What follows belongs to an exercise in optimizing a design on an open flow for small area; a production flow would make more cautious choices. RTL that was checked went through simulation tests only; none was proved equivalent to the original. Some runs may be left out. An edit can pass the tests and still lose a function that they never use. For run 2, only the layout was checked, not whether the RTL still works.

$ cat design/flow/run.sh
#!/bin/bash
# synth_recipe.tcl (not shown) runs the flow's synth.tcl, then flattens the netlist and writes it again
# the make line also repeats each setting of config.mk as NAME=value (left out here)
make -C /OpenROAD-flow-scripts/flow DESIGN_CONFIG=/design/flow/config.mk WORK_HOME=/design/flow/orfs CLKGATE_MAP_FILE= SYNTH_SCRIPT=/design/flow/synth_recipe.tcl finish
$ cat design/flow/config.mk
export PLATFORM = sky130hd
export DESIGN_NAME = ALU
export DESIGN_NICKNAME = ALU
export VERILOG_FILES = /design/flow/design.v
export SDC_FILE = /design/flow/constraint.sdc
export NUM_CORES = 4
export LEC_CHECK = 0
export CAP_MARGIN = 20
export CORE_MARGIN = 2
export CORE_UTILIZATION = 40
export SLEW_MARGIN = 20
$ cat design/flow/constraint.sdc
create_clock -name core_clock -period 20.0 [get_ports {CLK}]
set_input_delay 4.0000 -clock core_clock [delete_from_list [all_inputs] [get_ports {CLK}]]
set_output_delay 4.0000 -clock core_clock [all_outputs]
set_load 0.01 [all_outputs]
$ cat design/flow/design.v
`timescale 1ns / 1ps
module ACT16bits(A,OP,R);
	input [15:0] A;
	input OP;
	output reg [15:0] R;
	always @(A or OP)
		case (OP)
			1'b0: R=16'b0;
			1'b1: R=A;
		endcase
endmodule
`timescale 1ns / 1ps
module ALU1module(opA,opB,Cin,op,R,CFA,AFA,OFA);
	input [15:0] opA,opB;
	input Cin;
	input [2:0] op;
	output wire [15:0] R;
	output wire CFA,AFA,OFA;
	wire [15:0] RAND,ROR,RXOR,RSUM;
	wire CinAdder,AF,CF,OF;
	assign CinAdder=(Cin&op[1]&~op[2]);
	ANDmodule AND(opA,opB,RAND);
	ORmodule OR(opA,opB,ROR);
	XORmodule XOR(opA,opB,RXOR);
	Adder16bits Adder(opA,opB,op[0],CinAdder,RSUM,AF,CF,OF);
	wire [1:0] opMux;
	wire FA,FS;
	DecoALU1module DecSal(op,opMux,FA,FS);
	Mux4a1de16bits MuxRDatos(RAND,ROR,RXOR,RSUM,opMux,R);
	assign CFA=(CF&FA)|(~CF&FS);
	assign AFA=(AF&FA)|(~AF&FS);
	assign OFA=OF&(FA|FS);
endmodule
`timescale 1ns / 1ps
module ALU2module(opA,opB,V,Cin,op,R,CF,OF);
	input [15:0] opA;
	input [3:0] opB;
	input V,Cin;
	input [2:0] op;
	output wire [15:0] R;
	output wire CF,OF;
	wire [15:0] RS,RR;
	wire CFS,CFR,OFS,OFR;
	ShiftBasicModule SHI(opA,opB,V,op[1:0],RS,CFS,OFS);
	RotateBasicModule ROT(opA,opB,Cin,V,op[1:0],RR,CFR,OFR);
	Mux2a1de16bits MuxRDatos(RR,RS,op[2],R);
	assign CF=(CFS&op[2])|(CFR&~op[2]);
	assign OF=(OFS&op[2])|(OFR&~op[2]);	
endmodule
`timescale 1ns / 1ps
module ANDmodule(A,B,R);
	input [15:0] A,B;
	output [15:0] R;
	assign R=A&B;
endmodule
`timescale 1ns / 1ps
module Adder16bits(A,B,OP,Cin,R,AF,CF,OF);
	input [15:0] A,B;
	input OP,Cin;
	output [15:0] R;
	output wire AF,CF,OF;
	wire C0,C1,C2,C4,C5,C6,C7,C8,C9,C10,C11,C12,C13,C14,C15,C16;
	wire [15:0] opB;
	assign AF=C4,
			 CF=C16,
			 OF=(C15^C16);
	assign opB[0]=B[0]^OP,opB[1]=B[1]^OP,
			 opB[2]=B[2]^OP,opB[3]=B[3]^OP, 
			 opB[4]=B[4]^OP,opB[5]=B[5]^OP,
			 opB[6]=B[6]^OP,opB[7]=B[7]^OP,
			 opB[8]=B[8]^OP,opB[9]=B[9]^OP, 
			 opB[10]=B[10]^OP,opB[11]=B[11]^OP, 
			 opB[12]=B[12]^OP,opB[13]=B[13]^OP,
			 opB[14]=B[14]^OP,opB[15]=B[15]^OP; 
	assign C0=(Cin^OP);
	FullAdder	AD0 (A[0],opB[0],C0,R[0],C1);
	FullAdder	AD1 (A[1],opB[1],C1,R[1],C2);
	FullAdder	AD2 (A[2],opB[2],C2,R[2],C3);
	FullAdder	AD3 (A[3],opB[3],C3,R[3],C4);
	FullAdder	AD4 (A[4],opB[4],C4,R[4],C5);
	FullAdder	AD5 (A[5],opB[5],C5,R[5],C6); 
	FullAdder	AD6 (A[6],opB[6],C6,R[6],C7);
	FullAdder	AD7 (A[7],opB[7],C7,R[7],C8);
	FullAdder	AD8 (A[8],opB[8],C8,R[8],C9);
	FullAdder	AD9 (A[9],opB[9],C9,R[9],C10);
	FullAdder	AD10 (A[10],opB[10],C10,R[10],C11);
	FullAdder	AD11 (A[11],opB[11],C11,R[11],C12);
	FullAdder	AD12 (A[12],opB[12],C12,R[12],C13);
	FullAdder	AD13 (A[13],opB[13],C13,R[13],C14);
	FullAdder	AD14 (A[14],opB[14],C14,R[14],C15);
	FullAdder	AD15 (A[15],opB[15],C15,R[15],C16);				
endmodule 
`timescale 1ns / 1ps
module AjustBasicModule(Ain,Bin,op,CFin,AFin,A,B,CF,AF);
	input [15:0] Ain,Bin;
	input [1:0] op;
	input AFin,CFin;
	output wire [15:0] A,B;
	output wire CF,AF;
	wire MA,MD;
	assign MA=(AFin|(Ain[3]&(Ain[2]|Ain[1])));
	assign MD=(CFin|(Ain[7]&(Ain[6]|Ain[5])));	
	wire [2:0] Dir;
	assign Dir={op[0],MD,MA};
   wire [15:0] Sal;
	RomDatosAjustBasic Rom(Dir,Sal);
	Mux2a1de16bits MuxB(Bin,Sal,op[1],B);
	assign A=Ain;
	assign AF=op[1]&MA;
	assign CF=op[1]&((~op[0]&AF)|(op[0]&MD));
endmodule
`timescale 1ns / 1ps
module Comple2d16bits(A,cmp,R);
	input [15:0] A;
	input cmp;
	output [15:0] R;
	wire C0,C1,C2,C3,C4,C5,C6,C7,C8,C9,C10,C11,C12,C13,C14;
	FullComple2 FC0(A[0],cmp,cmp,R[0],C0);
	FullComple2 FC1(A[1],C0,cmp,R[1],C1);
	FullComple2 FC2(A[2],C1,cmp,R[2],C2);
	FullComple2 FC3(A[3],C2,cmp,R[3],C3);
	FullComple2 FC4(A[4],C3,cmp,R[4],C4);
	FullComple2 FC5(A[5],C4,cmp,R[5],C5);
	FullComple2 FC6(A[6],C5,cmp,R[6],C6);
	FullComple2 FC7(A[7],C6,cmp,R[7],C7);
	FullComple2 FC8(A[8],C7,cmp,R[8],C8);
	FullComple2 FC9(A[9],C8,cmp,R[9],C9);
	FullComple2 FC10(A[10],C9,cmp,R[10],C10);
	FullComple2 FC11(A[11],C10,cmp,R[11],C11);
	FullComple2 FC12(A[12],C11,cmp,R[12],C12);
	FullComple2 FC13(A[13],C12,cmp,R[13],C13);
	FullComple2 FC14(A[14],C13,cmp,R[14],C14);
	FullComple2inc FC15(A[15],C14,cmp,R[15]);
endmodule
`timescale 1ns / 1ps
module Comple2d16bitsB(A,Cin,cmp,R,Co);
	input [15:0] A;
	input Cin,cmp;
	output wire [15:0] R;
	output wire Co;
	wire C0,C1,C2,C3,C4,C5,C6,C7,C8,C9,C10,C11,C12,C13,C14;
	FullComple2 FC0(A[0],Cin,cmp,R[0],C0);
	FullComple2 FC1(A[1],C0,cmp,R[1],C1);
	FullComple2 FC2(A[2],C1,cmp,R[2],C2);
	FullComple2 FC3(A[3],C2,cmp,R[3],C3);
	FullComple2 FC4(A[4],C3,cmp,R[4],C4);
	FullComple2 FC5(A[5],C4,cmp,R[5],C5);
	FullComple2 FC6(A[6],C5,cmp,R[6],C6);
	FullComple2 FC7(A[7],C6,cmp,R[7],C7);
	FullComple2 FC8(A[8],C7,cmp,R[8],C8);
	FullComple2 FC9(A[9],C8,cmp,R[9],C9);
	FullComple2 FC10(A[10],C9,cmp,R[10],C10);
	FullComple2 FC11(A[11],C10,cmp,R[11],C11);
	FullComple2 FC12(A[12],C11,cmp,R[12],C12);
	FullComple2 FC13(A[13],C12,cmp,R[13],C13);
	FullComple2 FC14(A[14],C13,cmp,R[14],C14);
	FullComple2 FC15(A[15],C14,cmp,R[15],Co);
endmodule
`timescale 1ns / 1ps
module Comple2d16bitsCin(A,Cin,cmp,R);
	input [15:0] A;
	input Cin,cmp;
	output [15:0] R;
	wire C0,C1,C2,C3,C4,C5,C6,C7,C8,C9,C10,C11,C12,C13,C14;
	FullComple2 FC0(A[0],Cin,cmp,R[0],C0);
	FullComple2 FC1(A[1],C0,cmp,R[1],C1);
	FullComple2 FC2(A[2],C1,cmp,R[2],C2);
	FullComple2 FC3(A[3],C2,cmp,R[3],C3);
	FullComple2 FC4(A[4],C3,cmp,R[4],C4);
	FullComple2 FC5(A[5],C4,cmp,R[5],C5);
	FullComple2 FC6(A[6],C5,cmp,R[6],C6);
	FullComple2 FC7(A[7],C6,cmp,R[7],C7);
	FullComple2 FC8(A[8],C7,cmp,R[8],C8);
	FullComple2 FC9(A[9],C8,cmp,R[9],C9);
	FullComple2 FC10(A[10],C9,cmp,R[10],C10);
	FullComple2 FC11(A[11],C10,cmp,R[11],C11);
	FullComple2 FC12(A[12],C11,cmp,R[12],C12);
	FullComple2 FC13(A[13],C12,cmp,R[13],C13);
	FullComple2 FC14(A[14],C13,cmp,R[14],C14);
	FullComple2inc FC15(A[15],C14,cmp,R[15]);
endmodule
`timescale 1ns / 1ps
module Comple2d32bits(A,Cin,cmp,R);
	input [31:0] A;
	input Cin,cmp;
	output [31:0] R;
	wire C0,C1,C2,C3,C4,C5,C6,C7,C8,C9,C10,C11,C12,C13,C14,C15,
		  C16,C17,C18,C19,C20,C21,C22,C23,C24,C25,C26,C27,C28,C29,C30;
	FullComple2 FC0(A[0],Cin,cmp,R[0],C0);
	FullComple2 FC1(A[1],C0,cmp,R[1],C1);
	FullComple2 FC2(A[2],C1,cmp,R[2],C2);
	FullComple2 FC3(A[3],C2,cmp,R[3],C3);
	FullComple2 FC4(A[4],C3,cmp,R[4],C4);
	FullComple2 FC5(A[5],C4,cmp,R[5],C5);
	FullComple2 FC6(A[6],C5,cmp,R[6],C6);
	FullComple2 FC7(A[7],C6,cmp,R[7],C7);
	FullComple2 FC8(A[8],C7,cmp,R[8],C8);
	FullComple2 FC9(A[9],C8,cmp,R[9],C9);
	FullComple2 FC10(A[10],C9,cmp,R[10],C10);
	FullComple2 FC11(A[11],C10,cmp,R[11],C11);
	FullComple2 FC12(A[12],C11,cmp,R[12],C12);
	FullComple2 FC13(A[13],C12,cmp,R[13],C13);
	FullComple2 FC14(A[14],C13,cmp,R[14],C14);
	FullComple2 FC15(A[15],C14,cmp,R[15],C15);
	FullComple2 FC16(A[16],C15,cmp,R[16],C16);
	FullComple2 FC17(A[17],C16,cmp,R[17],C17);
	FullComple2 FC18(A[18],C17,cmp,R[18],C18);
	FullComple2 FC19(A[19],C18,cmp,R[19],C19);
	FullComple2 FC20(A[20],C19,cmp,R[20],C20);
	FullComple2 FC21(A[21],C20,cmp,R[21],C21);
	FullComple2 FC22(A[22],C21,cmp,R[22],C22);
	FullComple2 FC23(A[23],C22,cmp,R[23],C23);
	FullComple2 FC24(A[24],C23,cmp,R[24],C24);
	FullComple2 FC25(A[25],C24,cmp,R[25],C25);
	FullComple2 FC26(A[26],C25,cmp,R[26],C26);
	FullComple2 FC27(A[27],C26,cmp,R[27],C27);
	FullComple2 FC28(A[28],C27,cmp,R[28],C28);
	FullComple2 FC29(A[29],C28,cmp,R[29],C29);
	FullComple2 FC30(A[30],C29,cmp,R[30],C30);
	FullComple2inc FC31(A[31],C30,cmp,R[31]);
endmodule
`timescale 1ns / 1ps
module DecoALU1module(op,opMux,FA,FS);
	input [2:0] op;
	output reg [1:0] opMux;
	output wire FA,FS;
	assign FA=(opMux[1]&opMux[0]&~op[0]);
	assign FS=(opMux[1]&opMux[0]&op[0]);
	always @(op)
		case (op)
			3'b000: opMux=2'b11;
			3'b001: opMux=2'b01;
			3'b010: opMux=2'b11;
			3'b011: opMux=2'b11;
			3'b100: opMux=2'b00;
			3'b101: opMux=2'b11;
			3'b110: opMux=2'b10;
			3'b111: opMux=2'b11;
		endcase
endmodule
`timescale 1ns / 1ps
module DetectorParidad(A,P);
	input [15:0] A;
	output wire P;
	assign P=~(^A[15:0]);
endmodule
`timescale 1ns / 1ps
module DetectorZero(A,Z);
	input [15:0] A;
	output wire Z;
	assign Z=~|A;
endmodule
`timescale 1ns / 1ps
module Divi16bits(A,B,Comp,R,Cout);
	input [16:0] A;
	input [15:0] B;
	input Comp;
	output wire [15:0] R;
	output wire Cout;
	wire C0,C1,C2,C3,C4,C5,C6,C7,C8,C9,C10,C11,C12,C13,C14,C15;
	FullDivi FD0(A[0],B[0],Comp,Comp,R[0],C0);
	FullDivi FD1(A[1],B[1],Comp,C0,R[1],C1);
	FullDivi FD2(A[2],B[2],Comp,C1,R[2],C2);
	FullDivi FD3(A[3],B[3],Comp,C2,R[3],C3);
	FullDivi FD4(A[4],B[4],Comp,C3,R[4],C4);
	FullDivi FD5(A[5],B[5],Comp,C4,R[5],C5);
	FullDivi FD6(A[6],B[6],Comp,C5,R[6],C6);
	FullDivi FD7(A[7],B[7],Comp,C6,R[7],C7);
	FullDivi FD8(A[8],B[8],Comp,C7,R[8],C8);
	FullDivi FD9(A[9],B[9],Comp,C8,R[9],C9);
	FullDivi FD10(A[10],B[10],Comp,C9,R[10],C10);
	FullDivi FD11(A[11],B[11],Comp,C10,R[11],C11);
	FullDivi FD12(A[12],B[12],Comp,C11,R[12],C12);
	FullDivi FD13(A[13],B[13],Comp,C12,R[13],C13);
	FullDivi FD14(A[14],B[14],Comp,C13,R[14],C14);
	FullDivi FD15(A[15],B[15],Comp,C14,R[15],C15);
	assign Cout=((~Comp&A[16]&C15)|(Comp&(A[16]|C15)));
endmodule 
`timescale 1ns / 1ps
module Divi16x16bits(CLK,RST,ENA,D,A,B,R,R2,FIN);
	input CLK,RST,ENA;
	input [15:0] D,A,B;
	output wire [15:0] R,R2;
	output wire FIN;
	wire [3:0] PRE;
	FSMDivi MaqEstDivi(CLK,RST,ENA,FIN,PRE);
	wire [15:0] R3,Ro,RE,opD;
	wire C,Co,A0,P0;
	assign P0=|PRE;
	Mux16a1de1bit MuxdeA0(A[15],A[14],A[13],A[12],A[11],A[10],A[9],A[8],
								 A[7],A[6],A[5],A[4],A[3],A[2],A[1],A[0],PRE,A0);
	Mux16a1de1bit MuxdeC(1'b1,R[15],R[14],R[13],R[12],R[11],R[10],R[9],
								R[8],R[7],R[6],R[5],R[4],R[3],R[2],R[1],PRE,C);
	Mux2a1de16bits MuxdeA(D,RE,P0,opD);
	Divi16bits D15({opD[15:0],A0},B,C,Ro,Co);
	Reg16bitsEnaDown RegDeRE(CLK,RST,ENA|P0,Ro,RE);
	RegRotate16bitsEnaDown RegDeC(CLK,RST,ENA|P0,PRE,Co,R);
	SemiAdder16bits Sum(RE,B,R3);
	Mux2a1de16bits MuxResiduo(R3,RE,R[0],R2);
endmodule
`timescale 1ns / 1ps
module FSMDivi(CLK,RST,ENA,FIN,PRE);
	input CLK,RST,ENA;
	output [3:0] PRE;
	output wire FIN;
	reg [3:0] PRE,FUT;
	parameter T0=4'b0000,T1=4'b0001,T2=4'b0010,T3=4'b0011,
				 T4=4'b0100,T5=4'b0101,T6=4'b0110,T7=4'b0111,
				 T8=4'b1000,T9=4'b1001,T10=4'b1010,T11=4'b1011,
				 T12=4'b1100,T13=4'b1101,T14=4'b1110,T15=4'b1111;
	always @(posedge CLK or posedge RST)
		if (RST)
			PRE<=T0;
		else 
			PRE<=FUT;
	always @(PRE or ENA)
		case (PRE)
			T0: if (ENA)
					FUT=T1;
				 else
					FUT=T0;
			T1: FUT=T2;
			T2: FUT=T3;
			T3: FUT=T4;
			T4: FUT=T5;
			T5: FUT=T6;
			T6: FUT=T7;
			T7: FUT=T8;
			T8: FUT=T9;
			T9: FUT=T10;
			T10: FUT=T11;
			T11: FUT=T12;
			T12: FUT=T13;
			T13: FUT=T14;
			T14: FUT=T15;
			T15: FUT=T0;
		endcase
	assign FIN=(~PRE[3]&~PRE[2]&~PRE[1]&~PRE[0]);
endmodule
`timescale 1ns / 1ps
module FullAdder(A,B,Cin,R,Cout);
	input A,B,Cin;
	output wire R,Cout;
	wire R1,O1,O2;
	assign R1=A^B;
	assign O1=A&B;
	assign R=R1^Cin;
	assign O2=R1&Cin;
	assign Cout=O1|O2;
endmodule 
`timescale 1ns / 1ps
module FullComple2(A,Cin,cmp,R,Cout);
	input A,Cin,cmp;
	output wire R,Cout;
	wire opA;
	assign opA=A^cmp;
	assign R=opA^Cin;
	assign Cout=opA&Cin;
endmodule
`timescale 1ns / 1ps
module FullComple2inc(A,Cin,cmp,R);
	input A,Cin,cmp;
	output wire R;
	wire opA;
	assign opA=A^cmp;
	assign R=opA^Cin;
endmodule
`timescale 1ns / 1ps
module FullDivi(A,B,Comp,Cin,R,Cout);
	input A,B,Comp,Cin;
	output wire R,Cout;
	wire opB;
	assign opB=B^Comp;
	FullAdder FA(A,opB,Cin,R,Cout);
endmodule
`timescale 1ns / 1ps
module Multi(A,B,R);
	input [15:0] A,B;
	output wire [31:0] R;
	assign R=A*B;
endmodule
`timescale 1ns / 1ps
module Mux16a1de1bit(A0,A1,A2,A3,A4,A5,A6,A7,A8,A9,A10,A11,A12,A13,A14,A15,op,R);
	input A0,A1,A2,A3,A4,A5,A6,A7,A8,A9,A10,A11,A12,A13,A14,A15;
	input [3:0] op;
	output reg R;
	always @ (A0 or A1 or A2 or A3 or A4 or A5 or A6 or A7 or A8
			or A9 or A10 or A11 or A12 or A13 or A14 or A15 or op)
		case (op)
			4'b0000: R=A0;
			4'b0001: R=A1;
			4'b0010: R=A2;
			4'b0011: R=A3;
			4'b0100: R=A4;
			4'b0101: R=A5;
			4'b0110: R=A6;
			4'b0111: R=A7;
			4'b1000: R=A8;
			4'b1001: R=A9;
			4'b1010: R=A10;
			4'b1011: R=A11;
			4'b1100: R=A12;
			4'b1101: R=A13;
			4'b1110: R=A14;
			4'b1111: R=A15;
		endcase
endmodule 
`timescale 1ns / 1ps
module Mux2a1de16bits(A0,A1,OP,R);
	input [15:0] A0,A1;
	input OP;
	output reg [15:0] R;
	always @(A0 or A1 or OP)
		case (OP)
			1'b0: R=A0;
			1'b1: R=A1;
		endcase
endmodule
`timescale 1ns / 1ps
module Mux2a1de8bits(A0,A1,OP,R);
	input [7:0] A0,A1;
	input OP;
	output reg [7:0] R;
	always @(A0 or A1 or OP)
		case (OP)
			1'b0: R=A0;
			1'b1: R=A1;
		endcase
endmodule
`timescale 1ns / 1ps
module Mux4a1de16bits(A0,A1,A2,A3,OP,R);
	input [15:0] A0,A1,A2,A3;
	input [1:0] OP;
	output reg [15:0] R;
	always @(A0 or A1 or A2 or A3 or OP)
		case (OP)
			2'b00: R=A0;
			2'b01: R=A1;
			2'b10: R=A2;
			2'b11: R=A3;
		endcase
endmodule
`timescale 1ns / 1ps
module Mux4a1de1bit(A0,A1,A2,A3,OP,R);
	input A0,A1,A2,A3;
	input [1:0] OP;
	output reg R;
	always @(A0 or A1 or A2 or A3 or OP)
		case (OP)
			2'b00: R=A0;
			2'b01: R=A1;
			2'b10: R=A2;
			2'b11: R=A3;
		endcase
endmodule
`timescale 1ns / 1ps
module Mux8a1de1bit(A0,A1,A2,A3,A4,A5,A6,A7,OP,R);
	input A0,A1,A2,A3,A4,A5,A6,A7;
	input [2:0] OP;
	output reg R;
	always @(A0 or A1 or A2 or A3 or A4 or A5 or A6 or A7 or OP)
		case (OP)
			3'b000: R=A0;
			3'b001: R=A1;
			3'b010: R=A2;
			3'b011: R=A3;
			3'b100: R=A4;
			3'b101: R=A5;
			3'b110: R=A6;
			3'b111: R=A7;
		endcase
endmodule
`timescale 1ns / 1ps
module MuxShiftLeftRota(A,OP,R);
	input [15:0] A;
	input [3:0] OP;
	output reg [15:0] R;
	always @ (A or OP)
		case (OP)
			4'b0000: R=A[15:0];
			4'b0001: R={A[14:0],A[15]};
			4'b0010: R={A[13:0],A[15:14]};
			4'b0011: R={A[12:0],A[15:13]};
			4'b0100: R={A[11:0],A[15:12]};
			4'b0101: R={A[10:0],A[15:11]};
			4'b0110: R={A[9:0],A[15:10]};
			4'b0111: R={A[8:0],A[15:9]};
			4'b1000: R={A[7:0],A[15:8]};
			4'b1001: R={A[6:0],A[15:7]};
			4'b1010: R={A[5:0],A[15:6]};
			4'b1011: R={A[4:0],A[15:5]};
			4'b1100: R={A[3:0],A[15:4]};
			4'b1101: R={A[2:0],A[15:3]};
			4'b1110: R={A[1:0],A[15:2]};
			4'b1111: R={A[0],A[15:1]};
		endcase
endmodule 
`timescale 1ns / 1ps
module MuxShiftLeftRotaWC(A,Cin,OP,R);
	input Cin;
	input [15:0] A;
	input [3:0] OP;
	output reg [16:0] R;
	always @ (A or Cin or OP)
		case (OP)
			4'b0000: R={Cin,A[15:0]};
			4'b0001: R={A[15:0],Cin};
			4'b0010: R={A[14:0],Cin,A[15]};
			4'b0011: R={A[13:0],Cin,A[15:14]};
			4'b0100: R={A[12:0],Cin,A[15:13]};
			4'b0101: R={A[11:0],Cin,A[15:12]};
			4'b0110: R={A[10:0],Cin,A[15:11]}; 
			4'b0111: R={A[9:0],Cin,A[15:10]};
			4'b1000: R={A[8:0],Cin,A[15:9]};
			4'b1001: R={A[7:0],Cin,A[15:8]};
			4'b1010: R={A[6:0],Cin,A[15:7]};
			4'b1011: R={A[5:0],Cin,A[15:6]};
			4'b1100: R={A[4:0],Cin,A[15:5]};
			4'b1101: R={A[3:0],Cin,A[15:4]};
			4'b1110: R={A[2:0],Cin,A[15:3]};
			4'b1111: R={A[1:0],Cin,A[15:2]};
		endcase
endmodule 
`timescale 1ns / 1ps
module MuxShiftLeftSimple(A,OP,R);
	input [15:0] A;
	input [3:0] OP;
	output reg [15:0] R;
	always @ (A or OP)
		case (OP)
			4'b0000: R=A[15:0];
			4'b0001: R={A[14:0],1'b0};
			4'b0010: R={A[13:0],2'b0};
			4'b0011: R={A[12:0],3'b0};
			4'b0100: R={A[11:0],4'b0};
			4'b0101: R={A[10:0],5'b0};
			4'b0110: R={A[9:0],6'b0};
			4'b0111: R={A[8:0],7'b0};
			4'b1000: R={A[7:0],8'b0};
			4'b1001: R={A[6:0],9'b0};
			4'b1010: R={A[5:0],10'b0};
			4'b1011: R={A[4:0],11'b0};
			4'b1100: R={A[3:0],12'b0};
			4'b1101: R={A[2:0],13'b0};
			4'b1110: R={A[1:0],14'b0};
			4'b1111: R={A[0],15'b0};
		endcase
endmodule 
`timescale 1ns / 1ps
module MuxShiftRightRota(A,OP,R);
	input [15:0] A;
	input [3:0] OP;
	output reg [15:0] R;
	always @ (A or OP)
		case (OP)
			4'b0000: R=A[15:0];
			4'b0001: R={A[0],A[15:1]};
			4'b0010: R={A[1:0],A[15:2]};
			4'b0011: R={A[2:0],A[15:3]};
			4'b0100: R={A[3:0],A[15:4]};
			4'b0101: R={A[4:0],A[15:5]};
			4'b0110: R={A[5:0],A[15:6]};
			4'b0111: R={A[6:0],A[15:7]};
			4'b1000: R={A[7:0],A[15:8]};
			4'b1001: R={A[8:0],A[15:9]};
			4'b1010: R={A[9:0],A[15:10]};
			4'b1011: R={A[10:0],A[15:11]};
			4'b1100: R={A[11:0],A[15:12]};
			4'b1101: R={A[12:0],A[15:13]};
			4'b1110: R={A[13:0],A[15:14]};
			4'b1111: R={A[14:0],A[15]};
		endcase
endmodule 
`timescale 1ns / 1ps
module MuxShiftRightRotaWC(A,Cin,OP,R);
	input Cin;
	input [15:0] A;
	input [3:0] OP;
	output reg [16:0] R;
	always @ (A or Cin or OP)
		case (OP)
			4'b0000: R={A[15:0],Cin};
			4'b0001: R={Cin,A[15:0]};
			4'b0010: R={A[0],Cin,A[15:1]};
			4'b0011: R={A[1:0],Cin,A[15:2]};
			4'b0100: R={A[2:0],Cin,A[15:3]};
			4'b0101: R={A[3:0],Cin,A[15:4]};
			4'b0110: R={A[4:0],Cin,A[15:5]};
			4'b0111: R={A[5:0],Cin,A[15:6]};
			4'b1000: R={A[6:0],Cin,A[15:7]};
			4'b1001: R={A[7:0],Cin,A[15:8]};
			4'b1010: R={A[8:0],Cin,A[15:9]};
			4'b1011: R={A[9:0],Cin,A[15:10]};
			4'b1100: R={A[10:0],Cin,A[15:11]};
			4'b1101: R={A[11:0],Cin,A[15:12]};
			4'b1110: R={A[12:0],Cin,A[15:13]};
			4'b1111: R={A[13:0],Cin,A[15:14]};
		endcase
endmodule 
`timescale 1ns / 1ps
module MuxShiftRightSimple(A,OP,R);
	input [15:0] A;
	input [3:0] OP;
	output reg [15:0] R;
	always @ (A or OP)
		case (OP)
			4'b0000: R=A[15:0];
			4'b0001: R={1'b0,A[15:1]};
			4'b0010: R={2'b0,A[15:2]};
			4'b0011: R={3'b0,A[15:3]};
			4'b0100: R={4'b0,A[15:4]};
			4'b0101: R={5'b0,A[15:5]};
			4'b0110: R={6'b0,A[15:6]};
			4'b0111: R={7'b0,A[15:7]};
			4'b1000: R={8'b0,A[15:8]};
			4'b1001: R={9'b0,A[15:9]};
			4'b1010: R={10'b0,A[15:10]};
			4'b1011: R={11'b0,A[15:11]};
			4'b1100: R={12'b0,A[15:12]};
			4'b1101: R={13'b0,A[15:13]};
			4'b1110: R={14'b0,A[15:14]};
			4'b1111: R={15'b0,A[15]};
		endcase
endmodule 
`timescale 1ns / 1ps
module MuxShiftRightSimpleArit(A,OP,R);
	input [15:0] A;
	input [3:0] OP;
	output reg [15:0] R;
	always @ (A or OP)
		case (OP)
			4'b0000: R=A[15:0];
			4'b0001: R={A[15],A[15:1]};
			4'b0010: R={A[15],A[15],A[15:2]};
			4'b0011: R={A[15],A[15],A[15],A[15:3]};
			4'b0100: R={A[15],A[15],A[15],A[15],A[15:4]};
			4'b0101: R={A[15],A[15],A[15],A[15],A[15],A[15:5]};
			4'b0110: R={A[15],A[15],A[15],A[15],A[15],A[15],A[15:6]};
			4'b0111: R={A[15],A[15],A[15],A[15],A[15],A[15],A[15],A[15:7]};
			4'b1000: R={A[15],A[15],A[15],A[15],A[15],A[15],A[15],A[15],A[15:8]};
			4'b1001: R={A[15],A[15],A[15],A[15],A[15],A[15],A[15],A[15],A[15],A[15:9]};
			4'b1010: R={A[15],A[15],A[15],A[15],A[15],A[15],A[15],A[15],A[15],A[15],A[15:10]};
			4'b1011: R={A[15],A[15],A[15],A[15],A[15],A[15],A[15],A[15],A[15],A[15],A[15],A[15:11]};
			4'b1100: R={A[15],A[15],A[15],A[15],A[15],A[15],A[15],A[15],A[15],A[15],A[15],A[15],A[15:12]};
			4'b1101: R={A[15],A[15],A[15],A[15],A[15],A[15],A[15],A[15],A[15],A[15],A[15],A[15],A[15],A[15:13]};
			4'b1110: R={A[15],A[15],A[15],A[15],A[15],A[15],A[15],A[15],A[15],A[15],A[15],A[15],A[15],A[15],A[15:14]};
			4'b1111: R={A[15],A[15],A[15],A[15],A[15],A[15],A[15],A[15],A[15],A[15],A[15],A[15],A[15],A[15],A[15],A[15]};
		endcase
endmodule 
`timescale 1ns / 1ps
module ORmodule(A,B,R);
	input [15:0] A,B;
	output [15:0] R;
	assign R=A|B;
endmodule
`timescale 1ns / 1ps
module Reg16bitsEnaDown(CLK,RST,ENA,D,Q);
	input CLK,RST,ENA;
	input [15:0] D;
	output reg [15:0] Q;
	always @(posedge CLK or posedge RST)
		if (RST)
			Q<=16'h0000;
		else if (ENA)
			Q<=D;
		else
			Q<=Q;
endmodule
`timescale 1ns / 1ps
module Reg1bitEnaDown(CLK,RST,ENA,D,Q);
	input CLK,RST,ENA;
	input D;
	output reg Q;
	always @(posedge CLK or posedge RST)
		if (RST)
			Q<=1'b0;
		else if (ENA)
			Q<=D;
		else
			Q<=Q;
endmodule
`timescale 1ns / 1ps
module Reg1bitEnaSetDown(CLK,RST,ENA,SET,D,Q);
	input CLK,RST,ENA,SET;
	input D;
	output reg Q;
	always @(posedge CLK or posedge RST)
		if (RST)
			Q<=1'b0;
		else if (SET)
			Q<=1'b1;
		else if (ENA)
			Q<=D;
		else
			Q<=Q;
endmodule
`timescale 1ns / 1ps
module Reg1bitEnaSetTogDown(CLK,RST,ENA,SET,TOG,D,Q);
	input CLK,RST,ENA,TOG,SET;
	input D;
	output reg Q;
	always @(posedge CLK or posedge RST)
		if (RST)
			Q<=1'b0;
		else if (SET)
			Q<=1'b1;
		else if (TOG)
			Q<=~Q;
		else if (ENA)
			Q<=D;
		else
			Q<=Q;
endmodule
`timescale 1ns / 1ps
module RegIfEnaSetDown(CLK,RST,RSET,ENA,SET,D,Q);
	input CLK,RST,RSET,ENA,SET;
	input D;
	output reg Q;
	always @(posedge CLK or posedge RST)
		if (RST)
			Q<=1'b1;
		else if (RSET)
			Q<=1'b0;
		else if (SET)
			Q<=1'b1;
		else if (ENA)
			Q<=D;
		else
			Q<=Q;
endmodule
`timescale 1ns / 1ps
module RegRotate16bitsEnaDown(CLK,RST,ENA,SEL,D,Q);
	input CLK,RST,ENA;
	input D;
	input [3:0] SEL;
	output wire [15:0] Q;
	wire [15:0] WR;
	RomRegRotate16bits RomSel(SEL,WR);
	Reg1bitEnaDown Q0(CLK,RST,ENA&WR[0],D,Q[15]);
	Reg1bitEnaDown Q1(CLK,RST,ENA&WR[1],D,Q[14]);
	Reg1bitEnaDown Q2(CLK,RST,ENA&WR[2],D,Q[13]);
	Reg1bitEnaDown Q3(CLK,RST,ENA&WR[3],D,Q[12]);
	Reg1bitEnaDown Q4(CLK,RST,ENA&WR[4],D,Q[11]);
	Reg1bitEnaDown Q5(CLK,RST,ENA&WR[5],D,Q[10]);
	Reg1bitEnaDown Q6(CLK,RST,ENA&WR[6],D,Q[9]);
	Reg1bitEnaDown Q7(CLK,RST,ENA&WR[7],D,Q[8]);
	Reg1bitEnaDown Q8(CLK,RST,ENA&WR[8],D,Q[7]);
	Reg1bitEnaDown Q9(CLK,RST,ENA&WR[9],D,Q[6]);
	Reg1bitEnaDown Q10(CLK,RST,ENA&WR[10],D,Q[5]);
	Reg1bitEnaDown Q11(CLK,RST,ENA&WR[11],D,Q[4]);
	Reg1bitEnaDown Q12(CLK,RST,ENA&WR[12],D,Q[3]);
	Reg1bitEnaDown Q13(CLK,RST,ENA&WR[13],D,Q[2]);
	Reg1bitEnaDown Q14(CLK,RST,ENA&WR[14],D,Q[1]);
	Reg1bitEnaDown Q15(CLK,RST,ENA&WR[15],D,Q[0]);
endmodule
`timescale 1ns / 1ps
module RomDatosAjustBasic(Dir,Sal);
	input [2:0] Dir;
	output reg [15:0] Sal;
	always @(Dir)
		case (Dir)
			3'b000: Sal=16'b0000;
			3'b001: Sal=16'h0106;
			3'b010: Sal=16'h0000;
			3'b011: Sal=16'h0106;
			3'b100: Sal=16'b0000;
			3'b101: Sal=16'h0006;
			3'b110: Sal=16'h0060;
			3'b111: Sal=16'h0066;
		endcase
endmodule
`timescale 1ns / 1ps
module RomDecComp(op,A15,A7,B15,B7,D15,CA,c2inA,c2inB,c2out);	
	input [3:0] op;
	input A15,A7,B15,B7,D15;
	output wire CA,c2inA,c2inB,c2out;
	wire I,Mu,Di,N8,N16,MD,NI;
	assign I=op[1];
	assign Mu=~op[3]&~op[2];
	assign Di=~op[3]&op[2];
	assign N8=~op[0];
	assign N16=op[0];
	assign MD=~op[3];
	assign NI=op[3]&~op[2];
	assign c2inA=(I&((Mu&((A15&N16)|(A7&N8)))|(Di&((D15&N16)|(A15&N8)))))|NI;
	assign c2inB=I&(MD)&
						((B15&N16)|(B7&N8));
	assign CA=(MD&(I&((Mu&((A15&N16)|(A7&N8)))|(Di&((D15&N16)|(A15&N8))))))|(NI&op[0]);
	assign c2out=MD&(c2inA^c2inB);
endmodule
`timescale 1ns / 1ps
module RomRegRotate16bits(SEL,WR);
	input [3:0] SEL;
	output reg [15:0] WR;
	always @(SEL)
		case (SEL)
			4'b0000: WR={4'b0000,4'b0000,4'b0000,4'b0001};
			4'b0001: WR={4'b0000,4'b0000,4'b0000,4'b0010};
			4'b0010: WR={4'b0000,4'b0000,4'b0000,4'b0100};
			4'b0011: WR={4'b0000,4'b0000,4'b0000,4'b1000};
			4'b0100: WR={4'b0000,4'b0000,4'b0001,4'b0000};
			4'b0101: WR={4'b0000,4'b0000,4'b0010,4'b0000};
			4'b0110: WR={4'b0000,4'b0000,4'b0100,4'b0000};
			4'b0111: WR={4'b0000,4'b0000,4'b1000,4'b0000};
			4'b1000: WR={4'b0000,4'b0001,4'b0000,4'b0000};
			4'b1001: WR={4'b0000,4'b0010,4'b0000,4'b0000};
			4'b1010: WR={4'b0000,4'b0100,4'b0000,4'b0000};
			4'b1011: WR={4'b0000,4'b1000,4'b0000,4'b0000};
			4'b1100: WR={4'b0001,4'b0000,4'b0000,4'b0000};
			4'b1101: WR={4'b0010,4'b0000,4'b0000,4'b0000};
			4'b1110: WR={4'b0100,4'b0000,4'b0000,4'b0000};
			4'b1111: WR={4'b1000,4'b0000,4'b0000,4'b0000};
	endcase
endmodule
`timescale 1ns / 1ps
module RomopFL(opFL,RSTCF,RSTDF,RSTIF,SETCF,SETDF,SETIF,TOGCF);
	input [2:0] opFL;
	output wire RSTCF,RSTDF,RSTIF,SETCF,SETDF,SETIF,TOGCF;
	reg [6:0] D;
	assign {RSTCF,RSTDF,RSTIF,SETCF,SETDF,SETIF,TOGCF}=D;
	always @(opFL)
		case (opFL)
			3'b000: D=7'b0000000;
			3'b001: D=7'b1000000;
			3'b010: D=7'b0000001;
			3'b011: D=7'b0001000;
			3'b100: D=7'b0100000;
			3'b101: D=7'b0000100;
			3'b110: D=7'b0010000;
			3'b111: D=7'b0000010;
		endcase
endmodule
`timescale 1ns / 1ps
module RotateBasicModule(A,B,Cin,Simp,op,R,CF,OF);
	input [15:0] A;
	input [3:0] B;
	input [1:0] op;
	input Cin,Simp;
	output wire [15:0] R;
	output wire CF,OF;
	wire [15:0] RRCL,RRCR,RROL,RROR;
	wire CRCR,CRCL;
	reg [3:0] Des;
	always @(B or Simp)
		if (Simp)
			Des=4'b0001;
		else
			Des=B;
	MuxShiftRightRotaWC RotacionRCR(A,Cin,Des,{RRCR[15:0],CRCR});
	MuxShiftLeftRotaWC RotacionRCL(A,Cin,Des,{CRCL,RRCL[15:0]});
	MuxShiftLeftRota RotacionROL(A,Des,RROL);
	MuxShiftRightRota RotacionROR(A,Des,RROR);	
	Mux4a1de16bits Mux(RROL,RROR,RRCL,RRCR,op,R);
	Mux4a1de1bit MuxC(R[15],R[0],CRCL,CRCR,op,CF);
	assign OF=(A[15]^R[15]);
endmodule
`timescale 1ns / 1ps
module SemiAdder16bits(A,B,R);
	input [15:0] A,B;
	output [15:0] R;
	wire C0,C1,C2,C4,C5,C6,C7,C8,C9,C10,C11,C12,C13,C14;
	SemiAdderIni	AD0 (A[0],B[0],R[0],C0);
	FullAdder	AD1 (A[1],B[1],C0,R[1],C1);
	FullAdder	AD2 (A[2],B[2],C1,R[2],C2);
	FullAdder	AD3 (A[3],B[3],C2,R[3],C3);
	FullAdder	AD4 (A[4],B[4],C3,R[4],C4);
	FullAdder	AD5 (A[5],B[5],C4,R[5],C5); 
	FullAdder	AD6 (A[6],B[6],C5,R[6],C6);
	FullAdder	AD7 (A[7],B[7],C6,R[7],C7);
	FullAdder	AD8 (A[8],B[8],C7,R[8],C8);
	FullAdder	AD9 (A[9],B[9],C8,R[9],C9);
	FullAdder	AD10 (A[10],B[10],C9,R[10],C10);
	FullAdder	AD11 (A[11],B[11],C10,R[11],C11);
	FullAdder	AD12 (A[12],B[12],C11,R[12],C12);
	FullAdder	AD13 (A[13],B[13],C12,R[13],C13);
	FullAdder	AD14 (A[14],B[14],C13,R[14],C14);
	SemiAdderFin	AD15 (A[15],B[15],C14,R[15]);
endmodule 
`timescale 1ns / 1ps
module SemiAdder8bits(A,B,R);
	input [7:0] A,B;
	output [7:0] R;
	wire C0,C1,C2,C4,C5,C6;
	SemiAdderIni	AD0 (A[0],B[0],R[0],C0);
	FullAdder	AD1 (A[1],B[1],C0,R[1],C1);
	FullAdder	AD2 (A[2],B[2],C1,R[2],C2);
	FullAdder	AD3 (A[3],B[3],C2,R[3],C3);
	FullAdder	AD4 (A[4],B[4],C3,R[4],C4);
	FullAdder	AD5 (A[5],B[5],C4,R[5],C5); 
	FullAdder	AD6 (A[6],B[6],C5,R[6],C6);
	SemiAdderFin	AD7 (A[7],B[7],C6,R[7]);
endmodule 
`timescale 1ns / 1ps
module SemiAdderFin(A,B,Cin,R);
	input A,B,Cin;
	output wire R;
	wire R1;
	assign R1=A^B;
	assign R=R1^Cin;
endmodule 
`timescale 1ns / 1ps
module SemiAdderIni(A,B,R,Cout);
	input A,B;
	output wire R,Cout;
	assign R=A^B;
	assign Cout=A&B;
endmodule 
`timescale 1ns / 1ps
module ShiftBasicModule(A,B,Simp,op,R,CF,OF);
	input [15:0] A;
	input [3:0] B;
	input [1:0] op;
	input Simp;
	output wire [15:0] R;
	output wire CF,OF;
	wire [15:0] RSHL,RSHR,RSAR;
	wire CFRight,CFLeft;
	reg [3:0] Des;
	always @(B or Simp)
		if (Simp)
			Des=4'b0001;
		else
			Des=B;
	MuxShiftRightSimple CorrimientoRS(A,Des,RSHR);
	MuxShiftLeftSimple CorrimientoLS(A,Des,RSHL);
	MuxShiftRightSimpleArit CorrimientoRSA(A,Des,RSAR);
	Mux16a1de1bit CarryRight(A[14],A[13],A[12],A[11],A[10],A[9],A[8],A[7],A[6],A[5],A[4],A[3],A[2],A[1],A[0],1'b0,Des,CFRight);
	Mux16a1de1bit CarryLeft(A[1],A[2],A[3],A[4],A[5],A[6],A[7],A[8],A[9],A[10],A[11],A[12],A[13],A[14],A[15],1'b0,Des,CFLeft);
	Mux4a1de16bits Mux(RSHL,RSHR,RSHL,RSAR,op,R);
	assign CF=(CFRight&op[0])|(CFLeft&~op[0]);
	assign OF=(A[15]^R[15]);
endmodule
`timescale 1ns / 1ps
module UnidadProducto(CLK,RST,ENA,A,B,D,op,R1,R2,OF,CF,FIN);
	input CLK,RST,ENA;
	input [15:0] A,B,D;
	input [3:0] op;
	output wire [15:0] R1,R2;
	output wire OF,CF,FIN;
	wire [15:0] AAMD,AA;
	Mux2a1de8bits MuxAMAD(A[7:0],A[15:8],op[0],AAMD[7:0]);
	assign AAMD[15:8]=8'b0;
	Mux2a1de16bits MuxdeEntrada(A,AAMD,op[3]&op[2],AA);
	wire CA,Co,c2inA,c2inB,c2out;
	wire [15:0] opA,opB,opD,DR;
	Comple2d32bits CompA2A({D,AA},CA,c2inA,{DR,opA});
	Comple2d16bits CompA2B(B,c2inB,opB);
	ACT16bits ActivadorD(DR,op[0],opD);
	RomDecComp DecoComple(op,AA[15],AA[7],B[15],B[7],D[15],CA,c2inA,c2inB,c2out);	
	wire [15:0] RMUL,RDIV,RMUL2,REDIV;
	Divi16x16bits Divisor(CLK,RST,ENA,opD,opA,opB,RDIV,REDIV,FIN);
	Multi Multiplicador(opA,opB,{RMUL2,RMUL});
	wire [15:0] opR1,opR2,C2R1,C2R2,opR;
	Mux2a1de16bits MuxR1(RMUL,RDIV,op[2],opR1);
	Mux2a1de16bits MuxR2(RMUL2,REDIV,op[2],opR2);
	Comple2d16bitsB CompA2R1(opR1,c2out,c2out,C2R1,Co);
	Comple2d16bitsCin CompA2R2(opR2,((Co&~op[2])|(c2out&op[2])),c2out,C2R2);
	Mux2a1de16bits AjustedeDIV(C2R1,{C2R2[7:0],C2R1[7:0]},(op[2]&~op[0]),opR);
	wire [15:0] opAAMDC;
	wire [7:0] opRAAD;
	SemiAdder8bits AdderdeAAM(RMUL[7:0],A[7:0],opRAAD);	
	Mux4a1de16bits MuxdeopAAMDC({A[7],A[7],A[7],A[7],A[7],A[7],A[7],A[7],A[7:0]},
										{A[15],A[15],A[15],A[15],A[15],A[15],A[15],A[15],A[15],A[15],A[15],A[15],A[15],A[15],A[15],A[15]},
										{RDIV[7:0],REDIV[7:0]},
										{8'b0,opRAAD},
										op[1:0],opAAMDC);
	Mux4a1de16bits MuxdeR1(opR,opR,opA,opAAMDC,op[3:2],R1);
	assign R2=C2R2;
	assign OF=CF;
	assign CF=|RMUL2;
endmodule
`timescale 1ns / 1ps
module XORmodule(A,B,R);
	input [15:0] A,B;
	output [15:0] R;
	assign R=A^B;
endmodule
`timescale 1ns / 1ps
module ALU(CLK,RST,A,V,op,WA,WB,WD,WR,ENADi,opFL,R1,R2,FLAGS,FL,FINP,IF);
	input CLK,RST;
	input [15:0] A;
	input V;
	input [5:0] op;
	input WA,WB,WD,ENADi;
	input [1:0] WR;
	input [2:0] opFL;
	output wire [15:0] R1,R2,FLAGS;
	output wire [5:0] FL;
	output wire FINP,IF;
	wire [15:0] opA,opB,opD,R;
	Reg16bitsEnaDown REGA(CLK,RST,WA,A,opA);
	Reg16bitsEnaDown REGB(CLK,RST,WB,A,opB);
	Reg16bitsEnaDown REGD(CLK,RST,WD,A,opD);
	wire [15:0] AA,BA;
	wire CFC,AFC;
	AjustBasicModule Ajuste(opA,opB,op[4:3],FLAGS[0],FLAGS[4],AA,BA,CFC,AFC);
	wire [15:0] RA;
	wire CFA,AFA,OFA;
	ALU1module ALU1(AA,BA,FLAGS[0],op[2:0],RA,CFA,AFA,OFA);
	wire [15:0] RB;
	wire CFB,OFB;
	ALU2module ALU2(opA,opB[3:0],V,FLAGS[0],op[2:0],RB,CFB,OFB);
	wire [15:0]opR1;
	wire OFD,CFD;
	UnidadProducto UnidPro(CLK,RST,ENADi,opA,opB,opD,op[3:0],opR1,R2,OFD,CFD,FINP);
	wire CF,OF,AF;
	Mux4a1de16bits MuxSal(RA,RB,{RA[15:8],4'b0,RA[3:0]},RA,op[4:3],R);
	Mux2a1de16bits MuxSalFinal(R,opR1,op[5],R1);
	Mux8a1de1bit MuxCF(CFA,CFB,CFC,CFC,CFD,CFD,1'b0,1'b0,op[5:3],CF);
	Mux8a1de1bit MuxOF(OFA,OFB,OFA,OFA,OFD,OFD,1'b0,1'b0,op[5:3],OF);
	Mux4a1de1bit MuxAF(AFA,AFA,AFC,AFC,op[4:3],AF);
	assign FLAGS[1]=1'b0,FLAGS[3]=1'b0,FLAGS[5]=1'b0,FLAGS[8]=1'b0,
			 FLAGS[12]=1'b0,FLAGS[13]=1'b0,FLAGS[14]=1'b0,FLAGS[15]=1'b0;
	wire P,Z,S;
	DetectorParidad Parid(R1,P);
	DetectorZero Zer(R1,Z);
	assign S=R1[15];
	wire CFR,PR,AFR,ZR,SR,OFR;
	assign CFR=(CF&~WR[1])|(A[0]&WR[1]);
	assign PR=(P&~WR[1])|(A[2]&WR[1]);
	assign AFR=(AF&~WR[1])|(A[4]&WR[1]);
	assign ZR=(Z&~WR[1])|(A[6]&WR[1]);
	assign SR=(S&~WR[1])|(A[7]&WR[1]);
	assign OFR=(OF&~WR[1])|(A[11]&WR[1]);
	wire RSTCF,RSTDF,RSTIF,SETCF,SETDF,SETIF,TOGCF;
	RomopFL RomdeopFL(opFL,RSTCF,RSTDF,RSTIF,SETCF,SETDF,SETIF,TOGCF);
	Reg1bitEnaSetTogDown REGF0(CLK,RST,(WR[1]|WR[0]|RSTCF),SETCF,TOGCF,CFR&~RSTCF,FLAGS[0]);	 
	Reg1bitEnaDown REGF2(CLK,RST,(WR[1]|WR[0]),PR,FLAGS[2]);										 
	Reg1bitEnaDown REGF4(CLK,RST,(WR[1]|WR[0]),AFR,FLAGS[4]);									 
	Reg1bitEnaDown REGF6(CLK,RST,(WR[1]|WR[0]),ZR,FLAGS[6]);										 
	Reg1bitEnaDown REGF7(CLK,RST,(WR[1]|WR[0]),SR,FLAGS[7]);										 
	RegIfEnaSetDown REGF9(CLK,RST,RSTIF,(WR[1]&~WR[0]),SETIF,A[9],FLAGS[9]);				 
	Reg1bitEnaSetDown REGF10(CLK,RST,((WR[1]&~WR[0])|RSTDF),SETDF,A[10]&~RSTDF,FLAGS[10]);			 
	Reg1bitEnaDown REGF11(CLK,RST,(WR[1]^WR[0]),OFR,FLAGS[11]);									 
	assign FL={FLAGS[10],FLAGS[0],FLAGS[6],FLAGS[7],FLAGS[11],FLAGS[2]};
	assign IF=FLAGS[9];			
endmodule
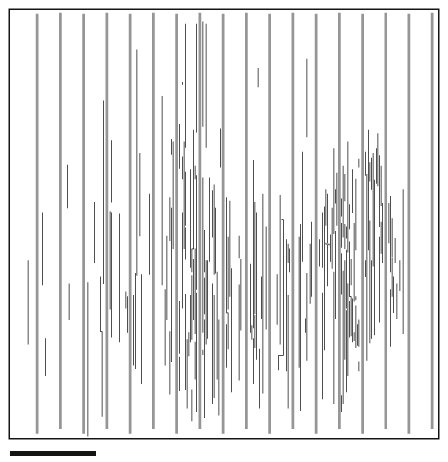
Run 1: the metal 4 layer
The bar under the picture is 50 um long. Supply wires on this layer in gray.
longest straight run	132 um
wire length on this layer	7,530 um

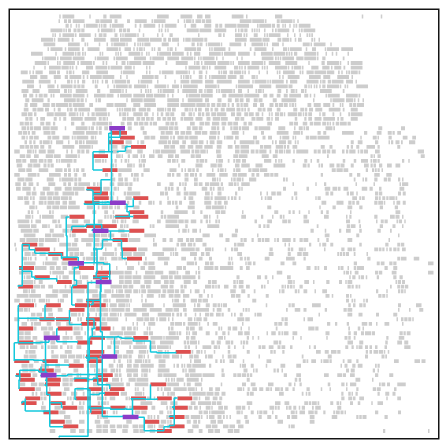
Run 1: clock distribution
[clock wires] cyan | length: 1,430 um
[flip-flops] red | count: 92
[cells driving clock nets] purple | count: 9
routed clock nets	10

==> notes.md, run 1 <==
- Placer Congestion: 1.005
- Global routing met2 resource utilization: 57.18%
- # hold bufs at CTS: 0
- Layout cells sized above 1: 14.60%
- CP Max Fanout: 5
- Post-Syn Instances: 2,974
- Filler-free cell count of the finished design: 3,838
- Post-synthesis mux area share: 7.333%
- Commonest non-fill, non-tap cell in the layout: nand2_1
- CP endpoint kind: output port
- Outcome: complete, no violations
- Reg2reg start: REGB.Q[1]
- Xor/xnor share of the synthesized area: 6.103%
- Post-synthesis simple-gate area fraction: 19.25%
- Hold Startpoint: REGF2.Q
- Most used DFF post-synth: dfrtp_1
- Drt first pass iters: 6
- Main combinational cell family by area after synthesis: adder cells
- Max-cap violations: 0
- CP most frequent cell: ha_1
- Worst-skew pair later-pin latency: 0.37 ns
- Synthesized-area fraction occupied by adder cells: 31.95%
- M1 GR Usage: 47.58%
- Critical path type: in2out
- Row cnt: 90
- Total CTS buffers: 9
- Worst slew margin: 20.50%
- Worst hold margin: 0.5198 ns
- Sink Count: 92
- Nets@finish: 3,553
- R2R Path End: REGF2.Q
- Worst hold stages: 2
- Total grt overflow: 0
- Wire per inst: 29.83 um
- Worst Path Required: 16.00 ns
- Initial antenna violation count: 3
- Final worst slack: 0.4447 ns
- Iter 0 DRT Violations: 2,499
- DIE WIDTH: 249.9 um
- Most Used Layer, Global Route: met2
- First-pass GRT wire length: 167,100 um
- H-Tree Depth: 3
- Setup WS pre-CTS: -1.052 ns
- Flop2flop setup slack: 6.92 ns
- Die Ht: 249.9 um
- Worst hold path class: reg2reg
- Max clock buf depth: 2
- Mean Syn Cell Area: 8.135 sq um
- Via density: 6.270
- Vias in the first global route: 24,402
- Post-layout util: 45.64%
- GRT Total Usage: 36.12%
- Post-route ant nets: 0
- Remaining DRCs: 0
- Compound-Gate Fraction of Synth Area: 15.32%
- Largest net degree at the start of global routing: 65
- Slowest stage delay, CP: 0.53 ns
- Seq cells post-synth: 92
- Worst Setup Start Kind: primary input
- Hpwl dp: 86,990 um
- Worst Hold Path EP: REGF2.Q
- Synth async-reset ratio: 100.0%
- Part of the cycle the worst path needs: 97.78%
- Worst Max-Slew Pin Slew: 1.176 ns
- Final setup vio count: 0
- Area of the core: 60,020 sq um
- Arrival @ worst endpoint: 15.56 ns
- Setup Total Neg Slack: 0 ns
- Area grow syn2layout: 13.23%
- Commonest cells after routing, fill and taps aside: 371 x nand2_1, 330 x inv_1, 245 x fa_1
- Final Slew Violations: 0
- Unique masters post-synth: 98
- Design area: 27,400 sq um
- Placed insts: 3,809
- WL final: 114,500 um
- Post-synth EDFFs: 0
- R2r worst-path depth: 57
- Root buf cell: clkbuf_16
- Worst-path clk slew: 0.07 ns
- Register area share after synthesis: 9.521%
- Port bufs: 81
- Die ar.: 62,470 sq um
- Dpl cell area: 26,560 sq um
- Skew final: 0.01488 ns
- TritonCTS clock tree: built
- Synth warnings: 29
- DR vias: 24,064
- Fin crit period: 19.56 ns
- Mapped Area: 24,190 sq um
- Hold Vio Cnt, Final: 0
- I/O pins: 90
- Slowest CP cell: fa_1
- Met3 Use GR: 5.246%
- F_max: 51.14 MHz
- Initial Util: 40.31%
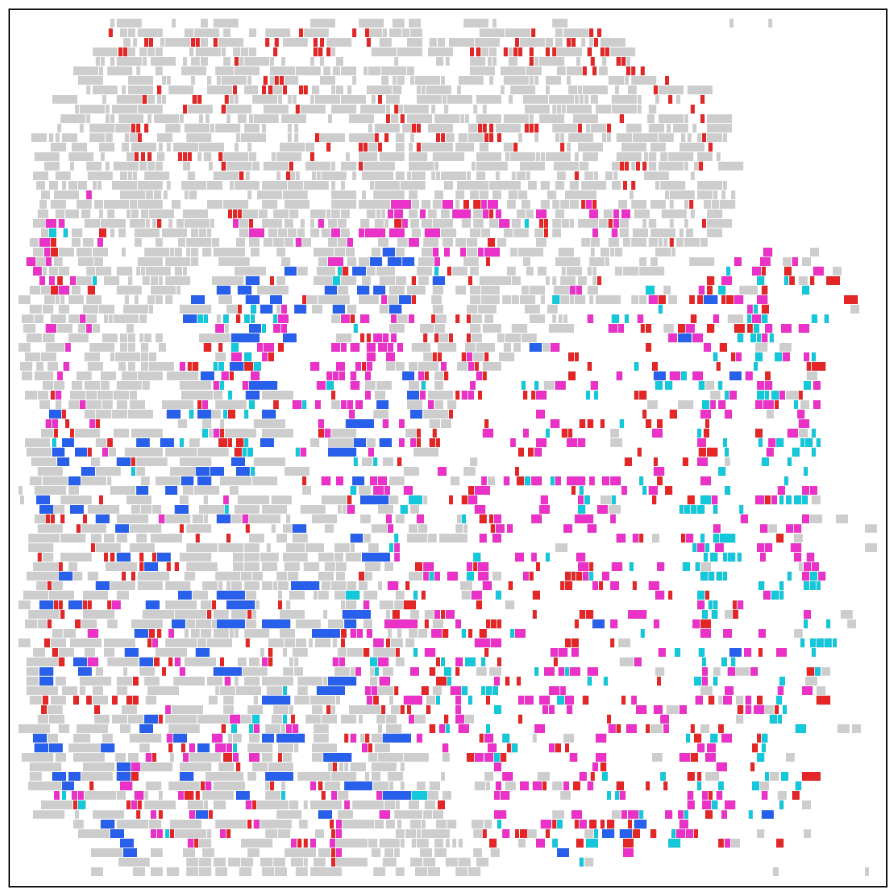
Run 1: gate families picked out
family	color	cells
inverting AOI/OAI gates	magenta	485
NAND gates	red	518
multiplexers	blue	141
NOR gates	cyan	256

-- run 1: synthesized netlist by cell type, types with 30 or more instances --
master / n / share of area [%]
mux2i_1: 49 / 2.0
nand2_1: 373 / 5.8
xnor2_1: 110 / 4.0
fa_1: 245 / 20
buf_2: 42 / 0.87
mux2_2: 70 / 3.3
and2_1: 128 / 3.3
nor4_1: 30 / 0.78
nor2_1: 143 / 2.2
inv_1: 333 / 5.2
o22ai_1: 57 / 1.5
o211ai_1: 32 / 0.99
o21ai_0: 128 / 2.6
buf_4: 46 / 1.4
nand2b_1: 34 / 0.88
ha_1: 225 / 12
nor3_1: 53 / 1.1
a21oi_1: 92 / 1.9
dfrtp_1: 91 / 9.4
clkbuf_1: 141 / 2.2
nand3_1: 77 / 1.6
xor2_1: 49 / 1.8
-- run 1: layer usage --
metal | up-vias | part of all wire, %
li1 | 10226 | -
met2 | 1426 | 45
met4 | 0 | 6.6
met1 | 12022 | 40
met5 | - | 0
met3 | 390 | 8.7
-- run 1: registers in the layout (all words and copies together) (netlist names), 4 cells and up --
register / cells
REGA.Q: 16
REGB.Q: 16
REGD.Q: 16
UnidPro.Divisor.MaqEstDivi.PRE: 4
UnidPro.Divisor.RegDeRE.Q: 16
-- run 1: area by class of cell --
cell class,count,area (sq um)
Timing Repair Buffer,317,2714
Fill cell,5993,32630
Inverter,341,1282
Clock inverter,6,92.59
Clock buffer,10,239.0
Antenna cell,2,5.005
Sequential cell,92,2305
Multi-Input combinational cell,2288,19780
Tap cell,782,978.4
-- run 1: worst max-delay path by stage --
stage / start / to / slack, ns / cells past startpoint
after floorplan: op[1] / R2[15] / 0.01 / 57
after global placement: op[3] / R2[15] / -0.85 / 59
after detailed placement: op[3] / R2[15] / -1.05 / 57
after CTS: op[3] / R2[15] / 0.01 / 60
after global routing: op[2] / R2[15] / -0.01 / 57
final: op[0] / R1[14] / 0.44 / 55
-- run 1: worst max-delay path, delay by kind of cell --
| kind | cells | cell delay, ns |
|---|---|---|
| XOR/XNOR | 4 | 0.72 |
| adder cells (fa/ha/maj) | 25 | 6.74 |
| multiplexers | 3 | 0.53 |
| AND/OR/NAND/NOR | 2 | 0.15 |
| buffers and inverters | 11 | 1.57 |
| AO/OA/AOI/OAI | 10 | 1.83 |
-- run 1: what timing repair did --
action,4_1_cts,5_1_grt
pin swaps,10,42
resized for setup,25,73
setup endpoints to repair,8,9
hold endpoints to repair,0,0
setup buffers,5,5
Run 1, cell density map:
The bar under the picture is 50 um long. The die is cut into 25 by 25 equal tiles; dark purple is low, yellow is high, 0 to 100% covered.
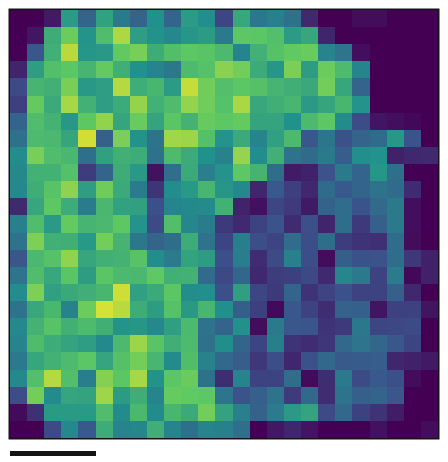

==> run 2: a larger rewrite; changed files in full <==
==> design/flow/design.v <==
`timescale 1ns / 1ps
module ALU1module(ra,rb,op,cf,af,RA,CFA,AFA,OFA,CFC,AFC);
	input [15:0] ra,rb;
	input [4:0] op;
	input cf,af;
	output reg [15:0] RA;
	output wire CFA,AFA,OFA,CFC,AFC;
	wire MA = af | (ra[3] & (ra[2] | ra[1]));
	wire MDj = cf | (ra[7] & (ra[6] | ra[5]));
	wire [15:0] Sal = op[3] ? {9'b0, MDj, MDj, 2'b0, MA, MA, 1'b0} : {7'b0, MA, 5'b0, MA, MA, 1'b0};
	wire [15:0] BA = op[4] ? Sal : rb;
	assign AFC = op[4] & MA;
	assign CFC = op[4] & (op[3] ? MDj : MA);
	wire sub = op[0];
	wire ci = (cf & op[1] & ~op[2]) ^ sub;
	wire [15:0] Bx = BA ^ {16{sub}};
	wire [16:0] ac;
	wire [15:0] RSUM;
	assign ac[0] = ci;
	genvar gi;
	generate for (gi = 0; gi < 16; gi = gi + 1) begin: gad
		FullAdder fa(ra[gi], Bx[gi], ac[gi], RSUM[gi], ac[gi+1]);
	end endgenerate
	always @(*)
		case (op[2:0])
			3'b001: RA = ra | BA;
			3'b100: RA = ra & BA;
			3'b110: RA = ra ^ BA;
			default: RA = RSUM;
		endcase
	wire arith = ~((op[2:0] == 3'b001) | (op[2:0] == 3'b100) | (op[2:0] == 3'b110));
	assign CFA = arith & (ac[16] ^ sub);
	assign AFA = arith & (ac[4] ^ sub);
	assign OFA = arith & (ac[15] ^ ac[16]);
endmodule
`timescale 1ns / 1ps
module ALU2module(ra,rb,V,cf,op,RB,CFB,OFB);
	input [15:0] ra;
	input [3:0] rb;
	input V,cf;
	input [2:0] op;
	output wire [15:0] RB;
	output wire CFB,OFB;
	wire [3:0] k = V ? 4'd1 : rb;
	wire k0 = ~|k;
	wire left = ~op[0];
	wire [3:0] s = (k ^ {4{left}}) + {3'b0, left};
	wire useRa = ~left | ~op[1] & ~op[2] | k0;
	wire useRa1 = left & op[1] & ~op[2] & ~k0;
	wire [15:0] ra1 = {cf, ra[15:1]};
	wire [15:0] Wl = ({16{useRa}} & ra) | ({16{useRa1}} & ra1);
	wire selA = left | ~op[1] & ~op[2];
	wire selS = ~left & op[1] & op[2];
	wire selC = ~left & op[1] & ~op[2];
	wire [14:0] rc = {ra[13:0], cf};
	wire [14:0] Wh = ({15{selA}} & ra[14:0]) | ({15{selS}} & {15{ra[15]}}) | ({15{selC}} & rc);
	wire [30:0] W = {Wh, Wl};
	wire [22:0] T1 = s[3] ? W[30:8] : W[22:0];
	wire [18:0] T2 = s[2] ? T1[22:4] : T1[18:0];
	wire [16:0] T3 = s[1] ? T2[18:2] : T2[16:0];
	assign RB = s[0] ? T3[16:1] : T3[15:0];
	wire nm = (op == 3'b010) | (op[2] & op[0]);
	wire plus = (op == 3'b010) | (op[2] & ~op[0]);
	wire [3:0] idx = (k ^ {4{nm}}) + (plus ? 4'd1 : 4'd15);
	wire cfm = ra[idx];
	reg c;
	always @(*)
		casez (op)
			3'b000: c = RB[15];
			3'b001: c = RB[0];
			3'b01?: c = k0 ? cf : cfm;
			default: c = (k == 4'd15) ? 1'b0 : cfm;
		endcase
	assign CFB = c;
	assign OFB = ra[15] ^ RB[15];
endmodule
`timescale 1ns / 1ps
module Divi16bits(D,A0,B,Comp,R,Cout);
	input [15:0] D,B;
	input A0,Comp;
	output wire [15:0] R;
	output wire Cout;
	wire [16:0] c;
	wire [16:0] X = {D, A0};
	assign c[0] = Comp;
	genvar gi;
	generate for (gi = 0; gi < 16; gi = gi + 1) begin: gdv
		FullAdder fa(X[gi], B[gi] ^ Comp, c[gi], R[gi], c[gi+1]);
	end endgenerate
	assign Cout = Comp ? (X[16] | c[16]) : (X[16] & c[16]);
endmodule
`timescale 1ns / 1ps
module FullAdder(A,B,Cin,R,Cout);
	input A,B,Cin;
	output wire R,Cout;
	wire R1,O1,O2;
	assign R1=A^B;
	assign O1=A&B;
	assign R=R1^Cin;
	assign O2=R1&Cin;
	assign Cout=O1|O2;
endmodule 
module Multi(A,B,RN);
	input [15:0] A,B;
	output [31:0] RN;
	wire [255:0] pp;
	genvar i,j;
	generate for (i=0;i<16;i=i+1) begin: g
		for (j=0;j<16;j=j+1) begin: h
			assign pp[i*16+j] = ~(A[j] & B[i]);
		end
	end endgenerate
	wire t1;
	wire t2;
	wire t3;
	wire t4;
	wire t5;
	wire t6;
	wire t7;
	wire t8;
	wire t9;
	wire t10;
	wire t11;
	wire t12;
	wire t13;
	wire t14;
	wire t15;
	wire t16;
	wire t17;
	wire t18;
	wire t19;
	wire t20;
	wire t21;
	wire t22;
	wire t23;
	wire t24;
	wire t25;
	wire t26;
	wire t27;
	wire t28;
	wire t29;
	wire t30;
	wire t31;
	wire t32;
	wire t33;
	wire t34;
	wire t35;
	wire t36;
	wire t37;
	wire t38;
	wire t39;
	wire t40;
	wire t41;
	wire t42;
	wire t43;
	wire t44;
	wire t45;
	wire t46;
	wire t47;
	wire t48;
	wire t49;
	wire t50;
	wire t51;
	wire t52;
	wire t53;
	wire t54;
	wire t55;
	wire t56;
	wire t57;
	wire t58;
	wire t59;
	wire t60;
	wire t61;
	wire t62;
	wire t63;
	wire t64;
	wire t65;
	wire t66;
	wire t67;
	wire t68;
	wire t69;
	wire t70;
	wire t71;
	wire t72;
	wire t73;
	wire t74;
	wire t75;
	wire t76;
	wire t77;
	wire t78;
	wire t79;
	wire t80;
	wire t81;
	wire t82;
	wire t83;
	wire t84;
	wire t85;
	wire t86;
	wire t87;
	wire t88;
	wire t89;
	wire t90;
	wire t91;
	wire t92;
	wire t93;
	wire t94;
	wire t95;
	wire t96;
	wire t97;
	wire t98;
	wire t99;
	wire t100;
	wire t101;
	wire t102;
	wire t103;
	wire t104;
	wire t105;
	wire t106;
	wire t107;
	wire t108;
	wire t109;
	wire t110;
	wire t111;
	wire t112;
	wire t113;
	wire t114;
	wire t115;
	wire t116;
	wire t117;
	wire t118;
	wire t119;
	wire t120;
	wire t121;
	wire t122;
	wire t123;
	wire t124;
	wire t125;
	wire t126;
	wire t127;
	wire t128;
	wire t129;
	wire t130;
	wire t131;
	wire t132;
	wire t133;
	wire t134;
	wire t135;
	wire t136;
	wire t137;
	wire t138;
	wire t139;
	wire t140;
	wire t141;
	wire t142;
	wire t143;
	wire t144;
	wire t145;
	wire t146;
	wire t147;
	wire t148;
	wire t149;
	wire t150;
	wire t151;
	wire t152;
	wire t153;
	wire t154;
	wire t155;
	wire t156;
	wire t157;
	wire t158;
	wire t159;
	wire t160;
	wire t161;
	wire t162;
	wire t163;
	wire t164;
	wire t165;
	wire t166;
	wire t167;
	wire t168;
	wire t169;
	wire t170;
	wire t171;
	wire t172;
	wire t173;
	wire t174;
	wire t175;
	wire t176;
	wire t177;
	wire t178;
	wire t179;
	wire t180;
	wire t181;
	wire t182;
	wire t183;
	wire t184;
	wire t185;
	wire t186;
	wire t187;
	wire t188;
	wire t189;
	wire t190;
	wire t191;
	wire t192;
	wire t193;
	wire t194;
	wire t195;
	wire t196;
	wire t197;
	wire t198;
	wire t199;
	wire t200;
	wire t201;
	wire t202;
	wire t203;
	wire t204;
	wire t205;
	wire t206;
	wire t207;
	wire t208;
	wire t209;
	wire t210;
	wire t211;
	wire t212;
	wire t213;
	wire t214;
	wire t215;
	wire t216;
	wire t217;
	wire t218;
	wire t219;
	wire t220;
	wire t221;
	wire t222;
	wire t223;
	wire t224;
	wire t225;
	wire t226;
	wire t227;
	wire t228;
	wire t229;
	wire t230;
	wire t231;
	wire t232;
	wire t233;
	wire t234;
	wire t235;
	wire t236;
	wire t237;
	wire t238;
	wire t239;
	wire t240;
	wire t241;
	wire t242;
	wire t243;
	wire t244;
	wire t245;
	wire t246;
	wire t247;
	wire t248;
	wire t249;
	wire t250;
	wire t251;
	wire t252;
	wire t253;
	wire t254;
	wire t255;
	wire t256;
	wire t257;
	wire t258;
	wire t259;
	wire t260;
	wire t261;
	wire t262;
	wire t263;
	wire t264;
	wire t265;
	wire t266;
	wire t267;
	wire t268;
	wire t269;
	wire t270;
	wire t271;
	wire t272;
	wire t273;
	wire t274;
	wire t275;
	wire t276;
	wire t277;
	wire t278;
	wire t279;
	wire t280;
	wire t281;
	wire t282;
	wire t283;
	wire t284;
	wire t285;
	wire t286;
	wire t287;
	wire t288;
	wire t289;
	wire t290;
	wire t291;
	wire t292;
	wire t293;
	wire t294;
	wire t295;
	wire t296;
	wire t297;
	wire t298;
	wire t299;
	wire t300;
	wire t301;
	wire t302;
	wire t303;
	wire t304;
	wire t305;
	wire t306;
	wire t307;
	wire t308;
	wire t309;
	wire t310;
	wire t311;
	wire t312;
	wire t313;
	wire t314;
	wire t315;
	wire t316;
	wire t317;
	wire t318;
	wire t319;
	wire t320;
	wire t321;
	wire t322;
	wire t323;
	wire t324;
	wire t325;
	wire t326;
	wire t327;
	wire t328;
	wire t329;
	wire t330;
	wire t331;
	wire t332;
	wire t333;
	wire t334;
	wire t335;
	wire t336;
	wire t337;
	wire t338;
	wire t339;
	wire t340;
	wire t341;
	wire t342;
	wire t343;
	wire t344;
	wire t345;
	wire t346;
	wire t347;
	wire t348;
	wire t349;
	wire t350;
	wire t351;
	wire t352;
	wire t353;
	wire t354;
	wire t355;
	wire t356;
	wire t357;
	wire t358;
	wire t359;
	wire t360;
	wire t361;
	wire t362;
	wire t363;
	wire t364;
	wire t365;
	wire t366;
	wire t367;
	wire t368;
	wire t369;
	wire t370;
	wire t371;
	wire t372;
	wire t373;
	wire t374;
	wire t375;
	wire t376;
	wire t377;
	wire t378;
	wire t379;
	wire t380;
	wire t381;
	wire t382;
	wire t383;
	wire t384;
	wire t385;
	wire t386;
	wire t387;
	wire t388;
	wire t389;
	wire t390;
	wire t391;
	wire t392;
	wire t393;
	wire t394;
	wire t395;
	wire t396;
	wire t397;
	wire t398;
	wire t399;
	wire t400;
	wire t401;
	wire t402;
	wire t403;
	wire t404;
	wire t405;
	wire t406;
	wire t407;
	wire t408;
	wire t409;
	wire t410;
	wire t411;
	wire t412;
	wire t413;
	wire t414;
	wire t415;
	wire t416;
	wire t417;
	wire t418;
	wire t419;
	wire t420;
	wire t421;
	wire t422;
	wire t423;
	wire t424;
	wire t425;
	wire t426;
	wire t427;
	wire t428;
	wire t429;
	wire t430;
	wire t431;
	wire t432;
	wire t433;
	wire t434;
	wire t435;
	wire t436;
	wire t437;
	wire t438;
	wire t439;
	wire t440;
	wire t441;
	wire t442;
	wire t443;
	wire t444;
	wire t445;
	wire t446;
	wire t447;
	wire t448;
	wire t449;
	wire t450;
	wire t451;
	wire t452;
	wire t453;
	wire t454;
	wire t455;
	wire t456;
	wire t457;
	wire t458;
	wire t459;
	wire t460;
	wire t461;
	wire t462;
	wire t463;
	wire t464;
	wire t465;
	wire t466;
	wire t467;
	wire t468;
	wire t469;
	wire t470;
	wire t471;
	wire t472;
	wire t473;
	wire t474;
	wire t475;
	wire t476;
	wire t477;
	wire t478;
	wire t479;
	wire t480;
	wire t481;
	wire t482;
	wire t483;
	wire t484;
	wire t485;
	wire t486;
	wire t487;
	wire t488;
	wire t489;
	wire t490;
	wire t491;
	wire t492;
	wire t493;
	wire t494;
	wire t495;
	wire t496;
	wire t497;
	wire t498;
	wire t499;
	wire t500;
	wire t501;
	wire t502;
	wire t503;
	wire t504;
	wire t505;
	wire t506;
	wire t507;
	wire t508;
	wire t509;
	wire t510;
	wire t511;
	wire t512;
	wire t513;
	wire t514;
	wire t515;
	wire t516;
	wire t517;
	wire t518;
	wire t519;
	wire t520;
	wire t521;
	wire t522;
	wire t523;
	wire t524;
	wire t525;
	wire t526;
	wire t527;
	wire t528;
	wire t529;
	wire t530;
	wire t531;
	wire t532;
	HalfAdderN ht1(pp[13],pp[28],t1,t2);
	FullAdder ft3(pp[14],pp[29],pp[44],t3,t4);
	HalfAdderN ht5(pp[59],pp[74],t5,t6);
	FullAdder ft7(pp[15],pp[30],pp[45],t7,t8);
	FullAdder ft9(pp[60],pp[75],pp[90],t9,t10);
	HalfAdderN ht11(pp[105],pp[120],t11,t12);
	FullAdder ft13(pp[31],pp[46],pp[61],t13,t14);
	FullAdder ft15(pp[76],pp[91],pp[106],t15,t16);
	HalfAdderN ht17(pp[121],pp[136],t17,t18);
	FullAdder ft19(pp[47],pp[62],pp[77],t19,t20);
	FullAdder ft21(pp[92],pp[107],pp[122],t21,t22);
	FullAdder ft23(pp[63],pp[78],pp[93],t23,t24);
	HalfAdderN ht25(pp[9],pp[24],t25,t26);
	FullAdder ft27(pp[10],pp[25],pp[40],t27,t28);
	HalfAdderN ht29(pp[55],pp[70],t29,t30);
	FullAdder ft31(pp[11],pp[26],pp[41],t31,t32);
	FullAdder ft33(pp[56],pp[71],pp[86],t33,t34);
	HalfAdderN ht35(pp[101],pp[116],t35,t36);
	FullAdder ft37(pp[12],pp[27],pp[42],t37,t38);
	FullAdder ft39(pp[57],pp[72],pp[87],t39,t40);
	FullAdder ft41(pp[102],pp[117],pp[132],t41,t42);
	HalfAdderN ht43(pp[147],pp[162],t43,t44);
	FullAdder ft45(t1,pp[43],pp[58],t45,t46);
	FullAdder ft47(pp[73],pp[88],pp[103],t47,t48);
	FullAdder ft49(pp[118],pp[133],pp[148],t49,t50);
	FullAdder ft51(pp[163],pp[178],pp[193],t51,t52);
	FullAdder ft53(t2,t3,t5,t53,t54);
	FullAdder ft55(pp[89],pp[104],pp[119],t55,t56);
	FullAdder ft57(pp[134],pp[149],pp[164],t57,t58);
	FullAdder ft59(pp[179],pp[194],pp[209],t59,t60);
	FullAdder ft61(t4,t6,t7,t61,t62);
	FullAdder ft63(t9,t11,pp[135],t63,t64);
	FullAdder ft65(pp[150],pp[165],pp[180],t65,t66);
	FullAdder ft67(pp[195],pp[210],pp[225],t67,t68);
	FullAdder ft69(t8,t10,t12,t69,t70);
	FullAdder ft71(t13,t15,t17,t71,t72);
	FullAdder ft73(pp[151],pp[166],pp[181],t73,t74);
	FullAdder ft75(pp[196],pp[211],pp[226],t75,t76);
	FullAdder ft77(t14,t16,t18,t77,t78);
	FullAdder ft79(t19,t21,pp[137],t79,t80);
	FullAdder ft81(pp[152],pp[167],pp[182],t81,t82);
	FullAdder ft83(pp[197],pp[212],pp[227],t83,t84);
	FullAdder ft85(t20,t22,t23,t85,t86);
	FullAdder ft87(pp[108],pp[123],pp[138],t87,t88);
	FullAdder ft89(pp[153],pp[168],pp[183],t89,t90);
	FullAdder ft91(pp[198],pp[213],pp[228],t91,t92);
	FullAdder ft93(t24,pp[79],pp[94],t93,t94);
	FullAdder ft95(pp[109],pp[124],pp[139],t95,t96);
	FullAdder ft97(pp[154],pp[169],pp[184],t97,t98);
	FullAdder ft99(pp[199],pp[214],pp[229],t99,t100);
	FullAdder ft101(pp[95],pp[110],pp[125],t101,t102);
	FullAdder ft103(pp[140],pp[155],pp[170],t103,t104);
	FullAdder ft105(pp[185],pp[200],pp[215],t105,t106);
	FullAdder ft107(pp[111],pp[126],pp[141],t107,t108);
	FullAdder ft109(pp[156],pp[171],pp[186],t109,t110);
	FullAdder ft111(pp[127],pp[142],pp[157],t111,t112);
	HalfAdderN ht113(pp[6],pp[21],t113,t114);
	FullAdder ft115(pp[7],pp[22],pp[37],t115,t116);
	HalfAdderN ht117(pp[52],pp[67],t117,t118);
	FullAdder ft119(pp[8],pp[23],pp[38],t119,t120);
	FullAdder ft121(pp[53],pp[68],pp[83],t121,t122);
	HalfAdderN ht123(pp[98],pp[113],t123,t124);
	FullAdder ft125(t25,pp[39],pp[54],t125,t126);
	FullAdder ft127(pp[69],pp[84],pp[99],t127,t128);
	FullAdder ft129(pp[114],pp[129],pp[144],t129,t130);
	FullAdder ft131(t26,t27,t29,t131,t132);
	FullAdder ft133(pp[85],pp[100],pp[115],t133,t134);
	FullAdder ft135(pp[130],pp[145],pp[160],t135,t136);
	FullAdder ft137(t28,t30,t31,t137,t138);
	FullAdder ft139(t33,t35,pp[131],t139,t140);
	FullAdder ft141(pp[146],pp[161],pp[176],t141,t142);
	FullAdder ft143(t32,t34,t36,t143,t144);
	FullAdder ft145(t37,t39,t41,t145,t146);
	FullAdder ft147(t43,pp[177],pp[192],t147,t148);
	FullAdder ft149(t38,t40,t42,t149,t150);
	FullAdder ft151(t44,t45,t47,t151,t152);
	FullAdder ft153(t49,t51,pp[208],t153,t154);
	FullAdder ft155(t46,t48,t50,t155,t156);
	FullAdder ft157(t52,t53,t55,t157,t158);
	FullAdder ft159(t57,t59,pp[224],t159,t160);
	FullAdder ft161(t54,t56,t58,t161,t162);
	FullAdder ft163(t60,t61,t63,t163,t164);
	FullAdder ft165(t65,t67,pp[240],t165,t166);
	FullAdder ft167(t62,t64,t66,t167,t168);
	FullAdder ft169(t68,t69,t71,t169,t170);
	FullAdder ft171(t73,t75,pp[241],t171,t172);
	FullAdder ft173(t70,t72,t74,t173,t174);
	FullAdder ft175(t76,t77,t79,t175,t176);
	FullAdder ft177(t81,t83,pp[242],t177,t178);
	FullAdder ft179(t78,t80,t82,t179,t180);
	FullAdder ft181(t84,t85,t87,t181,t182);
	FullAdder ft183(t89,t91,pp[243],t183,t184);
	FullAdder ft185(t86,t88,t90,t185,t186);
	FullAdder ft187(t92,t93,t95,t187,t188);
	FullAdder ft189(t97,t99,pp[244],t189,t190);
	FullAdder ft191(t94,t96,t98,t191,t192);
	FullAdder ft193(t100,t101,t103,t193,t194);
	FullAdder ft195(t105,pp[230],pp[245],t195,t196);
	FullAdder ft197(t102,t104,t106,t197,t198);
	FullAdder ft199(t107,t109,pp[201],t199,t200);
	FullAdder ft201(pp[216],pp[231],pp[246],t201,t202);
	FullAdder ft203(t108,t110,t111,t203,t204);
	FullAdder ft205(pp[172],pp[187],pp[202],t205,t206);
	FullAdder ft207(pp[217],pp[232],pp[247],t207,t208);
	FullAdder ft209(t112,pp[143],pp[158],t209,t210);
	FullAdder ft211(pp[173],pp[188],pp[203],t211,t212);
	FullAdder ft213(pp[218],pp[233],pp[248],t213,t214);
	FullAdder ft215(pp[159],pp[174],pp[189],t215,t216);
	FullAdder ft217(pp[204],pp[219],pp[234],t217,t218);
	FullAdder ft219(pp[175],pp[190],pp[205],t219,t220);
	HalfAdderN ht221(pp[4],pp[19],t221,t222);
	FullAdder ft223(pp[5],pp[20],pp[35],t223,t224);
	HalfAdderN ht225(pp[50],pp[65],t225,t226);
	FullAdder ft227(t113,pp[36],pp[51],t227,t228);
	FullAdder ft229(pp[66],pp[81],pp[96],t229,t230);
	FullAdder ft231(t114,t115,t117,t231,t232);
	FullAdder ft233(pp[82],pp[97],pp[112],t233,t234);
	FullAdder ft235(t116,t118,t119,t235,t236);
	FullAdder ft237(t121,t123,pp[128],t237,t238);
	FullAdder ft239(t120,t122,t124,t239,t240);
	FullAdder ft241(t125,t127,t129,t241,t242);
	FullAdder ft243(t126,t128,t130,t243,t244);
	FullAdder ft245(t131,t133,t135,t245,t246);
	FullAdder ft247(t132,t134,t136,t247,t248);
	FullAdder ft249(t137,t139,t141,t249,t250);
	FullAdder ft251(t138,t140,t142,t251,t252);
	FullAdder ft253(t143,t145,t147,t253,t254);
	FullAdder ft255(t144,t146,t148,t255,t256);
	FullAdder ft257(t149,t151,t153,t257,t258);
	FullAdder ft259(t150,t152,t154,t259,t260);
	FullAdder ft261(t155,t157,t159,t261,t262);
	FullAdder ft263(t156,t158,t160,t263,t264);
	FullAdder ft265(t161,t163,t165,t265,t266);
	FullAdder ft267(t162,t164,t166,t267,t268);
	FullAdder ft269(t167,t169,t171,t269,t270);
	FullAdder ft271(t168,t170,t172,t271,t272);
	FullAdder ft273(t173,t175,t177,t273,t274);
	FullAdder ft275(t174,t176,t178,t275,t276);
	FullAdder ft277(t179,t181,t183,t277,t278);
	FullAdder ft279(t180,t182,t184,t279,t280);
	FullAdder ft281(t185,t187,t189,t281,t282);
	FullAdder ft283(t186,t188,t190,t283,t284);
	FullAdder ft285(t191,t193,t195,t285,t286);
	FullAdder ft287(t192,t194,t196,t287,t288);
	FullAdder ft289(t197,t199,t201,t289,t290);
	FullAdder ft291(t198,t200,t202,t291,t292);
	FullAdder ft293(t203,t205,t207,t293,t294);
	FullAdder ft295(t204,t206,t208,t295,t296);
	FullAdder ft297(t209,t211,t213,t297,t298);
	FullAdder ft299(t210,t212,t214,t299,t300);
	FullAdder ft301(t215,t217,pp[249],t301,t302);
	FullAdder ft303(t216,t218,t219,t303,t304);
	FullAdder ft305(pp[220],pp[235],pp[250],t305,t306);
	FullAdder ft307(t220,pp[191],pp[206],t307,t308);
	FullAdder ft309(pp[221],pp[236],pp[251],t309,t310);
	FullAdder ft311(pp[207],pp[222],pp[237],t311,t312);
	HalfAdderN ht313(pp[3],pp[18],t313,t314);
	FullAdder ft315(t221,pp[34],pp[49],t315,t316);
	FullAdder ft317(t222,t223,t225,t317,t318);
	FullAdder ft319(t224,t226,t227,t319,t320);
	FullAdder ft321(t228,t230,t231,t321,t322);
	FullAdder ft323(t232,t234,t235,t323,t324);
	FullAdder ft325(t236,t238,t239,t325,t326);
	FullAdder ft327(t240,t242,t243,t327,t328);
	FullAdder ft329(t244,t246,t247,t329,t330);
	FullAdder ft331(t248,t250,t251,t331,t332);
	FullAdder ft333(t252,t254,t255,t333,t334);
	FullAdder ft335(t256,t258,t259,t335,t336);
	FullAdder ft337(t260,t262,t263,t337,t338);
	FullAdder ft339(t264,t266,t267,t339,t340);
	FullAdder ft341(t268,t270,t271,t341,t342);
	FullAdder ft343(t272,t274,t275,t343,t344);
	FullAdder ft345(t276,t278,t279,t345,t346);
	FullAdder ft347(t280,t282,t283,t347,t348);
	FullAdder ft349(t284,t286,t287,t349,t350);
	FullAdder ft351(t288,t290,t291,t351,t352);
	FullAdder ft353(t292,t294,t295,t353,t354);
	FullAdder ft355(t296,t298,t299,t355,t356);
	FullAdder ft357(t300,t302,t303,t357,t358);
	FullAdder ft359(t304,t306,t307,t359,t360);
	FullAdder ft361(t308,t310,t311,t361,t362);
	FullAdder ft363(t312,pp[223],pp[238],t363,t364);
	HalfAdderN ht365(pp[2],pp[17],t365,t366);
	FullAdder ft367(t313,pp[33],pp[48],t367,t368);
	FullAdder ft369(t314,t315,pp[64],t369,t370);
	FullAdder ft371(t316,t317,pp[80],t371,t372);
	FullAdder ft373(t318,t319,t229,t373,t374);
	FullAdder ft375(t320,t321,t233,t375,t376);
	FullAdder ft377(t322,t323,t237,t377,t378);
	FullAdder ft379(t324,t325,t241,t379,t380);
	FullAdder ft381(t326,t327,t245,t381,t382);
	FullAdder ft383(t328,t329,t249,t383,t384);
	FullAdder ft385(t330,t331,t253,t385,t386);
	FullAdder ft387(t332,t333,t257,t387,t388);
	FullAdder ft389(t334,t335,t261,t389,t390);
	FullAdder ft391(t336,t337,t265,t391,t392);
	FullAdder ft393(t338,t339,t269,t393,t394);
	FullAdder ft395(t340,t341,t273,t395,t396);
	FullAdder ft397(t342,t343,t277,t397,t398);
	FullAdder ft399(t344,t345,t281,t399,t400);
	FullAdder ft401(t346,t347,t285,t401,t402);
	FullAdder ft403(t348,t349,t289,t403,t404);
	FullAdder ft405(t350,t351,t293,t405,t406);
	FullAdder ft407(t352,t353,t297,t407,t408);
	FullAdder ft409(t354,t355,t301,t409,t410);
	FullAdder ft411(t356,t357,t305,t411,t412);
	FullAdder ft413(t358,t359,t309,t413,t414);
	FullAdder ft415(t360,t361,pp[252],t415,t416);
	FullAdder ft417(t362,t363,pp[253],t417,t418);
	FullAdder ft419(t364,pp[239],pp[254],t419,t420);
	HalfAdderN ht421(pp[1],pp[16],t421,t422);
	FullAdder ft423(t365,pp[32],t422,t423,t424);
	FullAdder ft425(t366,t367,t424,t425,t426);
	FullAdder ft427(t368,t369,t426,t427,t428);
	FullAdder ft429(t370,t371,t428,t429,t430);
	FullAdder ft431(t372,t373,t430,t431,t432);
	FullAdder ft433(t374,t375,t432,t433,t434);
	FullAdder ft435(t376,t377,t434,t435,t436);
	FullAdder ft437(t378,t379,t436,t437,t438);
	FullAdder ft439(t380,t381,t438,t439,t440);
	FullAdder ft441(t382,t383,t440,t441,t442);
	FullAdder ft443(t384,t385,t442,t443,t444);
	FullAdder ft445(t386,t387,t444,t445,t446);
	FullAdder ft447(t388,t389,t446,t447,t448);
	FullAdder ft449(t390,t391,t448,t449,t450);
	HalfAdderN ht451(t392,t393,t451,t452);
	assign t453 = t392 ^ t393;
	assign t454 = t392 & t393;
	FullAdder ft455(t394,t395,t452,t455,t456);
	FullAdder ft457(t394,t395,t454,t457,t458);
	FullAdder ft459(t396,t397,t456,t459,t460);
	FullAdder ft461(t396,t397,t458,t461,t462);
	FullAdder ft463(t398,t399,t460,t463,t464);
	FullAdder ft465(t398,t399,t462,t465,t466);
	FullAdder ft467(t400,t401,t464,t467,t468);
	FullAdder ft469(t400,t401,t466,t469,t470);
	FullAdder ft471(t402,t403,t468,t471,t472);
	FullAdder ft473(t402,t403,t470,t473,t474);
	FullAdder ft475(t404,t405,t472,t475,t476);
	FullAdder ft477(t404,t405,t474,t477,t478);
	FullAdder ft479(t406,t407,t476,t479,t480);
	FullAdder ft481(t406,t407,t478,t481,t482);
	assign t483 = t450 ? t451 : t453;
	assign t484 = t450 ? t455 : t457;
	assign t485 = t450 ? t459 : t461;
	assign t486 = t450 ? t463 : t465;
	assign t487 = t450 ? t467 : t469;
	assign t488 = t450 ? t471 : t473;
	assign t489 = t450 ? t475 : t477;
	assign t490 = t450 ? t479 : t481;
	assign t491 = t450 ? t480 : t482;
	HalfAdderN ht492(t408,t409,t492,t493);
	assign t494 = t408 ^ t409;
	assign t495 = t408 & t409;
	FullAdder ft496(t410,t411,t493,t496,t497);
	FullAdder ft498(t410,t411,t495,t498,t499);
	FullAdder ft500(t412,t413,t497,t500,t501);
	FullAdder ft502(t412,t413,t499,t502,t503);
	FullAdder ft504(t414,t415,t501,t504,t505);
	FullAdder ft506(t414,t415,t503,t506,t507);
	FullAdder ft508(t416,t417,t505,t508,t509);
	FullAdder ft510(t416,t417,t507,t510,t511);
	FullAdder ft512(t418,t419,t509,t512,t513);
	FullAdder ft514(t418,t419,t511,t514,t515);
	FullAdder ft516(t420,pp[255],t513,t516,t517);
	FullAdder ft518(t420,pp[255],t515,t518,t519);
	FullAdder ft520(1'b1,1'b1,t517,t520,t521);
	FullAdder ft522(1'b1,1'b1,t519,t522,t523);
	assign t524 = t491 ? t492 : t494;
	assign t525 = t491 ? t496 : t498;
	assign t526 = t491 ? t500 : t502;
	assign t527 = t491 ? t504 : t506;
	assign t528 = t491 ? t508 : t510;
	assign t529 = t491 ? t512 : t514;
	assign t530 = t491 ? t516 : t518;
	assign t531 = t491 ? t520 : t522;
	assign t532 = t491 ? t521 : t523;
	assign RN = {t531, t530, t529, t528, t527, t526, t525, t524, t490, t489, t488, t487, t486, t485, t484, t483, t449, t447, t445, t443, t441, t439, t437, t435, t433, t431, t429, t427, t425, t423, t421, pp[0]};
endmodule
module HalfAdderN(A,B,R,Cout);
	input A,B;
	output wire R,Cout;
	XnorGate X(A,B,R);
	assign Cout=A|B;
endmodule
module XnorGate(A,B,R);
	input A,B;
	output wire R;
	assign R=~(A^B);
endmodule
`timescale 1ns / 1ps
module SemiAdderIni(A,B,R,Cout);
	input A,B;
	output wire R,Cout;
	assign R=A^B;
	assign Cout=A&B;
endmodule 
`timescale 1ns / 1ps
module UnidadProducto(ra,rb,rd,p,Q,RE,opA,opB,opD,R1,R2,CF);
	input [15:0] ra,rb,rd;
	input [3:0] p;
	input [15:0] Q,RE;
	output wire [15:0] opA,opB,opD;
	output reg [15:0] R1;
	output wire [15:0] R2;
	output wire CF;
	wire [15:0] AA = (p[3] & p[2]) ? {8'b0, p[0] ? ra[15:8] : ra[7:0]} : ra;
	wire sgnA = p[1] & ~p[3] & (p[2] ? (p[0] ? rd[15] : ra[15]) : (p[0] ? ra[15] : ra[7]));
	wire NI = p[3] & ~p[2];
	wire c2inA = sgnA | NI;
	wire CA = sgnA | (NI & p[0]);
	wire c2inB = p[1] & ~p[3] & (p[0] ? rb[15] : rb[7]);
	wire c2out = ~p[3] & (sgnA ^ c2inB);
	wire [16:0] pfA, pfB;
	wire [15:0] pfD;
	assign pfA[0] = 1'b0;
	assign pfB[0] = 1'b0;
	assign pfD[0] = pfA[16];
	genvar gi;
	generate for (gi = 0; gi < 16; gi = gi + 1) begin: gpf
		assign pfA[gi+1] = pfA[gi] | ra[gi];
		assign pfB[gi+1] = pfB[gi] | rb[gi];
		if (gi > 0) begin: gd
			assign pfD[gi] = pfD[gi-1] | rd[gi-1];
		end
	end endgenerate
	assign opA = AA ^ ({16{c2inA}} & ({16{~CA}} | pfA[15:0]));
	wire [15:0] DR = rd ^ ({16{c2inA}} & ({16{~CA}} | pfD));
	assign opB = rb ^ ({16{c2inB}} & pfB[15:0]);
	assign opD = p[0] ? DR : 16'h0000;
	wire [31:0] prodn;
	Multi Mult(opA, opB, prodn);
	wire [31:0] prod = ~prodn;
	wire [15:0] RMUL = prod[15:0];
	wire [15:0] RMUL2 = prod[31:16];
	wire [15:0] Bq = opB & {16{~Q[0]}};
	wire [15:0] rc;
	wire [15:0] REDIV;
	SemiAdderIni rc0(RE[0], Bq[0], REDIV[0], rc[1]);
	generate for (gi = 1; gi < 15; gi = gi + 1) begin: grv
		FullAdder fa(RE[gi], Bq[gi], rc[gi], REDIV[gi], rc[gi+1]);
	end endgenerate
	assign REDIV[15] = RE[15] ^ Bq[15] ^ rc[15];
	wire [15:0] opR1 = p[2] ? Q : RMUL;
	wire [15:0] opR2 = p[2] ? REDIV : RMUL2;
	wire [16:0] po1, po2;
	assign po1[0] = 1'b0;
	assign po2[0] = ~p[2] & po1[16];
	generate for (gi = 0; gi < 16; gi = gi + 1) begin: gng
		assign po1[gi+1] = po1[gi] | opR1[gi];
		assign po2[gi+1] = po2[gi] | opR2[gi];
	end endgenerate
	wire [15:0] C2R1 = opR1 ^ ({16{c2out}} & po1[15:0]);
	wire [15:0] C2R2 = opR2 ^ ({16{c2out}} & po2[15:0]);
	wire [15:0] opR = (p[2] & ~p[0]) ? {C2R2[7:0], C2R1[7:0]} : C2R1;
	wire [7:0] aad = RMUL[7:0] + ra[7:0];
	always @(*)
		casez (p)
			4'b0???: R1 = opR;
			4'b10??: R1 = opA;
			4'b1100: R1 = {{8{ra[7]}}, ra[7:0]};
			4'b1101: R1 = {16{ra[15]}};
			4'b1110: R1 = {Q[7:0], REDIV[7:0]};
			4'b1111: R1 = {8'b0, aad};
		endcase
	assign R2 = C2R2;
	assign CF = |RMUL2;
endmodule
`timescale 1ns / 1ps
module ALU(CLK,RST,A,V,op,WA,WB,WD,WR,ENADi,opFL,R1,R2,FLAGS,FL,FINP,IF);
	input CLK,RST;
	input [15:0] A;
	input V;
	input [5:0] op;
	input WA,WB,WD,ENADi;
	input [1:0] WR;
	input [2:0] opFL;
	output wire [15:0] R1,R2,FLAGS;
	output wire [5:0] FL;
	output wire FINP,IF;
	reg [15:0] ra, rb, rd;
	always @(posedge CLK or posedge RST)
		if (RST) ra <= 16'h0000; else if (WA) ra <= A;
	always @(posedge CLK or posedge RST)
		if (RST) rb <= 16'h0000; else if (WB) rb <= A;
	always @(posedge CLK or posedge RST)
		if (RST) rd <= 16'h0000; else if (WD) rd <= A;
	reg cf, pf, af, zf, sf, fi, df, of;
	wire [15:0] opA, opB, opD, PR1;
	wire CFD;
	reg [15:0] RE, Q;
	UnidadProducto UnidPro(ra, rb, rd, op[3:0], Q, RE, opA, opB, opD, PR1, R2, CFD);
	reg [3:0] PRE;
	wire P0 = |PRE;
	wire A0 = opA[~PRE];
	wire C = P0 ? Q[5'd16 - {1'b0, PRE}] : 1'b1;
	wire [15:0] Ro;
	wire Co;
	Divi16bits Step(P0 ? RE : opD, A0, opB, C, Ro, Co);
	wire dena = ENADi | P0;
	always @(posedge CLK or posedge RST)
		if (RST) PRE <= 4'd0;
		else if (dena) PRE <= PRE + 4'd1;
	always @(posedge CLK or posedge RST)
		if (RST) RE <= 16'h0000;
		else if (dena) RE <= Ro;
	integer i;
	always @(posedge CLK or posedge RST)
		if (RST) Q <= 16'h0000;
		else for (i = 0; i < 16; i = i + 1)
			if (dena && (PRE == 15 - i)) Q[i] <= Co;
	assign FINP = ~P0;
	wire [15:0] RA;
	wire CFA, AFA, OFA, CFC, AFC;
	ALU1module ALU1(ra, rb, op[4:0], cf, af, RA, CFA, AFA, OFA, CFC, AFC);
	wire [15:0] RB;
	wire CFB, OFB;
	ALU2module ALU2(ra, rb[3:0], V, cf, op[2:0], RB, CFB, OFB);
	reg [15:0] R;
	always @(*)
		case (op[4:3])
			2'b01: R = RB;
			2'b10: R = {RA[15:8], 4'b0, RA[3:0]};
			default: R = RA;
		endcase
	assign R1 = op[5] ? PR1 : R;
	reg CF, OF;
	always @(*)
		case (op[5:3])
			3'b000: begin CF = CFA; OF = OFA; end
			3'b001: begin CF = CFB; OF = OFB; end
			3'b010, 3'b011: begin CF = CFC; OF = OFA; end
			3'b100, 3'b101: begin CF = CFD; OF = CFD; end
			default: begin CF = 1'b0; OF = 1'b0; end
		endcase
	wire AF = op[4] ? AFC : AFA;
	wire P = ~^R1;
	wire Z = ~|R1;
	wire S = R1[15];
	wire we = WR[1] | WR[0];
	wire RSTCF = (opFL == 3'b001);
	wire TOGCF = (opFL == 3'b010);
	wire SETCF = (opFL == 3'b011);
	wire RSTDF = (opFL == 3'b100);
	wire SETDF = (opFL == 3'b101);
	wire RSTIF = (opFL == 3'b110);
	wire SETIF = (opFL == 3'b111);
	wire w10 = WR[1] & ~WR[0];
	always @(posedge CLK or posedge RST)
		if (RST) cf <= 1'b0;
		else if (SETCF) cf <= 1'b1;
		else if (TOGCF) cf <= ~cf;
		else if (we | RSTCF) cf <= (WR[1] ? A[0] : CF) & ~RSTCF;
	always @(posedge CLK or posedge RST)
		if (RST) begin pf <= 1'b0; af <= 1'b0; zf <= 1'b0; sf <= 1'b0; end
		else if (we) begin
			pf <= WR[1] ? A[2] : P;
			af <= WR[1] ? A[4] : AF;
			zf <= WR[1] ? A[6] : Z;
			sf <= WR[1] ? A[7] : S;
		end
	always @(posedge CLK or posedge RST)
		if (RST) fi <= 1'b1;
		else if (RSTIF) fi <= 1'b0;
		else if (SETIF) fi <= 1'b1;
		else if (w10) fi <= A[9];
	always @(posedge CLK or posedge RST)
		if (RST) df <= 1'b0;
		else if (SETDF) df <= 1'b1;
		else if (w10 | RSTDF) df <= A[10] & ~RSTDF;
	always @(posedge CLK or posedge RST)
		if (RST) of <= 1'b0;
		else if (WR[1] ^ WR[0]) of <= WR[1] ? A[11] : OF;
	assign FLAGS = {4'b0, of, df, fi, 1'b0, sf, zf, 1'b0, af, 1'b0, pf, 1'b0, cf};
	assign FL = {df, cf, zf, sf, of, pf};
	assign IF = fi;
endmodule
==> design/flow/config.mk <==
export PLATFORM = sky130hd
export DESIGN_NAME = ALU
export DESIGN_NICKNAME = ALU
export VERILOG_FILES = /design/flow/design.v
export SDC_FILE = /design/flow/constraint.sdc
export NUM_CORES = 4
export LEC_CHECK = 0
export CAP_MARGIN = 20
export CORE_MARGIN = 2
export CORE_UTILIZATION = 40
export SLEW_MARGIN = 20
export SYNTH_HIERARCHICAL = 1
export SYNTH_MINIMUM_KEEP_SIZE = 0
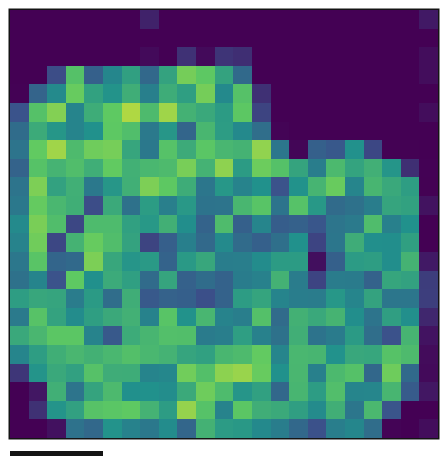
Run 2: cell density map
The bar under the picture is 50 um long. The die is cut into 23 by 23 equal tiles; dark purple is low, yellow is high, 0 to 100% covered.
fullest tile	88%
tiles over 75% full	6.2%
mean over tiles	40%
nearly empty tiles	22%
emptiest ninth of the die	top right

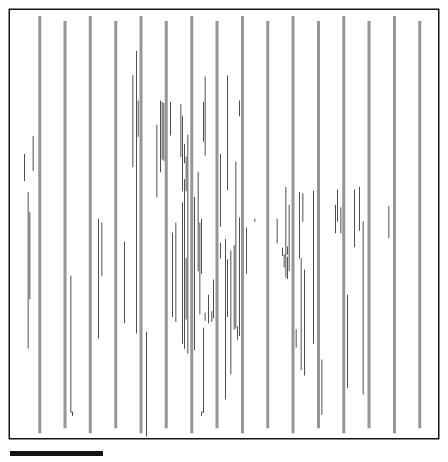
Run 2: the metal 4 layer
The bar under the picture is 50 um long. Supply wires on this layer in gray.
nets with wire on the layer	57
share of all routed wire	4.1%
main direction	vertical

==> run 2 against run 1 <==
First-iteration DRC count fell by 27%. Register-to-register slack improved by 0.45 ns. Setup slack better by 0.10 ns. Flip-flop and latch count stayed put. Critical path type unchanged. Highest routed layer is now met5.
==> notes.md, run 2 <==
- Worst slew margin: 18.47% (-2.0 points)
- Commonest cells after routing, fill and taps aside: 411 x nand2_1, 285 x fa_1, 127 x mux2_2
- Arrival @ worst endpoint: 15.45 ns (-0.11 ns)
- Synth async-reset ratio: 100.0% (unchanged)
- Total grt overflow: 0 (unchanged)
- Most used DFF post-synth: dfrtp_1
- Unique masters post-synth: 102 (+4.1%)
- Worst Max-Slew Pin Slew: 1.222 ns (+0.04588 ns)
- R2r worst-path depth: 39 (-32%)
- Top post-synthesis cells by area: fa_1 28%, dfrtp_1 11%, nand2_1 7.6%, mux2_2 7.1%, xnor2_1 4.2%
- Worst-path clk slew: 0.07 ns (about the same)
- Layout cells sized above 1: 12.83% (-1.8 points)
- Setup Total Neg Slack: 0 ns (unchanged)
- Xor/xnor share of the synthesized area: 7.342% (+1.2 points)
- Commonest non-fill, non-tap cell in the layout: nand2_1
- Critical path type: in2out
- Post-synthesis mux area share: 12.61% (+5.3 points)
- Worst hold margin: 0.5111 ns (-0.008756 ns)
- Worst-skew pair later-pin latency: 0.37 ns (about the same)
- Wire per inst: 24.40 um (-18%)
- DIE WIDTH: 229.2 um (-8.3%)
- Compound-Gate Fraction of Synth Area: 12.86% (-2.5 points)
- # hold bufs at CTS: 0 (unchanged)
- Top-area cell type share of the netlist area: 28.13% (+7.9 points)
- Synth warnings: 10 (-66%)
- Vias in the first global route: 17,562 (-28%)
- Drt first pass iters: 6 (unchanged)
- Area leader, netlist: fa_1
- Post-route ant nets: 0 (unchanged)
- Hold Vio Cnt, Final: 0 (unchanged)
- Most frequent cell after synthesis: nand2_1
- Register area share after synthesis: 11.36% (+1.8 points)
- Fin crit period: 19.45 ns (-0.1032 ns)
- TritonCTS clock tree: built
- Post-synthesis simple-gate area fraction: 15.86% (-3.4 points)
- Seq cells post-synth: 92 (unchanged)
- Final setup vio count: 0 (unchanged)
- I/O pins: 90 (unchanged)
- Outcome: complete, no violations
- First-pass GRT wire length: 108,300 um (-35%)
- Dpl cell area: 21,410 sq um (-19%)
- Part of the cycle the worst path needs: 97.26% (-0.52 points)
- Design area: 21,740 sq um (-21%)
- Worst hold path class: reg2reg
- Flop2flop setup slack: 7.37 ns (+0.45 ns)
- CP Max Fanout: 24 (+19)
- Post-synth EDFFs: 0 (unchanged)
- Slowest CP cell: fa_1
- Worst Hold Path EP: zf
- Skew final: 0.01262 ns (-0.002258 ns)
- Placer Congestion: 0.9946 (-1.0%)
- Synthesized-area fraction occupied by adder cells: 32.14% (+0.19 points)
- Area of the core: 50,070 sq um (-17%)
- Root buf cell: clkbuf_16
- Port bufs: 81 (unchanged)
- Largest net degree at the start of global routing: 68 (+4.6%)
- WL final: 70,380 um (-39%)
- GRT Total Usage: 26.91% (-9.2 points)
- Total CTS buffers: 9 (unchanged)
- CP most frequent cell: fa_1
- ANT cells: 0 (-2)
- Worst hold stages: 2 (unchanged)
- Final Slew Violations: 0 (unchanged)
- Iter 0 DRT Violations: 1,815 (-27%)
- Reg2reg start: ra[15]
- Die Ht: 229.2 um (-8.3%)
- Initial antenna violation count: 4 (+1)
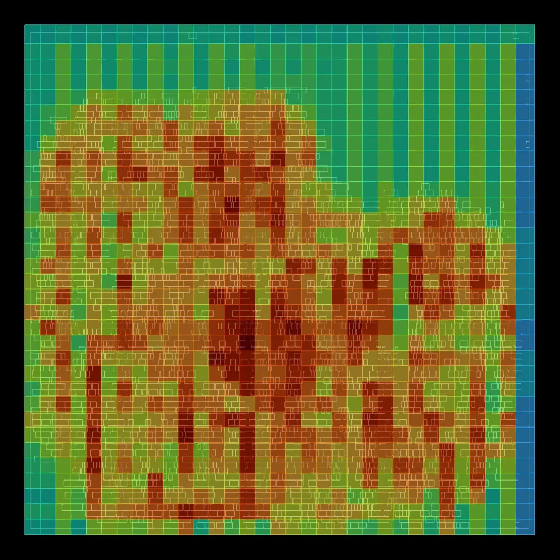
Run 2: track usage over the die
M1 GR Usage: 36.97%
post-layout util: 43.42%
Most Used Layer, Global Route: met2

## run 2: worst max-delay path by stage
stage	depth (start not counted)	slack [ns]	to	startpoint
after floorplan	37	2.01	R1[14]	op[0]
after global placement	34	0.90	R1[14]	op[3]
after detailed placement	33	0.64	R1[14]	op[3]
after CTS	33	0.65	R1[14]	op[3]
after global routing	34	0.08	R1[14]	op[3]
final	34	0.55	R1[14]	op[3]
## run 2: metrics by stage
step / util, % / instances
2_1_floorplan: - / 2252
3_3_place_gp: 42.77 / 2869
3_5_place_dp: 42.77 / 2869
4_1_cts: 43.42 / 2885
5_1_grt: 43.42 / 2885
6_report: 43.42 / 2885
## run 2: per-module statistics from Yosys, one instance, submodules excluded, a selection
module | cells inside | flip-flops and latches | times used | cell area (sq um)
SemiAdderIni | 1 | 0 | 1 | 12.51
Multi | 373 | 0 | 1 | 1684
ALU2module | 266 | 0 | 1 | 1896
HalfAdderN | 1 | 0 | 18 | 6.256
UnidadProducto | 588 | 0 | 1 | 3741
FullAdder | 1 | 0 | 283 | 20.02
ALU1module | 218 | 0 | 1 | 1585
## run 2: cell type report
cell class / instances / area, sq um
fill: 4980 / 28330
multi-input combinational: 1847 / 16500
sequential: 92 / 2303
timing repair buffer: 161 / 1399
tap: 672 / 840.8
inverter: 97 / 366.6
clock buffer: 10 / 239.0
clock inverter: 6 / 86.33
## run 2: layer usage
layer	GRT usage, %	vias up	wire (um)
li1	-	7458	-
met1	36.97	8654	29530
met2	42.54	800	31930
met3	4.905	162	6009
met4	9.558	4	2880
met5	0	-	27
## run 2: worst max-delay path: cells and delay by family
family,cells,cell delay [ns]
buffers and inverters,6,1.87
multiplexers,2,0.70
AO/OA/AOI/OAI,4,0.91
adder cells (fa/ha/maj),13,5.47
XOR/XNOR,2,0.80
AND/OR/NAND/NOR,7,1.69
## run 2: logic make-up after synthesis
group           after synthesis
other cells                   2
xor+xnor                    167
compound gates              389
fa+ha+maj                   350
simple gates                709
buf+inv                     313
mux                         220
flops                        92
Run 2, the routed nets:
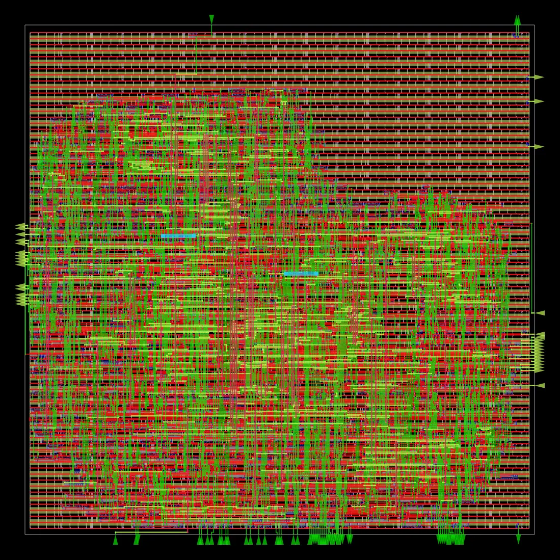

==> run 3: changes to the inputs <==
--- a/design/flow/design.v
+++ b/design/flow/design.v
@@ -21,14 +21,12 @@
 	generate for (gi = 0; gi < 16; gi = gi + 1) begin: gad
 		FullAdder fa(ra[gi], Bx[gi], ac[gi], RSUM[gi], ac[gi+1]);
 	end endgenerate
-	always @(*)
-		case (op[2:0])
-			3'b001: RA = ra | BA;
-			3'b100: RA = ra & BA;
-			3'b110: RA = ra ^ BA;
-			default: RA = RSUM;
-		endcase
+	wire [3:0] tt = {~op[1], op[0] | op[1], op[0] | op[1], 1'b0};
 	wire arith = ~((op[2:0] == 3'b001) | (op[2:0] == 3'b100) | (op[2:0] == 3'b110));
+	integer j;
+	always @(*)
+		for (j = 0; j < 16; j = j + 1)
+			RA[j] = arith ? RSUM[j] : tt[{ra[j], BA[j]}];
 	assign CFA = arith & (ac[16] ^ sub);
 	assign AFA = arith & (ac[4] ^ sub);
 	assign OFA = arith & (ac[15] ^ ac[16]);
@@ -75,6 +73,18 @@
 	assign OFB = ra[15] ^ RB[15];
 endmodule
 `timescale 1ns / 1ps
+module DetectorParidad(A,P);
+	input [15:0] A;
+	output wire P;
+	assign P=~(^A[15:0]);
+endmodule
+`timescale 1ns / 1ps
+module DetectorZero(A,Z);
+	input [15:0] A;
+	output wire Z;
+	assign Z=~|A;
+endmodule
+`timescale 1ns / 1ps
 module Divi16bits(D,A0,B,Comp,R,Cout);
 	input [15:0] D,B;
 	input A0,Comp;
@@ -1078,8 +1088,9 @@
 			default: begin CF = 1'b0; OF = 1'b0; end
 		endcase
 	wire AF = op[4] ? AFC : AFA;
-	wire P = ~^R1;
-	wire Z = ~|R1;
+	wire P, Z;
+	DetectorParidad Parid(R1, P);
+	DetectorZero Zer(R1, Z);
 	wire S = R1[15];
 	wire we = WR[1] | WR[0];
 	wire RSTCF = (opFL == 3'b001);
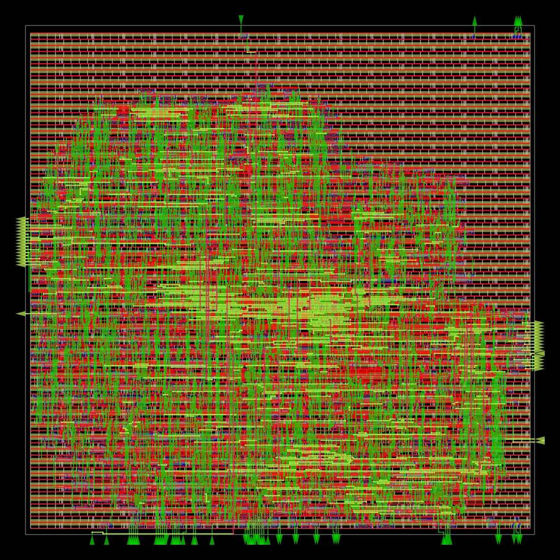
Run 3: the routed nets
DR vias: 16,876
wire length on met3: 6136 um

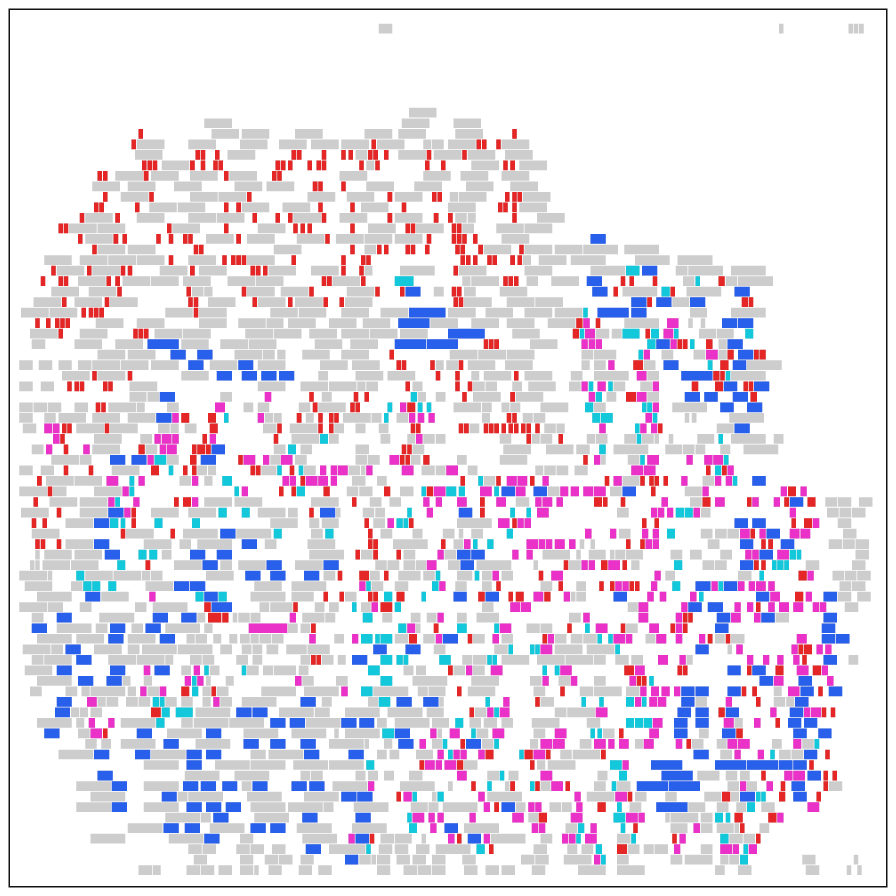
Run 3: gate families picked out
fraction of area in multi-input gates: 76.72%
filler-free cell count of the finished design: 2,823
commonest non-fill, non-tap cell in the layout: nand2_1

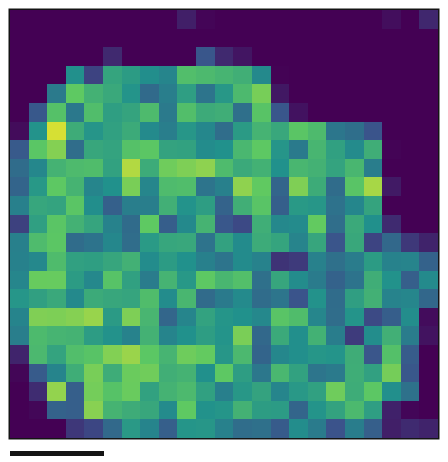
Run 3: cell density map
The bar under the picture is 50 um long. The die is cut into 23 by 23 equal tiles; dark purple is low, yellow is high, 0 to 100% covered.
nearly empty tiles	23%
emptiest ninth of the die	top right
tiles over 75% full	6.8%
fullest tile	94%
mean over tiles	40%

==> run 3 against run 2 <==
Die area decreased by 2.3%. Critical path depth fell by 4. Global-route usage decreased by 0.22 points. Still clean on timing, DRC and antenna. Highest routed layer is now met4. Worst hold slack improved by 0.0078 ns. Register-to-register slack improved by 0.09 ns. Synthesized cell count down 2.1%. Non-clock buffer count shrank 5.
==> notes.md, run 3 <==
- Outcome: complete, no violations
- DIE WIDTH: 226.5 um (-1.2%)
- Fin crit period: 19.43 ns (-0.02589 ns)
- Final worst slack: 0.5738 ns
- Design area: 21,220 sq um (-2.4%)
- Layout filler cell count: 4,823 (-3.2%)
- Worst slew margin: 25.42% (+6.9 points)
- H-Tree Depth: 3
- Drt first pass iters: 8 (+2)
- Synthesized-area fraction occupied by adder cells: 30.39% (-1.7 points)
- Max clock buf depth: 2
- Area of the core: 48,950 sq um (-2.2%)
- Top-area cell type share of the netlist area: 28.82% (+0.68 points)
- CP Max Fanout: 14 (-42%)
- RSZ-0062 raised after global routing: false
- Arrival @ worst endpoint: 15.43 ns (-0.02 ns)
- Commonest cells after routing, fill and taps aside: 419 x nand2_1, 285 x fa_1, 123 x mux2_2
- Critical path type: in2out
- Slowest CP cell: xnor2_1
- Post-synthesis mux area share: 12.67% (+0.060 points)
- Hold Vio Cnt, Final: 0 (unchanged)
- GRT Total Usage: 26.68% (-0.22 points)
- Compound-Gate Fraction of Synth Area: 13.03% (+0.17 points)
- Row cnt: 81
- CP most frequent cell: fa_1
- I/O pins: 90 (unchanged)
- Sequential Area: 2303 sq um (unchanged)
- Largest net degree at the start of global routing: 84 (+24%)
- Total grt overflow: 0 (unchanged)
- # Post-CTS Setup Buffers: 0
- Root buf cell: clkbuf_16
- Post-synth top cells: 419 x nand2_1, 285 x fa_1, 123 x mux2_2, 114 x clkbuf_1, 108 x o21ai_0
- Initial antenna violation count: 0 (-4)
- Worst hold path class: reg2reg
- Post-route ant nets: 0 (unchanged)
- Wire per inst: 23.66 um (-3.0%)
- Post-layout util: 43.35% (-0.067 points)
- Setup WS pre-CTS: 0.8125 ns
- Sink Count: 92
- Placed insts: 2,806 (-2.2%)
- Worst Max-Slew Pin Slew: 1.111 ns (-0.1106 ns)
- Part of the cycle the worst path needs: 97.13% (-0.13 points)
- First-pass GRT wire length: 103,900 um (-4.1%)
- Layout cells sized above 1: 12.88% (+0.049 points)
- Skew final: 0.01973 ns (+0.007112 ns)
- Worst hold margin: 0.5189 ns (+0.007780 ns)
- Area leader, netlist: fa_1
- Max-cap violations: 0
- Worst Setup Start Kind: primary input
- Post-Syn Instances: 2,194
- Worst-skew pair later-pin latency: 0.38 ns (about the same)
- Via density: 5.978
- Initial Util: 40.45%
- TritonCTS clock tree: built
- Slowest stage delay, CP: 0.72 ns
- Mapped Area: 19,800 sq um
- Remaining DRCs: 0
- Area grow syn2layout: 7.185%
- Xor/xnor share of the synthesized area: 8.310% (+0.97 points)
- Iter 0 DRT Violations: 1,738 (-4.2%)
- Post-synth EDFFs: 0 (unchanged)
- Most used DFF post-synth: dfrtp_1
- Placer Congestion: 1.022 (+2.8%)
- Synth warnings: 10 (unchanged)
- Register area share after synthesis: 11.63% (+0.28 points)
- Vias in the first global route: 17,308 (-1.4%)
- Dpl cell area: 20,910 sq um (-2.3%)
- Die Ht: 226.5 um (-1.2%)
- Worst Path Required: 16.00 ns
- Top post-synthesis cells by area: fa_1 29%, dfrtp_1 12%, nand2_1 7.9%, mux2_2 7.0%, xnor2_1 4.7%
- WL final: 66,780 um (-5.1%)
- Main combinational cell family by area after synthesis: adder cells
- Unique masters post-synth: 99 (-2.9%)
- Post-synthesis simple-gate area fraction: 17.37% (+1.5 points)
- Seq cells post-synth: 92 (unchanged)
- Post-CTS sizing: 0
- F_max: 51.48 MHz
- Setup Total Neg Slack: 0 ns (unchanged)
- Nets@finish: 2,496
- Worst-path clk slew: 0.09 ns (+0.02 ns)
- Most frequent cell after synthesis: nand2_1
- Port bufs: 81 (unchanged)
- Mean Syn Cell Area: 9.024 sq um
- Synth async-reset ratio: 100.0% (unchanged)
- Total CTS buffers: 9 (unchanged)
- Area of the multi-input gates: 16,280 sq um (-1.4%)
- CP endpoint kind: output port
- Hpwl dp: 50,490 um
- Final Slew Violations: 0 (unchanged)
- Final setup vio count: 0 (unchanged)
- Die ar.: 51,290 sq um
- # hold bufs at CTS: 0 (unchanged)
[run 3: worst paths after layout]
check / from / to / slack [ns] / cells after the start
min: pf / pf / 0.52 / 2
min reg2reg: pf / pf / 0.52 / 2
max in group asynchronous: RST / PRE[1] / 14.82 / 3
max reg2reg: ra[15] / pf / 7.46 / 38
min in group asynchronous: RST / rd[8] / 4.03 / 2
max: op[3] / R2[15] / 0.57 / 30
[run 3: logic make-up after synthesis]
kind of cell,Yosys count
and+or+nand+nor,747
AOI/OAI and AO/OA,391
adders and majority gates,310
buffers and inverters,250
muxes,215
xor gates and xnor gates,187
DFF,92
other,2
[run 3: worst max-delay path, delay by kind of cell]
kind / cells / cell delay, ns
fa+ha+maj: 13 / 5.80
buf+inv: 3 / 1.63
simple gates: 6 / 1.45
compound gates: 4 / 1.01
xor+xnor: 2 / 0.94
mux: 2 / 0.58
[run 3: modules after synthesis, one instance, submodules excluded, a selection]
module	flip-flops and latches	times used
ALU1module	0	1
ALU2module	0	1
DetectorParidad	0	1
DetectorZero	0	1
Divi16bits	0	1
HalfAdderN	0	18
Multi	0	1
SemiAdderIni	0	1
UnidadProducto	0	1
XnorGate	0	18
[run 3: layer usage]
layer	vias to the layer above	track usage, %	part of all wire [%]
met5	-	0	0
met4	0	5.857	1.9
met3	92	5.611	9.2
met2	794	42.89	46
met1	8667	37.03	42
li1	7323	-	-
[run 3: area by class of cell]
type | instances | share of cell area [%]
Antenna cell | 1 | 0.01179
Clock buffer | 9 | 1.061
Clock inverter | 7 | 0.3773
Inverter | 32 | 0.5778
Multi-Input combinational cell | 1862 | 76.72
Sequential cell | 92 | 10.85
Tap cell | 664 | 3.915
Timing Repair Buffer | 156 | 6.485
Run 3, the metal 4 layer:
The bar under the picture is 50 um long. Supply wires on this layer in gray.
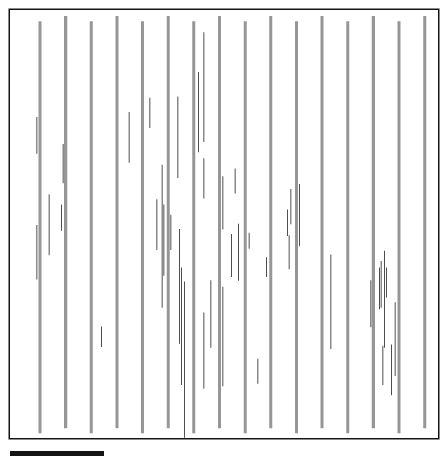

==> run 4: changes to the inputs <==
==> design/flow/flow/run.sh (new file) <==
#!/bin/bash
# The standard layout, with plain buf_1 cells as the port buffers
set -euo pipefail
export BUFFER_PORTS_ARGS="-buffer_cell sky130_fd_sc_hd__buf_1"
bash standard.sh > standard.log 2>&1
==> design/flow/standard.sh (new file) <==
#!/bin/bash
# synth_recipe.tcl (not shown) runs the flow's synth.tcl, then flattens the netlist and writes it again
# the make line also repeats each setting of config.mk as NAME=value (left out here)
make -C /OpenROAD-flow-scripts/flow DESIGN_CONFIG=/design/flow/config.mk WORK_HOME=/design/flow/orfs CLKGATE_MAP_FILE= SYNTH_SCRIPT=/design/flow/synth_recipe.tcl "${@:-finish}"
--- a/design/flow/config.mk
+++ b/design/flow/config.mk
@@ -7,7 +7,8 @@
 export LEC_CHECK = 0
 export CAP_MARGIN = 20
 export CORE_MARGIN = 2
-export CORE_UTILIZATION = 40
+export CORE_UTILIZATION = 65
+export CTS_BUF_LIST = sky130_fd_sc_hd__clkbuf_8
 export SLEW_MARGIN = 20
 export SYNTH_HIERARCHICAL = 1
 export SYNTH_MINIMUM_KEEP_SIZE = 0
removed: design/flow/run.sh
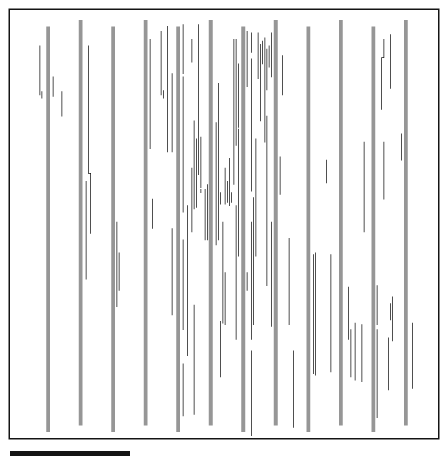
Run 4: the metal 4 layer
The bar under the picture is 50 um long. Supply wires on this layer in gray.
longest straight run	70.7 um
nets with wire on the layer	74
wire length on this layer	2,530 um
share of all routed wire	4.2%
main direction	vertical

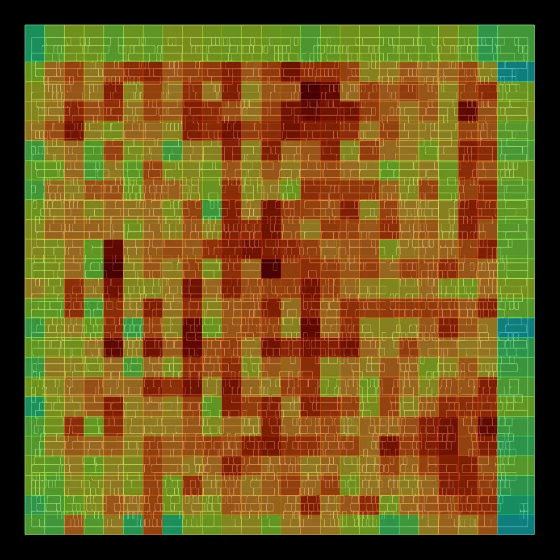
Run 4: track usage over the die
M1 GR Usage: 54.44%
global routing met2 resource utilization: 59.72%
met3 Use GR: 9.932%

==> run 4 against run 3 <==
Still clean. First-iteration DRC count up 5.1%. Utilization up 24 points. Clock-buffer cell count unchanged.
==> notes.md, run 4 <==
- Vias in the first global route: 16,773 (-3.1%)
- Seq cells post-synth: 92 (unchanged)
- WL final: 60,350 um (-9.6%)
- DIE WIDTH: 178.5 um (-21%)
- ANT cells: 0 (-1)
- Setup Total Neg Slack: 0 ns (unchanged)
- Worst-skew pair later-pin latency: 0.40 ns (+0.02 ns)
- Nets@finish: 2,489 (-0.28%)
- Post-Syn Instances: 2,194 (unchanged)
- F_max: 53.34 MHz (+3.6%)
- Most frequent cell after synthesis: nand2_1
- Setup WS pre-CTS: 1.244 ns (+0.4311 ns)
- Arrival @ worst endpoint: 14.75 ns (-0.68 ns)
- Top-area cell type share of the netlist area: 28.82% (unchanged)
- Via density: 6.576 (+10%)
- Wire per inst: 23.75 um (+0.39%)
- Largest net degree at the start of global routing: 60 (-29%)
- Root buf cell: clkbuf_8
- Max clock buf depth: 2 (unchanged)
- Mapped Area: 19,800 sq um (unchanged)
- Die ar.: 31,870 sq um (-38%)
- Row cnt: 63 (-22%)
- Synth async-reset ratio: 100.0% (unchanged)
- Critical path type: in2out
- Port bufs: 81 (unchanged)
- Worst hold stages: 2 (unchanged)
- Initial antenna violation count: 0 (unchanged)
- Worst Hold Path EP: zf
- CP endpoint kind: output port
- DR vias: 16,710 (-0.98%)
- RSZ-0062 raised after global routing: false
- Register area share after synthesis: 11.63% (unchanged)
- Total grt overflow: 0 (unchanged)
- Unique masters post-synth: 99 (unchanged)
- Area of the core: 29,800 sq um (-39%)
- Die Ht: 178.5 um (-21%)
- Hold Startpoint: zf
- Worst hold path class: reg2reg
- Worst slew margin: 32.00% (+6.6 points)
- Worst-path clk slew: 0.11 ns (+0.02 ns)
- CP Max Fanout: 43 (+29)
- # hold bufs at CTS: 0 (unchanged)
- Hpwl dp: 45,770 um (-9.3%)
- Mean Syn Cell Area: 9.024 sq um (unchanged)
- Outcome: complete, no violations
- Post-synth top cells: 419 x nand2_1, 285 x fa_1, 123 x mux2_2, 114 x clkbuf_1, 108 x o21ai_0
- # Post-CTS Setup Buffers: 0 (unchanged)
- R2R Path End: pf
- Most used DFF post-synth: dfrtp_1
- Top post-synthesis cells by area: fa_1 29%, dfrtp_1 12%, nand2_1 7.9%, mux2_2 7.0%, xnor2_1 4.7%
- I/O pins: 90 (unchanged)
- Commonest cells after routing, fill and taps aside: 419 x nand2_1, 285 x fa_1, 123 x mux2_2
- Drt first pass iters: 6 (-2)
- Initial Util: 66.45% (+26 points)
- Post-CTS sizing: 0 (unchanged)
- H-Tree Depth: 3 (unchanged)
- Final worst slack: 1.251 ns (+0.6773 ns)
- R2r worst-path depth: 36 (-5.3%)
- Iter 0 DRT Violations: 1,827 (+5.1%)
- Worst hold margin: 0.5227 ns (+0.003826 ns)
- Placer Congestion: 0.9443 (-7.6%)
- Post-synth EDFFs: 0 (unchanged)
- Sink Count: 92 (unchanged)
- Total CTS buffers: 9 (unchanged)
- Commonest non-fill, non-tap cell in the layout: nand2_1
- Fin crit period: 18.75 ns (-0.6773 ns)
- Slowest CP cell: fa_1
- Slowest stage delay, CP: 0.59 ns (-0.13 ns)
- Flop2flop setup slack: 7.85 ns (+0.39 ns)
- Max-cap violations: 0 (unchanged)
- Synth warnings: 10 (unchanged)
- Worst Setup Start Kind: primary input
- Final Slew Violations: 0 (unchanged)
- Hold Vio Cnt, Final: 0 (unchanged)
- Worst Path Required: 16.00 ns (about the same)
- Remaining DRCs: 0 (unchanged)
- Worst Max-Slew Pin Slew: 1.013 ns (-0.09853 ns)
- Part of the cycle the worst path needs: 93.74% (-3.4 points)
- Final setup vio count: 0 (unchanged)
- Reg2reg start: ra[7]
- Post-route ant nets: 0 (unchanged)
- Skew final: 0.01622 ns (-0.003514 ns)
- Area grow syn2layout: 2.022%
- Layout cells sized above 1: 12.46% (-0.42 points)
- GRT Total Usage: 39.27% (+13 points)
- First-pass GRT wire length: 94,590 um (-8.9%)
- Area leader, netlist: fa_1
- CP most frequent cell: fa_1
- TritonCTS clock tree: built
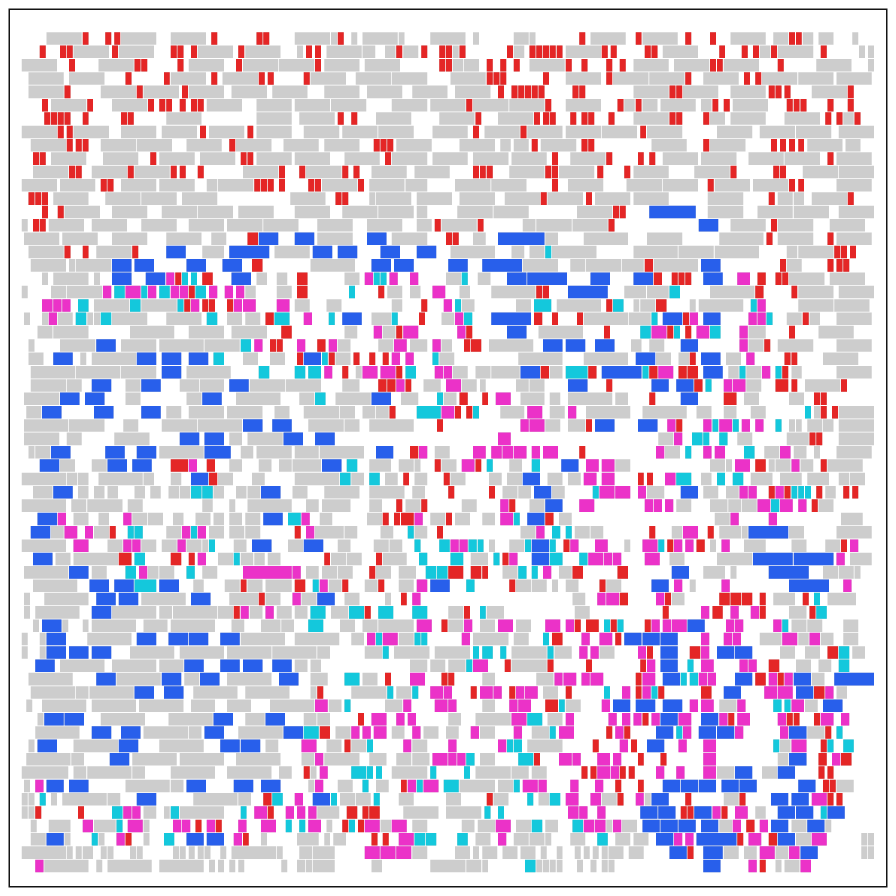
Run 4: gate families picked out
fraction of area in multi-input gates: 80.49%
filler-free cell count of the finished design: 2,541

run 4: cell counts after synthesis:
No cell type changed its count.
run 4: worst max path at each step:
stage,start,cells past startpoint,slack (ns),endpoint
floorplan,op[2],35,1.98,R2[15]
global placement,op[2],35,1.51,R1[15]
detailed placement,op[2],35,1.24,R1[11]
CTS,op[2],35,1.32,R1[11]
global route,op[2],34,0.67,R2[15]
finish,op[2],35,1.25,R1[11]
run 4: critical path: cells and delay by family:
kind,cells,cell delay (ns)
adders and majority gates,14,5.96
buffers and inverters,5,1.50
AOI/OAI and AO/OA,6,1.40
and+or+nand+nor,6,1.02
xor gates and xnor gates,3,0.46
muxes,1,0.36
run 4: through the flow:
step | cells | utilization, % | area (sq um)
2_1_floorplan | 2204 | - | 19840
5_1_grt | 2541 | 67.79 | 20200
3_5_place_dp | 2525 | 67.11 | 20000
4_1_cts | 2541 | 67.79 | 20200
3_3_place_gp | 2525 | 67.11 | 20000
6_report | 2541 | 67.79 | 20200
run 4: layout make-up:
| cell class | count | area (sq um) |
|---|---|---|
| well taps | 390 | 488.0 |
| inverters | 32 | 122.6 |
| clock buffers | 9 | 123.9 |
| clock inverters | 7 | 80.08 |
| fillers | 2526 | 9597 |
| multi-input cells | 1862 | 16260 |
| flip-flops and latches | 92 | 2303 |
| repair buffers | 149 | 823.3 |
run 4: cells by family (layout without fill, tap and decap cells):
family                     count (synthesis)  in the layout  share of synthesized area [%]
muxes                                    215            215                          12.67
AOI/OAI and AO/OA                        391            391                          13.03
DFF                                       92             92                          11.63
adders and majority gates                310            310                          30.39
other                                      2             12                        0.03793
xor gates and xnor gates                 187            187                          8.310
buffers and inverters                    250            197                          6.553
and+or+nand+nor                          747            747                          17.37
run 4: metal layers:
| layer | wire length [um] | up-vias | global-route usage (%) | share of wire (%) |
|---|---|---|---|---|
| met5 | 0 | - | 0 | 0 |
| met4 | 2533 | 0 | 14.63 | 4.2 |
| met3 | 6318 | 180 | 9.932 | 10 |
| met2 | 26940 | 942 | 59.72 | 45 |
| met1 | 24560 | 8280 | 54.44 | 41 |
| li1 | - | 7308 | - | - |
Run 4, cell density map:
The bar under the picture is 50 um long. The die is cut into 18 by 18 equal tiles; dark purple is low, yellow is high, 0 to 100% covered.
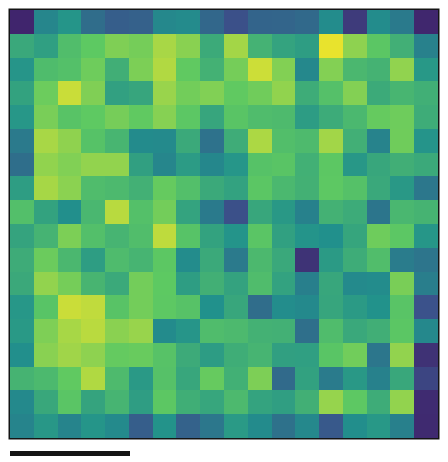

==> run 5: changes to the inputs <==
--- a/design/flow/design.v
+++ b/design/flow/design.v
@@ -638,20 +638,6 @@
 	wire t516;
 	wire t517;
 	wire t518;
-	wire t519;
-	wire t520;
-	wire t521;
-	wire t522;
-	wire t523;
-	wire t524;
-	wire t525;
-	wire t526;
-	wire t527;
-	wire t528;
-	wire t529;
-	wire t530;
-	wire t531;
-	wire t532;
 	HalfAdderN ht1(pp[13],pp[28],t1,t2);
 	FullAdder ft3(pp[14],pp[29],pp[44],t3,t4);
 	HalfAdderN ht5(pp[59],pp[74],t5,t6);
@@ -878,58 +864,58 @@
 	FullAdder ft447(t388,t389,t446,t447,t448);
 	FullAdder ft449(t390,t391,t448,t449,t450);
 	HalfAdderN ht451(t392,t393,t451,t452);
-	assign t453 = t392 ^ t393;
-	assign t454 = t392 & t393;
-	FullAdder ft455(t394,t395,t452,t455,t456);
-	FullAdder ft457(t394,t395,t454,t457,t458);
-	FullAdder ft459(t396,t397,t456,t459,t460);
-	FullAdder ft461(t396,t397,t458,t461,t462);
-	FullAdder ft463(t398,t399,t460,t463,t464);
-	FullAdder ft465(t398,t399,t462,t465,t466);
-	FullAdder ft467(t400,t401,t464,t467,t468);
-	FullAdder ft469(t400,t401,t466,t469,t470);
-	FullAdder ft471(t402,t403,t468,t471,t472);
-	FullAdder ft473(t402,t403,t470,t473,t474);
-	FullAdder ft475(t404,t405,t472,t475,t476);
-	FullAdder ft477(t404,t405,t474,t477,t478);
-	FullAdder ft479(t406,t407,t476,t479,t480);
-	FullAdder ft481(t406,t407,t478,t481,t482);
-	assign t483 = t450 ? t451 : t453;
-	assign t484 = t450 ? t455 : t457;
-	assign t485 = t450 ? t459 : t461;
-	assign t486 = t450 ? t463 : t465;
-	assign t487 = t450 ? t467 : t469;
-	assign t488 = t450 ? t471 : t473;
-	assign t489 = t450 ? t475 : t477;
-	assign t490 = t450 ? t479 : t481;
-	assign t491 = t450 ? t480 : t482;
-	HalfAdderN ht492(t408,t409,t492,t493);
-	assign t494 = t408 ^ t409;
-	assign t495 = t408 & t409;
-	FullAdder ft496(t410,t411,t493,t496,t497);
-	FullAdder ft498(t410,t411,t495,t498,t499);
-	FullAdder ft500(t412,t413,t497,t500,t501);
-	FullAdder ft502(t412,t413,t499,t502,t503);
-	FullAdder ft504(t414,t415,t501,t504,t505);
-	FullAdder ft506(t414,t415,t503,t506,t507);
-	FullAdder ft508(t416,t417,t505,t508,t509);
-	FullAdder ft510(t416,t417,t507,t510,t511);
-	FullAdder ft512(t418,t419,t509,t512,t513);
-	FullAdder ft514(t418,t419,t511,t514,t515);
-	FullAdder ft516(t420,pp[255],t513,t516,t517);
-	FullAdder ft518(t420,pp[255],t515,t518,t519);
-	FullAdder ft520(1'b1,1'b1,t517,t520,t521);
-	FullAdder ft522(1'b1,1'b1,t519,t522,t523);
-	assign t524 = t491 ? t492 : t494;
-	assign t525 = t491 ? t496 : t498;
-	assign t526 = t491 ? t500 : t502;
-	assign t527 = t491 ? t504 : t506;
-	assign t528 = t491 ? t508 : t510;
-	assign t529 = t491 ? t512 : t514;
-	assign t530 = t491 ? t516 : t518;
-	assign t531 = t491 ? t520 : t522;
-	assign t532 = t491 ? t521 : t523;
-	assign RN = {t531, t530, t529, t528, t527, t526, t525, t524, t490, t489, t488, t487, t486, t485, t484, t483, t449, t447, t445, t443, t441, t439, t437, t435, t433, t431, t429, t427, t425, t423, t421, pp[0]};
+	FullAdder ft453(t394,t395,t452,t453,t454);
+	FullAdder ft455(t396,t397,t454,t455,t456);
+	FullAdder ft457(t398,t399,t456,t457,t458);
+	FullAdder ft459(t400,t401,t458,t459,t460);
+	FullAdder ft461(t402,t403,t460,t461,t462);
+	FullAdder ft463(t404,t405,t462,t463,t464);
+	FullAdder ft465(t406,t407,t464,t465,t466);
+	assign t467 = ~t450;
+	assign t468 = t451 ^ t467;
+	assign t469 = t467 & ~t451;
+	assign t470 = t453 ^ t469;
+	assign t471 = t469 & ~t453;
+	assign t472 = t455 ^ t471;
+	assign t473 = t471 & ~t455;
+	assign t474 = t457 ^ t473;
+	assign t475 = t473 & ~t457;
+	assign t476 = t459 ^ t475;
+	assign t477 = t475 & ~t459;
+	assign t478 = t461 ^ t477;
+	assign t479 = t477 & ~t461;
+	assign t480 = t463 ^ t479;
+	assign t481 = t479 & ~t463;
+	assign t482 = t465 ^ t481;
+	assign t483 = t481 & ~t465;
+	assign t484 = t466 & ~t483;
+	HalfAdderN ht485(t408,t409,t485,t486);
+	FullAdder ft487(t410,t411,t486,t487,t488);
+	FullAdder ft489(t412,t413,t488,t489,t490);
+	FullAdder ft491(t414,t415,t490,t491,t492);
+	FullAdder ft493(t416,t417,t492,t493,t494);
+	FullAdder ft495(t418,t419,t494,t495,t496);
+	FullAdder ft497(t420,pp[255],t496,t497,t498);
+	FullAdder ft499(1'b1,1'b1,t498,t499,t500);
+	assign t501 = ~t484;
+	assign t502 = t485 ^ t501;
+	assign t503 = t501 & ~t485;
+	assign t504 = t487 ^ t503;
+	assign t505 = t503 & ~t487;
+	assign t506 = t489 ^ t505;
+	assign t507 = t505 & ~t489;
+	assign t508 = t491 ^ t507;
+	assign t509 = t507 & ~t491;
+	assign t510 = t493 ^ t509;
+	assign t511 = t509 & ~t493;
+	assign t512 = t495 ^ t511;
+	assign t513 = t511 & ~t495;
+	assign t514 = t497 ^ t513;
+	assign t515 = t513 & ~t497;
+	assign t516 = t499 ^ t515;
+	assign t517 = t515 & ~t499;
+	assign t518 = t500 & ~t517;
+	assign RN = {t516, t514, t512, t510, t508, t506, t504, t502, t482, t480, t478, t476, t474, t472, t470, t468, t449, t447, t445, t443, t441, t439, t437, t435, t433, t431, t429, t427, t425, t423, t421, pp[0]};
 endmodule
 module HalfAdderN(A,B,R,Cout);
 	input A,B;
@@ -1047,7 +1033,9 @@
 	reg [3:0] PRE;
 	wire P0 = |PRE;
 	wire A0 = opA[~PRE];
-	wire C = P0 ? Q[5'd16 - {1'b0, PRE}] : 1'b1;
+	reg qlast;
+	always @(posedge CLK) qlast <= Co;
+	wire C = P0 ? qlast : 1'b1;
 	wire [15:0] Ro;
 	wire Co;
 	Divi16bits Step(P0 ? RE : opD, A0, opB, C, Ro, Co);
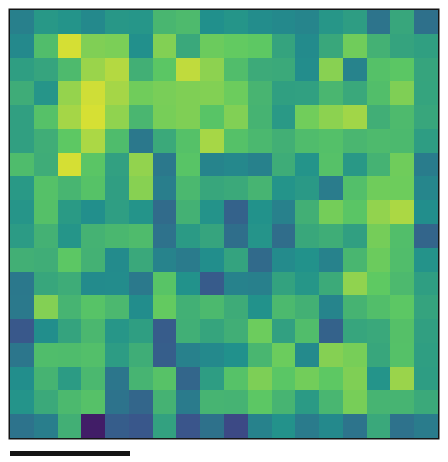
Run 5: cell density map
The bar under the picture is 50 um long. The die is cut into 18 by 18 equal tiles; dark purple is low, yellow is high, 0 to 100% covered.
fullest tile	94%
tiles over 75% full	17%
mean over tiles	61%

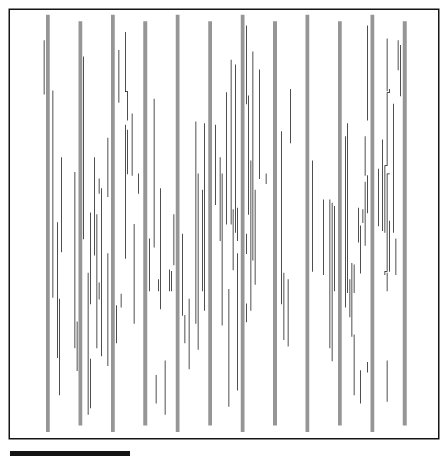
Run 5: the metal 4 layer
The bar under the picture is 50 um long. Supply wires on this layer in gray.
wire length on this layer	3,490 um
main direction	vertical
nets with wire on the layer	76

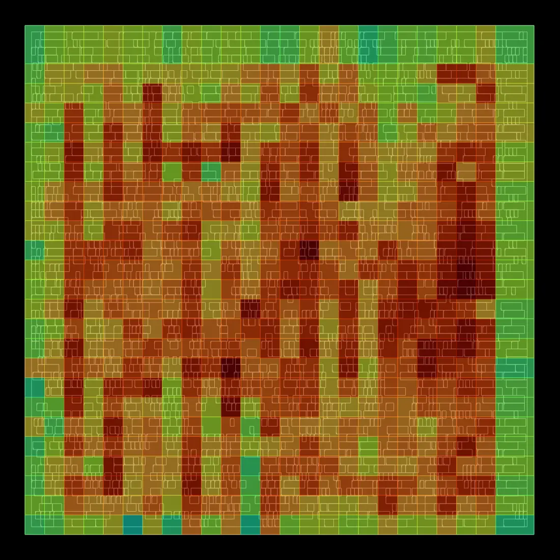
Run 5: track usage over the die
wire per inst: 24.71 um
M1 GR Usage: 52.09%
post-layout util: 65.60%
met3 Use GR: 7.040%
global routing met2 resource utilization: 64.07%

==> run 5 against run 4 <==
Highest routed layer unchanged. Die area is 0.60% higher. Maximum frequency down 2.2%. Design area decreased by 1.4%. Via count down 0.68%. Final cell count is 0.20% lower. Worst hold slack improved by 0.010 ns. Critical path type unchanged. Still clean. Clock-buffer cell count did not move. Global-route usage increased by 0.58 points. Largest cell class unchanged.
==> notes.md, run 5 <==
- Top-area cell type share of the netlist area: 27.23% (-1.6 points)
- Final setup vio count: 0 (unchanged)
- Row cnt: 64 (+1.6%)
- Max-cap violations: 0 (unchanged)
- Seq cells post-synth: 93 (+1.1%)
- # Post-CTS Setup Buffers: 0 (unchanged)
- Area grow syn2layout: -0.05650%
- CP most frequent cell: fa_1
- Worst hold margin: 0.5330 ns (+0.01029 ns)
- Via density: 6.544 (-0.49%)
- F_max: 52.18 MHz (-2.2%)
- DIE WIDTH: 179.1 um (+0.30%)
- WL final: 62,670 um (+3.8%)
- Worst-skew pair later-pin latency: 0.39 ns (about the same)
- Worst slew margin: 26.85% (-5.1 points)
- Slowest stage delay, CP: 0.50 ns (-0.09 ns)
- Sink Count: 93 (+1.1%)
- Total grt overflow: 0 (unchanged)
- Part of the cycle the worst path needs: 95.83% (+2.1 points)
- Slowest CP cell: fa_1
- Hold Vio Cnt, Final: 0 (unchanged)
- Largest net degree at the start of global routing: 83 (+38%)
- Most frequent cell after synthesis: nand2_1
- Worst Max-Slew Pin Slew: 1.094 ns (+0.08078 ns)
- # hold bufs at CTS: 0 (unchanged)
- Post-synth top cells: 408 x nand2_1, 271 x fa_1, 107 x o21ai_0, 105 x xnor2_1, 95 x nor2_1
- Worst Setup Start Kind: primary input
- Outcome: complete, no violations
- Setup Total Neg Slack: 0 ns (unchanged)
- Max clock buf depth: 2 (unchanged)
- Most used DFF post-synth: dfrtp_1
- CP endpoint kind: output port
- Post-route ant nets: 0 (unchanged)
- Total CTS buffers: 9 (unchanged)
- Arrival @ worst endpoint: 15.17 ns (+0.42 ns)
- Dpl cell area: 19,710 sq um (-1.5%)
- Synth async-reset ratio: 98.92% (-1.1 points)
- Worst Path Required: 16.00 ns (about the same)
- Nets@finish: 2,477 (-0.48%)
- Die ar.: 32,060 sq um (+0.60%)
- Hpwl dp: 47,970 um (+4.8%)
- Placer Congestion: 0.9963 (+5.5%)
- CP Max Fanout: 17 (-60%)
- TritonCTS clock tree: built
- Root buf cell: clkbuf_8
- Die Ht: 179.1 um (+0.30%)
- Mapped Area: 19,920 sq um (+0.61%)
- Initial antenna violation count: 0 (unchanged)
- Top post-synthesis cells by area: fa_1 27%, dfrtp_1 11%, nand2_1 7.7%, mux2_2 5.1%, xnor2_1 4.6%
- Initial Util: 65.64% (-0.81 points)
- Synth warnings: 10 (unchanged)
- Sequential Area: 2323 sq um (+0.87%)
- Drt first pass iters: 6 (unchanged)
- Area leader, netlist: fa_1
- Port bufs: 81 (unchanged)
- Layout filler cell count: 2,547 (+0.83%)
- GRT Total Usage: 39.85% (+0.58 points)
- Iter 0 DRT Violations: 1,654 (-9.5%)
- Critical path type: in2out
- H-Tree Depth: 3 (unchanged)
- I/O pins: 90 (unchanged)
- Area of the multi-input gates: 15,780 sq um (-3.0%)
- Unique masters post-synth: 98 (-1.0%)
- Post-Syn Instances: 2,172 (-1.0%)
- Skew final: 0.02249 ns (+0.006272 ns)
- ANT cells: 0 (unchanged)
- DR vias: 16,596 (-0.68%)
- First-pass GRT wire length: 95,580 um (+1.0%)
- Commonest cells after routing, fill and taps aside: 408 x nand2_1, 271 x fa_1, 107 x o21ai_0
- Post-CTS sizing: 0 (unchanged)
- Area of the core: 30,350 sq um (+1.9%)
- Worst hold path class: reg2reg
- Vias in the first global route: 16,374 (-2.4%)
- Layout cells sized above 1: 12.38% (-0.076 points)
- Fin crit period: 19.17 ns (+0.4168 ns)
- Commonest non-fill, non-tap cell in the layout: nand2_1
- Register area share after synthesis: 11.66% (+0.030 points)
- Design area: 19,910 sq um (-1.4%)
- Remaining DRCs: 0 (unchanged)
- Post-synth EDFFs: 0 (unchanged)
- Mean Syn Cell Area: 9.171 sq um (+1.6%)
- Final Slew Violations: 0 (unchanged)
- RSZ-0062 raised after global routing: false
- Worst-path clk slew: 0.11 ns (about the same)
run 5: changes by cell type after synthesis, moves of 7 or more:
| cell | change |
|---|---|
| buf_6 | +63 |
| nand2_2 | +7 |
| inv_1 | +32 |
| ha_1 | +13 |
| fa_1 | -14 |
| mux2_2 | -32 |
| nand2_1 | -11 |
| clkbuf_1 | -72 |
| mux2_4 | +16 |
run 5: worst paths after layout:
kind | startpoint | endpoint | slack (ns) | cells past startpoint
worst min-delay path | pf | pf | 0.53 | 2
worst max register to register | ra[3] | cf | 7.20 | 38
worst max-delay path | op[2] | R2[15] | 0.83 | 43
min in group asynchronous | RST | ra[1] | 3.56 | 2
worst min register to register | pf | pf | 0.53 | 2
max in group asynchronous | RST | RE[1] | 15.26 | 3
run 5: area by class of cell:
cell class | instances | area share (%)
Multi-Input combinational cell | 1812 | 79.24
Sequential cell | 93 | 11.67
Timing Repair Buffer | 155 | 4.361
Tap cell | 396 | 2.489
Inverter | 64 | 1.219
Clock buffer | 9 | 0.6222
Clock inverter | 7 | 0.4022
run 5: cells by family after synthesis:
kind of cell	Yosys count	share of synthesized area, %
adder cells (fa/ha/maj)	309	29.61
flip-flops	93	11.66
multiplexers	190	11.24
XOR/XNOR	187	8.260
AND/OR/NAND/NOR	731	16.96
other	2	0.03770
buffers and inverters	275	9.447
AO/OA/AOI/OAI	385	12.78
run 5: layer usage:
layer	track usage, %	part of all wire [%]	vias up
met4	19.61	5.6	0
met5	0	0	-
met3	7.040	9.4	216
met2	64.07	46	976
li1	-	-	7184
met1	52.09	39	8220
run 5: metrics by stage:
stage          cells  worst slack [ns]  util, %
2_1_floorplan   2180             1.507        -
3_3_place_gp    2520            0.9578    64.93
3_5_place_dp    2520            0.9223    64.93
4_1_cts         2536            0.9086    65.60
5_1_grt         2536            0.2044    65.60
6_report        2536            0.8343    65.60
run 5: worst max-delay path, delay by kind of cell:
family / cells / cell delay [ns]
muxes: 1 / 0.35
xor gates and xnor gates: 3 / 0.59
adders and majority gates: 24 / 7.18
AOI/OAI and AO/OA: 3 / 0.70
and+or+nand+nor: 7 / 1.52
buffers and inverters: 5 / 0.80
run 5: modules after synthesis (local to each module, per instance), excerpt:
module	cells	times used
ALU1module	192	1
ALU2module	266	1
DetectorParidad	15	1
DetectorZero	5	1
Divi16bits	19	1
FullAdder	1	269
HalfAdderN	1	18
Multi	401	1
SemiAdderIni	1	1
UnidadProducto	580	1
XnorGate	1	18
Run 5, gate families picked out:
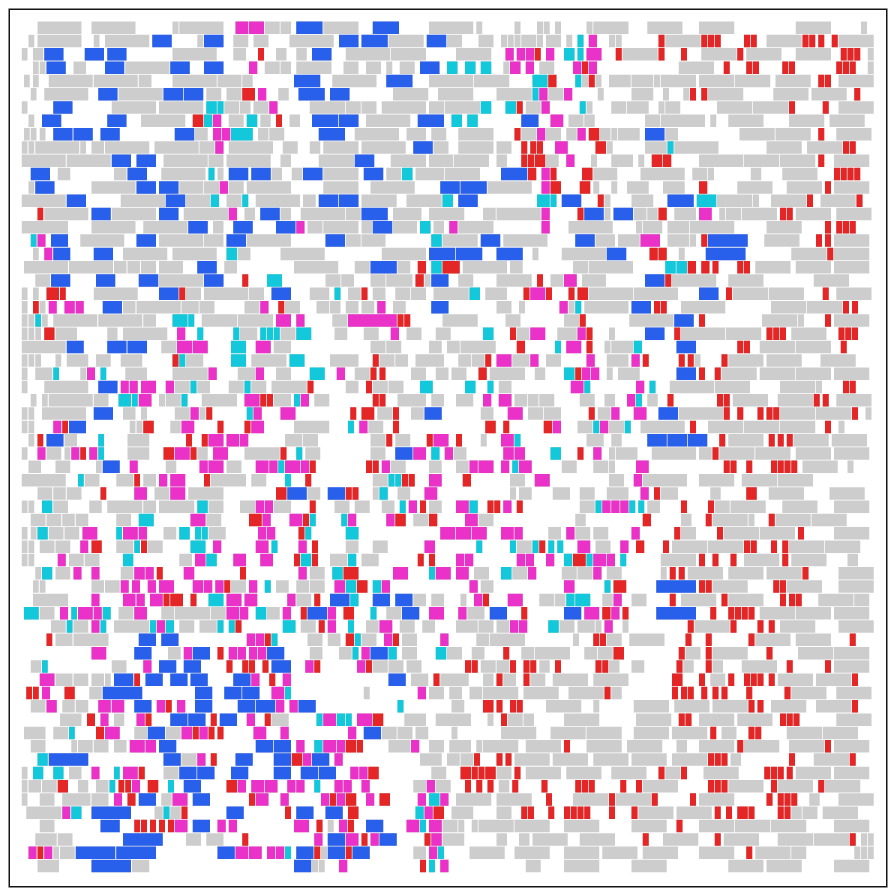

==> run 6: changes to the inputs <==
--- a/design/flow/design.v
+++ b/design/flow/design.v
@@ -53,10 +53,24 @@
 	wire [14:0] rc = {ra[13:0], cf};
 	wire [14:0] Wh = ({15{selA}} & ra[14:0]) | ({15{selS}} & {15{ra[15]}}) | ({15{selC}} & rc);
 	wire [30:0] W = {Wh, Wl};
-	wire [22:0] T1 = s[3] ? W[30:8] : W[22:0];
-	wire [18:0] T2 = s[2] ? T1[22:4] : T1[18:0];
-	wire [16:0] T3 = s[1] ? T2[18:2] : T2[16:0];
-	assign RB = s[0] ? T3[16:1] : T3[15:0];
+	wire [22:0] T1;
+	wire [18:0] T2;
+	wire [16:0] T3;
+	genvar gi;
+	generate
+		for (gi = 0; gi < 23; gi = gi + 1) begin: g1
+			MuxInv2 m(W[gi], W[gi+8], s[3], T1[gi]);
+		end
+		for (gi = 0; gi < 19; gi = gi + 1) begin: g2
+			MuxInv2 m(T1[gi], T1[gi+4], s[2], T2[gi]);
+		end
+		for (gi = 0; gi < 17; gi = gi + 1) begin: g3
+			MuxInv2 m(T2[gi], T2[gi+2], s[1], T3[gi]);
+		end
+		for (gi = 0; gi < 16; gi = gi + 1) begin: g4
+			MuxInv2 m(T3[gi], T3[gi+1], s[0], RB[gi]);
+		end
+	endgenerate
 	wire nm = (op == 3'b010) | (op[2] & op[0]);
 	wire plus = (op == 3'b010) | (op[2] & ~op[0]);
 	wire [3:0] idx = (k ^ {4{nm}}) + (plus ? 4'd1 : 4'd15);
@@ -873,22 +887,22 @@
 	FullAdder ft465(t406,t407,t464,t465,t466);
 	assign t467 = ~t450;
 	assign t468 = t451 ^ t467;
-	assign t469 = t467 & ~t451;
-	assign t470 = t453 ^ t469;
+	assign t469 = ~t451;
+	assign t470 = t453 ^ (t467 & t469);
 	assign t471 = t469 & ~t453;
-	assign t472 = t455 ^ t471;
+	assign t472 = t455 ^ (t467 & t471);
 	assign t473 = t471 & ~t455;
-	assign t474 = t457 ^ t473;
+	assign t474 = t457 ^ (t467 & t473);
 	assign t475 = t473 & ~t457;
-	assign t476 = t459 ^ t475;
+	assign t476 = t459 ^ (t467 & t475);
 	assign t477 = t475 & ~t459;
-	assign t478 = t461 ^ t477;
+	assign t478 = t461 ^ (t467 & t477);
 	assign t479 = t477 & ~t461;
-	assign t480 = t463 ^ t479;
+	assign t480 = t463 ^ (t467 & t479);
 	assign t481 = t479 & ~t463;
-	assign t482 = t465 ^ t481;
+	assign t482 = t465 ^ (t467 & t481);
 	assign t483 = t481 & ~t465;
-	assign t484 = t466 & ~t483;
+	assign t484 = t466 & ~(t467 & t483);
 	HalfAdderN ht485(t408,t409,t485,t486);
 	FullAdder ft487(t410,t411,t486,t487,t488);
 	FullAdder ft489(t412,t413,t488,t489,t490);
@@ -899,24 +913,30 @@
 	FullAdder ft499(1'b1,1'b1,t498,t499,t500);
 	assign t501 = ~t484;
 	assign t502 = t485 ^ t501;
-	assign t503 = t501 & ~t485;
-	assign t504 = t487 ^ t503;
+	assign t503 = ~t485;
+	assign t504 = t487 ^ (t501 & t503);
 	assign t505 = t503 & ~t487;
-	assign t506 = t489 ^ t505;
+	assign t506 = t489 ^ (t501 & t505);
 	assign t507 = t505 & ~t489;
-	assign t508 = t491 ^ t507;
+	assign t508 = t491 ^ (t501 & t507);
 	assign t509 = t507 & ~t491;
-	assign t510 = t493 ^ t509;
+	assign t510 = t493 ^ (t501 & t509);
 	assign t511 = t509 & ~t493;
-	assign t512 = t495 ^ t511;
+	assign t512 = t495 ^ (t501 & t511);
 	assign t513 = t511 & ~t495;
-	assign t514 = t497 ^ t513;
+	assign t514 = t497 ^ (t501 & t513);
 	assign t515 = t513 & ~t497;
-	assign t516 = t499 ^ t515;
+	assign t516 = t499 ^ (t501 & t515);
 	assign t517 = t515 & ~t499;
-	assign t518 = t500 & ~t517;
+	assign t518 = t500 & ~(t501 & t517);
 	assign RN = {t516, t514, t512, t510, t508, t506, t504, t502, t482, t480, t478, t476, t474, t472, t470, t468, t449, t447, t445, t443, t441, t439, t437, t435, t433, t431, t429, t427, t425, t423, t421, pp[0]};
 endmodule
+`timescale 1ns / 1ps
+module MuxInv2(A,B,S,R);
+	input A,B,S;
+	output wire R;
+	assign R = ~(S ? B : A);
+endmodule
 module HalfAdderN(A,B,R,Cout);
 	input A,B;
 	output wire R,Cout;
==> design/flow/flow/run.sh (replaced) <==
#!/bin/bash
# Layout flow: the standard flow with two changes.
#  1. Synthesis is the standard synthesis script, except that each ABC
#     mapping call runs Yosys's default ABC script (with a 20 ns delay target)
#     instead of ORFS's speed script. Everything else, registers included,
#     is the same as in standard.sh synth.
#  2. The port buffers that global placement inserts are buf_1 cells.
set -euo pipefail
here=$(pwd)
export BUFFER_PORTS_ARGS="-buffer_cell sky130_fd_sc_hd__buf_1"
{
  head -n 1 synth_recipe.tcl
  cat flow/abc_default.tcl
  tail -n +2 synth_recipe.tcl
} > my_synth.tcl
sed "s#SYNTH_SCRIPT=[^ ]*#SYNTH_SCRIPT=$here/my_synth.tcl#" standard.sh > my_standard.sh
bash my_standard.sh synth > synth.log 2>&1
bash standard.sh > standard.log 2>&1
==> design/flow/flow/abc_default.tcl (new file) <==
# Replaces the abc command: drops ORFS's -script and -D arguments, so that ABC
# runs Yosys's default mapping script with a 20 ns delay target.
proc abc {args} {
  set out {}
  set skip 0
  foreach a $args {
    if {$skip} { set skip 0; continue }
    if {$a eq "-script" || $a eq "-D"} { set skip 1; continue }
    lappend out $a
  }
  yosys abc {*}$out -D 20000
}
--- a/design/flow/config.mk
+++ b/design/flow/config.mk
@@ -8,7 +8,6 @@
 export CAP_MARGIN = 20
 export CORE_MARGIN = 2
 export CORE_UTILIZATION = 65
-export CTS_BUF_LIST = sky130_fd_sc_hd__clkbuf_8
 export SLEW_MARGIN = 20
 export SYNTH_HIERARCHICAL = 1
 export SYNTH_MINIMUM_KEEP_SIZE = 0
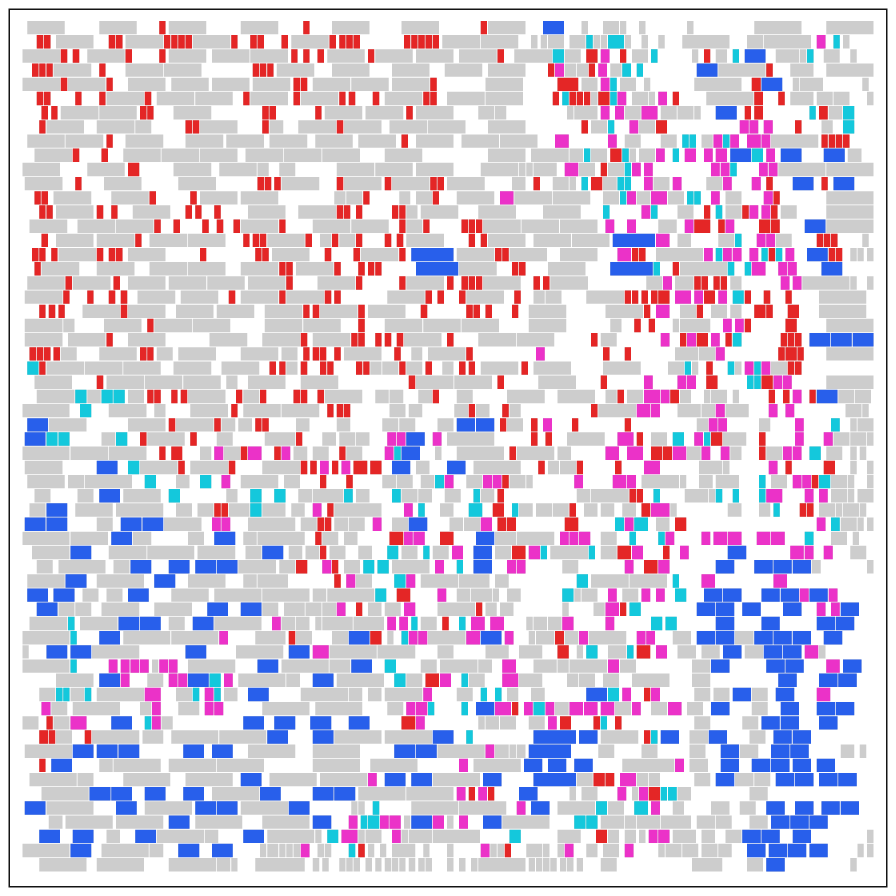
Run 6: gate families picked out
family	color	cells
multiplexers	blue	202
NAND gates	red	431
NOR gates	cyan	143
inverting AOI/OAI gates	magenta	256

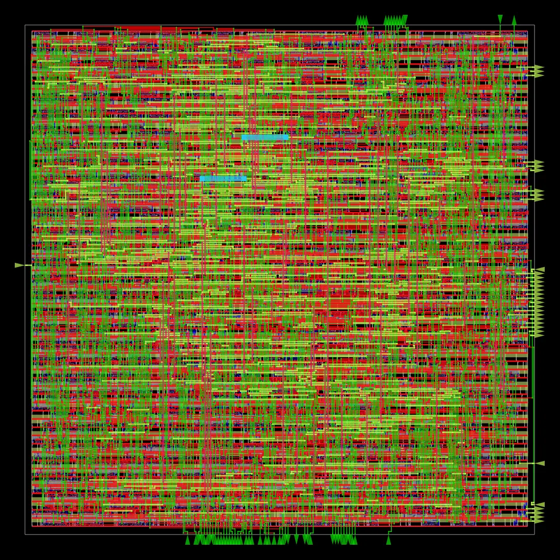
Run 6: the routed nets
WL final: 56,870 um
wire length on met3: 7237 um
met2 WL: 25,140 um
DR vias: 14,911

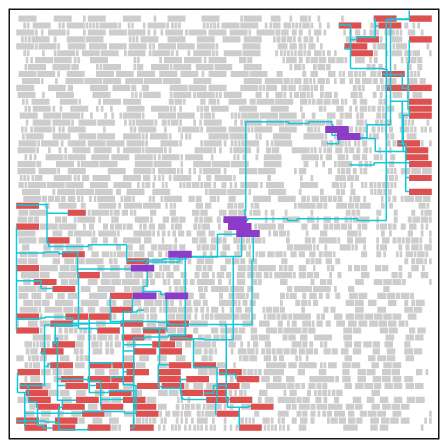
Run 6: clock distribution
[clock wires] cyan | length: 1,870 um
[cells driving clock nets] purple | count: 9
[flip-flops] red | count: 93
routed clock nets	10

==> run 6 against run 5 <==
Clock-buffer cell count is the same. Setup slack lost 0.086 ns. Non-clock buffer count shrank 12. Maximum frequency shrank 0.45%. Wire length shrank 9.3%. Die area shrank 12%. Worst hold slack lost 0.021 ns. Synthesized area shrank 12%. First-iteration DRC count shrank 9.7%. Via count shrank 10%. Largest cell class unchanged.
==> notes.md, run 6 <==
- Outcome: complete, no violations
- Worst hold margin: 0.5123 ns (-0.02066 ns)
- Total grt overflow: 0 (unchanged)
- Critical path type: in2out
- Worst Max-Slew Pin Slew: 1.051 ns (-0.04207 ns)
- Initial Util: 65.54% (-0.093 points)
- Worst-path clk slew: 0.08 ns (-0.03 ns)
- Area of the core: 26,650 sq um (-12%)
- TritonCTS clock tree: built
- Post-synth top cells: 375 x nand2_1, 271 x fa_1, 99 x mux2_2, 98 x o21ai_0, 96 x mux2i_1
- Initial antenna violation count: 2 (+2)
- Iter 0 DRT Violations: 1,494 (-9.7%)
- Worst-skew pair later-pin latency: 0.37 ns (-0.02 ns)
- R2R Path End: pf
- Post-route ant nets: 0 (unchanged)
- Most used DFF post-synth: dfrtp_1
- Setup WS pre-CTS: 0.8665 ns (-0.05578 ns)
- Top-area cell type share of the netlist area: 31.06% (+3.8 points)
- Synth warnings: 10 (unchanged)
- Arrival @ worst endpoint: 15.25 ns (+0.08 ns)
- GRT Total Usage: 41.20% (+1.3 points)
- Worst Path Required: 16.00 ns (about the same)
- Most frequent cell after synthesis: nand2_1
- Worst hold path class: reg2reg
- Hpwl dp: 42,500 um (-11%)
- Uppermost layer routed: met5
- Critical Path Stages: 33 (-23%)
- Critical Path Sink: R2[15]
- Crit path from: op[3]
- Register area share after synthesis: 13.30% (+1.6 points)
- Wire per inst: 25.25 um (+2.2%)
- Layout cells sized above 1: 12.04% (-0.35 points)
- F_max: 51.94 MHz (-0.45%)
- DIE WIDTH: 167.9 um (-6.2%)
- Post-layout util: 68.71% (+3.1 points)
- Reg2reg start: ra[1]
- Slowest CP cell: or4_1
- Area grow syn2layout: 4.835%
- Max-cap violations: 0 (unchanged)
- Seq cells post-synth: 93 (unchanged)
- Root buf cell: clkbuf_16
- Post-synth EDFFs: 0 (unchanged)
- Dpl cell area: 18,000 sq um (-8.7%)
- Post-Syn Instances: 1,893 (-13%)
- Final setup vio count: 0 (unchanged)
- H-Tree Depth: 3 (unchanged)
- Drt first pass iters: 6 (unchanged)
- Max clock buf depth: 2 (unchanged)
- Part of the cycle the worst path needs: 96.26% (+0.43 points)
- R2r worst-path depth: 36 (-5.3%)
- CP Max Fanout: 24 (+7)
- Die Ht: 167.9 um (-6.2%)
- CP endpoint kind: output port
- Placer Congestion: 0.9528 (-4.4%)
- Via density: 6.621 (+1.2%)
- # Post-CTS Setup Buffers: 0 (unchanged)
- Slowest stage delay, CP: 0.63 ns (+0.13 ns)
- Largest net degree at the start of global routing: 83 (unchanged)
- Vias in the first global route: 15,009 (-8.3%)
- Worst slew margin: 29.43% (+2.6 points)
- Fin crit period: 19.25 ns (+0.08577 ns)
- Layout filler cell count: 2,154 (-15%)
- Die ar.: 28,200 sq um (-12%)
- Crit path max-delay family: adder cells
- Hold Vio Cnt, Final: 0 (unchanged)
- RSZ-0062 raised after global routing: false
- CP most frequent cell: fa_1
- Port bufs: 81 (unchanged)
- First-pass GRT wire length: 87,800 um (-8.1%)
- Total CTS buffers: 9 (unchanged)
- Commonest non-fill, non-tap cell in the layout: nand2_1
- Worst Setup Start Kind: primary input
- I/O pins: 90 (unchanged)
- Post-CTS sizing: 0 (unchanged)
- Setup Total Neg Slack: 0 ns (unchanged)
- # hold bufs at CTS: 0 (unchanged)
- Remaining DRCs: 0 (unchanged)
- Top post-synthesis cells by area: fa_1 31%, dfrtp_1 13%, nand2_1 8.1%, mux2_2 6.4%, mux2i_1 5.5%
- ANT cells: 0 (unchanged)
- Synth async-reset ratio: 98.92% (unchanged)
- Skew final: 0.02394 ns (+0.001448 ns)
- Nets@finish: 2,235 (-9.8%)
- Unique masters post-synth: 68 (-31%)
- Area leader, netlist: fa_1
- Flop2flop setup slack: 6.98 ns (-0.22 ns)
- Sink Count: 93 (unchanged)
- Mapped Area: 17,470 sq um (-12%)
- Filler-free cell count of the finished design: 2,252 (-11%)
- Placed insts: 2,236 (-11%)
- Final worst slack: 0.7485 ns (-0.08577 ns)
- Row cnt: 60 (-6.3%)
- M1 WL: 22,390 um (-7.9%)
- Commonest cells after routing, fill and taps aside: 375 x nand2_1, 271 x fa_1, 99 x mux2_2
- Buf+Inv Stages, Crit Path: 4 (-1)
- Mean Syn Cell Area: 9.228 sq um (+0.61%)
- Design area: 18,310 sq um (-8.0%)
- Final Slew Violations: 0 (unchanged)
-- run 6: cell types whose count changed in the layout (fill, tap and decap cells not counted), sizes merged, moves of 15 or more --
cell / change
a221oi: -15
inv: -22
mux2i: +25
nand2: -42
o21ai: -16
xnor2: -17
-- run 6: area by class of cell --
class	count	area [sq um]	share of cell area (%)
Clock buffer	9	225.2	1.230
Clock inverter	7	78.83	0.4304
Inverter	39	148.9	0.8131
Multi-Input combinational cell	1620	14340	78.29
Sequential cell	93	2323	12.69
Tap cell	341	426.7	2.330
Timing Repair Buffer	143	772.0	4.216
-- run 6: cell families (layout without fill, tap and decap cells) --
| family | count (synthesis) | count (layout) | share of synthesized area [%] |
|---|---|---|---|
| buffers and inverters | 188 | 198 | 5.243 |
| DFF | 93 | 93 | 13.30 |
| adders and majority gates | 297 | 297 | 32.89 |
| other | 2 | 10 | 0.04299 |
| xor gates and xnor gates | 162 | 162 | 8.123 |
| muxes | 202 | 202 | 12.79 |
| and+or+nand+nor | 631 | 631 | 16.15 |
| AOI/OAI and AO/OA | 318 | 318 | 11.47 |
-- run 6: how the worst min path moves through the flow --
stage           from  slack, ns     to  cells after the start
2_1_floorplan     af       0.47     af                      2
3_3_place_gp      pf       0.49     pf                      2
3_5_place_dp   Q[12]       0.50  Q[12]                      1
4_1_cts        Q[12]       0.51  Q[12]                      1
5_1_grt        Q[11]       0.53  Q[11]                      1
6_report       Q[12]       0.51  Q[12]                      1
-- run 6: metal layers --
layer,vias up,global-route usage [%]
met4,4,13.99
met3,161,12.65
met2,924,62.67
li1,6367,-
met5,-,0
met1,7455,56.66
-- run 6: per-module statistics from Yosys, one instance, submodules excluded, excerpt --
module	flip-flops and latches	area (sq um)	times used	cells
ALU	93	4616	1	385
ALU1module	0	860.8	1	143
ALU2module	0	804.5	1	97
DetectorParidad	0	131.4	1	15
DetectorZero	0	33.78	1	6
Divi16bits	0	157.7	1	19
HalfAdderN	0	6.256	18	1
Multi	0	1563	1	357
MuxInv2	0	10.01	75	1
SemiAdderIni	0	12.51	1	1
UnidadProducto	0	2883	1	490
XnorGate	0	8.758	18	1
Run 6, the metal 4 layer:
The bar under the picture is 50 um long. Supply wires on this layer in gray.
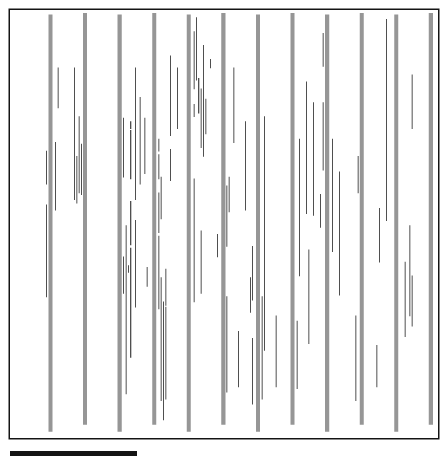

==> run 7: changes to the inputs <==
--- a/design/flow/design.v
+++ b/design/flow/design.v
@@ -652,6 +652,16 @@
 	wire t516;
 	wire t517;
 	wire t518;
+	wire t519;
+	wire t520;
+	wire t521;
+	wire t522;
+	wire t523;
+	wire t524;
+	wire t525;
+	wire t526;
+	wire t527;
+	wire t528;
 	HalfAdderN ht1(pp[13],pp[28],t1,t2);
 	FullAdder ft3(pp[14],pp[29],pp[44],t3,t4);
 	HalfAdderN ht5(pp[59],pp[74],t5,t6);
@@ -873,63 +883,73 @@
 	FullAdder ft437(t378,t379,t436,t437,t438);
 	FullAdder ft439(t380,t381,t438,t439,t440);
 	FullAdder ft441(t382,t383,t440,t441,t442);
-	FullAdder ft443(t384,t385,t442,t443,t444);
+	HalfAdderN ht443(t384,t385,t443,t444);
 	FullAdder ft445(t386,t387,t444,t445,t446);
 	FullAdder ft447(t388,t389,t446,t447,t448);
 	FullAdder ft449(t390,t391,t448,t449,t450);
-	HalfAdderN ht451(t392,t393,t451,t452);
+	FullAdder ft451(t392,t393,t450,t451,t452);
 	FullAdder ft453(t394,t395,t452,t453,t454);
 	FullAdder ft455(t396,t397,t454,t455,t456);
 	FullAdder ft457(t398,t399,t456,t457,t458);
-	FullAdder ft459(t400,t401,t458,t459,t460);
-	FullAdder ft461(t402,t403,t460,t461,t462);
-	FullAdder ft463(t404,t405,t462,t463,t464);
-	FullAdder ft465(t406,t407,t464,t465,t466);
-	assign t467 = ~t450;
-	assign t468 = t451 ^ t467;
-	assign t469 = ~t451;
-	assign t470 = t453 ^ (t467 & t469);
+	assign t459 = ~t442;
+	assign t460 = t443 ^ t459;
+	assign t461 = ~t443;
+	assign t462 = t445 ^ (t459 & t461);
+	assign t463 = t461 & ~t445;
+	assign t464 = t447 ^ (t459 & t463);
+	assign t465 = t463 & ~t447;
+	assign t466 = t449 ^ (t459 & t465);
+	assign t467 = t465 & ~t449;
+	assign t468 = t451 ^ (t459 & t467);
+	assign t469 = t467 & ~t451;
+	assign t470 = t453 ^ (t459 & t469);
 	assign t471 = t469 & ~t453;
-	assign t472 = t455 ^ (t467 & t471);
+	assign t472 = t455 ^ (t459 & t471);
 	assign t473 = t471 & ~t455;
-	assign t474 = t457 ^ (t467 & t473);
+	assign t474 = t457 ^ (t459 & t473);
 	assign t475 = t473 & ~t457;
-	assign t476 = t459 ^ (t467 & t475);
-	assign t477 = t475 & ~t459;
-	assign t478 = t461 ^ (t467 & t477);
-	assign t479 = t477 & ~t461;
-	assign t480 = t463 ^ (t467 & t479);
-	assign t481 = t479 & ~t463;
-	assign t482 = t465 ^ (t467 & t481);
-	assign t483 = t481 & ~t465;
-	assign t484 = t466 & ~(t467 & t483);
-	HalfAdderN ht485(t408,t409,t485,t486);
+	assign t476 = t458 & ~(t459 & t475);
+	HalfAdderN ht477(t400,t401,t477,t478);
+	FullAdder ft479(t402,t403,t478,t479,t480);
+	FullAdder ft481(t404,t405,t480,t481,t482);
+	FullAdder ft483(t406,t407,t482,t483,t484);
+	FullAdder ft485(t408,t409,t484,t485,t486);
 	FullAdder ft487(t410,t411,t486,t487,t488);
-	FullAdder ft489(t412,t413,t488,t489,t490);
-	FullAdder ft491(t414,t415,t490,t491,t492);
-	FullAdder ft493(t416,t417,t492,t493,t494);
-	FullAdder ft495(t418,t419,t494,t495,t496);
-	FullAdder ft497(t420,pp[255],t496,t497,t498);
-	FullAdder ft499(1'b1,1'b1,t498,t499,t500);
-	assign t501 = ~t484;
-	assign t502 = t485 ^ t501;
-	assign t503 = ~t485;
-	assign t504 = t487 ^ (t501 & t503);
-	assign t505 = t503 & ~t487;
-	assign t506 = t489 ^ (t501 & t505);
-	assign t507 = t505 & ~t489;
-	assign t508 = t491 ^ (t501 & t507);
-	assign t509 = t507 & ~t491;
-	assign t510 = t493 ^ (t501 & t509);
-	assign t511 = t509 & ~t493;
-	assign t512 = t495 ^ (t501 & t511);
-	assign t513 = t511 & ~t495;
-	assign t514 = t497 ^ (t501 & t513);
-	assign t515 = t513 & ~t497;
-	assign t516 = t499 ^ (t501 & t515);
-	assign t517 = t515 & ~t499;
-	assign t518 = t500 & ~(t501 & t517);
-	assign RN = {t516, t514, t512, t510, t508, t506, t504, t502, t482, t480, t478, t476, t474, t472, t470, t468, t449, t447, t445, t443, t441, t439, t437, t435, t433, t431, t429, t427, t425, t423, t421, pp[0]};
+	assign t489 = ~t476;
+	assign t490 = t477 ^ t489;
+	assign t491 = ~t477;
+	assign t492 = t479 ^ (t489 & t491);
+	assign t493 = t491 & ~t479;
+	assign t494 = t481 ^ (t489 & t493);
+	assign t495 = t493 & ~t481;
+	assign t496 = t483 ^ (t489 & t495);
+	assign t497 = t495 & ~t483;
+	assign t498 = t485 ^ (t489 & t497);
+	assign t499 = t497 & ~t485;
+	assign t500 = t487 ^ (t489 & t499);
+	assign t501 = t499 & ~t487;
+	assign t502 = t488 & ~(t489 & t501);
+	HalfAdderN ht503(t412,t413,t503,t504);
+	FullAdder ft505(t414,t415,t504,t505,t506);
+	FullAdder ft507(t416,t417,t506,t507,t508);
+	FullAdder ft509(t418,t419,t508,t509,t510);
+	FullAdder ft511(t420,pp[255],t510,t511,t512);
+	FullAdder ft513(1'b1,1'b1,t512,t513,t514);
+	assign t515 = ~t502;
+	assign t516 = t503 ^ t515;
+	assign t517 = ~t503;
+	assign t518 = t505 ^ (t515 & t517);
+	assign t519 = t517 & ~t505;
+	assign t520 = t507 ^ (t515 & t519);
+	assign t521 = t519 & ~t507;
+	assign t522 = t509 ^ (t515 & t521);
+	assign t523 = t521 & ~t509;
+	assign t524 = t511 ^ (t515 & t523);
+	assign t525 = t523 & ~t511;
+	assign t526 = t513 ^ (t515 & t525);
+	assign t527 = t525 & ~t513;
+	assign t528 = t514 & ~(t515 & t527);
+	assign RN = {t526, t524, t522, t520, t518, t516, t500, t498, t496, t494, t492, t490, t474, t472, t470, t468, t466, t464, t462, t460, t441, t439, t437, t435, t433, t431, t429, t427, t425, t423, t421, pp[0]};
 endmodule
 `timescale 1ns / 1ps
 module MuxInv2(A,B,S,R);
@@ -956,14 +976,30 @@
 	assign Cout=A&B;
 endmodule 
 `timescale 1ns / 1ps
-module UnidadProducto(ra,rb,rd,p,Q,RE,opA,opB,opD,R1,R2,CF);
-	input [15:0] ra,rb,rd;
-	input [3:0] p;
-	input [15:0] Q,RE;
-	output wire [15:0] opA,opB,opD;
-	output reg [15:0] R1;
-	output wire [15:0] R2;
-	output wire CF;
+module ALU(CLK,RST,A,V,op,WA,WB,WD,WR,ENADi,opFL,R1,R2,FLAGS,FL,FINP,IF);
+	input CLK,RST;
+	input [15:0] A;
+	input V;
+	input [5:0] op;
+	input WA,WB,WD,ENADi;
+	input [1:0] WR;
+	input [2:0] opFL;
+	output wire [15:0] R1,R2,FLAGS;
+	output wire [5:0] FL;
+	output wire FINP,IF;
+	reg [15:0] ra, rb, rd;
+	always @(posedge CLK or posedge RST)
+		if (RST) ra <= 16'h0000; else if (WA) ra <= A;
+	always @(posedge CLK or posedge RST)
+		if (RST) rb <= 16'h0000; else if (WB) rb <= A;
+	always @(posedge CLK or posedge RST)
+		if (RST) rd <= 16'h0000; else if (WD) rd <= A;
+	reg cf, pf, af, zf, sf, fi, df, of;
+	wire [15:0] opA, opB, DR;
+	reg [15:0] PR1;
+	wire [3:0] p = op[3:0];
+	wire CFD;
+	reg [15:0] RE, Q;
 	wire [15:0] AA = (p[3] & p[2]) ? {8'b0, p[0] ? ra[15:8] : ra[7:0]} : ra;
 	wire sgnA = p[1] & ~p[3] & (p[2] ? (p[0] ? rd[15] : ra[15]) : (p[0] ? ra[15] : ra[7]));
 	wire NI = p[3] & ~p[2];
@@ -976,18 +1012,17 @@
 	assign pfA[0] = 1'b0;
 	assign pfB[0] = 1'b0;
 	assign pfD[0] = pfA[16];
-	genvar gi;
-	generate for (gi = 0; gi < 16; gi = gi + 1) begin: gpf
-		assign pfA[gi+1] = pfA[gi] | ra[gi];
-		assign pfB[gi+1] = pfB[gi] | rb[gi];
-		if (gi > 0) begin: gd
-			assign pfD[gi] = pfD[gi-1] | rd[gi-1];
+	genvar gj;
+	generate for (gj = 0; gj < 16; gj = gj + 1) begin: gpf
+		assign pfA[gj+1] = pfA[gj] | ra[gj];
+		assign pfB[gj+1] = pfB[gj] | rb[gj];
+		if (gj > 0) begin: gd
+			assign pfD[gj] = pfD[gj-1] | rd[gj-1];
 		end
 	end endgenerate
-	assign opA = AA ^ ({16{c2inA}} & ({16{~CA}} | pfA[15:0]));
-	wire [15:0] DR = rd ^ ({16{c2inA}} & ({16{~CA}} | pfD));
+	wire [15:0] opA_; assign opA = AA ^ ({16{c2inA}} & ({16{~CA}} | pfA[15:0]));
+	assign DR = rd ^ ({16{c2inA}} & ({16{~CA}} | pfD));
 	assign opB = rb ^ ({16{c2inB}} & pfB[15:0]);
-	assign opD = p[0] ? DR : 16'h0000;
 	wire [31:0] prodn;
 	Multi Mult(opA, opB, prodn);
 	wire [31:0] prod = ~prodn;
@@ -997,8 +1032,8 @@
 	wire [15:0] rc;
 	wire [15:0] REDIV;
 	SemiAdderIni rc0(RE[0], Bq[0], REDIV[0], rc[1]);
-	generate for (gi = 1; gi < 15; gi = gi + 1) begin: grv
-		FullAdder fa(RE[gi], Bq[gi], rc[gi], REDIV[gi], rc[gi+1]);
+	generate for (gj = 1; gj < 15; gj = gj + 1) begin: grv
+		FullAdder fa(RE[gj], Bq[gj], rc[gj], REDIV[gj], rc[gj+1]);
 	end endgenerate
 	assign REDIV[15] = RE[15] ^ Bq[15] ^ rc[15];
 	wire [15:0] opR1 = p[2] ? Q : RMUL;
@@ -1006,50 +1041,31 @@
 	wire [16:0] po1, po2;
 	assign po1[0] = 1'b0;
 	assign po2[0] = ~p[2] & po1[16];
-	generate for (gi = 0; gi < 16; gi = gi + 1) begin: gng
-		assign po1[gi+1] = po1[gi] | opR1[gi];
-		assign po2[gi+1] = po2[gi] | opR2[gi];
+	generate for (gj = 0; gj < 16; gj = gj + 1) begin: gng
+		assign po1[gj+1] = po1[gj] | opR1[gj];
+		assign po2[gj+1] = po2[gj] | opR2[gj];
 	end endgenerate
 	wire [15:0] C2R1 = opR1 ^ ({16{c2out}} & po1[15:0]);
 	wire [15:0] C2R2 = opR2 ^ ({16{c2out}} & po2[15:0]);
 	wire [15:0] opR = (p[2] & ~p[0]) ? {C2R2[7:0], C2R1[7:0]} : C2R1;
-	wire [7:0] aad = RMUL[7:0] + ra[7:0];
+	wire [7:0] aad;
+	wire [7:0] ac;
+	SemiAdderIni aa0(RMUL[0], ra[0], aad[0], ac[1]);
+	generate for (gj = 1; gj < 7; gj = gj + 1) begin: gaa
+		FullAdder fa(RMUL[gj], ra[gj], ac[gj], aad[gj], ac[gj+1]);
+	end endgenerate
+	assign aad[7] = RMUL[7] ^ ra[7] ^ ac[7];
 	always @(*)
 		casez (p)
-			4'b0???: R1 = opR;
-			4'b10??: R1 = opA;
-			4'b1100: R1 = {{8{ra[7]}}, ra[7:0]};
-			4'b1101: R1 = {16{ra[15]}};
-			4'b1110: R1 = {Q[7:0], REDIV[7:0]};
-			4'b1111: R1 = {8'b0, aad};
+			4'b0???: PR1 = opR;
+			4'b10??: PR1 = opA;
+			4'b1100: PR1 = {{8{ra[7]}}, ra[7:0]};
+			4'b1101: PR1 = {16{ra[15]}};
+			4'b1110: PR1 = {Q[7:0], REDIV[7:0]};
+			4'b1111: PR1 = {8'b0, aad};
 		endcase
 	assign R2 = C2R2;
-	assign CF = |RMUL2;
-endmodule
-`timescale 1ns / 1ps
-module ALU(CLK,RST,A,V,op,WA,WB,WD,WR,ENADi,opFL,R1,R2,FLAGS,FL,FINP,IF);
-	input CLK,RST;
-	input [15:0] A;
-	input V;
-	input [5:0] op;
-	input WA,WB,WD,ENADi;
-	input [1:0] WR;
-	input [2:0] opFL;
-	output wire [15:0] R1,R2,FLAGS;
-	output wire [5:0] FL;
-	output wire FINP,IF;
-	reg [15:0] ra, rb, rd;
-	always @(posedge CLK or posedge RST)
-		if (RST) ra <= 16'h0000; else if (WA) ra <= A;
-	always @(posedge CLK or posedge RST)
-		if (RST) rb <= 16'h0000; else if (WB) rb <= A;
-	always @(posedge CLK or posedge RST)
-		if (RST) rd <= 16'h0000; else if (WD) rd <= A;
-	reg cf, pf, af, zf, sf, fi, df, of;
-	wire [15:0] opA, opB, opD, PR1;
-	wire CFD;
-	reg [15:0] RE, Q;
-	UnidadProducto UnidPro(ra, rb, rd, op[3:0], Q, RE, opA, opB, opD, PR1, R2, CFD);
+	assign CFD = |RMUL2;
 	reg [3:0] PRE;
 	wire P0 = |PRE;
 	wire A0 = opA[~PRE];
@@ -1058,7 +1074,8 @@
 	wire C = P0 ? qlast : 1'b1;
 	wire [15:0] Ro;
 	wire Co;
-	Divi16bits Step(P0 ? RE : opD, A0, opB, C, Ro, Co);
+	wire [15:0] X = P0 ? RE : (op[0] ? DR : 16'h0000);
+	Divi16bits Step(X, A0, opB, C, Ro, Co);
 	wire dena = ENADi | P0;
 	always @(posedge CLK or posedge RST)
 		if (RST) PRE <= 4'd0;
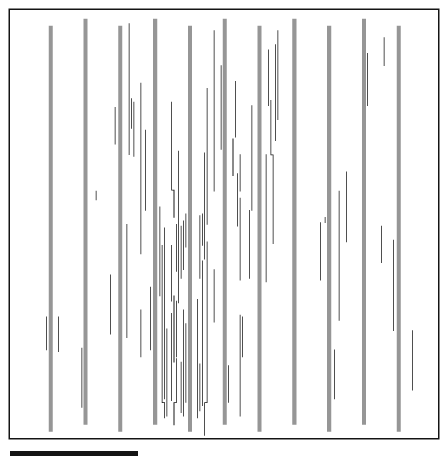
Run 7: the metal 4 layer
The bar under the picture is 50 um long. Supply wires on this layer in gray.
WL final: 53,450 um
DR vias: 14,643

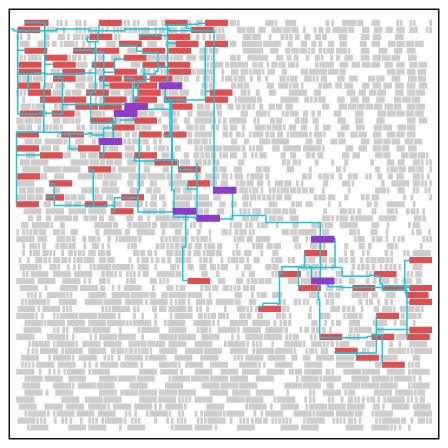
Run 7: clock distribution
[clock wires] cyan | length: 1,500 um
[cells driving clock nets] purple | count: 9
[flip-flops] red | count: 93
routed clock nets	10

==> run 7 against run 6 <==
Highest routed layer is now met4. Clock skew down 0.017 ns. Register-to-register slack better by 0.23 ns. Sequential share of layout area up 0.13 points. Flip-flop and latch count unchanged. Global-route usage down 1.9 points. Die area down 1.3%. Clock-buffer cell count up 1. Setup slack worse by 0.060 ns. Synthesized area down 1.3%. Worst hold slack worse by 0.014 ns.
==> notes.md, run 7 <==
- Max-cap violations: 0 (unchanged)
- Hold Vio Cnt, Final: 0 (unchanged)
- Root buf cell: clkbuf_16
- Die Ht: 166.9 um (-0.64%)
- Commonest cells after routing, fill and taps aside: 385 x nand2_1, 275 x fa_1, 97 x mux2i_1
- Seq cells post-synth: 93 (unchanged)
- Area leader, netlist: fa_1
- First-pass GRT wire length: 84,480 um (-3.8%)
- Sequential Area: 2323 sq um (unchanged)
- Worst-path clk slew: 0.07 ns (about the same)
- Drt first pass iters: 8 (+2)
- Register area share after synthesis: 13.48% (+0.18 points)
- Outcome: complete, no violations
- Hpwl dp: 41,010 um (-3.5%)
- Most frequent cell after synthesis: nand2_1
- Via density: 6.593 (-0.43%)
- Area of the core: 26,060 sq um (-2.2%)
- Layout filler cell count: 2,146 (-0.37%)
- Fin crit period: 19.31 ns (+0.05956 ns)
- Layout cells sized above 1: 11.03% (-1.0 points)
- Max clock buf depth: 2 (unchanged)
- Post-synthesis mux area share: 11.25% (-1.5 points)
- Part of the cycle the worst path needs: 96.56% (+0.30 points)
- Nets@finish: 2,209 (-1.2%)
- # Post-CTS Setup Buffers: 0 (unchanged)
- Main combinational cell family by area after synthesis: adder cells
- Unique masters post-synth: 64 (-5.9%)
- Sink Count: 93 (unchanged)
- Xor/xnor share of the synthesized area: 8.230% (+0.11 points)
- Worst Setup Start Kind: primary input
- Die ar.: 27,840 sq um (-1.3%)
- Initial Util: 66.16% (+0.61 points)
- CP most frequent cell: fa_1
- Mapped Area: 17,240 sq um (-1.3%)
- Port bufs: 81 (unchanged)
- Post-Syn Instances: 1,863 (-1.6%)
- Critical path type: in2out
- Final setup vio count: 0 (unchanged)
- I/O pins: 90 (unchanged)
- F_max: 51.78 MHz (-0.31%)
- Compound-Gate Fraction of Synth Area: 12.27% (+0.80 points)
- RSZ-0062 raised after global routing: false
- Final Slew Violations: 0 (unchanged)
- Post-CTS sizing: 0 (unchanged)
- # hold bufs at CTS: 0 (unchanged)
- Remaining DRCs: 0 (unchanged)
- Wire per inst: 24.06 um (-4.7%)
- Synth warnings: 9 (-1)
- Setup Total Neg Slack: 0 ns (unchanged)
- Placer Congestion: 0.9961 (+4.5%)
- Slowest CP cell: xnor2_1
- Vias in the first global route: 15,085 (+0.51%)
- Slowest stage delay, CP: 0.73 ns (+0.10 ns)
- Worst Path Required: 16.00 ns (about the same)
- Iter 0 DRT Violations: 1,578 (+5.6%)
- Placed insts: 2,204 (-1.4%)
- Worst slew margin: 25.11% (-4.3 points)
- Total grt overflow: 0 (unchanged)
- Commonest non-fill, non-tap cell in the layout: nand2_1
- CP endpoint kind: output port
- GRT Total Usage: 39.31% (-1.9 points)
- Top post-synthesis cells by area: fa_1 32%, dfrtp_1 13%, nand2_1 8.4%, mux2i_1 5.6%, mux2_2 5.2%
- Post-synth EDFFs: 0 (unchanged)
- Total CTS buffers: 9 (unchanged)
- Most used DFF post-synth: dfrtp_1
- Largest net degree at the start of global routing: 86 (+3.6%)
- Area of the multi-input gates: 14,120 sq um (-1.5%)
- Filler-free cell count of the finished design: 2,221 (-1.4%)
- Area grow syn2layout: 5.102%
- Worst Max-Slew Pin Slew: 1.123 ns (+0.07187 ns)
- Post-synth top cells: 385 x nand2_1, 275 x fa_1, 97 x mux2i_1, 95 x xnor2_1, 91 x dfrtp_1
- H-Tree Depth: 3 (unchanged)
- Mean Syn Cell Area: 9.254 sq um (+0.29%)
- CP Max Fanout: 13 (-46%)
- TritonCTS clock tree: built
- Top-area cell type share of the netlist area: 31.93% (+0.87 points)
- Skew final: 0.006842 ns (-0.01710 ns)
- Synth async-reset ratio: 98.92% (unchanged)
- Dpl cell area: 17,770 sq um (-1.3%)
- Post-synthesis simple-gate area fraction: 16.01% (-0.14 points)
- Worst-skew pair later-pin latency: 0.36 ns (about the same)
- ANT cells: 0 (unchanged)
- Arrival @ worst endpoint: 15.31 ns (+0.06 ns)
- Design area: 18,120 sq um (-1.1%)
- Row cnt: 59 (-1.7%)
- Synthesized-area fraction occupied by adder cells: 33.43% (+0.54 points)
- Post-route ant nets: 0 (unchanged)
- Initial antenna violation count: 0 (-2)
- Worst hold path class: reg2reg
- DIE WIDTH: 166.9 um (-0.64%)
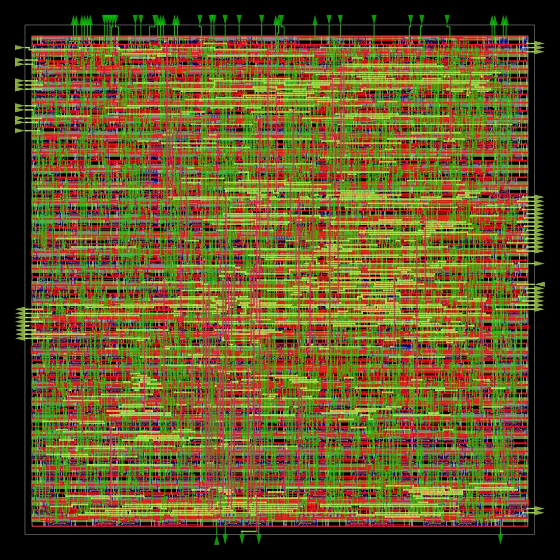
Run 7: the routed nets
met2 WL: 24,520 um
M1 WL: 20,690 um

run 7: cell count changes after synthesis, moves of 6 or more:
cell	delta
nand2_1	+10
a31oi_1	+6
xor2_1	-6
a221oi_1	+16
a22oi_1	-12
mux2_2	-19
o21ai_0	-21
nand4_1	-8
a22o_1	+6
nor2b_1	-7
a21oi_1	-15
xnor2_1	+6
run 7: layout make-up:
class / count / area share, %
Clock buffer: 10 / 1.264
Clock inverter: 6 / 0.4350
Inverter: 40 / 0.8355
Multi-Input combinational cell: 1590 / 77.90
Sequential cell: 93 / 12.82
Tap cell: 335 / 2.313
Timing Repair Buffer: 147 / 4.426
run 7: logic make-up (layout without fill, tap and decap cells):
| group | after synthesis | count (layout) |
|---|---|---|
| other cells | 2 | 10 |
| simple gates | 626 | 626 |
| fa+ha+maj | 296 | 296 |
| xor+xnor | 162 | 162 |
| compound gates | 316 | 316 |
| flops | 93 | 93 |
| buf+inv | 188 | 203 |
| mux | 180 | 180 |
run 7: worst paths after layout:
path | from | to | slack [ns] | depth (start not counted)
hold reg to reg | sf | sf | 0.50 | 2
setup reg to reg | ra[15] | pf | 7.21 | 40
hold / removal | sf | sf | 0.50 | 2
min in group asynchronous | RST | df | 3.62 | 2
max in group asynchronous | RST | Q[13] | 15.10 | 3
setup / recovery | op[0] | R2[15] | 0.69 | 36
run 7: worst max-delay path, delay by kind of cell:
family | cells | cell delay, ns
buffers and inverters | 3 | 0.81
xor gates and xnor gates | 3 | 1.10
and+or+nand+nor | 7 | 1.14
muxes | 2 | 0.37
adders and majority gates | 13 | 5.55
AOI/OAI and AO/OA | 8 | 2.32
run 7: layer usage:
layer	vias up	GRT usage [%]	wire [um]	part of all wire (%)
li1	6304	-	-	-
met1	7290	54.70	20690	39
met2	894	60.71	24520	46
met3	155	9.197	6166	12
met4	0	14.39	2069	3.9
met5	-	0	0	0
run 7: through the flow:
stage | setup slack (ns) | hold WS [ns] | utilization (%)
3_5_place_dp | 0.6645 | 0.4784 | 68.18
5_1_grt | 0.009443 | 0.5275 | 69.53
4_1_cts | 0.6355 | 0.4950 | 69.36
2_1_floorplan | 0.9404 | 0.4659 | -
3_3_place_gp | 0.9819 | 0.4735 | 68.12
6_report | 0.6890 | 0.4986 | 69.53
Run 7, gate families picked out:
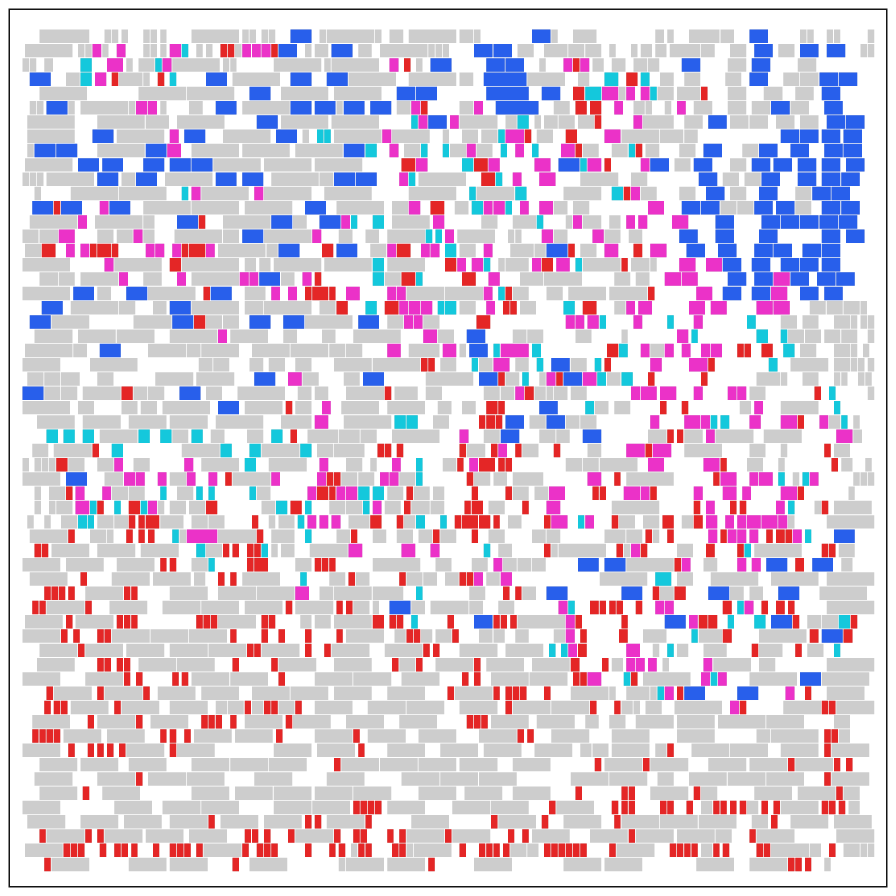

==> run 8: changes to the inputs <==
--- a/design/flow/design.v
+++ b/design/flow/design.v
@@ -1,92 +1,4 @@
 `timescale 1ns / 1ps
-module ALU1module(ra,rb,op,cf,af,RA,CFA,AFA,OFA,CFC,AFC);
-	input [15:0] ra,rb;
-	input [4:0] op;
-	input cf,af;
-	output reg [15:0] RA;
-	output wire CFA,AFA,OFA,CFC,AFC;
-	wire MA = af | (ra[3] & (ra[2] | ra[1]));
-	wire MDj = cf | (ra[7] & (ra[6] | ra[5]));
-	wire [15:0] Sal = op[3] ? {9'b0, MDj, MDj, 2'b0, MA, MA, 1'b0} : {7'b0, MA, 5'b0, MA, MA, 1'b0};
-	wire [15:0] BA = op[4] ? Sal : rb;
-	assign AFC = op[4] & MA;
-	assign CFC = op[4] & (op[3] ? MDj : MA);
-	wire sub = op[0];
-	wire ci = (cf & op[1] & ~op[2]) ^ sub;
-	wire [15:0] Bx = BA ^ {16{sub}};
-	wire [16:0] ac;
-	wire [15:0] RSUM;
-	assign ac[0] = ci;
-	genvar gi;
-	generate for (gi = 0; gi < 16; gi = gi + 1) begin: gad
-		FullAdder fa(ra[gi], Bx[gi], ac[gi], RSUM[gi], ac[gi+1]);
-	end endgenerate
-	wire [3:0] tt = {~op[1], op[0] | op[1], op[0] | op[1], 1'b0};
-	wire arith = ~((op[2:0] == 3'b001) | (op[2:0] == 3'b100) | (op[2:0] == 3'b110));
-	integer j;
-	always @(*)
-		for (j = 0; j < 16; j = j + 1)
-			RA[j] = arith ? RSUM[j] : tt[{ra[j], BA[j]}];
-	assign CFA = arith & (ac[16] ^ sub);
-	assign AFA = arith & (ac[4] ^ sub);
-	assign OFA = arith & (ac[15] ^ ac[16]);
-endmodule
-`timescale 1ns / 1ps
-module ALU2module(ra,rb,V,cf,op,RB,CFB,OFB);
-	input [15:0] ra;
-	input [3:0] rb;
-	input V,cf;
-	input [2:0] op;
-	output wire [15:0] RB;
-	output wire CFB,OFB;
-	wire [3:0] k = V ? 4'd1 : rb;
-	wire k0 = ~|k;
-	wire left = ~op[0];
-	wire [3:0] s = (k ^ {4{left}}) + {3'b0, left};
-	wire useRa = ~left | ~op[1] & ~op[2] | k0;
-	wire useRa1 = left & op[1] & ~op[2] & ~k0;
-	wire [15:0] ra1 = {cf, ra[15:1]};
-	wire [15:0] Wl = ({16{useRa}} & ra) | ({16{useRa1}} & ra1);
-	wire selA = left | ~op[1] & ~op[2];
-	wire selS = ~left & op[1] & op[2];
-	wire selC = ~left & op[1] & ~op[2];
-	wire [14:0] rc = {ra[13:0], cf};
-	wire [14:0] Wh = ({15{selA}} & ra[14:0]) | ({15{selS}} & {15{ra[15]}}) | ({15{selC}} & rc);
-	wire [30:0] W = {Wh, Wl};
-	wire [22:0] T1;
-	wire [18:0] T2;
-	wire [16:0] T3;
-	genvar gi;
-	generate
-		for (gi = 0; gi < 23; gi = gi + 1) begin: g1
-			MuxInv2 m(W[gi], W[gi+8], s[3], T1[gi]);
-		end
-		for (gi = 0; gi < 19; gi = gi + 1) begin: g2
-			MuxInv2 m(T1[gi], T1[gi+4], s[2], T2[gi]);
-		end
-		for (gi = 0; gi < 17; gi = gi + 1) begin: g3
-			MuxInv2 m(T2[gi], T2[gi+2], s[1], T3[gi]);
-		end
-		for (gi = 0; gi < 16; gi = gi + 1) begin: g4
-			MuxInv2 m(T3[gi], T3[gi+1], s[0], RB[gi]);
-		end
-	endgenerate
-	wire nm = (op == 3'b010) | (op[2] & op[0]);
-	wire plus = (op == 3'b010) | (op[2] & ~op[0]);
-	wire [3:0] idx = (k ^ {4{nm}}) + (plus ? 4'd1 : 4'd15);
-	wire cfm = ra[idx];
-	reg c;
-	always @(*)
-		casez (op)
-			3'b000: c = RB[15];
-			3'b001: c = RB[0];
-			3'b01?: c = k0 ? cf : cfm;
-			default: c = (k == 4'd15) ? 1'b0 : cfm;
-		endcase
-	assign CFB = c;
-	assign OFB = ra[15] ^ RB[15];
-endmodule
-`timescale 1ns / 1ps
 module DetectorParidad(A,P);
 	input [15:0] A;
 	output wire P;
@@ -1089,12 +1001,81 @@
 		else for (i = 0; i < 16; i = i + 1)
 			if (dena && (PRE == 15 - i)) Q[i] <= Co;
 	assign FINP = ~P0;
-	wire [15:0] RA;
+	reg [15:0] RA;
 	wire CFA, AFA, OFA, CFC, AFC;
-	ALU1module ALU1(ra, rb, op[4:0], cf, af, RA, CFA, AFA, OFA, CFC, AFC);
+	genvar g1;
+	wire MA = af | (ra[3] & (ra[2] | ra[1]));
+	wire MDj = cf | (ra[7] & (ra[6] | ra[5]));
+	wire [15:0] Sal = op[3] ? {9'b0, MDj, MDj, 2'b0, MA, MA, 1'b0} : {7'b0, MA, 5'b0, MA, MA, 1'b0};
+	wire [15:0] BA = op[4] ? Sal : rb;
+	assign AFC = op[4] & MA;
+	assign CFC = op[4] & (op[3] ? MDj : MA);
+	wire sub = op[0];
+	wire ci = (cf & op[1] & ~op[2]) ^ sub;
+	wire [15:0] Bx = BA ^ {16{sub}};
+	wire [16:0] aca;
+	wire [15:0] RSUM;
+	assign aca[0] = ci;
+	generate for (g1 = 0; g1 < 16; g1 = g1 + 1) begin: gad
+		FullAdder fa(ra[g1], Bx[g1], aca[g1], RSUM[g1], aca[g1+1]);
+	end endgenerate
+	wire [3:0] tt = {~op[1], op[0] | op[1], op[0] | op[1], 1'b0};
+	wire arith = ~((op[2:0] == 3'b001) | (op[2:0] == 3'b100) | (op[2:0] == 3'b110));
+	integer j1;
+	always @(*)
+		for (j1 = 0; j1 < 16; j1 = j1 + 1)
+			RA[j1] = arith ? RSUM[j1] : tt[{ra[j1], BA[j1]}];
+	assign CFA = arith & (aca[16] ^ sub);
+	assign AFA = arith & (aca[4] ^ sub);
+	assign OFA = arith & (aca[15] ^ aca[16]);
 	wire [15:0] RB;
 	wire CFB, OFB;
-	ALU2module ALU2(ra, rb[3:0], V, cf, op[2:0], RB, CFB, OFB);
+	wire [3:0] sk = V ? 4'd1 : rb[3:0];
+	wire sk0 = ~|sk;
+	wire sleft = ~op[0];
+	wire [3:0] ss = (sk ^ {4{sleft}}) + {3'b0, sleft};
+	wire suseRa = ~sleft | ~op[1] & ~op[2] | sk0;
+	wire suseRa1 = sleft & op[1] & ~op[2] & ~sk0;
+	wire [15:0] sra1 = {cf, ra[15:1]};
+	wire [15:0] sWl = ({16{suseRa}} & ra) | ({16{suseRa1}} & sra1);
+	wire sselA = sleft | ~op[1] & ~op[2];
+	wire sselS = ~sleft & op[1] & op[2];
+	wire sselC = ~sleft & op[1] & ~op[2];
+	wire [14:0] src = {ra[13:0], cf};
+	wire [14:0] sWh = ({15{sselA}} & ra[14:0]) | ({15{sselS}} & {15{ra[15]}}) | ({15{sselC}} & src);
+	wire [30:0] sW = {sWh, sWl};
+	wire [22:0] sT1;
+	wire [18:0] sT2;
+	wire [16:0] sT3;
+	genvar gs;
+	generate
+		for (gs = 0; gs < 23; gs = gs + 1) begin: gs1
+			MuxInv2 m(sW[gs], sW[gs+8], ss[3], sT1[gs]);
+		end
+		for (gs = 0; gs < 19; gs = gs + 1) begin: gs2
+			MuxInv2 m(sT1[gs], sT1[gs+4], ss[2], sT2[gs]);
+		end
+		for (gs = 0; gs < 17; gs = gs + 1) begin: gs3
+			MuxInv2 m(sT2[gs], sT2[gs+2], ss[1], sT3[gs]);
+		end
+		for (gs = 0; gs < 16; gs = gs + 1) begin: gs4
+			MuxInv2 m(sT3[gs], sT3[gs+1], ss[0], RB[gs]);
+		end
+	endgenerate
+	wire snm = (op[2:0] == 3'b010) | (op[2] & op[0]);
+	wire splus = (op[2:0] == 3'b010) | (op[2] & ~op[0]);
+	wire [3:0] sidx = (sk ^ {4{snm}}) + (splus ? 4'd1 : 4'd15);
+	wire scfm = ra[sidx];
+	reg sc;
+	always @(*)
+		casez (op[2:0])
+			3'b000: sc = RB[15];
+			3'b001: sc = RB[0];
+			3'b01?: sc = sk0 ? cf : scfm;
+			default: sc = (sk == 4'd15) ? 1'b0 : scfm;
+		endcase
+	assign CFB = sc;
+	assign OFB = ra[15] ^ RB[15];
 	reg [15:0] R;
 	always @(*)
 		case (op[4:3])
--- a/design/flow/config.mk
+++ b/design/flow/config.mk
@@ -7,7 +7,8 @@
 export LEC_CHECK = 0
 export CAP_MARGIN = 20
 export CORE_MARGIN = 2
-export CORE_UTILIZATION = 65
+export CORE_UTILIZATION = 75
+export GPL_TIMING_DRIVEN = 0
 export SLEW_MARGIN = 20
 export SYNTH_HIERARCHICAL = 1
 export SYNTH_MINIMUM_KEEP_SIZE = 0
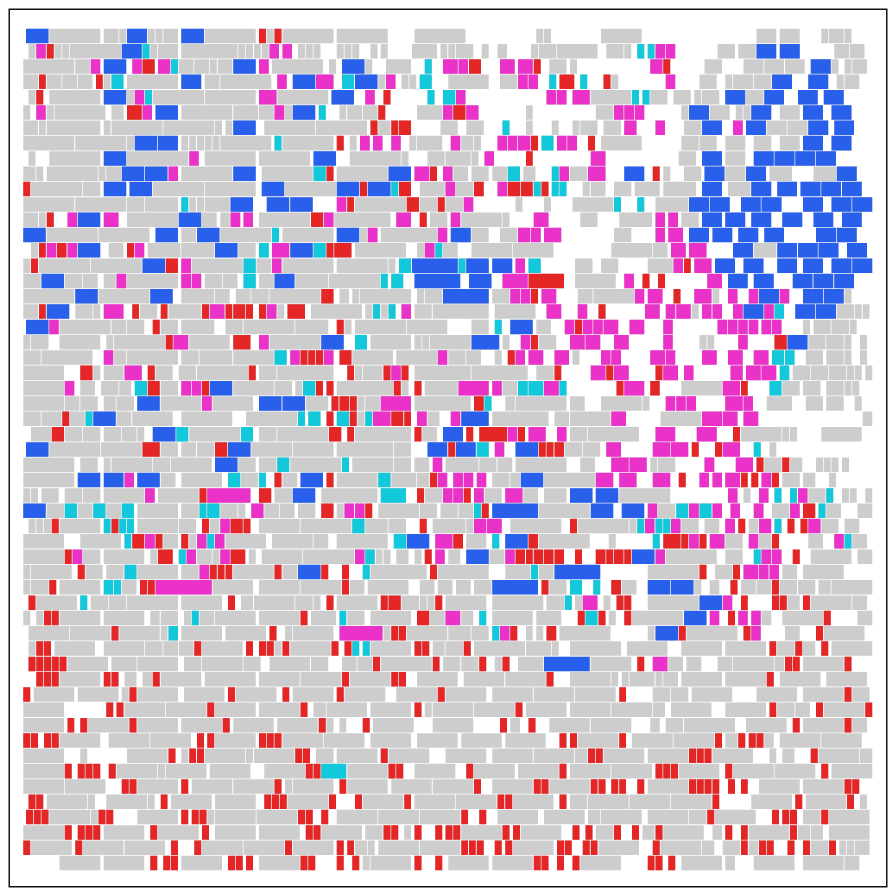
Run 8: gate families picked out
family	color	cells
NOR gates	cyan	118
inverting AOI/OAI gates	magenta	267
multiplexers	blue	172
NAND gates	red	447

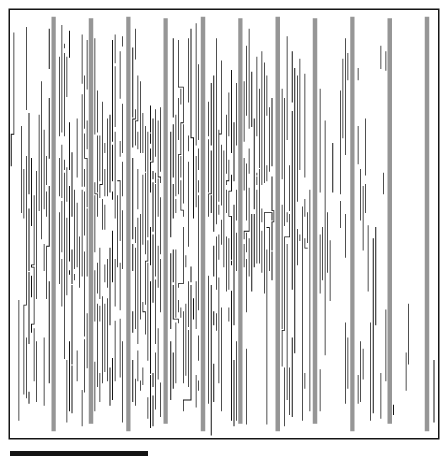
Run 8: the metal 4 layer
The bar under the picture is 50 um long. Supply wires on this layer in gray.
main direction	vertical
nets with wire on the layer	263

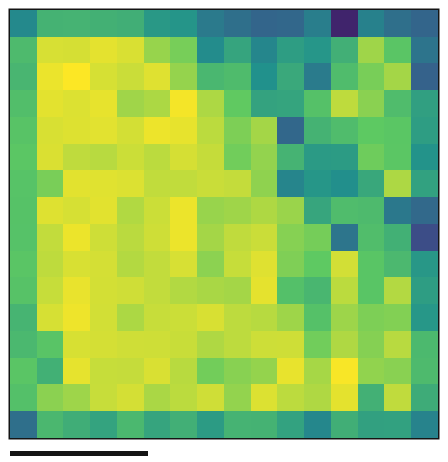
Run 8: cell density map
The bar under the picture is 50 um long. The die is cut into 16 by 16 equal tiles; dark purple is low, yellow is high, 0 to 100% covered.
mean over tiles	77%
fullest tile	100%
tiles over 75% full	58%

==> run 8 against run 7 <==
The layout now fails its checks (setup timing). Critical path depth is 3 lower. Die area is 13% lower. Critical path type unchanged. Critical endpoint unchanged.
==> notes.md, run 8 <==
- Iter 0 DRT Violations: 3,233 (+100%)
- Mapped Area: 17,230 sq um (about the same)
- TritonCTS clock tree: built
- Drt first pass iters: 15 (+7)
- Layout cells sized above 1: 13.30% (+2.3 points)
- Critical path type: in2out
- Arrival @ worst endpoint: 16.13 ns (+0.82 ns)
- Post-synth EDFFs: 0 (unchanged)
- Commonest cells after routing, fill and taps aside: 393 x nand2_1, 275 x fa_1, 91 x dfrtp_1
- Worst Setup Start Kind: primary input
- Worst hold margin: 0.5173 ns (+0.01865 ns)
- Port bufs: 77 (-4.9%)
- Seq cells post-synth: 93 (unchanged)
- Row cnt: 55 (-6.8%)
- Flop2flop setup slack: 6.34 ns (-0.87 ns)
- Hold Vio Cnt, Final: 0 (unchanged)
- Top-area cell type share of the netlist area: 31.96% (about the same)
- H-Tree Depth: 3 (unchanged)
- Fin crit period: 20.13 ns (+0.8157 ns)
- First-pass GRT wire length: 96,940 um (+15%)
- Synth warnings: 7 (-2)
- Setup WS pre-CTS: -1.730 ns (-2.394 ns)
- Total grt overflow: 0 (unchanged)
- Slowest stage delay, CP: 0.58 ns (-0.15 ns)
- Unique masters post-synth: 61 (-4.7%)
- Most used DFF post-synth: dfrtp_1
- Post-synth top cells: 393 x nand2_1, 275 x fa_1, 109 x clkbuf_1, 99 x xnor2_1, 91 x dfrtp_1
- Post-layout util: 83.70% (+14 points)
- Commonest non-fill, non-tap cell in the layout: nand2_1
- Final Slew Violations: 0 (unchanged)
- Worst Hold Path EP: Q[8]
- Layout filler cell count: 1,221 (-43%)
- DR vias: 17,338 (+18%)
- DIE WIDTH: 155.6 um (-6.8%)
- # hold bufs at CTS: 0 (unchanged)
- Via density: 7.624 (+16%)
- Synth async-reset ratio: 98.92% (unchanged)
- Crit path from: op[1]
- Mean Syn Cell Area: 9.208 sq um (-0.50%)
- R2R Path End: cf
- Vias in the first global route: 17,487 (+16%)
- Initial Util: 76.32% (+10 points)
- Worst-path clk slew: 0.08 ns (about the same)
- Hold Startpoint: Q[8]
- R2r worst-path depth: 32 (-20%)
- Max clock buf depth: 2 (unchanged)
- Placer Congestion: 1.053 (+5.7%)
- SO Viols: setup timing
- CP endpoint kind: output port
- Reg2reg start: ra[15]
- Post-route ant nets: 0 (unchanged)
- GRT Total Usage: 53.64% (+14 points)
- Max-cap violations: 0 (unchanged)
- Worst slew margin: 14.88% (-10 points)
- Area of the core: 22,570 sq um (-13%)
- Most frequent cell after synthesis: nand2_1
- Setup Total Neg Slack: -0.1726 ns (-0.1726 ns)
- WL final: 67,620 um (+27%)
- CP most frequent cell: fa_1
- Worst hold path class: reg2reg
- Slowest CP cell: xnor2_4
- Post-Syn Instances: 1,871 (+0.43%)
- Area leader, netlist: fa_1
- Worst-skew pair later-pin latency: 0.37 ns (about the same)
- Outcome: failed layout checks
- Final worst slack: -0.1267 ns (-0.8157 ns)
- Die ar.: 24,200 sq um (-13%)
- Skew final: 0.01957 ns (+0.01273 ns)
- Sink Count: 93 (unchanged)
- Nets@finish: 2,308 (+4.5%)
- Root buf cell: clkbuf_16
- Area grow syn2layout: 9.667%
- CP Max Fanout: 10 (-3)
- Worst Max-Slew Pin Slew: 1.272 ns (+0.1491 ns)
- Register area share after synthesis: 13.49% (about the same)
- Total CTS buffers: 9 (unchanged)
- Worst hold stages: 1 (-1)
- Remaining DRCs: 0 (unchanged)
- F_max: 49.69 MHz (-4.1%)
- Final setup vio count: 2 (+2)
- Part of the cycle the worst path needs: 100.6% (+4.1 points)
- Critical Path Sink: R2[15]
- I/O pins: 90 (unchanged)
- Die Ht: 155.6 um (-6.8%)
- Largest net degree at the start of global routing: 48 (-44%)
- Initial antenna violation count: 6 (+6)
- Wire per inst: 29.74 um (+24%)
- Worst Path Required: 16.00 ns (about the same)
- Top post-synthesis cells by area: fa_1 32%, dfrtp_1 13%, nand2_1 8.6%, mux2i_1 5.2%, xnor2_1 5.0%
- Hpwl dp: 46,680 um (+14%)
run 8: worst max-delay path, delay by kind of cell:
family / cells / cell delay (ns)
compound gates: 7 / 2.91
simple gates: 7 / 1.71
buf+inv: 4 / 1.10
xor+xnor: 3 / 1.00
fa+ha+maj: 12 / 5.37
run 8: modules after synthesis, one instance, submodules excluded:
module | cell area [sq um] | cells | copies in the design
ALU | 8732 | 1074 | 1
Multi | 1627 | 368 | 1
Divi16bits | 157.7 | 19 | 1
DetectorParidad | 131.4 | 15 | 1
DetectorZero | 33.78 | 6 | 1
FullAdder | 20.02 | 1 | 274
SemiAdderIni | 12.51 | 1 | 2
MuxInv2 | 10.01 | 1 | 75
XnorGate | 8.758 | 1 | 19
HalfAdderN | 6.256 | 1 | 19
run 8: kinds of logic (layout without fill, tap and decap cells):
logic type | count (synthesis) | after routing | share of synthesized area [%]
buffers and inverters | 198 | 304 | 5.512
AO/OA/AOI/OAI | 339 | 339 | 12.87
adder cells (fa/ha/maj) | 295 | 295 | 33.39
other | 2 | 14 | 0.04359
flip-flops | 93 | 93 | 13.49
AND/OR/NAND/NOR | 607 | 607 | 15.32
XOR/XNOR | 165 | 165 | 8.388
multiplexers | 172 | 172 | 10.98
run 8: layout make-up:
type                    count  area, sq um  area share (%)
diodes                      4        10.01         0.05298
clock inverters             6        77.57          0.4106
plain buffers             163        852.1           4.510
inverters                  31        118.9          0.6291
flip-flops and latches     93         2323           12.30
repair buffers             94        452.9           2.397
well taps                 285        356.6           1.887
clock buffers              10        229.0           1.212
multi-input cells        1588        14470           76.60
run 8: stage by stage:
stage	instance area, sq um	instances
finish	18890	2274
global route	18890	2272
CTS	18600	2264
detailed placement	18070	2246
global placement	17900	2241
floorplan	17260	1879
run 8: what timing repair did:
item	4_1_cts	5_1_grt
setup endpoints to repair	18	13
resized for setup	37	51
pin swaps	5	8
setup buffers	6	6
run 8: layer usage:
layer | GRT usage, % | wire length [um]
met5 | 1.035 | 61
met4 | 38.01 | 7867
met3 | 20.06 | 11370
met2 | 78.38 | 27460
met1 | 66.00 | 20860
Run 8, track usage over the die:
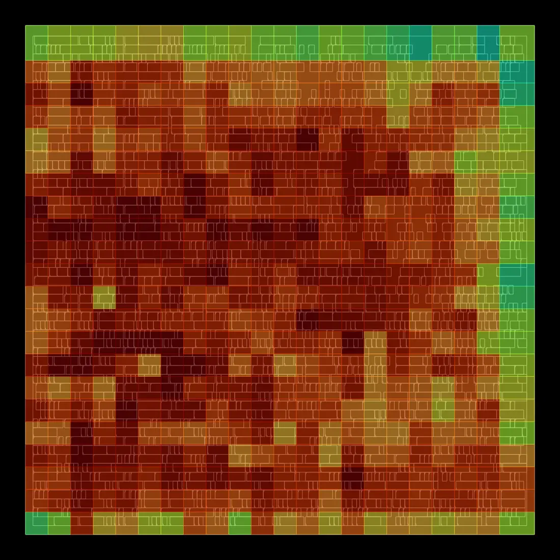

==> run 9: changes to the inputs <==
==> design/flow/config.mk (replaced) <==
export PLATFORM = sky130hd
export DESIGN_NAME = ALU
export DESIGN_NICKNAME = ALU
export VERILOG_FILES = /design/flow/design.v
export SDC_FILE = /design/flow/constraint.sdc
export NUM_CORES = 4
export LEC_CHECK = 0
export CAP_MARGIN = 0
export CORE_MARGIN = 2
export CORE_UTILIZATION = 65
export SLEW_MARGIN = 0
export SYNTH_HIERARCHICAL = 1
export SYNTH_MINIMUM_KEEP_SIZE = 0
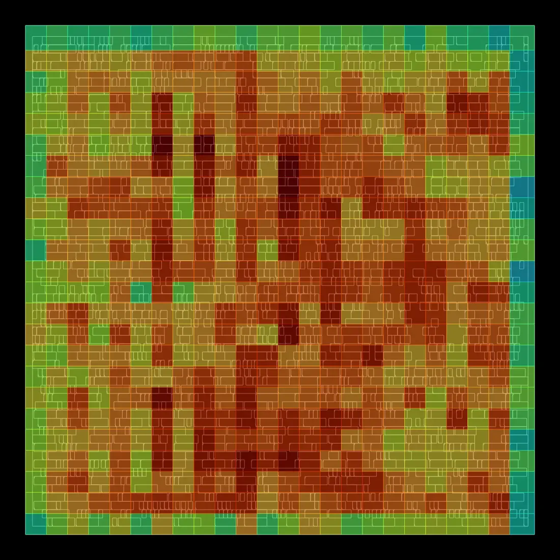
Run 9: track usage over the die
M1 GR Usage: 55.45%
met3 Use GR: 9.339%
GRT Total Usage: 40.11%
post-layout util: 69.02%
wire per inst: 24.49 um

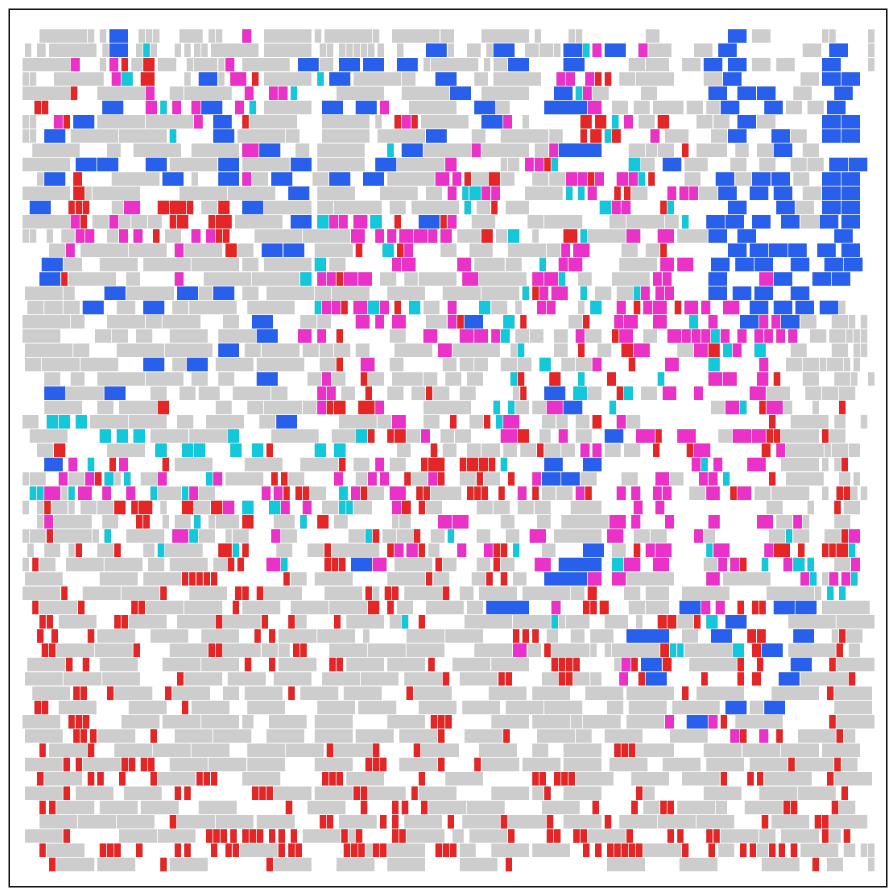
Run 9: gate families picked out
family	color	cells
NAND gates	red	447
inverting AOI/OAI gates	magenta	267
multiplexers	blue	172
NOR gates	cyan	118

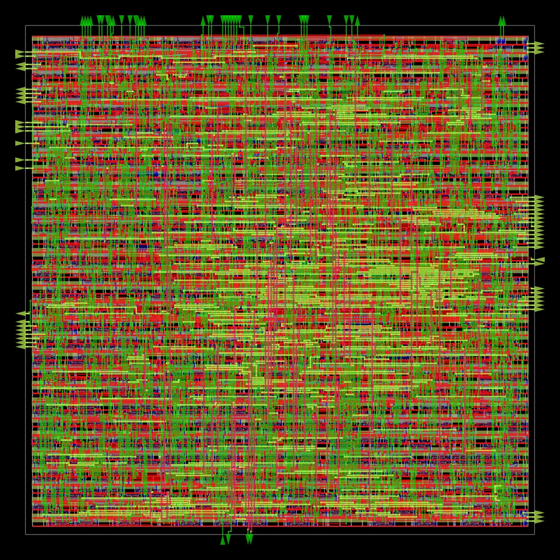
Run 9: the routed nets
met2 WL: 24,570 um
WL final: 54,110 um
wire length on met3: 6158 um
M1 WL: 20,940 um
uppermost layer routed: met4

==> run 9 against run 8 <==
Now clean on timing, DRC and antenna. Register-to-register slack improved by 0.79 ns. Via count decreased by 16%. Non-clock buffer count decreased by 112. Worst hold slack got worse by 0.012 ns. Highest routed layer is now met4.
==> notes.md, run 9 <==
- Outcome: complete, no violations
- Iter 0 DRT Violations: 1,705 (-47%)
- Final Slew Violations: 0 (unchanged)
- Seq cells post-synth: 93 (unchanged)
- Total CTS buffers: 9 (unchanged)
- Most frequent cell after synthesis: nand2_1
- Critical path type: in2out
- Fin crit period: 19.16 ns (-0.9635 ns)
- Total grt overflow: 0 (unchanged)
- Commonest cells after routing, fill and taps aside: 393 x nand2_1, 275 x fa_1, 96 x xnor2_1
- Layout cells sized above 1: 10.57% (-2.7 points)
- # Post-CTS Setup Buffers: 0 (-6)
- RSZ-0062 raised after global routing: false
- Arrival @ worst endpoint: 15.16 ns (-0.97 ns)
- F_max: 52.18 MHz (+5.0%)
- Remaining DRCs: 0 (unchanged)
- Port bufs: 81 (+5.2%)
- Via density: 6.629 (-13%)
- Top-area cell type share of the netlist area: 31.96% (unchanged)
- Setup WS pre-CTS: 0.9063 ns (+2.636 ns)
- Worst Path Required: 16.00 ns (about the same)
- Initial Util: 66.11% (-10 points)
- Worst hold path class: reg2reg
- Worst-skew pair later-pin latency: 0.37 ns (about the same)
- Max clock buf depth: 2 (unchanged)
- # hold bufs at CTS: 0 (unchanged)
- Post-Syn Instances: 1,871 (unchanged)
- Layout filler cell count: 2,105 (+72%)
- Hpwl dp: 41,480 um (-11%)
- Die ar.: 27,820 sq um (+15%)
- Register area share after synthesis: 13.49% (unchanged)
- Post-route ant nets: 0 (unchanged)
- Synth warnings: 7 (unchanged)
- Area grow syn2layout: 4.394%
- CP most frequent cell: fa_1
- DIE WIDTH: 166.8 um (+7.2%)
- Area of the core: 26,060 sq um (+15%)
- Mean Syn Cell Area: 9.208 sq um (unchanged)
- Synth async-reset ratio: 98.92% (unchanged)
- Max-cap violations: 0 (unchanged)
- Area leader, netlist: fa_1
- First-pass GRT wire length: 85,340 um (-12%)
- Final setup vio count: 0 (-2)
- Drt first pass iters: 9 (-6)
- CP Max Fanout: 18 (+8)
- Final worst slack: 0.8367 ns (+0.9635 ns)
- Most used DFF post-synth: dfrtp_1
- CP endpoint kind: output port
- Sink Count: 93 (unchanged)
- Setup Total Neg Slack: 0 ns (+0.1726 ns)
- I/O pins: 90 (unchanged)
- Skew final: 0.01730 ns (-0.002268 ns)
- Worst-path clk slew: 0.08 ns (about the same)
- Die Ht: 166.8 um (+7.2%)
- Nets@finish: 2,196 (-4.9%)
- Placer Congestion: 1.010 (-4.1%)
- Commonest non-fill, non-tap cell in the layout: nand2_1
- Hold Vio Cnt, Final: 0 (unchanged)
- Row cnt: 59 (+7.3%)
- Worst Max-Slew Pin Slew: 1.224 ns (-0.04821 ns)
- Initial antenna violation count: 2 (-4)
- Part of the cycle the worst path needs: 95.82% (-4.8 points)
- Root buf cell: clkbuf_16
- Vias in the first global route: 15,043 (-14%)
- Worst Setup Start Kind: primary input
- Slowest stage delay, CP: 0.79 ns (+0.21 ns)
- H-Tree Depth: 3 (unchanged)
- TritonCTS clock tree: built
- Unique masters post-synth: 61 (unchanged)
-- run 9: modules after synthesis (local to each module, per instance) --
module | flip-flops and latches | times used
ALU | 93 | 1
Multi | 0 | 1
Divi16bits | 0 | 1
DetectorParidad | 0 | 1
DetectorZero | 0 | 1
FullAdder | 0 | 274
SemiAdderIni | 0 | 2
MuxInv2 | 0 | 75
XnorGate | 0 | 19
HalfAdderN | 0 | 19
-- run 9: cell families after synthesis --
family | share of synthesized area (%)
simple gates | 15.32
compound gates | 12.87
fa+ha+maj | 33.39
buf+inv | 5.512
mux | 10.98
xor+xnor | 8.388
flops | 13.49
other cells | 0.04359
-- run 9: worst max-delay path: cells and delay by family --
kind / cells / cell delay [ns]
adders and majority gates: 13 / 5.62
AOI/OAI and AO/OA: 8 / 3.13
and+or+nand+nor: 6 / 0.99
buffers and inverters: 5 / 0.90
xor gates and xnor gates: 2 / 0.28
muxes: 1 / 0.22
-- run 9: path summary, 6_finish.rpt --
| path | start | endpoint | slack, ns | depth (start not counted) |
|---|---|---|---|---|
| worst min register to register | sf | sf | 0.51 | 2 |
| worst max register to register | ra[15] | pf | 7.13 | 36 |
| worst min-delay path | sf | sf | 0.51 | 2 |
| worst max-delay path | op[0] | R2[15] | 0.84 | 35 |
| max in group asynchronous | RST | ra[3] | 15.13 | 3 |
| min in group asynchronous | RST | pf | 3.75 | 2 |
-- run 9: layout make-up --
class | count | area, sq um | share of cell area (%)
Multi-Input combinational cell | 1588 | 14030 | 78.01
Sequential cell | 93 | 2323 | 12.92
Timing Repair Buffer | 145 | 785.8 | 4.369
Tap cell | 335 | 419.2 | 2.331
Clock buffer | 9 | 225.2 | 1.252
Inverter | 31 | 117.6 | 0.6540
Clock inverter | 7 | 81.33 | 0.4522
Antenna cell | 1 | 2.502 | 0.01391
-- run 9: routing by layer --
metal,global-route usage (%),wire (um)
met2,61.97,24570
met5,0,0
met4,15.89,2445
met1,55.45,20940
met3,9.339,6158
-- run 9: repair_timing --
action,CTS,global route
gates resized for setup,0,1
endpoints found under the hold margin,0,0
setup endpoints to repair,0,1
-- run 9: metrics by stage --
stage	instance area, sq um	instances	utilization (%)
2_1_floorplan	17260	1879	-
3_3_place_gp	17670	2192	67.80
3_5_place_dp	17670	2192	67.80
4_1_cts	17970	2208	68.98
5_1_grt	17980	2209	69.02
6_report	17980	2209	69.02
==> run 10: changes to the inputs <==
==> design/flow/config.mk (replaced) <==
export PLATFORM = sky130hd
export DESIGN_NAME = ALU
export DESIGN_NICKNAME = ALU
export VERILOG_FILES = /design/flow/design.v
export SDC_FILE = /design/flow/constraint.sdc
export NUM_CORES = 4
export LEC_CHECK = 0
export CAP_MARGIN = 5
export CORE_MARGIN = 2
export CORE_UTILIZATION = 65
export SLEW_MARGIN = 5
export SYNTH_HIERARCHICAL = 1
export SYNTH_MINIMUM_KEEP_SIZE = 0
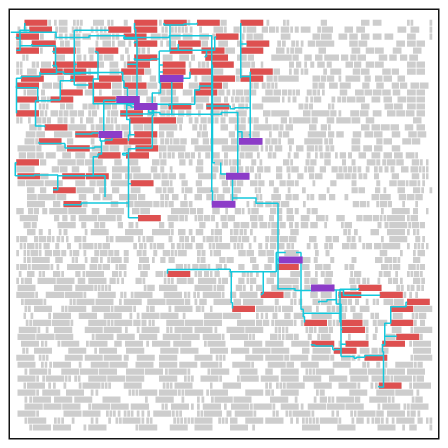
Run 10: clock distribution
[clock wires] cyan | length: 1,470 um
[cells driving clock nets] purple | count: 9
[flip-flops] red | count: 93
flops lie	widely spread
routed clock nets	10

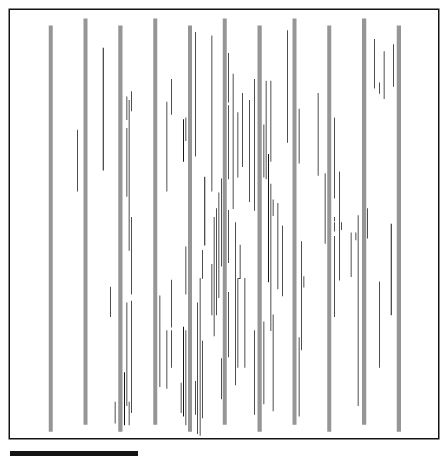
Run 10: the metal 4 layer
The bar under the picture is 50 um long. Supply wires on this layer in gray.
nets with wire on the layer	72
share of all routed wire	4.5%
main direction	vertical
longest straight run	74.1 um
wire length on this layer	2,450 um

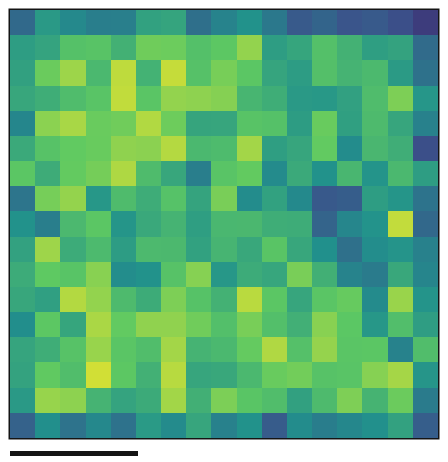
Run 10: cell density map
The bar under the picture is 50 um long. The die is cut into 17 by 17 equal tiles; dark purple is low, yellow is high, 0 to 100% covered.
Initial Util: 66.11%
area of the core: 26,060 sq um

==> run 10 against run 9 <==
First-iteration DRC count unchanged. Final cell count unchanged. Flip-flop and latch count unchanged. Worst hold slack unchanged. Utilization unchanged. Design area unchanged. Critical path type unchanged. Synthesized area unchanged. Die area unchanged. Global-route usage unchanged.
==> notes.md, run 10 <==
- Global routing met2 resource utilization: 61.97% (unchanged)
- Via density: 6.629 (unchanged)
- Flop2flop setup slack: 7.13 ns (about the same)
- Post-route ant nets: 0 (unchanged)
- Wire per inst: 24.49 um (unchanged)
- # hold bufs at CTS: 0 (unchanged)
- Total grt overflow: 0 (unchanged)
- M1 WL: 20,940 um (unchanged)
- Met3 Use GR: 9.339% (unchanged)
- Sequential Area: 2323 sq um (unchanged)
- Skew final: 0.01730 ns (unchanged)
- Worst-skew pair later-pin latency: 0.37 ns (about the same)
- Max-cap violations: 0 (unchanged)
- R2R Path End: pf
- Met2 WL: 24,570 um (unchanged)
- Synth async-reset ratio: 98.92% (unchanged)
- I/O pins: 90 (unchanged)
- Uppermost layer routed: met4
- Critical path type: in2out
- Iter 0 DRT Violations: 1,705 (unchanged)
- Area leader, netlist: fa_1
- First-pass GRT wire length: 85,340 um (unchanged)
- Setup Total Neg Slack: 0 ns (unchanged)
- Outcome: complete, no violations
- M1 GR Usage: 55.45% (unchanged)
- CP most frequent cell: fa_1
- Commonest cells after routing, fill and taps aside: 393 x nand2_1, 275 x fa_1, 96 x xnor2_1
- Arrival @ worst endpoint: 15.16 ns (about the same)
- Worst Hold Path EP: sf
- Hpwl dp: 41,480 um (unchanged)
- Remaining DRCs: 0 (unchanged)
- Layout cells sized above 1: 10.57% (unchanged)
- Total CTS buffers: 9 (unchanged)
- Initial antenna violation count: 2 (unchanged)
- Worst hold stages: 2 (unchanged)
- Fin crit period: 19.16 ns (unchanged)
- TritonCTS clock tree: built
- Post-Syn Instances: 1,871 (unchanged)
- Commonest non-fill, non-tap cell in the layout: nand2_1
- Final Slew Violations: 0 (unchanged)
- Root buf cell: clkbuf_16
- Die Ht: 166.8 um (unchanged)
- Sink Count: 93 (unchanged)
- CP endpoint kind: output port
- Worst Setup Start Kind: primary input
- Max clock buf depth: 2 (unchanged)
- WL final: 54,110 um (unchanged)
- Most frequent cell after synthesis: nand2_1
- Nets@finish: 2,196 (unchanged)
- Area grow syn2layout: 4.394% (unchanged)
- Hold Vio Cnt, Final: 0 (unchanged)
- Vias in the first global route: 15,043 (unchanged)
- Most Used Layer, Global Route: met2
- Top-area cell type share of the netlist area: 31.96% (unchanged)
- F_max: 52.18 MHz (unchanged)
- Worst-path clk slew: 0.08 ns (about the same)
- Final setup vio count: 0 (unchanged)
- Slowest stage delay, CP: 0.79 ns (about the same)
- Die ar.: 27,820 sq um (unchanged)
- Most used DFF post-synth: dfrtp_1
- R2r worst-path depth: 36 (unchanged)
- Seq cells post-synth: 93 (unchanged)
- CP Max Fanout: 18 (unchanged)
- Wire length on met3: 6158 um (unchanged)
- Drt first pass iters: 9 (unchanged)
- Part of the cycle the worst path needs: 95.82% (unchanged)
- Row cnt: 59 (unchanged)
- Unique masters post-synth: 61 (unchanged)
- Layout filler cell count: 2,105 (unchanged)
- Hold Startpoint: sf
- Worst Max-Slew Pin Slew: 1.224 ns (unchanged)
- Worst Path Required: 16.00 ns (about the same)
- RSZ-0062 raised after global routing: false
- DIE WIDTH: 166.8 um (unchanged)
- H-Tree Depth: 3 (unchanged)
- Register area share after synthesis: 13.49% (unchanged)
- GRT Total Usage: 40.11% (unchanged)
- Mean Syn Cell Area: 9.208 sq um (unchanged)
- Port bufs: 81 (unchanged)
- Reg2reg start: ra[15]
- Worst hold path class: reg2reg
- Synth warnings: 7 (unchanged)
- Placer Congestion: 1.010 (unchanged)
- Area of the multi-input gates: 14,030 sq um (unchanged)
run 10: what timing repair did:
action / in CTS / in global routing
endpoints found under the setup margin: 0 / 1
resized for setup: 0 / 1
buffers inserted: 0 / 0
run 10: worst max-delay path by stage:
stage	slack, ns	cells past startpoint	end	start
6_report	0.84	35	R2[15]	op[0]
5_1_grt	0.02	33	R2[15]	op[0]
4_1_cts	0.87	32	R2[15]	op[0]
3_5_place_dp	0.91	32	R2[15]	op[0]
3_3_place_gp	1.17	35	R2[15]	op[0]
2_1_floorplan	0.97	38	R2[13]	op[2]
run 10: metrics by stage:
| stage | instance area, sq um | util [%] | worst slack (ns) | hold WS, ns | instances |
|---|---|---|---|---|---|
| after floorplan | 17260 | - | 0.9681 | 0.4659 | 1879 |
| after global placement | 17670 | 67.80 | 1.174 | 0.4764 | 2192 |
| after detailed placement | 17670 | 67.80 | 0.9063 | 0.4871 | 2192 |
| after CTS | 17970 | 68.98 | 0.8730 | 0.5075 | 2208 |
| after global routing | 17980 | 69.02 | 0.02350 | 0.5259 | 2209 |
| final | 17980 | 69.02 | 0.8367 | 0.5051 | 2209 |
run 10: worst max-delay path, delay by kind of cell:
kind | cells | cell delay (ns)
xor gates and xnor gates | 2 | 0.28
muxes | 1 | 0.22
adders and majority gates | 13 | 5.62
buffers and inverters | 5 | 0.90
AOI/OAI and AO/OA | 8 | 3.13
and+or+nand+nor | 6 | 0.99
run 10: area by class of cell:
cell class                 instances  share of cell area (%)
sequential                        93                   12.92
timing repair buffer             145                   4.369
multi-input combinational       1588                   78.01
inverter                          31                  0.6540
clock inverter                     7                  0.4522
clock buffer                       9                   1.252
tap                              335                   2.331
antenna                            1                 0.01391
run 10: logic make-up after synthesis:
kind of cell	share of synthesized area (%)
flip-flops	13.49
AO/OA/AOI/OAI	12.87
other	0.04359
adder cells (fa/ha/maj)	33.39
buffers and inverters	5.512
AND/OR/NAND/NOR	15.32
XOR/XNOR	8.388
multiplexers	10.98
run 10: Yosys stat by module, one instance, submodules excluded, excerpt:
| module | cell area [sq um] | cells inside |
|---|---|---|
| DetectorParidad | 131.4 | 15 |
| SemiAdderIni | 12.51 | 1 |
| Multi | 1627 | 368 |
| XnorGate | 8.758 | 1 |
| ALU | 8732 | 1074 |
| HalfAdderN | 6.256 | 1 |
| Divi16bits | 157.7 | 19 |
==> run 11: changes to the inputs <==
--- a/design/flow/config.mk
+++ b/design/flow/config.mk
@@ -8,6 +8,7 @@
 export CAP_MARGIN = 5
 export CORE_MARGIN = 2
 export CORE_UTILIZATION = 65
+export CTS_BUF_LIST = sky130_fd_sc_hd__clkbuf_8 sky130_fd_sc_hd__clkbuf_16
 export SLEW_MARGIN = 5
 export SYNTH_HIERARCHICAL = 1
 export SYNTH_MINIMUM_KEEP_SIZE = 0
==> run 11 against run 10 <==
Still clean on timing, DRC and antenna. Setup slack is the same. First-iteration DRC count is the same. Clock-buffer cell count is the same. Utilization is the same. Via count is the same. Die area is the same. Final cell count is the same. Critical path type unchanged. Largest cell class unchanged.
==> notes.md, run 11 <==
- Post-Syn Instances: 1,871 (unchanged)
- Initial Util: 66.11% (unchanged)
- Sink Count: 93 (unchanged)
- Arrival @ worst endpoint: 15.16 ns (about the same)
- WL final: 54,110 um (unchanged)
- I/O pins: 90 (unchanged)
- Total CTS buffers: 9 (unchanged)
- Worst-skew pair later-pin latency: 0.37 ns (about the same)
- CP Max Fanout: 18 (unchanged)
- Max-cap violations: 0 (unchanged)
- Commonest non-fill, non-tap cell in the layout: nand2_1
- Slowest stage delay, CP: 0.79 ns (about the same)
- Setup Total Neg Slack: 0 ns (unchanged)
- # hold bufs at CTS: 0 (unchanged)
- Seq cells post-synth: 93 (unchanged)
- Hold Vio Cnt, Final: 0 (unchanged)
- Synth async-reset ratio: 98.92% (unchanged)
- RSZ-0062 raised after global routing: false
- Final Slew Violations: 0 (unchanged)
- Worst-path clk slew: 0.08 ns (about the same)
- Layout filler cell count: 2,105 (unchanged)
- Placed insts: 2,192 (unchanged)
- Nets@finish: 2,196 (unchanged)
- Iter 0 DRT Violations: 1,705 (unchanged)
- Register area share after synthesis: 13.49% (unchanged)
- # Post-CTS Setup Buffers: 0 (unchanged)
- Mean Syn Cell Area: 9.208 sq um (unchanged)
- Total grt overflow: 0 (unchanged)
- Fin crit period: 19.16 ns (unchanged)
- Via density: 6.629 (unchanged)
- Filler-free cell count of the finished design: 2,209 (unchanged)
- Placer Congestion: 1.010 (unchanged)
- Area of the core: 26,060 sq um (unchanged)
- Area leader, netlist: fa_1
- Post-CTS sizing: 0 (unchanged)
- Crit path max-delay family: adder cells
- Top-area cell type share of the netlist area: 31.96% (unchanged)
- TritonCTS clock tree: built
- Vias in the first global route: 15,043 (unchanged)
- Outcome: complete, no violations
- Skew final: 0.01730 ns (unchanged)
- Most frequent cell after synthesis: nand2_1
- Die Ht: 166.8 um (unchanged)
- Port bufs: 81 (unchanged)
- Most used DFF post-synth: dfrtp_1
- Largest net degree at the start of global routing: 48
- Critical path type: in2out
- Area grow syn2layout: 4.394% (unchanged)
- Initial antenna violation count: 2 (unchanged)
- Synth warnings: 7 (unchanged)
- Unique masters post-synth: 61 (unchanged)
- Remaining DRCs: 0 (unchanged)
- Buf+Inv Stages, Crit Path: 5 (unchanged)
- Worst hold path class: reg2reg
- CP endpoint kind: output port
- F_max: 52.18 MHz (unchanged)
- Drt first pass iters: 9 (unchanged)
- Row cnt: 59 (unchanged)
- Post-route ant nets: 0 (unchanged)
- Die ar.: 27,820 sq um (unchanged)
- Commonest cells after routing, fill and taps aside: 393 x nand2_1, 275 x fa_1, 96 x xnor2_1
- First-pass GRT wire length: 85,340 um (unchanged)
- Worst Setup Start Kind: primary input
- DIE WIDTH: 166.8 um (unchanged)
- Wire per inst: 24.49 um (unchanged)
- Final setup vio count: 0 (unchanged)
- Hpwl dp: 41,480 um (unchanged)
-- run 11: cell counts in the layout (fill, tap and decap cells not counted) --
Identical to the previous run, type by type.
-- run 11: cells by family (layout without fill, tap and decap cells) --
kind of cell	Yosys count	count (layout)	synth area share, %
mux	172	172	10.98
simple gates	607	607	15.32
buf+inv	198	192	5.512
fa+ha+maj	295	295	33.39
xor+xnor	165	165	8.388
other cells	2	11	0.04359
compound gates	339	339	12.87
flops	93	93	13.49
-- run 11: final timing paths --
| path | start | to | slack [ns] | depth (start not counted) |
|---|---|---|---|---|
| min in group asynchronous | RST | pf | 3.75 | 2 |
| max in group asynchronous | RST | ra[3] | 15.13 | 3 |
| min reg2reg | sf | sf | 0.51 | 2 |
| min | sf | sf | 0.51 | 2 |
| max reg2reg | ra[15] | pf | 7.13 | 36 |
| max | op[0] | R2[15] | 0.84 | 35 |
-- run 11: routing by layer --
layer  global-route usage [%]  share of wire (%)  vias up
li1                         -                  -     6278
met1                    55.45                 39     7310
met2                    61.97                 45      871
met3                    9.339                 11      184
met4                    15.89                4.5        0
met5                        0                  0        -
-- run 11: metrics by stage --
stage	util [%]	hold slack, ns	area (sq um)	worst slack, ns
finish	69.02	0.5051	17980	0.8367
global route	69.02	0.5259	17980	0.02350
CTS	68.98	0.5075	17970	0.8730
detailed placement	67.80	0.4871	17670	0.9063
global placement	67.80	0.4764	17670	1.174
floorplan	-	0.4659	17260	0.9681
-- run 11: final cells by class --
type	count	area, sq um	share of cell area, %
Inverter	31	117.6	0.6540
Sequential cell	93	2323	12.92
Timing Repair Buffer	145	785.8	4.369
Clock buffer	9	225.2	1.252
Clock inverter	7	81.33	0.4522
Antenna cell	1	2.502	0.01391
Multi-Input combinational cell	1588	14030	78.01
Tap cell	335	419.2	2.331
-- run 11: per-module statistics from Yosys, one instance, submodules excluded, a selection --
module	times used	cells inside
DetectorParidad	1	15
ALU	1	1074
DetectorZero	1	6
MuxInv2	75	1
XnorGate	19	1
HalfAdderN	19	1
Divi16bits	1	19
==> run 12: changes to the inputs <==
--- a/design/flow/design.v
+++ b/design/flow/design.v
@@ -568,12 +568,6 @@
 	wire t520;
 	wire t521;
 	wire t522;
-	wire t523;
-	wire t524;
-	wire t525;
-	wire t526;
-	wire t527;
-	wire t528;
 	HalfAdderN ht1(pp[13],pp[28],t1,t2);
 	FullAdder ft3(pp[14],pp[29],pp[44],t3,t4);
 	HalfAdderN ht5(pp[59],pp[74],t5,t6);
@@ -795,73 +789,67 @@
 	FullAdder ft437(t378,t379,t436,t437,t438);
 	FullAdder ft439(t380,t381,t438,t439,t440);
 	FullAdder ft441(t382,t383,t440,t441,t442);
-	HalfAdderN ht443(t384,t385,t443,t444);
+	FullAdder ft443(t384,t385,t442,t443,t444);
 	FullAdder ft445(t386,t387,t444,t445,t446);
-	FullAdder ft447(t388,t389,t446,t447,t448);
+	HalfAdderN ht447(t388,t389,t447,t448);
 	FullAdder ft449(t390,t391,t448,t449,t450);
 	FullAdder ft451(t392,t393,t450,t451,t452);
 	FullAdder ft453(t394,t395,t452,t453,t454);
 	FullAdder ft455(t396,t397,t454,t455,t456);
 	FullAdder ft457(t398,t399,t456,t457,t458);
-	assign t459 = ~t442;
-	assign t460 = t443 ^ t459;
-	assign t461 = ~t443;
-	assign t462 = t445 ^ (t459 & t461);
-	assign t463 = t461 & ~t445;
-	assign t464 = t447 ^ (t459 & t463);
-	assign t465 = t463 & ~t447;
-	assign t466 = t449 ^ (t459 & t465);
+	FullAdder ft459(t400,t401,t458,t459,t460);
+	FullAdder ft461(t402,t403,t460,t461,t462);
+	assign t463 = ~t446;
+	assign t464 = t447 ^ t463;
+	assign t465 = ~t447;
+	assign t466 = t449 ^ (t463 & t465);
 	assign t467 = t465 & ~t449;
-	assign t468 = t451 ^ (t459 & t467);
+	assign t468 = t451 ^ (t463 & t467);
 	assign t469 = t467 & ~t451;
-	assign t470 = t453 ^ (t459 & t469);
+	assign t470 = t453 ^ (t463 & t469);
 	assign t471 = t469 & ~t453;
-	assign t472 = t455 ^ (t459 & t471);
+	assign t472 = t455 ^ (t463 & t471);
 	assign t473 = t471 & ~t455;
-	assign t474 = t457 ^ (t459 & t473);
+	assign t474 = t457 ^ (t463 & t473);
 	assign t475 = t473 & ~t457;
-	assign t476 = t458 & ~(t459 & t475);
-	HalfAdderN ht477(t400,t401,t477,t478);
-	FullAdder ft479(t402,t403,t478,t479,t480);
-	FullAdder ft481(t404,t405,t480,t481,t482);
+	assign t476 = t459 ^ (t463 & t475);
+	assign t477 = t475 & ~t459;
+	assign t478 = t461 ^ (t463 & t477);
+	assign t479 = t477 & ~t461;
+	assign t480 = t462 & ~(t463 & t479);
+	HalfAdderN ht481(t404,t405,t481,t482);
 	FullAdder ft483(t406,t407,t482,t483,t484);
 	FullAdder ft485(t408,t409,t484,t485,t486);
 	FullAdder ft487(t410,t411,t486,t487,t488);
-	assign t489 = ~t476;
-	assign t490 = t477 ^ t489;
-	assign t491 = ~t477;
-	assign t492 = t479 ^ (t489 & t491);
-	assign t493 = t491 & ~t479;
-	assign t494 = t481 ^ (t489 & t493);
-	assign t495 = t493 & ~t481;
-	assign t496 = t483 ^ (t489 & t495);
-	assign t497 = t495 & ~t483;
-	assign t498 = t485 ^ (t489 & t497);
-	assign t499 = t497 & ~t485;
-	assign t500 = t487 ^ (t489 & t499);
-	assign t501 = t499 & ~t487;
-	assign t502 = t488 & ~(t489 & t501);
-	HalfAdderN ht503(t412,t413,t503,t504);
-	FullAdder ft505(t414,t415,t504,t505,t506);
-	FullAdder ft507(t416,t417,t506,t507,t508);
-	FullAdder ft509(t418,t419,t508,t509,t510);
-	FullAdder ft511(t420,pp[255],t510,t511,t512);
-	FullAdder ft513(1'b1,1'b1,t512,t513,t514);
-	assign t515 = ~t502;
-	assign t516 = t503 ^ t515;
-	assign t517 = ~t503;
-	assign t518 = t505 ^ (t515 & t517);
-	assign t519 = t517 & ~t505;
-	assign t520 = t507 ^ (t515 & t519);
-	assign t521 = t519 & ~t507;
-	assign t522 = t509 ^ (t515 & t521);
-	assign t523 = t521 & ~t509;
-	assign t524 = t511 ^ (t515 & t523);
-	assign t525 = t523 & ~t511;
-	assign t526 = t513 ^ (t515 & t525);
-	assign t527 = t525 & ~t513;
-	assign t528 = t514 & ~(t515 & t527);
-	assign RN = {t526, t524, t522, t520, t518, t516, t500, t498, t496, t494, t492, t490, t474, t472, t470, t468, t466, t464, t462, t460, t441, t439, t437, t435, t433, t431, t429, t427, t425, t423, t421, pp[0]};
+	FullAdder ft489(t412,t413,t488,t489,t490);
+	FullAdder ft491(t414,t415,t490,t491,t492);
+	FullAdder ft493(t416,t417,t492,t493,t494);
+	FullAdder ft495(t418,t419,t494,t495,t496);
+	FullAdder ft497(t420,pp[255],t496,t497,t498);
+	FullAdder ft499(1'b1,1'b1,t498,t499,t500);
+	assign t501 = ~t480;
+	assign t502 = t481 ^ t501;
+	assign t503 = ~t481;
+	assign t504 = t483 ^ (t501 & t503);
+	assign t505 = t503 & ~t483;
+	assign t506 = t485 ^ (t501 & t505);
+	assign t507 = t505 & ~t485;
+	assign t508 = t487 ^ (t501 & t507);
+	assign t509 = t507 & ~t487;
+	assign t510 = t489 ^ (t501 & t509);
+	assign t511 = t509 & ~t489;
+	assign t512 = t491 ^ (t501 & t511);
+	assign t513 = t511 & ~t491;
+	assign t514 = t493 ^ (t501 & t513);
+	assign t515 = t513 & ~t493;
+	assign t516 = t495 ^ (t501 & t515);
+	assign t517 = t515 & ~t495;
+	assign t518 = t497 ^ (t501 & t517);
+	assign t519 = t517 & ~t497;
+	assign t520 = t499 ^ (t501 & t519);
+	assign t521 = t519 & ~t499;
+	assign t522 = t500 & ~(t501 & t521);
+	assign RN = {t520, t518, t516, t514, t512, t510, t508, t506, t504, t502, t478, t476, t474, t472, t470, t468, t466, t464, t445, t443, t441, t439, t437, t435, t433, t431, t429, t427, t425, t423, t421, pp[0]};
 endmodule
 `timescale 1ns / 1ps
 module MuxInv2(A,B,S,R);
--- a/design/flow/config.mk
+++ b/design/flow/config.mk
@@ -8,7 +8,6 @@
 export CAP_MARGIN = 5
 export CORE_MARGIN = 2
 export CORE_UTILIZATION = 65
-export CTS_BUF_LIST = sky130_fd_sc_hd__clkbuf_8 sky130_fd_sc_hd__clkbuf_16
 export SLEW_MARGIN = 5
 export SYNTH_HIERARCHICAL = 1
 export SYNTH_MINIMUM_KEEP_SIZE = 0
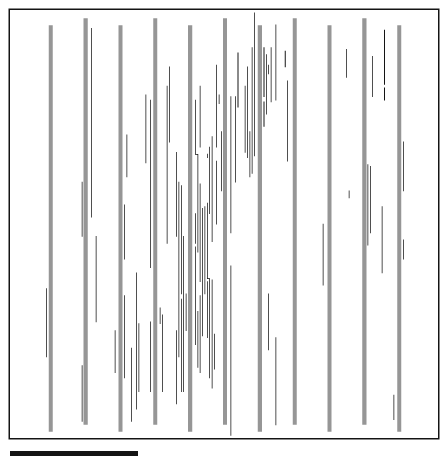
Run 12: the metal 4 layer
The bar under the picture is 50 um long. Supply wires on this layer in gray.
nets with wire on the layer	61
share of all routed wire	4.1%

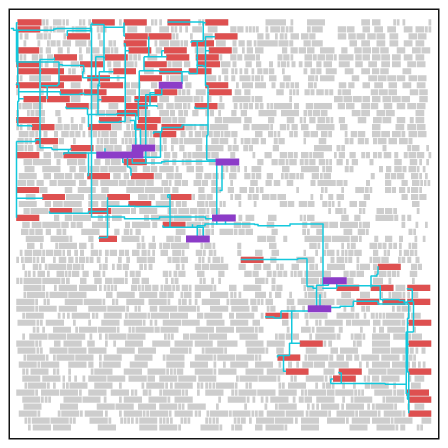
Run 12: clock distribution
skew final: 0.01487 ns
worst-skew pair later-pin latency: 0.37 ns

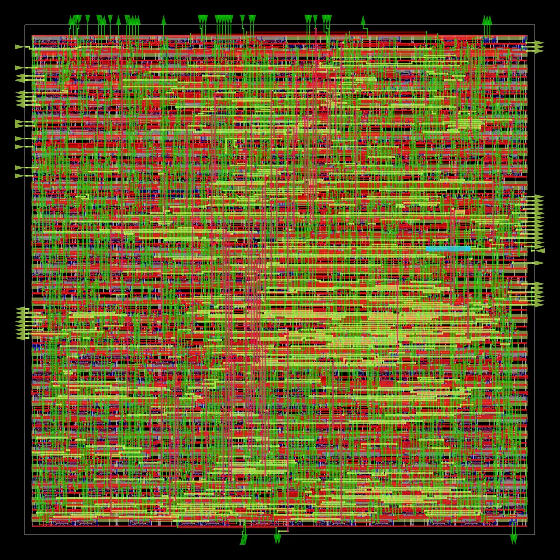
Run 12: the routed nets
WL final: 54,930 um
wire per inst: 24.99 um
DR vias: 14,629
wire length on met3: 7004 um

==> run 12 against run 11 <==
Via count is essentially flat. Utilization barely moved. Wire length up 1.5%. Global-route usage is 0.48 points higher. Clock skew fell by 0.0024 ns. Critical path depth down 1. Critical path type unchanged. Largest cell class unchanged.
==> notes.md, run 12 <==
- Final setup vio count: 0 (unchanged)
- Post-synthesis simple-gate area fraction: 15.26% (-0.067 points)
- Most frequent cell after synthesis: nand2_1
- # hold bufs at CTS: 0 (unchanged)
- F_max: 51.38 MHz (-1.5%)
- Slowest stage delay, CP: 0.68 ns (-0.11 ns)
- Post-synthesis mux area share: 11.00% (+0.020 points)
- Post-Syn Instances: 1,864 (-0.37%)
- Die ar.: 27,770 sq um (-0.17%)
- Via density: 6.656 (+0.40%)
- Nets@finish: 2,185 (-0.50%)
- R2R Path End: pf
- Flop2flop setup slack: 6.24 ns (-0.89 ns)
- Synth async-reset ratio: 98.92% (unchanged)
- Hold Startpoint: sf
- Layout filler cell count: 2,096 (-0.43%)
- Area of the core: 25,980 sq um (-0.28%)
- Critical path type: in2out
- Commonest cells after routing, fill and taps aside: 391 x nand2_1, 276 x fa_1, 96 x xnor2_1
- Synthesized-area fraction occupied by adder cells: 33.50% (+0.10 points)
- Top-area cell type share of the netlist area: 32.13% (+0.17 points)
- Hpwl dp: 41,770 um (+0.71%)
- Most used DFF post-synth: dfrtp_1
- Main combinational cell family by area after synthesis: adder cells
- Vias in the first global route: 14,966 (-0.51%)
- Worst hold stages: 2 (unchanged)
- Crit path max-delay family: adder cells
- Buf+Inv Stages, Crit Path: 4 (-1)
- Synth warnings: 7 (unchanged)
- Drt first pass iters: 8 (-1)
- Unique masters post-synth: 61 (unchanged)
- Post-CTS sizing: 0 (unchanged)
- I/O pins: 90 (unchanged)
- Worst Hold Path EP: sf
- Max-cap violations: 0 (unchanged)
- Row cnt: 59 (unchanged)
- Arrival @ worst endpoint: 15.46 ns (+0.30 ns)
- Post-route ant nets: 0 (unchanged)
- Worst-path clk slew: 0.08 ns (about the same)
- Fin crit period: 19.46 ns (+0.3008 ns)
- Iter 0 DRT Violations: 1,640 (-3.8%)
- Total CTS buffers: 9 (unchanged)
- Seq cells post-synth: 93 (unchanged)
- Worst hold path class: reg2reg
- DIE WIDTH: 166.7 um (about the same)
- Reg2reg start: ra[7]
- Worst Setup Start Kind: primary input
- Hold Vio Cnt, Final: 0 (unchanged)
- Compound-Gate Fraction of Synth Area: 12.89% (+0.016 points)
- Outcome: complete, no violations
- Mean Syn Cell Area: 9.226 sq um (+0.19%)
- Area leader, netlist: fa_1
- Final Slew Violations: 0 (unchanged)
- TritonCTS clock tree: built
- Commonest non-fill, non-tap cell in the layout: nand2_1
- Register area share after synthesis: 13.51% (+0.025 points)
- First-pass GRT wire length: 85,650 um (+0.36%)
-- run 12: cell types whose count changed in the layout (fill, tap and decap cells not counted), moves of 2 or more --
cell and change:
nand2_1 -2, buf_4 -3, inv_6 -2, inv_1 -2
-- run 12: metrics by stage --
step                std cells  hold slack (ns)  util, %  cell area (sq um)
finish                   2198           0.5148    68.98              17920
global route             2198           0.5454    68.98              17920
CTS                      2197           0.5180    68.95              17920
detailed placement       2181           0.4888    67.77              17610
global placement         2181           0.4806    67.77              17610
floorplan                1872           0.4659        -              17230
-- run 12: kinds of logic (layout without fill, tap and decap cells) --
| family | Yosys count | in the layout |
|---|---|---|
| other | 2 | 11 |
| AOI/OAI and AO/OA | 339 | 339 |
| buffers and inverters | 197 | 187 |
| muxes | 172 | 172 |
| and+or+nand+nor | 603 | 603 |
| adders and majority gates | 295 | 295 |
| DFF | 93 | 93 |
| xor gates and xnor gates | 163 | 163 |
-- run 12: worst max-delay path by stage --
stage	start	to	slack, ns	depth (start not counted)
2_1_floorplan	op[2]	R2[15]	0.61	37
3_3_place_gp	op[3]	R1[15]	1.01	34
3_5_place_dp	op[0]	R2[13]	0.74	35
4_1_cts	op[0]	R2[13]	0.71	35
5_1_grt	op[0]	R2[15]	-0.007	34
6_report	op[0]	R2[13]	0.54	34
-- run 12: per-layer routing --
metal	vias to the layer above	track usage, %	wire length (um)
li1	6267	-	-
met1	7344	54.94	21040
met2	848	60.60	24620
met3	168	13.88	7004
met4	2	16.23	2255
met5	-	0	12
-- run 12: layout make-up --
cell class	count	area, sq um	area share (%)
Timing Repair Buffer	142	763.2	4.258
Multi-Input combinational cell	1582	14000	78.11
Inverter	29	110.1	0.6143
Antenna cell	1	2.502	0.01396
Tap cell	335	419.2	2.338
Sequential cell	93	2323	12.96
Clock inverter	7	80.08	0.4467
Clock buffer	9	225.2	1.256
-- run 12: worst reg2reg max path: cells and delay by family (launching register included) --
kind	cells	cell delay [ns]
AO/OA/AOI/OAI	9	3.11
XOR/XNOR	6	1.85
adder cells (fa/ha/maj)	13	5.30
buffers and inverters	3	0.67
flip-flops	1	0.84
multiplexers	2	0.43
AND/OR/NAND/NOR	5	1.49

[afterwards: timing with drivers on the ports]
In the flow no input, the clock included, has a driving cell. The finished layouts below were timed again as built, in two steps.
Step 1 sets driving cells, clkbuf_16 on the clock port and buf_2 on the other inputs (assumed; they add their load-dependent delay and slew).
Step 2 times the ports against the registers' clock, not the clock port: input delays grow and output delays shrink by t, the midpoint of the rising clock arrivals with the driver on.
Three values: ideal ports, drivers, drivers and shift; two values: the first two.
| run | t (ns) | setup WS [ns] | worst hold slack (ns) | cell pins on the clock port's net |
|---|---|---|---|---|
| run 1 | 0.403 | 0.445 / 0.406 / 0.406 | 0.520 / 0.520 / 0.520 | 1 |
| run 2 | 0.400 | 0.548 / 0.458 / 0.458 | 0.511 / 0.511 / 0.511 | 1 |
| run 3 | 0.413 | 0.574 / 0.531 / 0.531 | 0.519 / 0.519 / 0.519 | 1 |
| run 4 | 0.431 | 1.251 / 1.219 / 1.219 | 0.523 / 0.523 / 0.523 | 1 |
| run 5 | 0.416 | 0.834 / 0.802 / 0.802 | 0.533 / 0.533 / 0.533 | 1 |
| run 6 | 0.410 | 0.749 / 0.725 / 0.725 | 0.512 / 0.512 / 0.512 | 1 |
| run 7 | 0.403 | 0.689 / 0.664 / 0.664 | 0.499 / 0.499 / 0.499 | 1 |
| run 8 | 0.410 | -0.127 / -0.150 / -0.150 | 0.517 / 0.517 / 0.517 | 1 |
| run 9 | 0.408 | 0.837 / 0.750 / 0.750 | 0.505 / 0.505 / 0.505 | 1 |
| run 10 | 0.408 | 0.837 / 0.750 / 0.750 | 0.505 / 0.505 / 0.505 | 1 |
| run 11 | 0.408 | 0.837 / 0.750 / 0.750 | 0.505 / 0.505 / 0.505 | 1 |
| run 12 | 0.414 | 0.536 / 0.456 / 0.456 | 0.515 / 0.515 / 0.515 | 1 |
The setup slack of run 2, which loses most, moves by -0.090 ns with the drivers and by -0.090 ns with both steps.
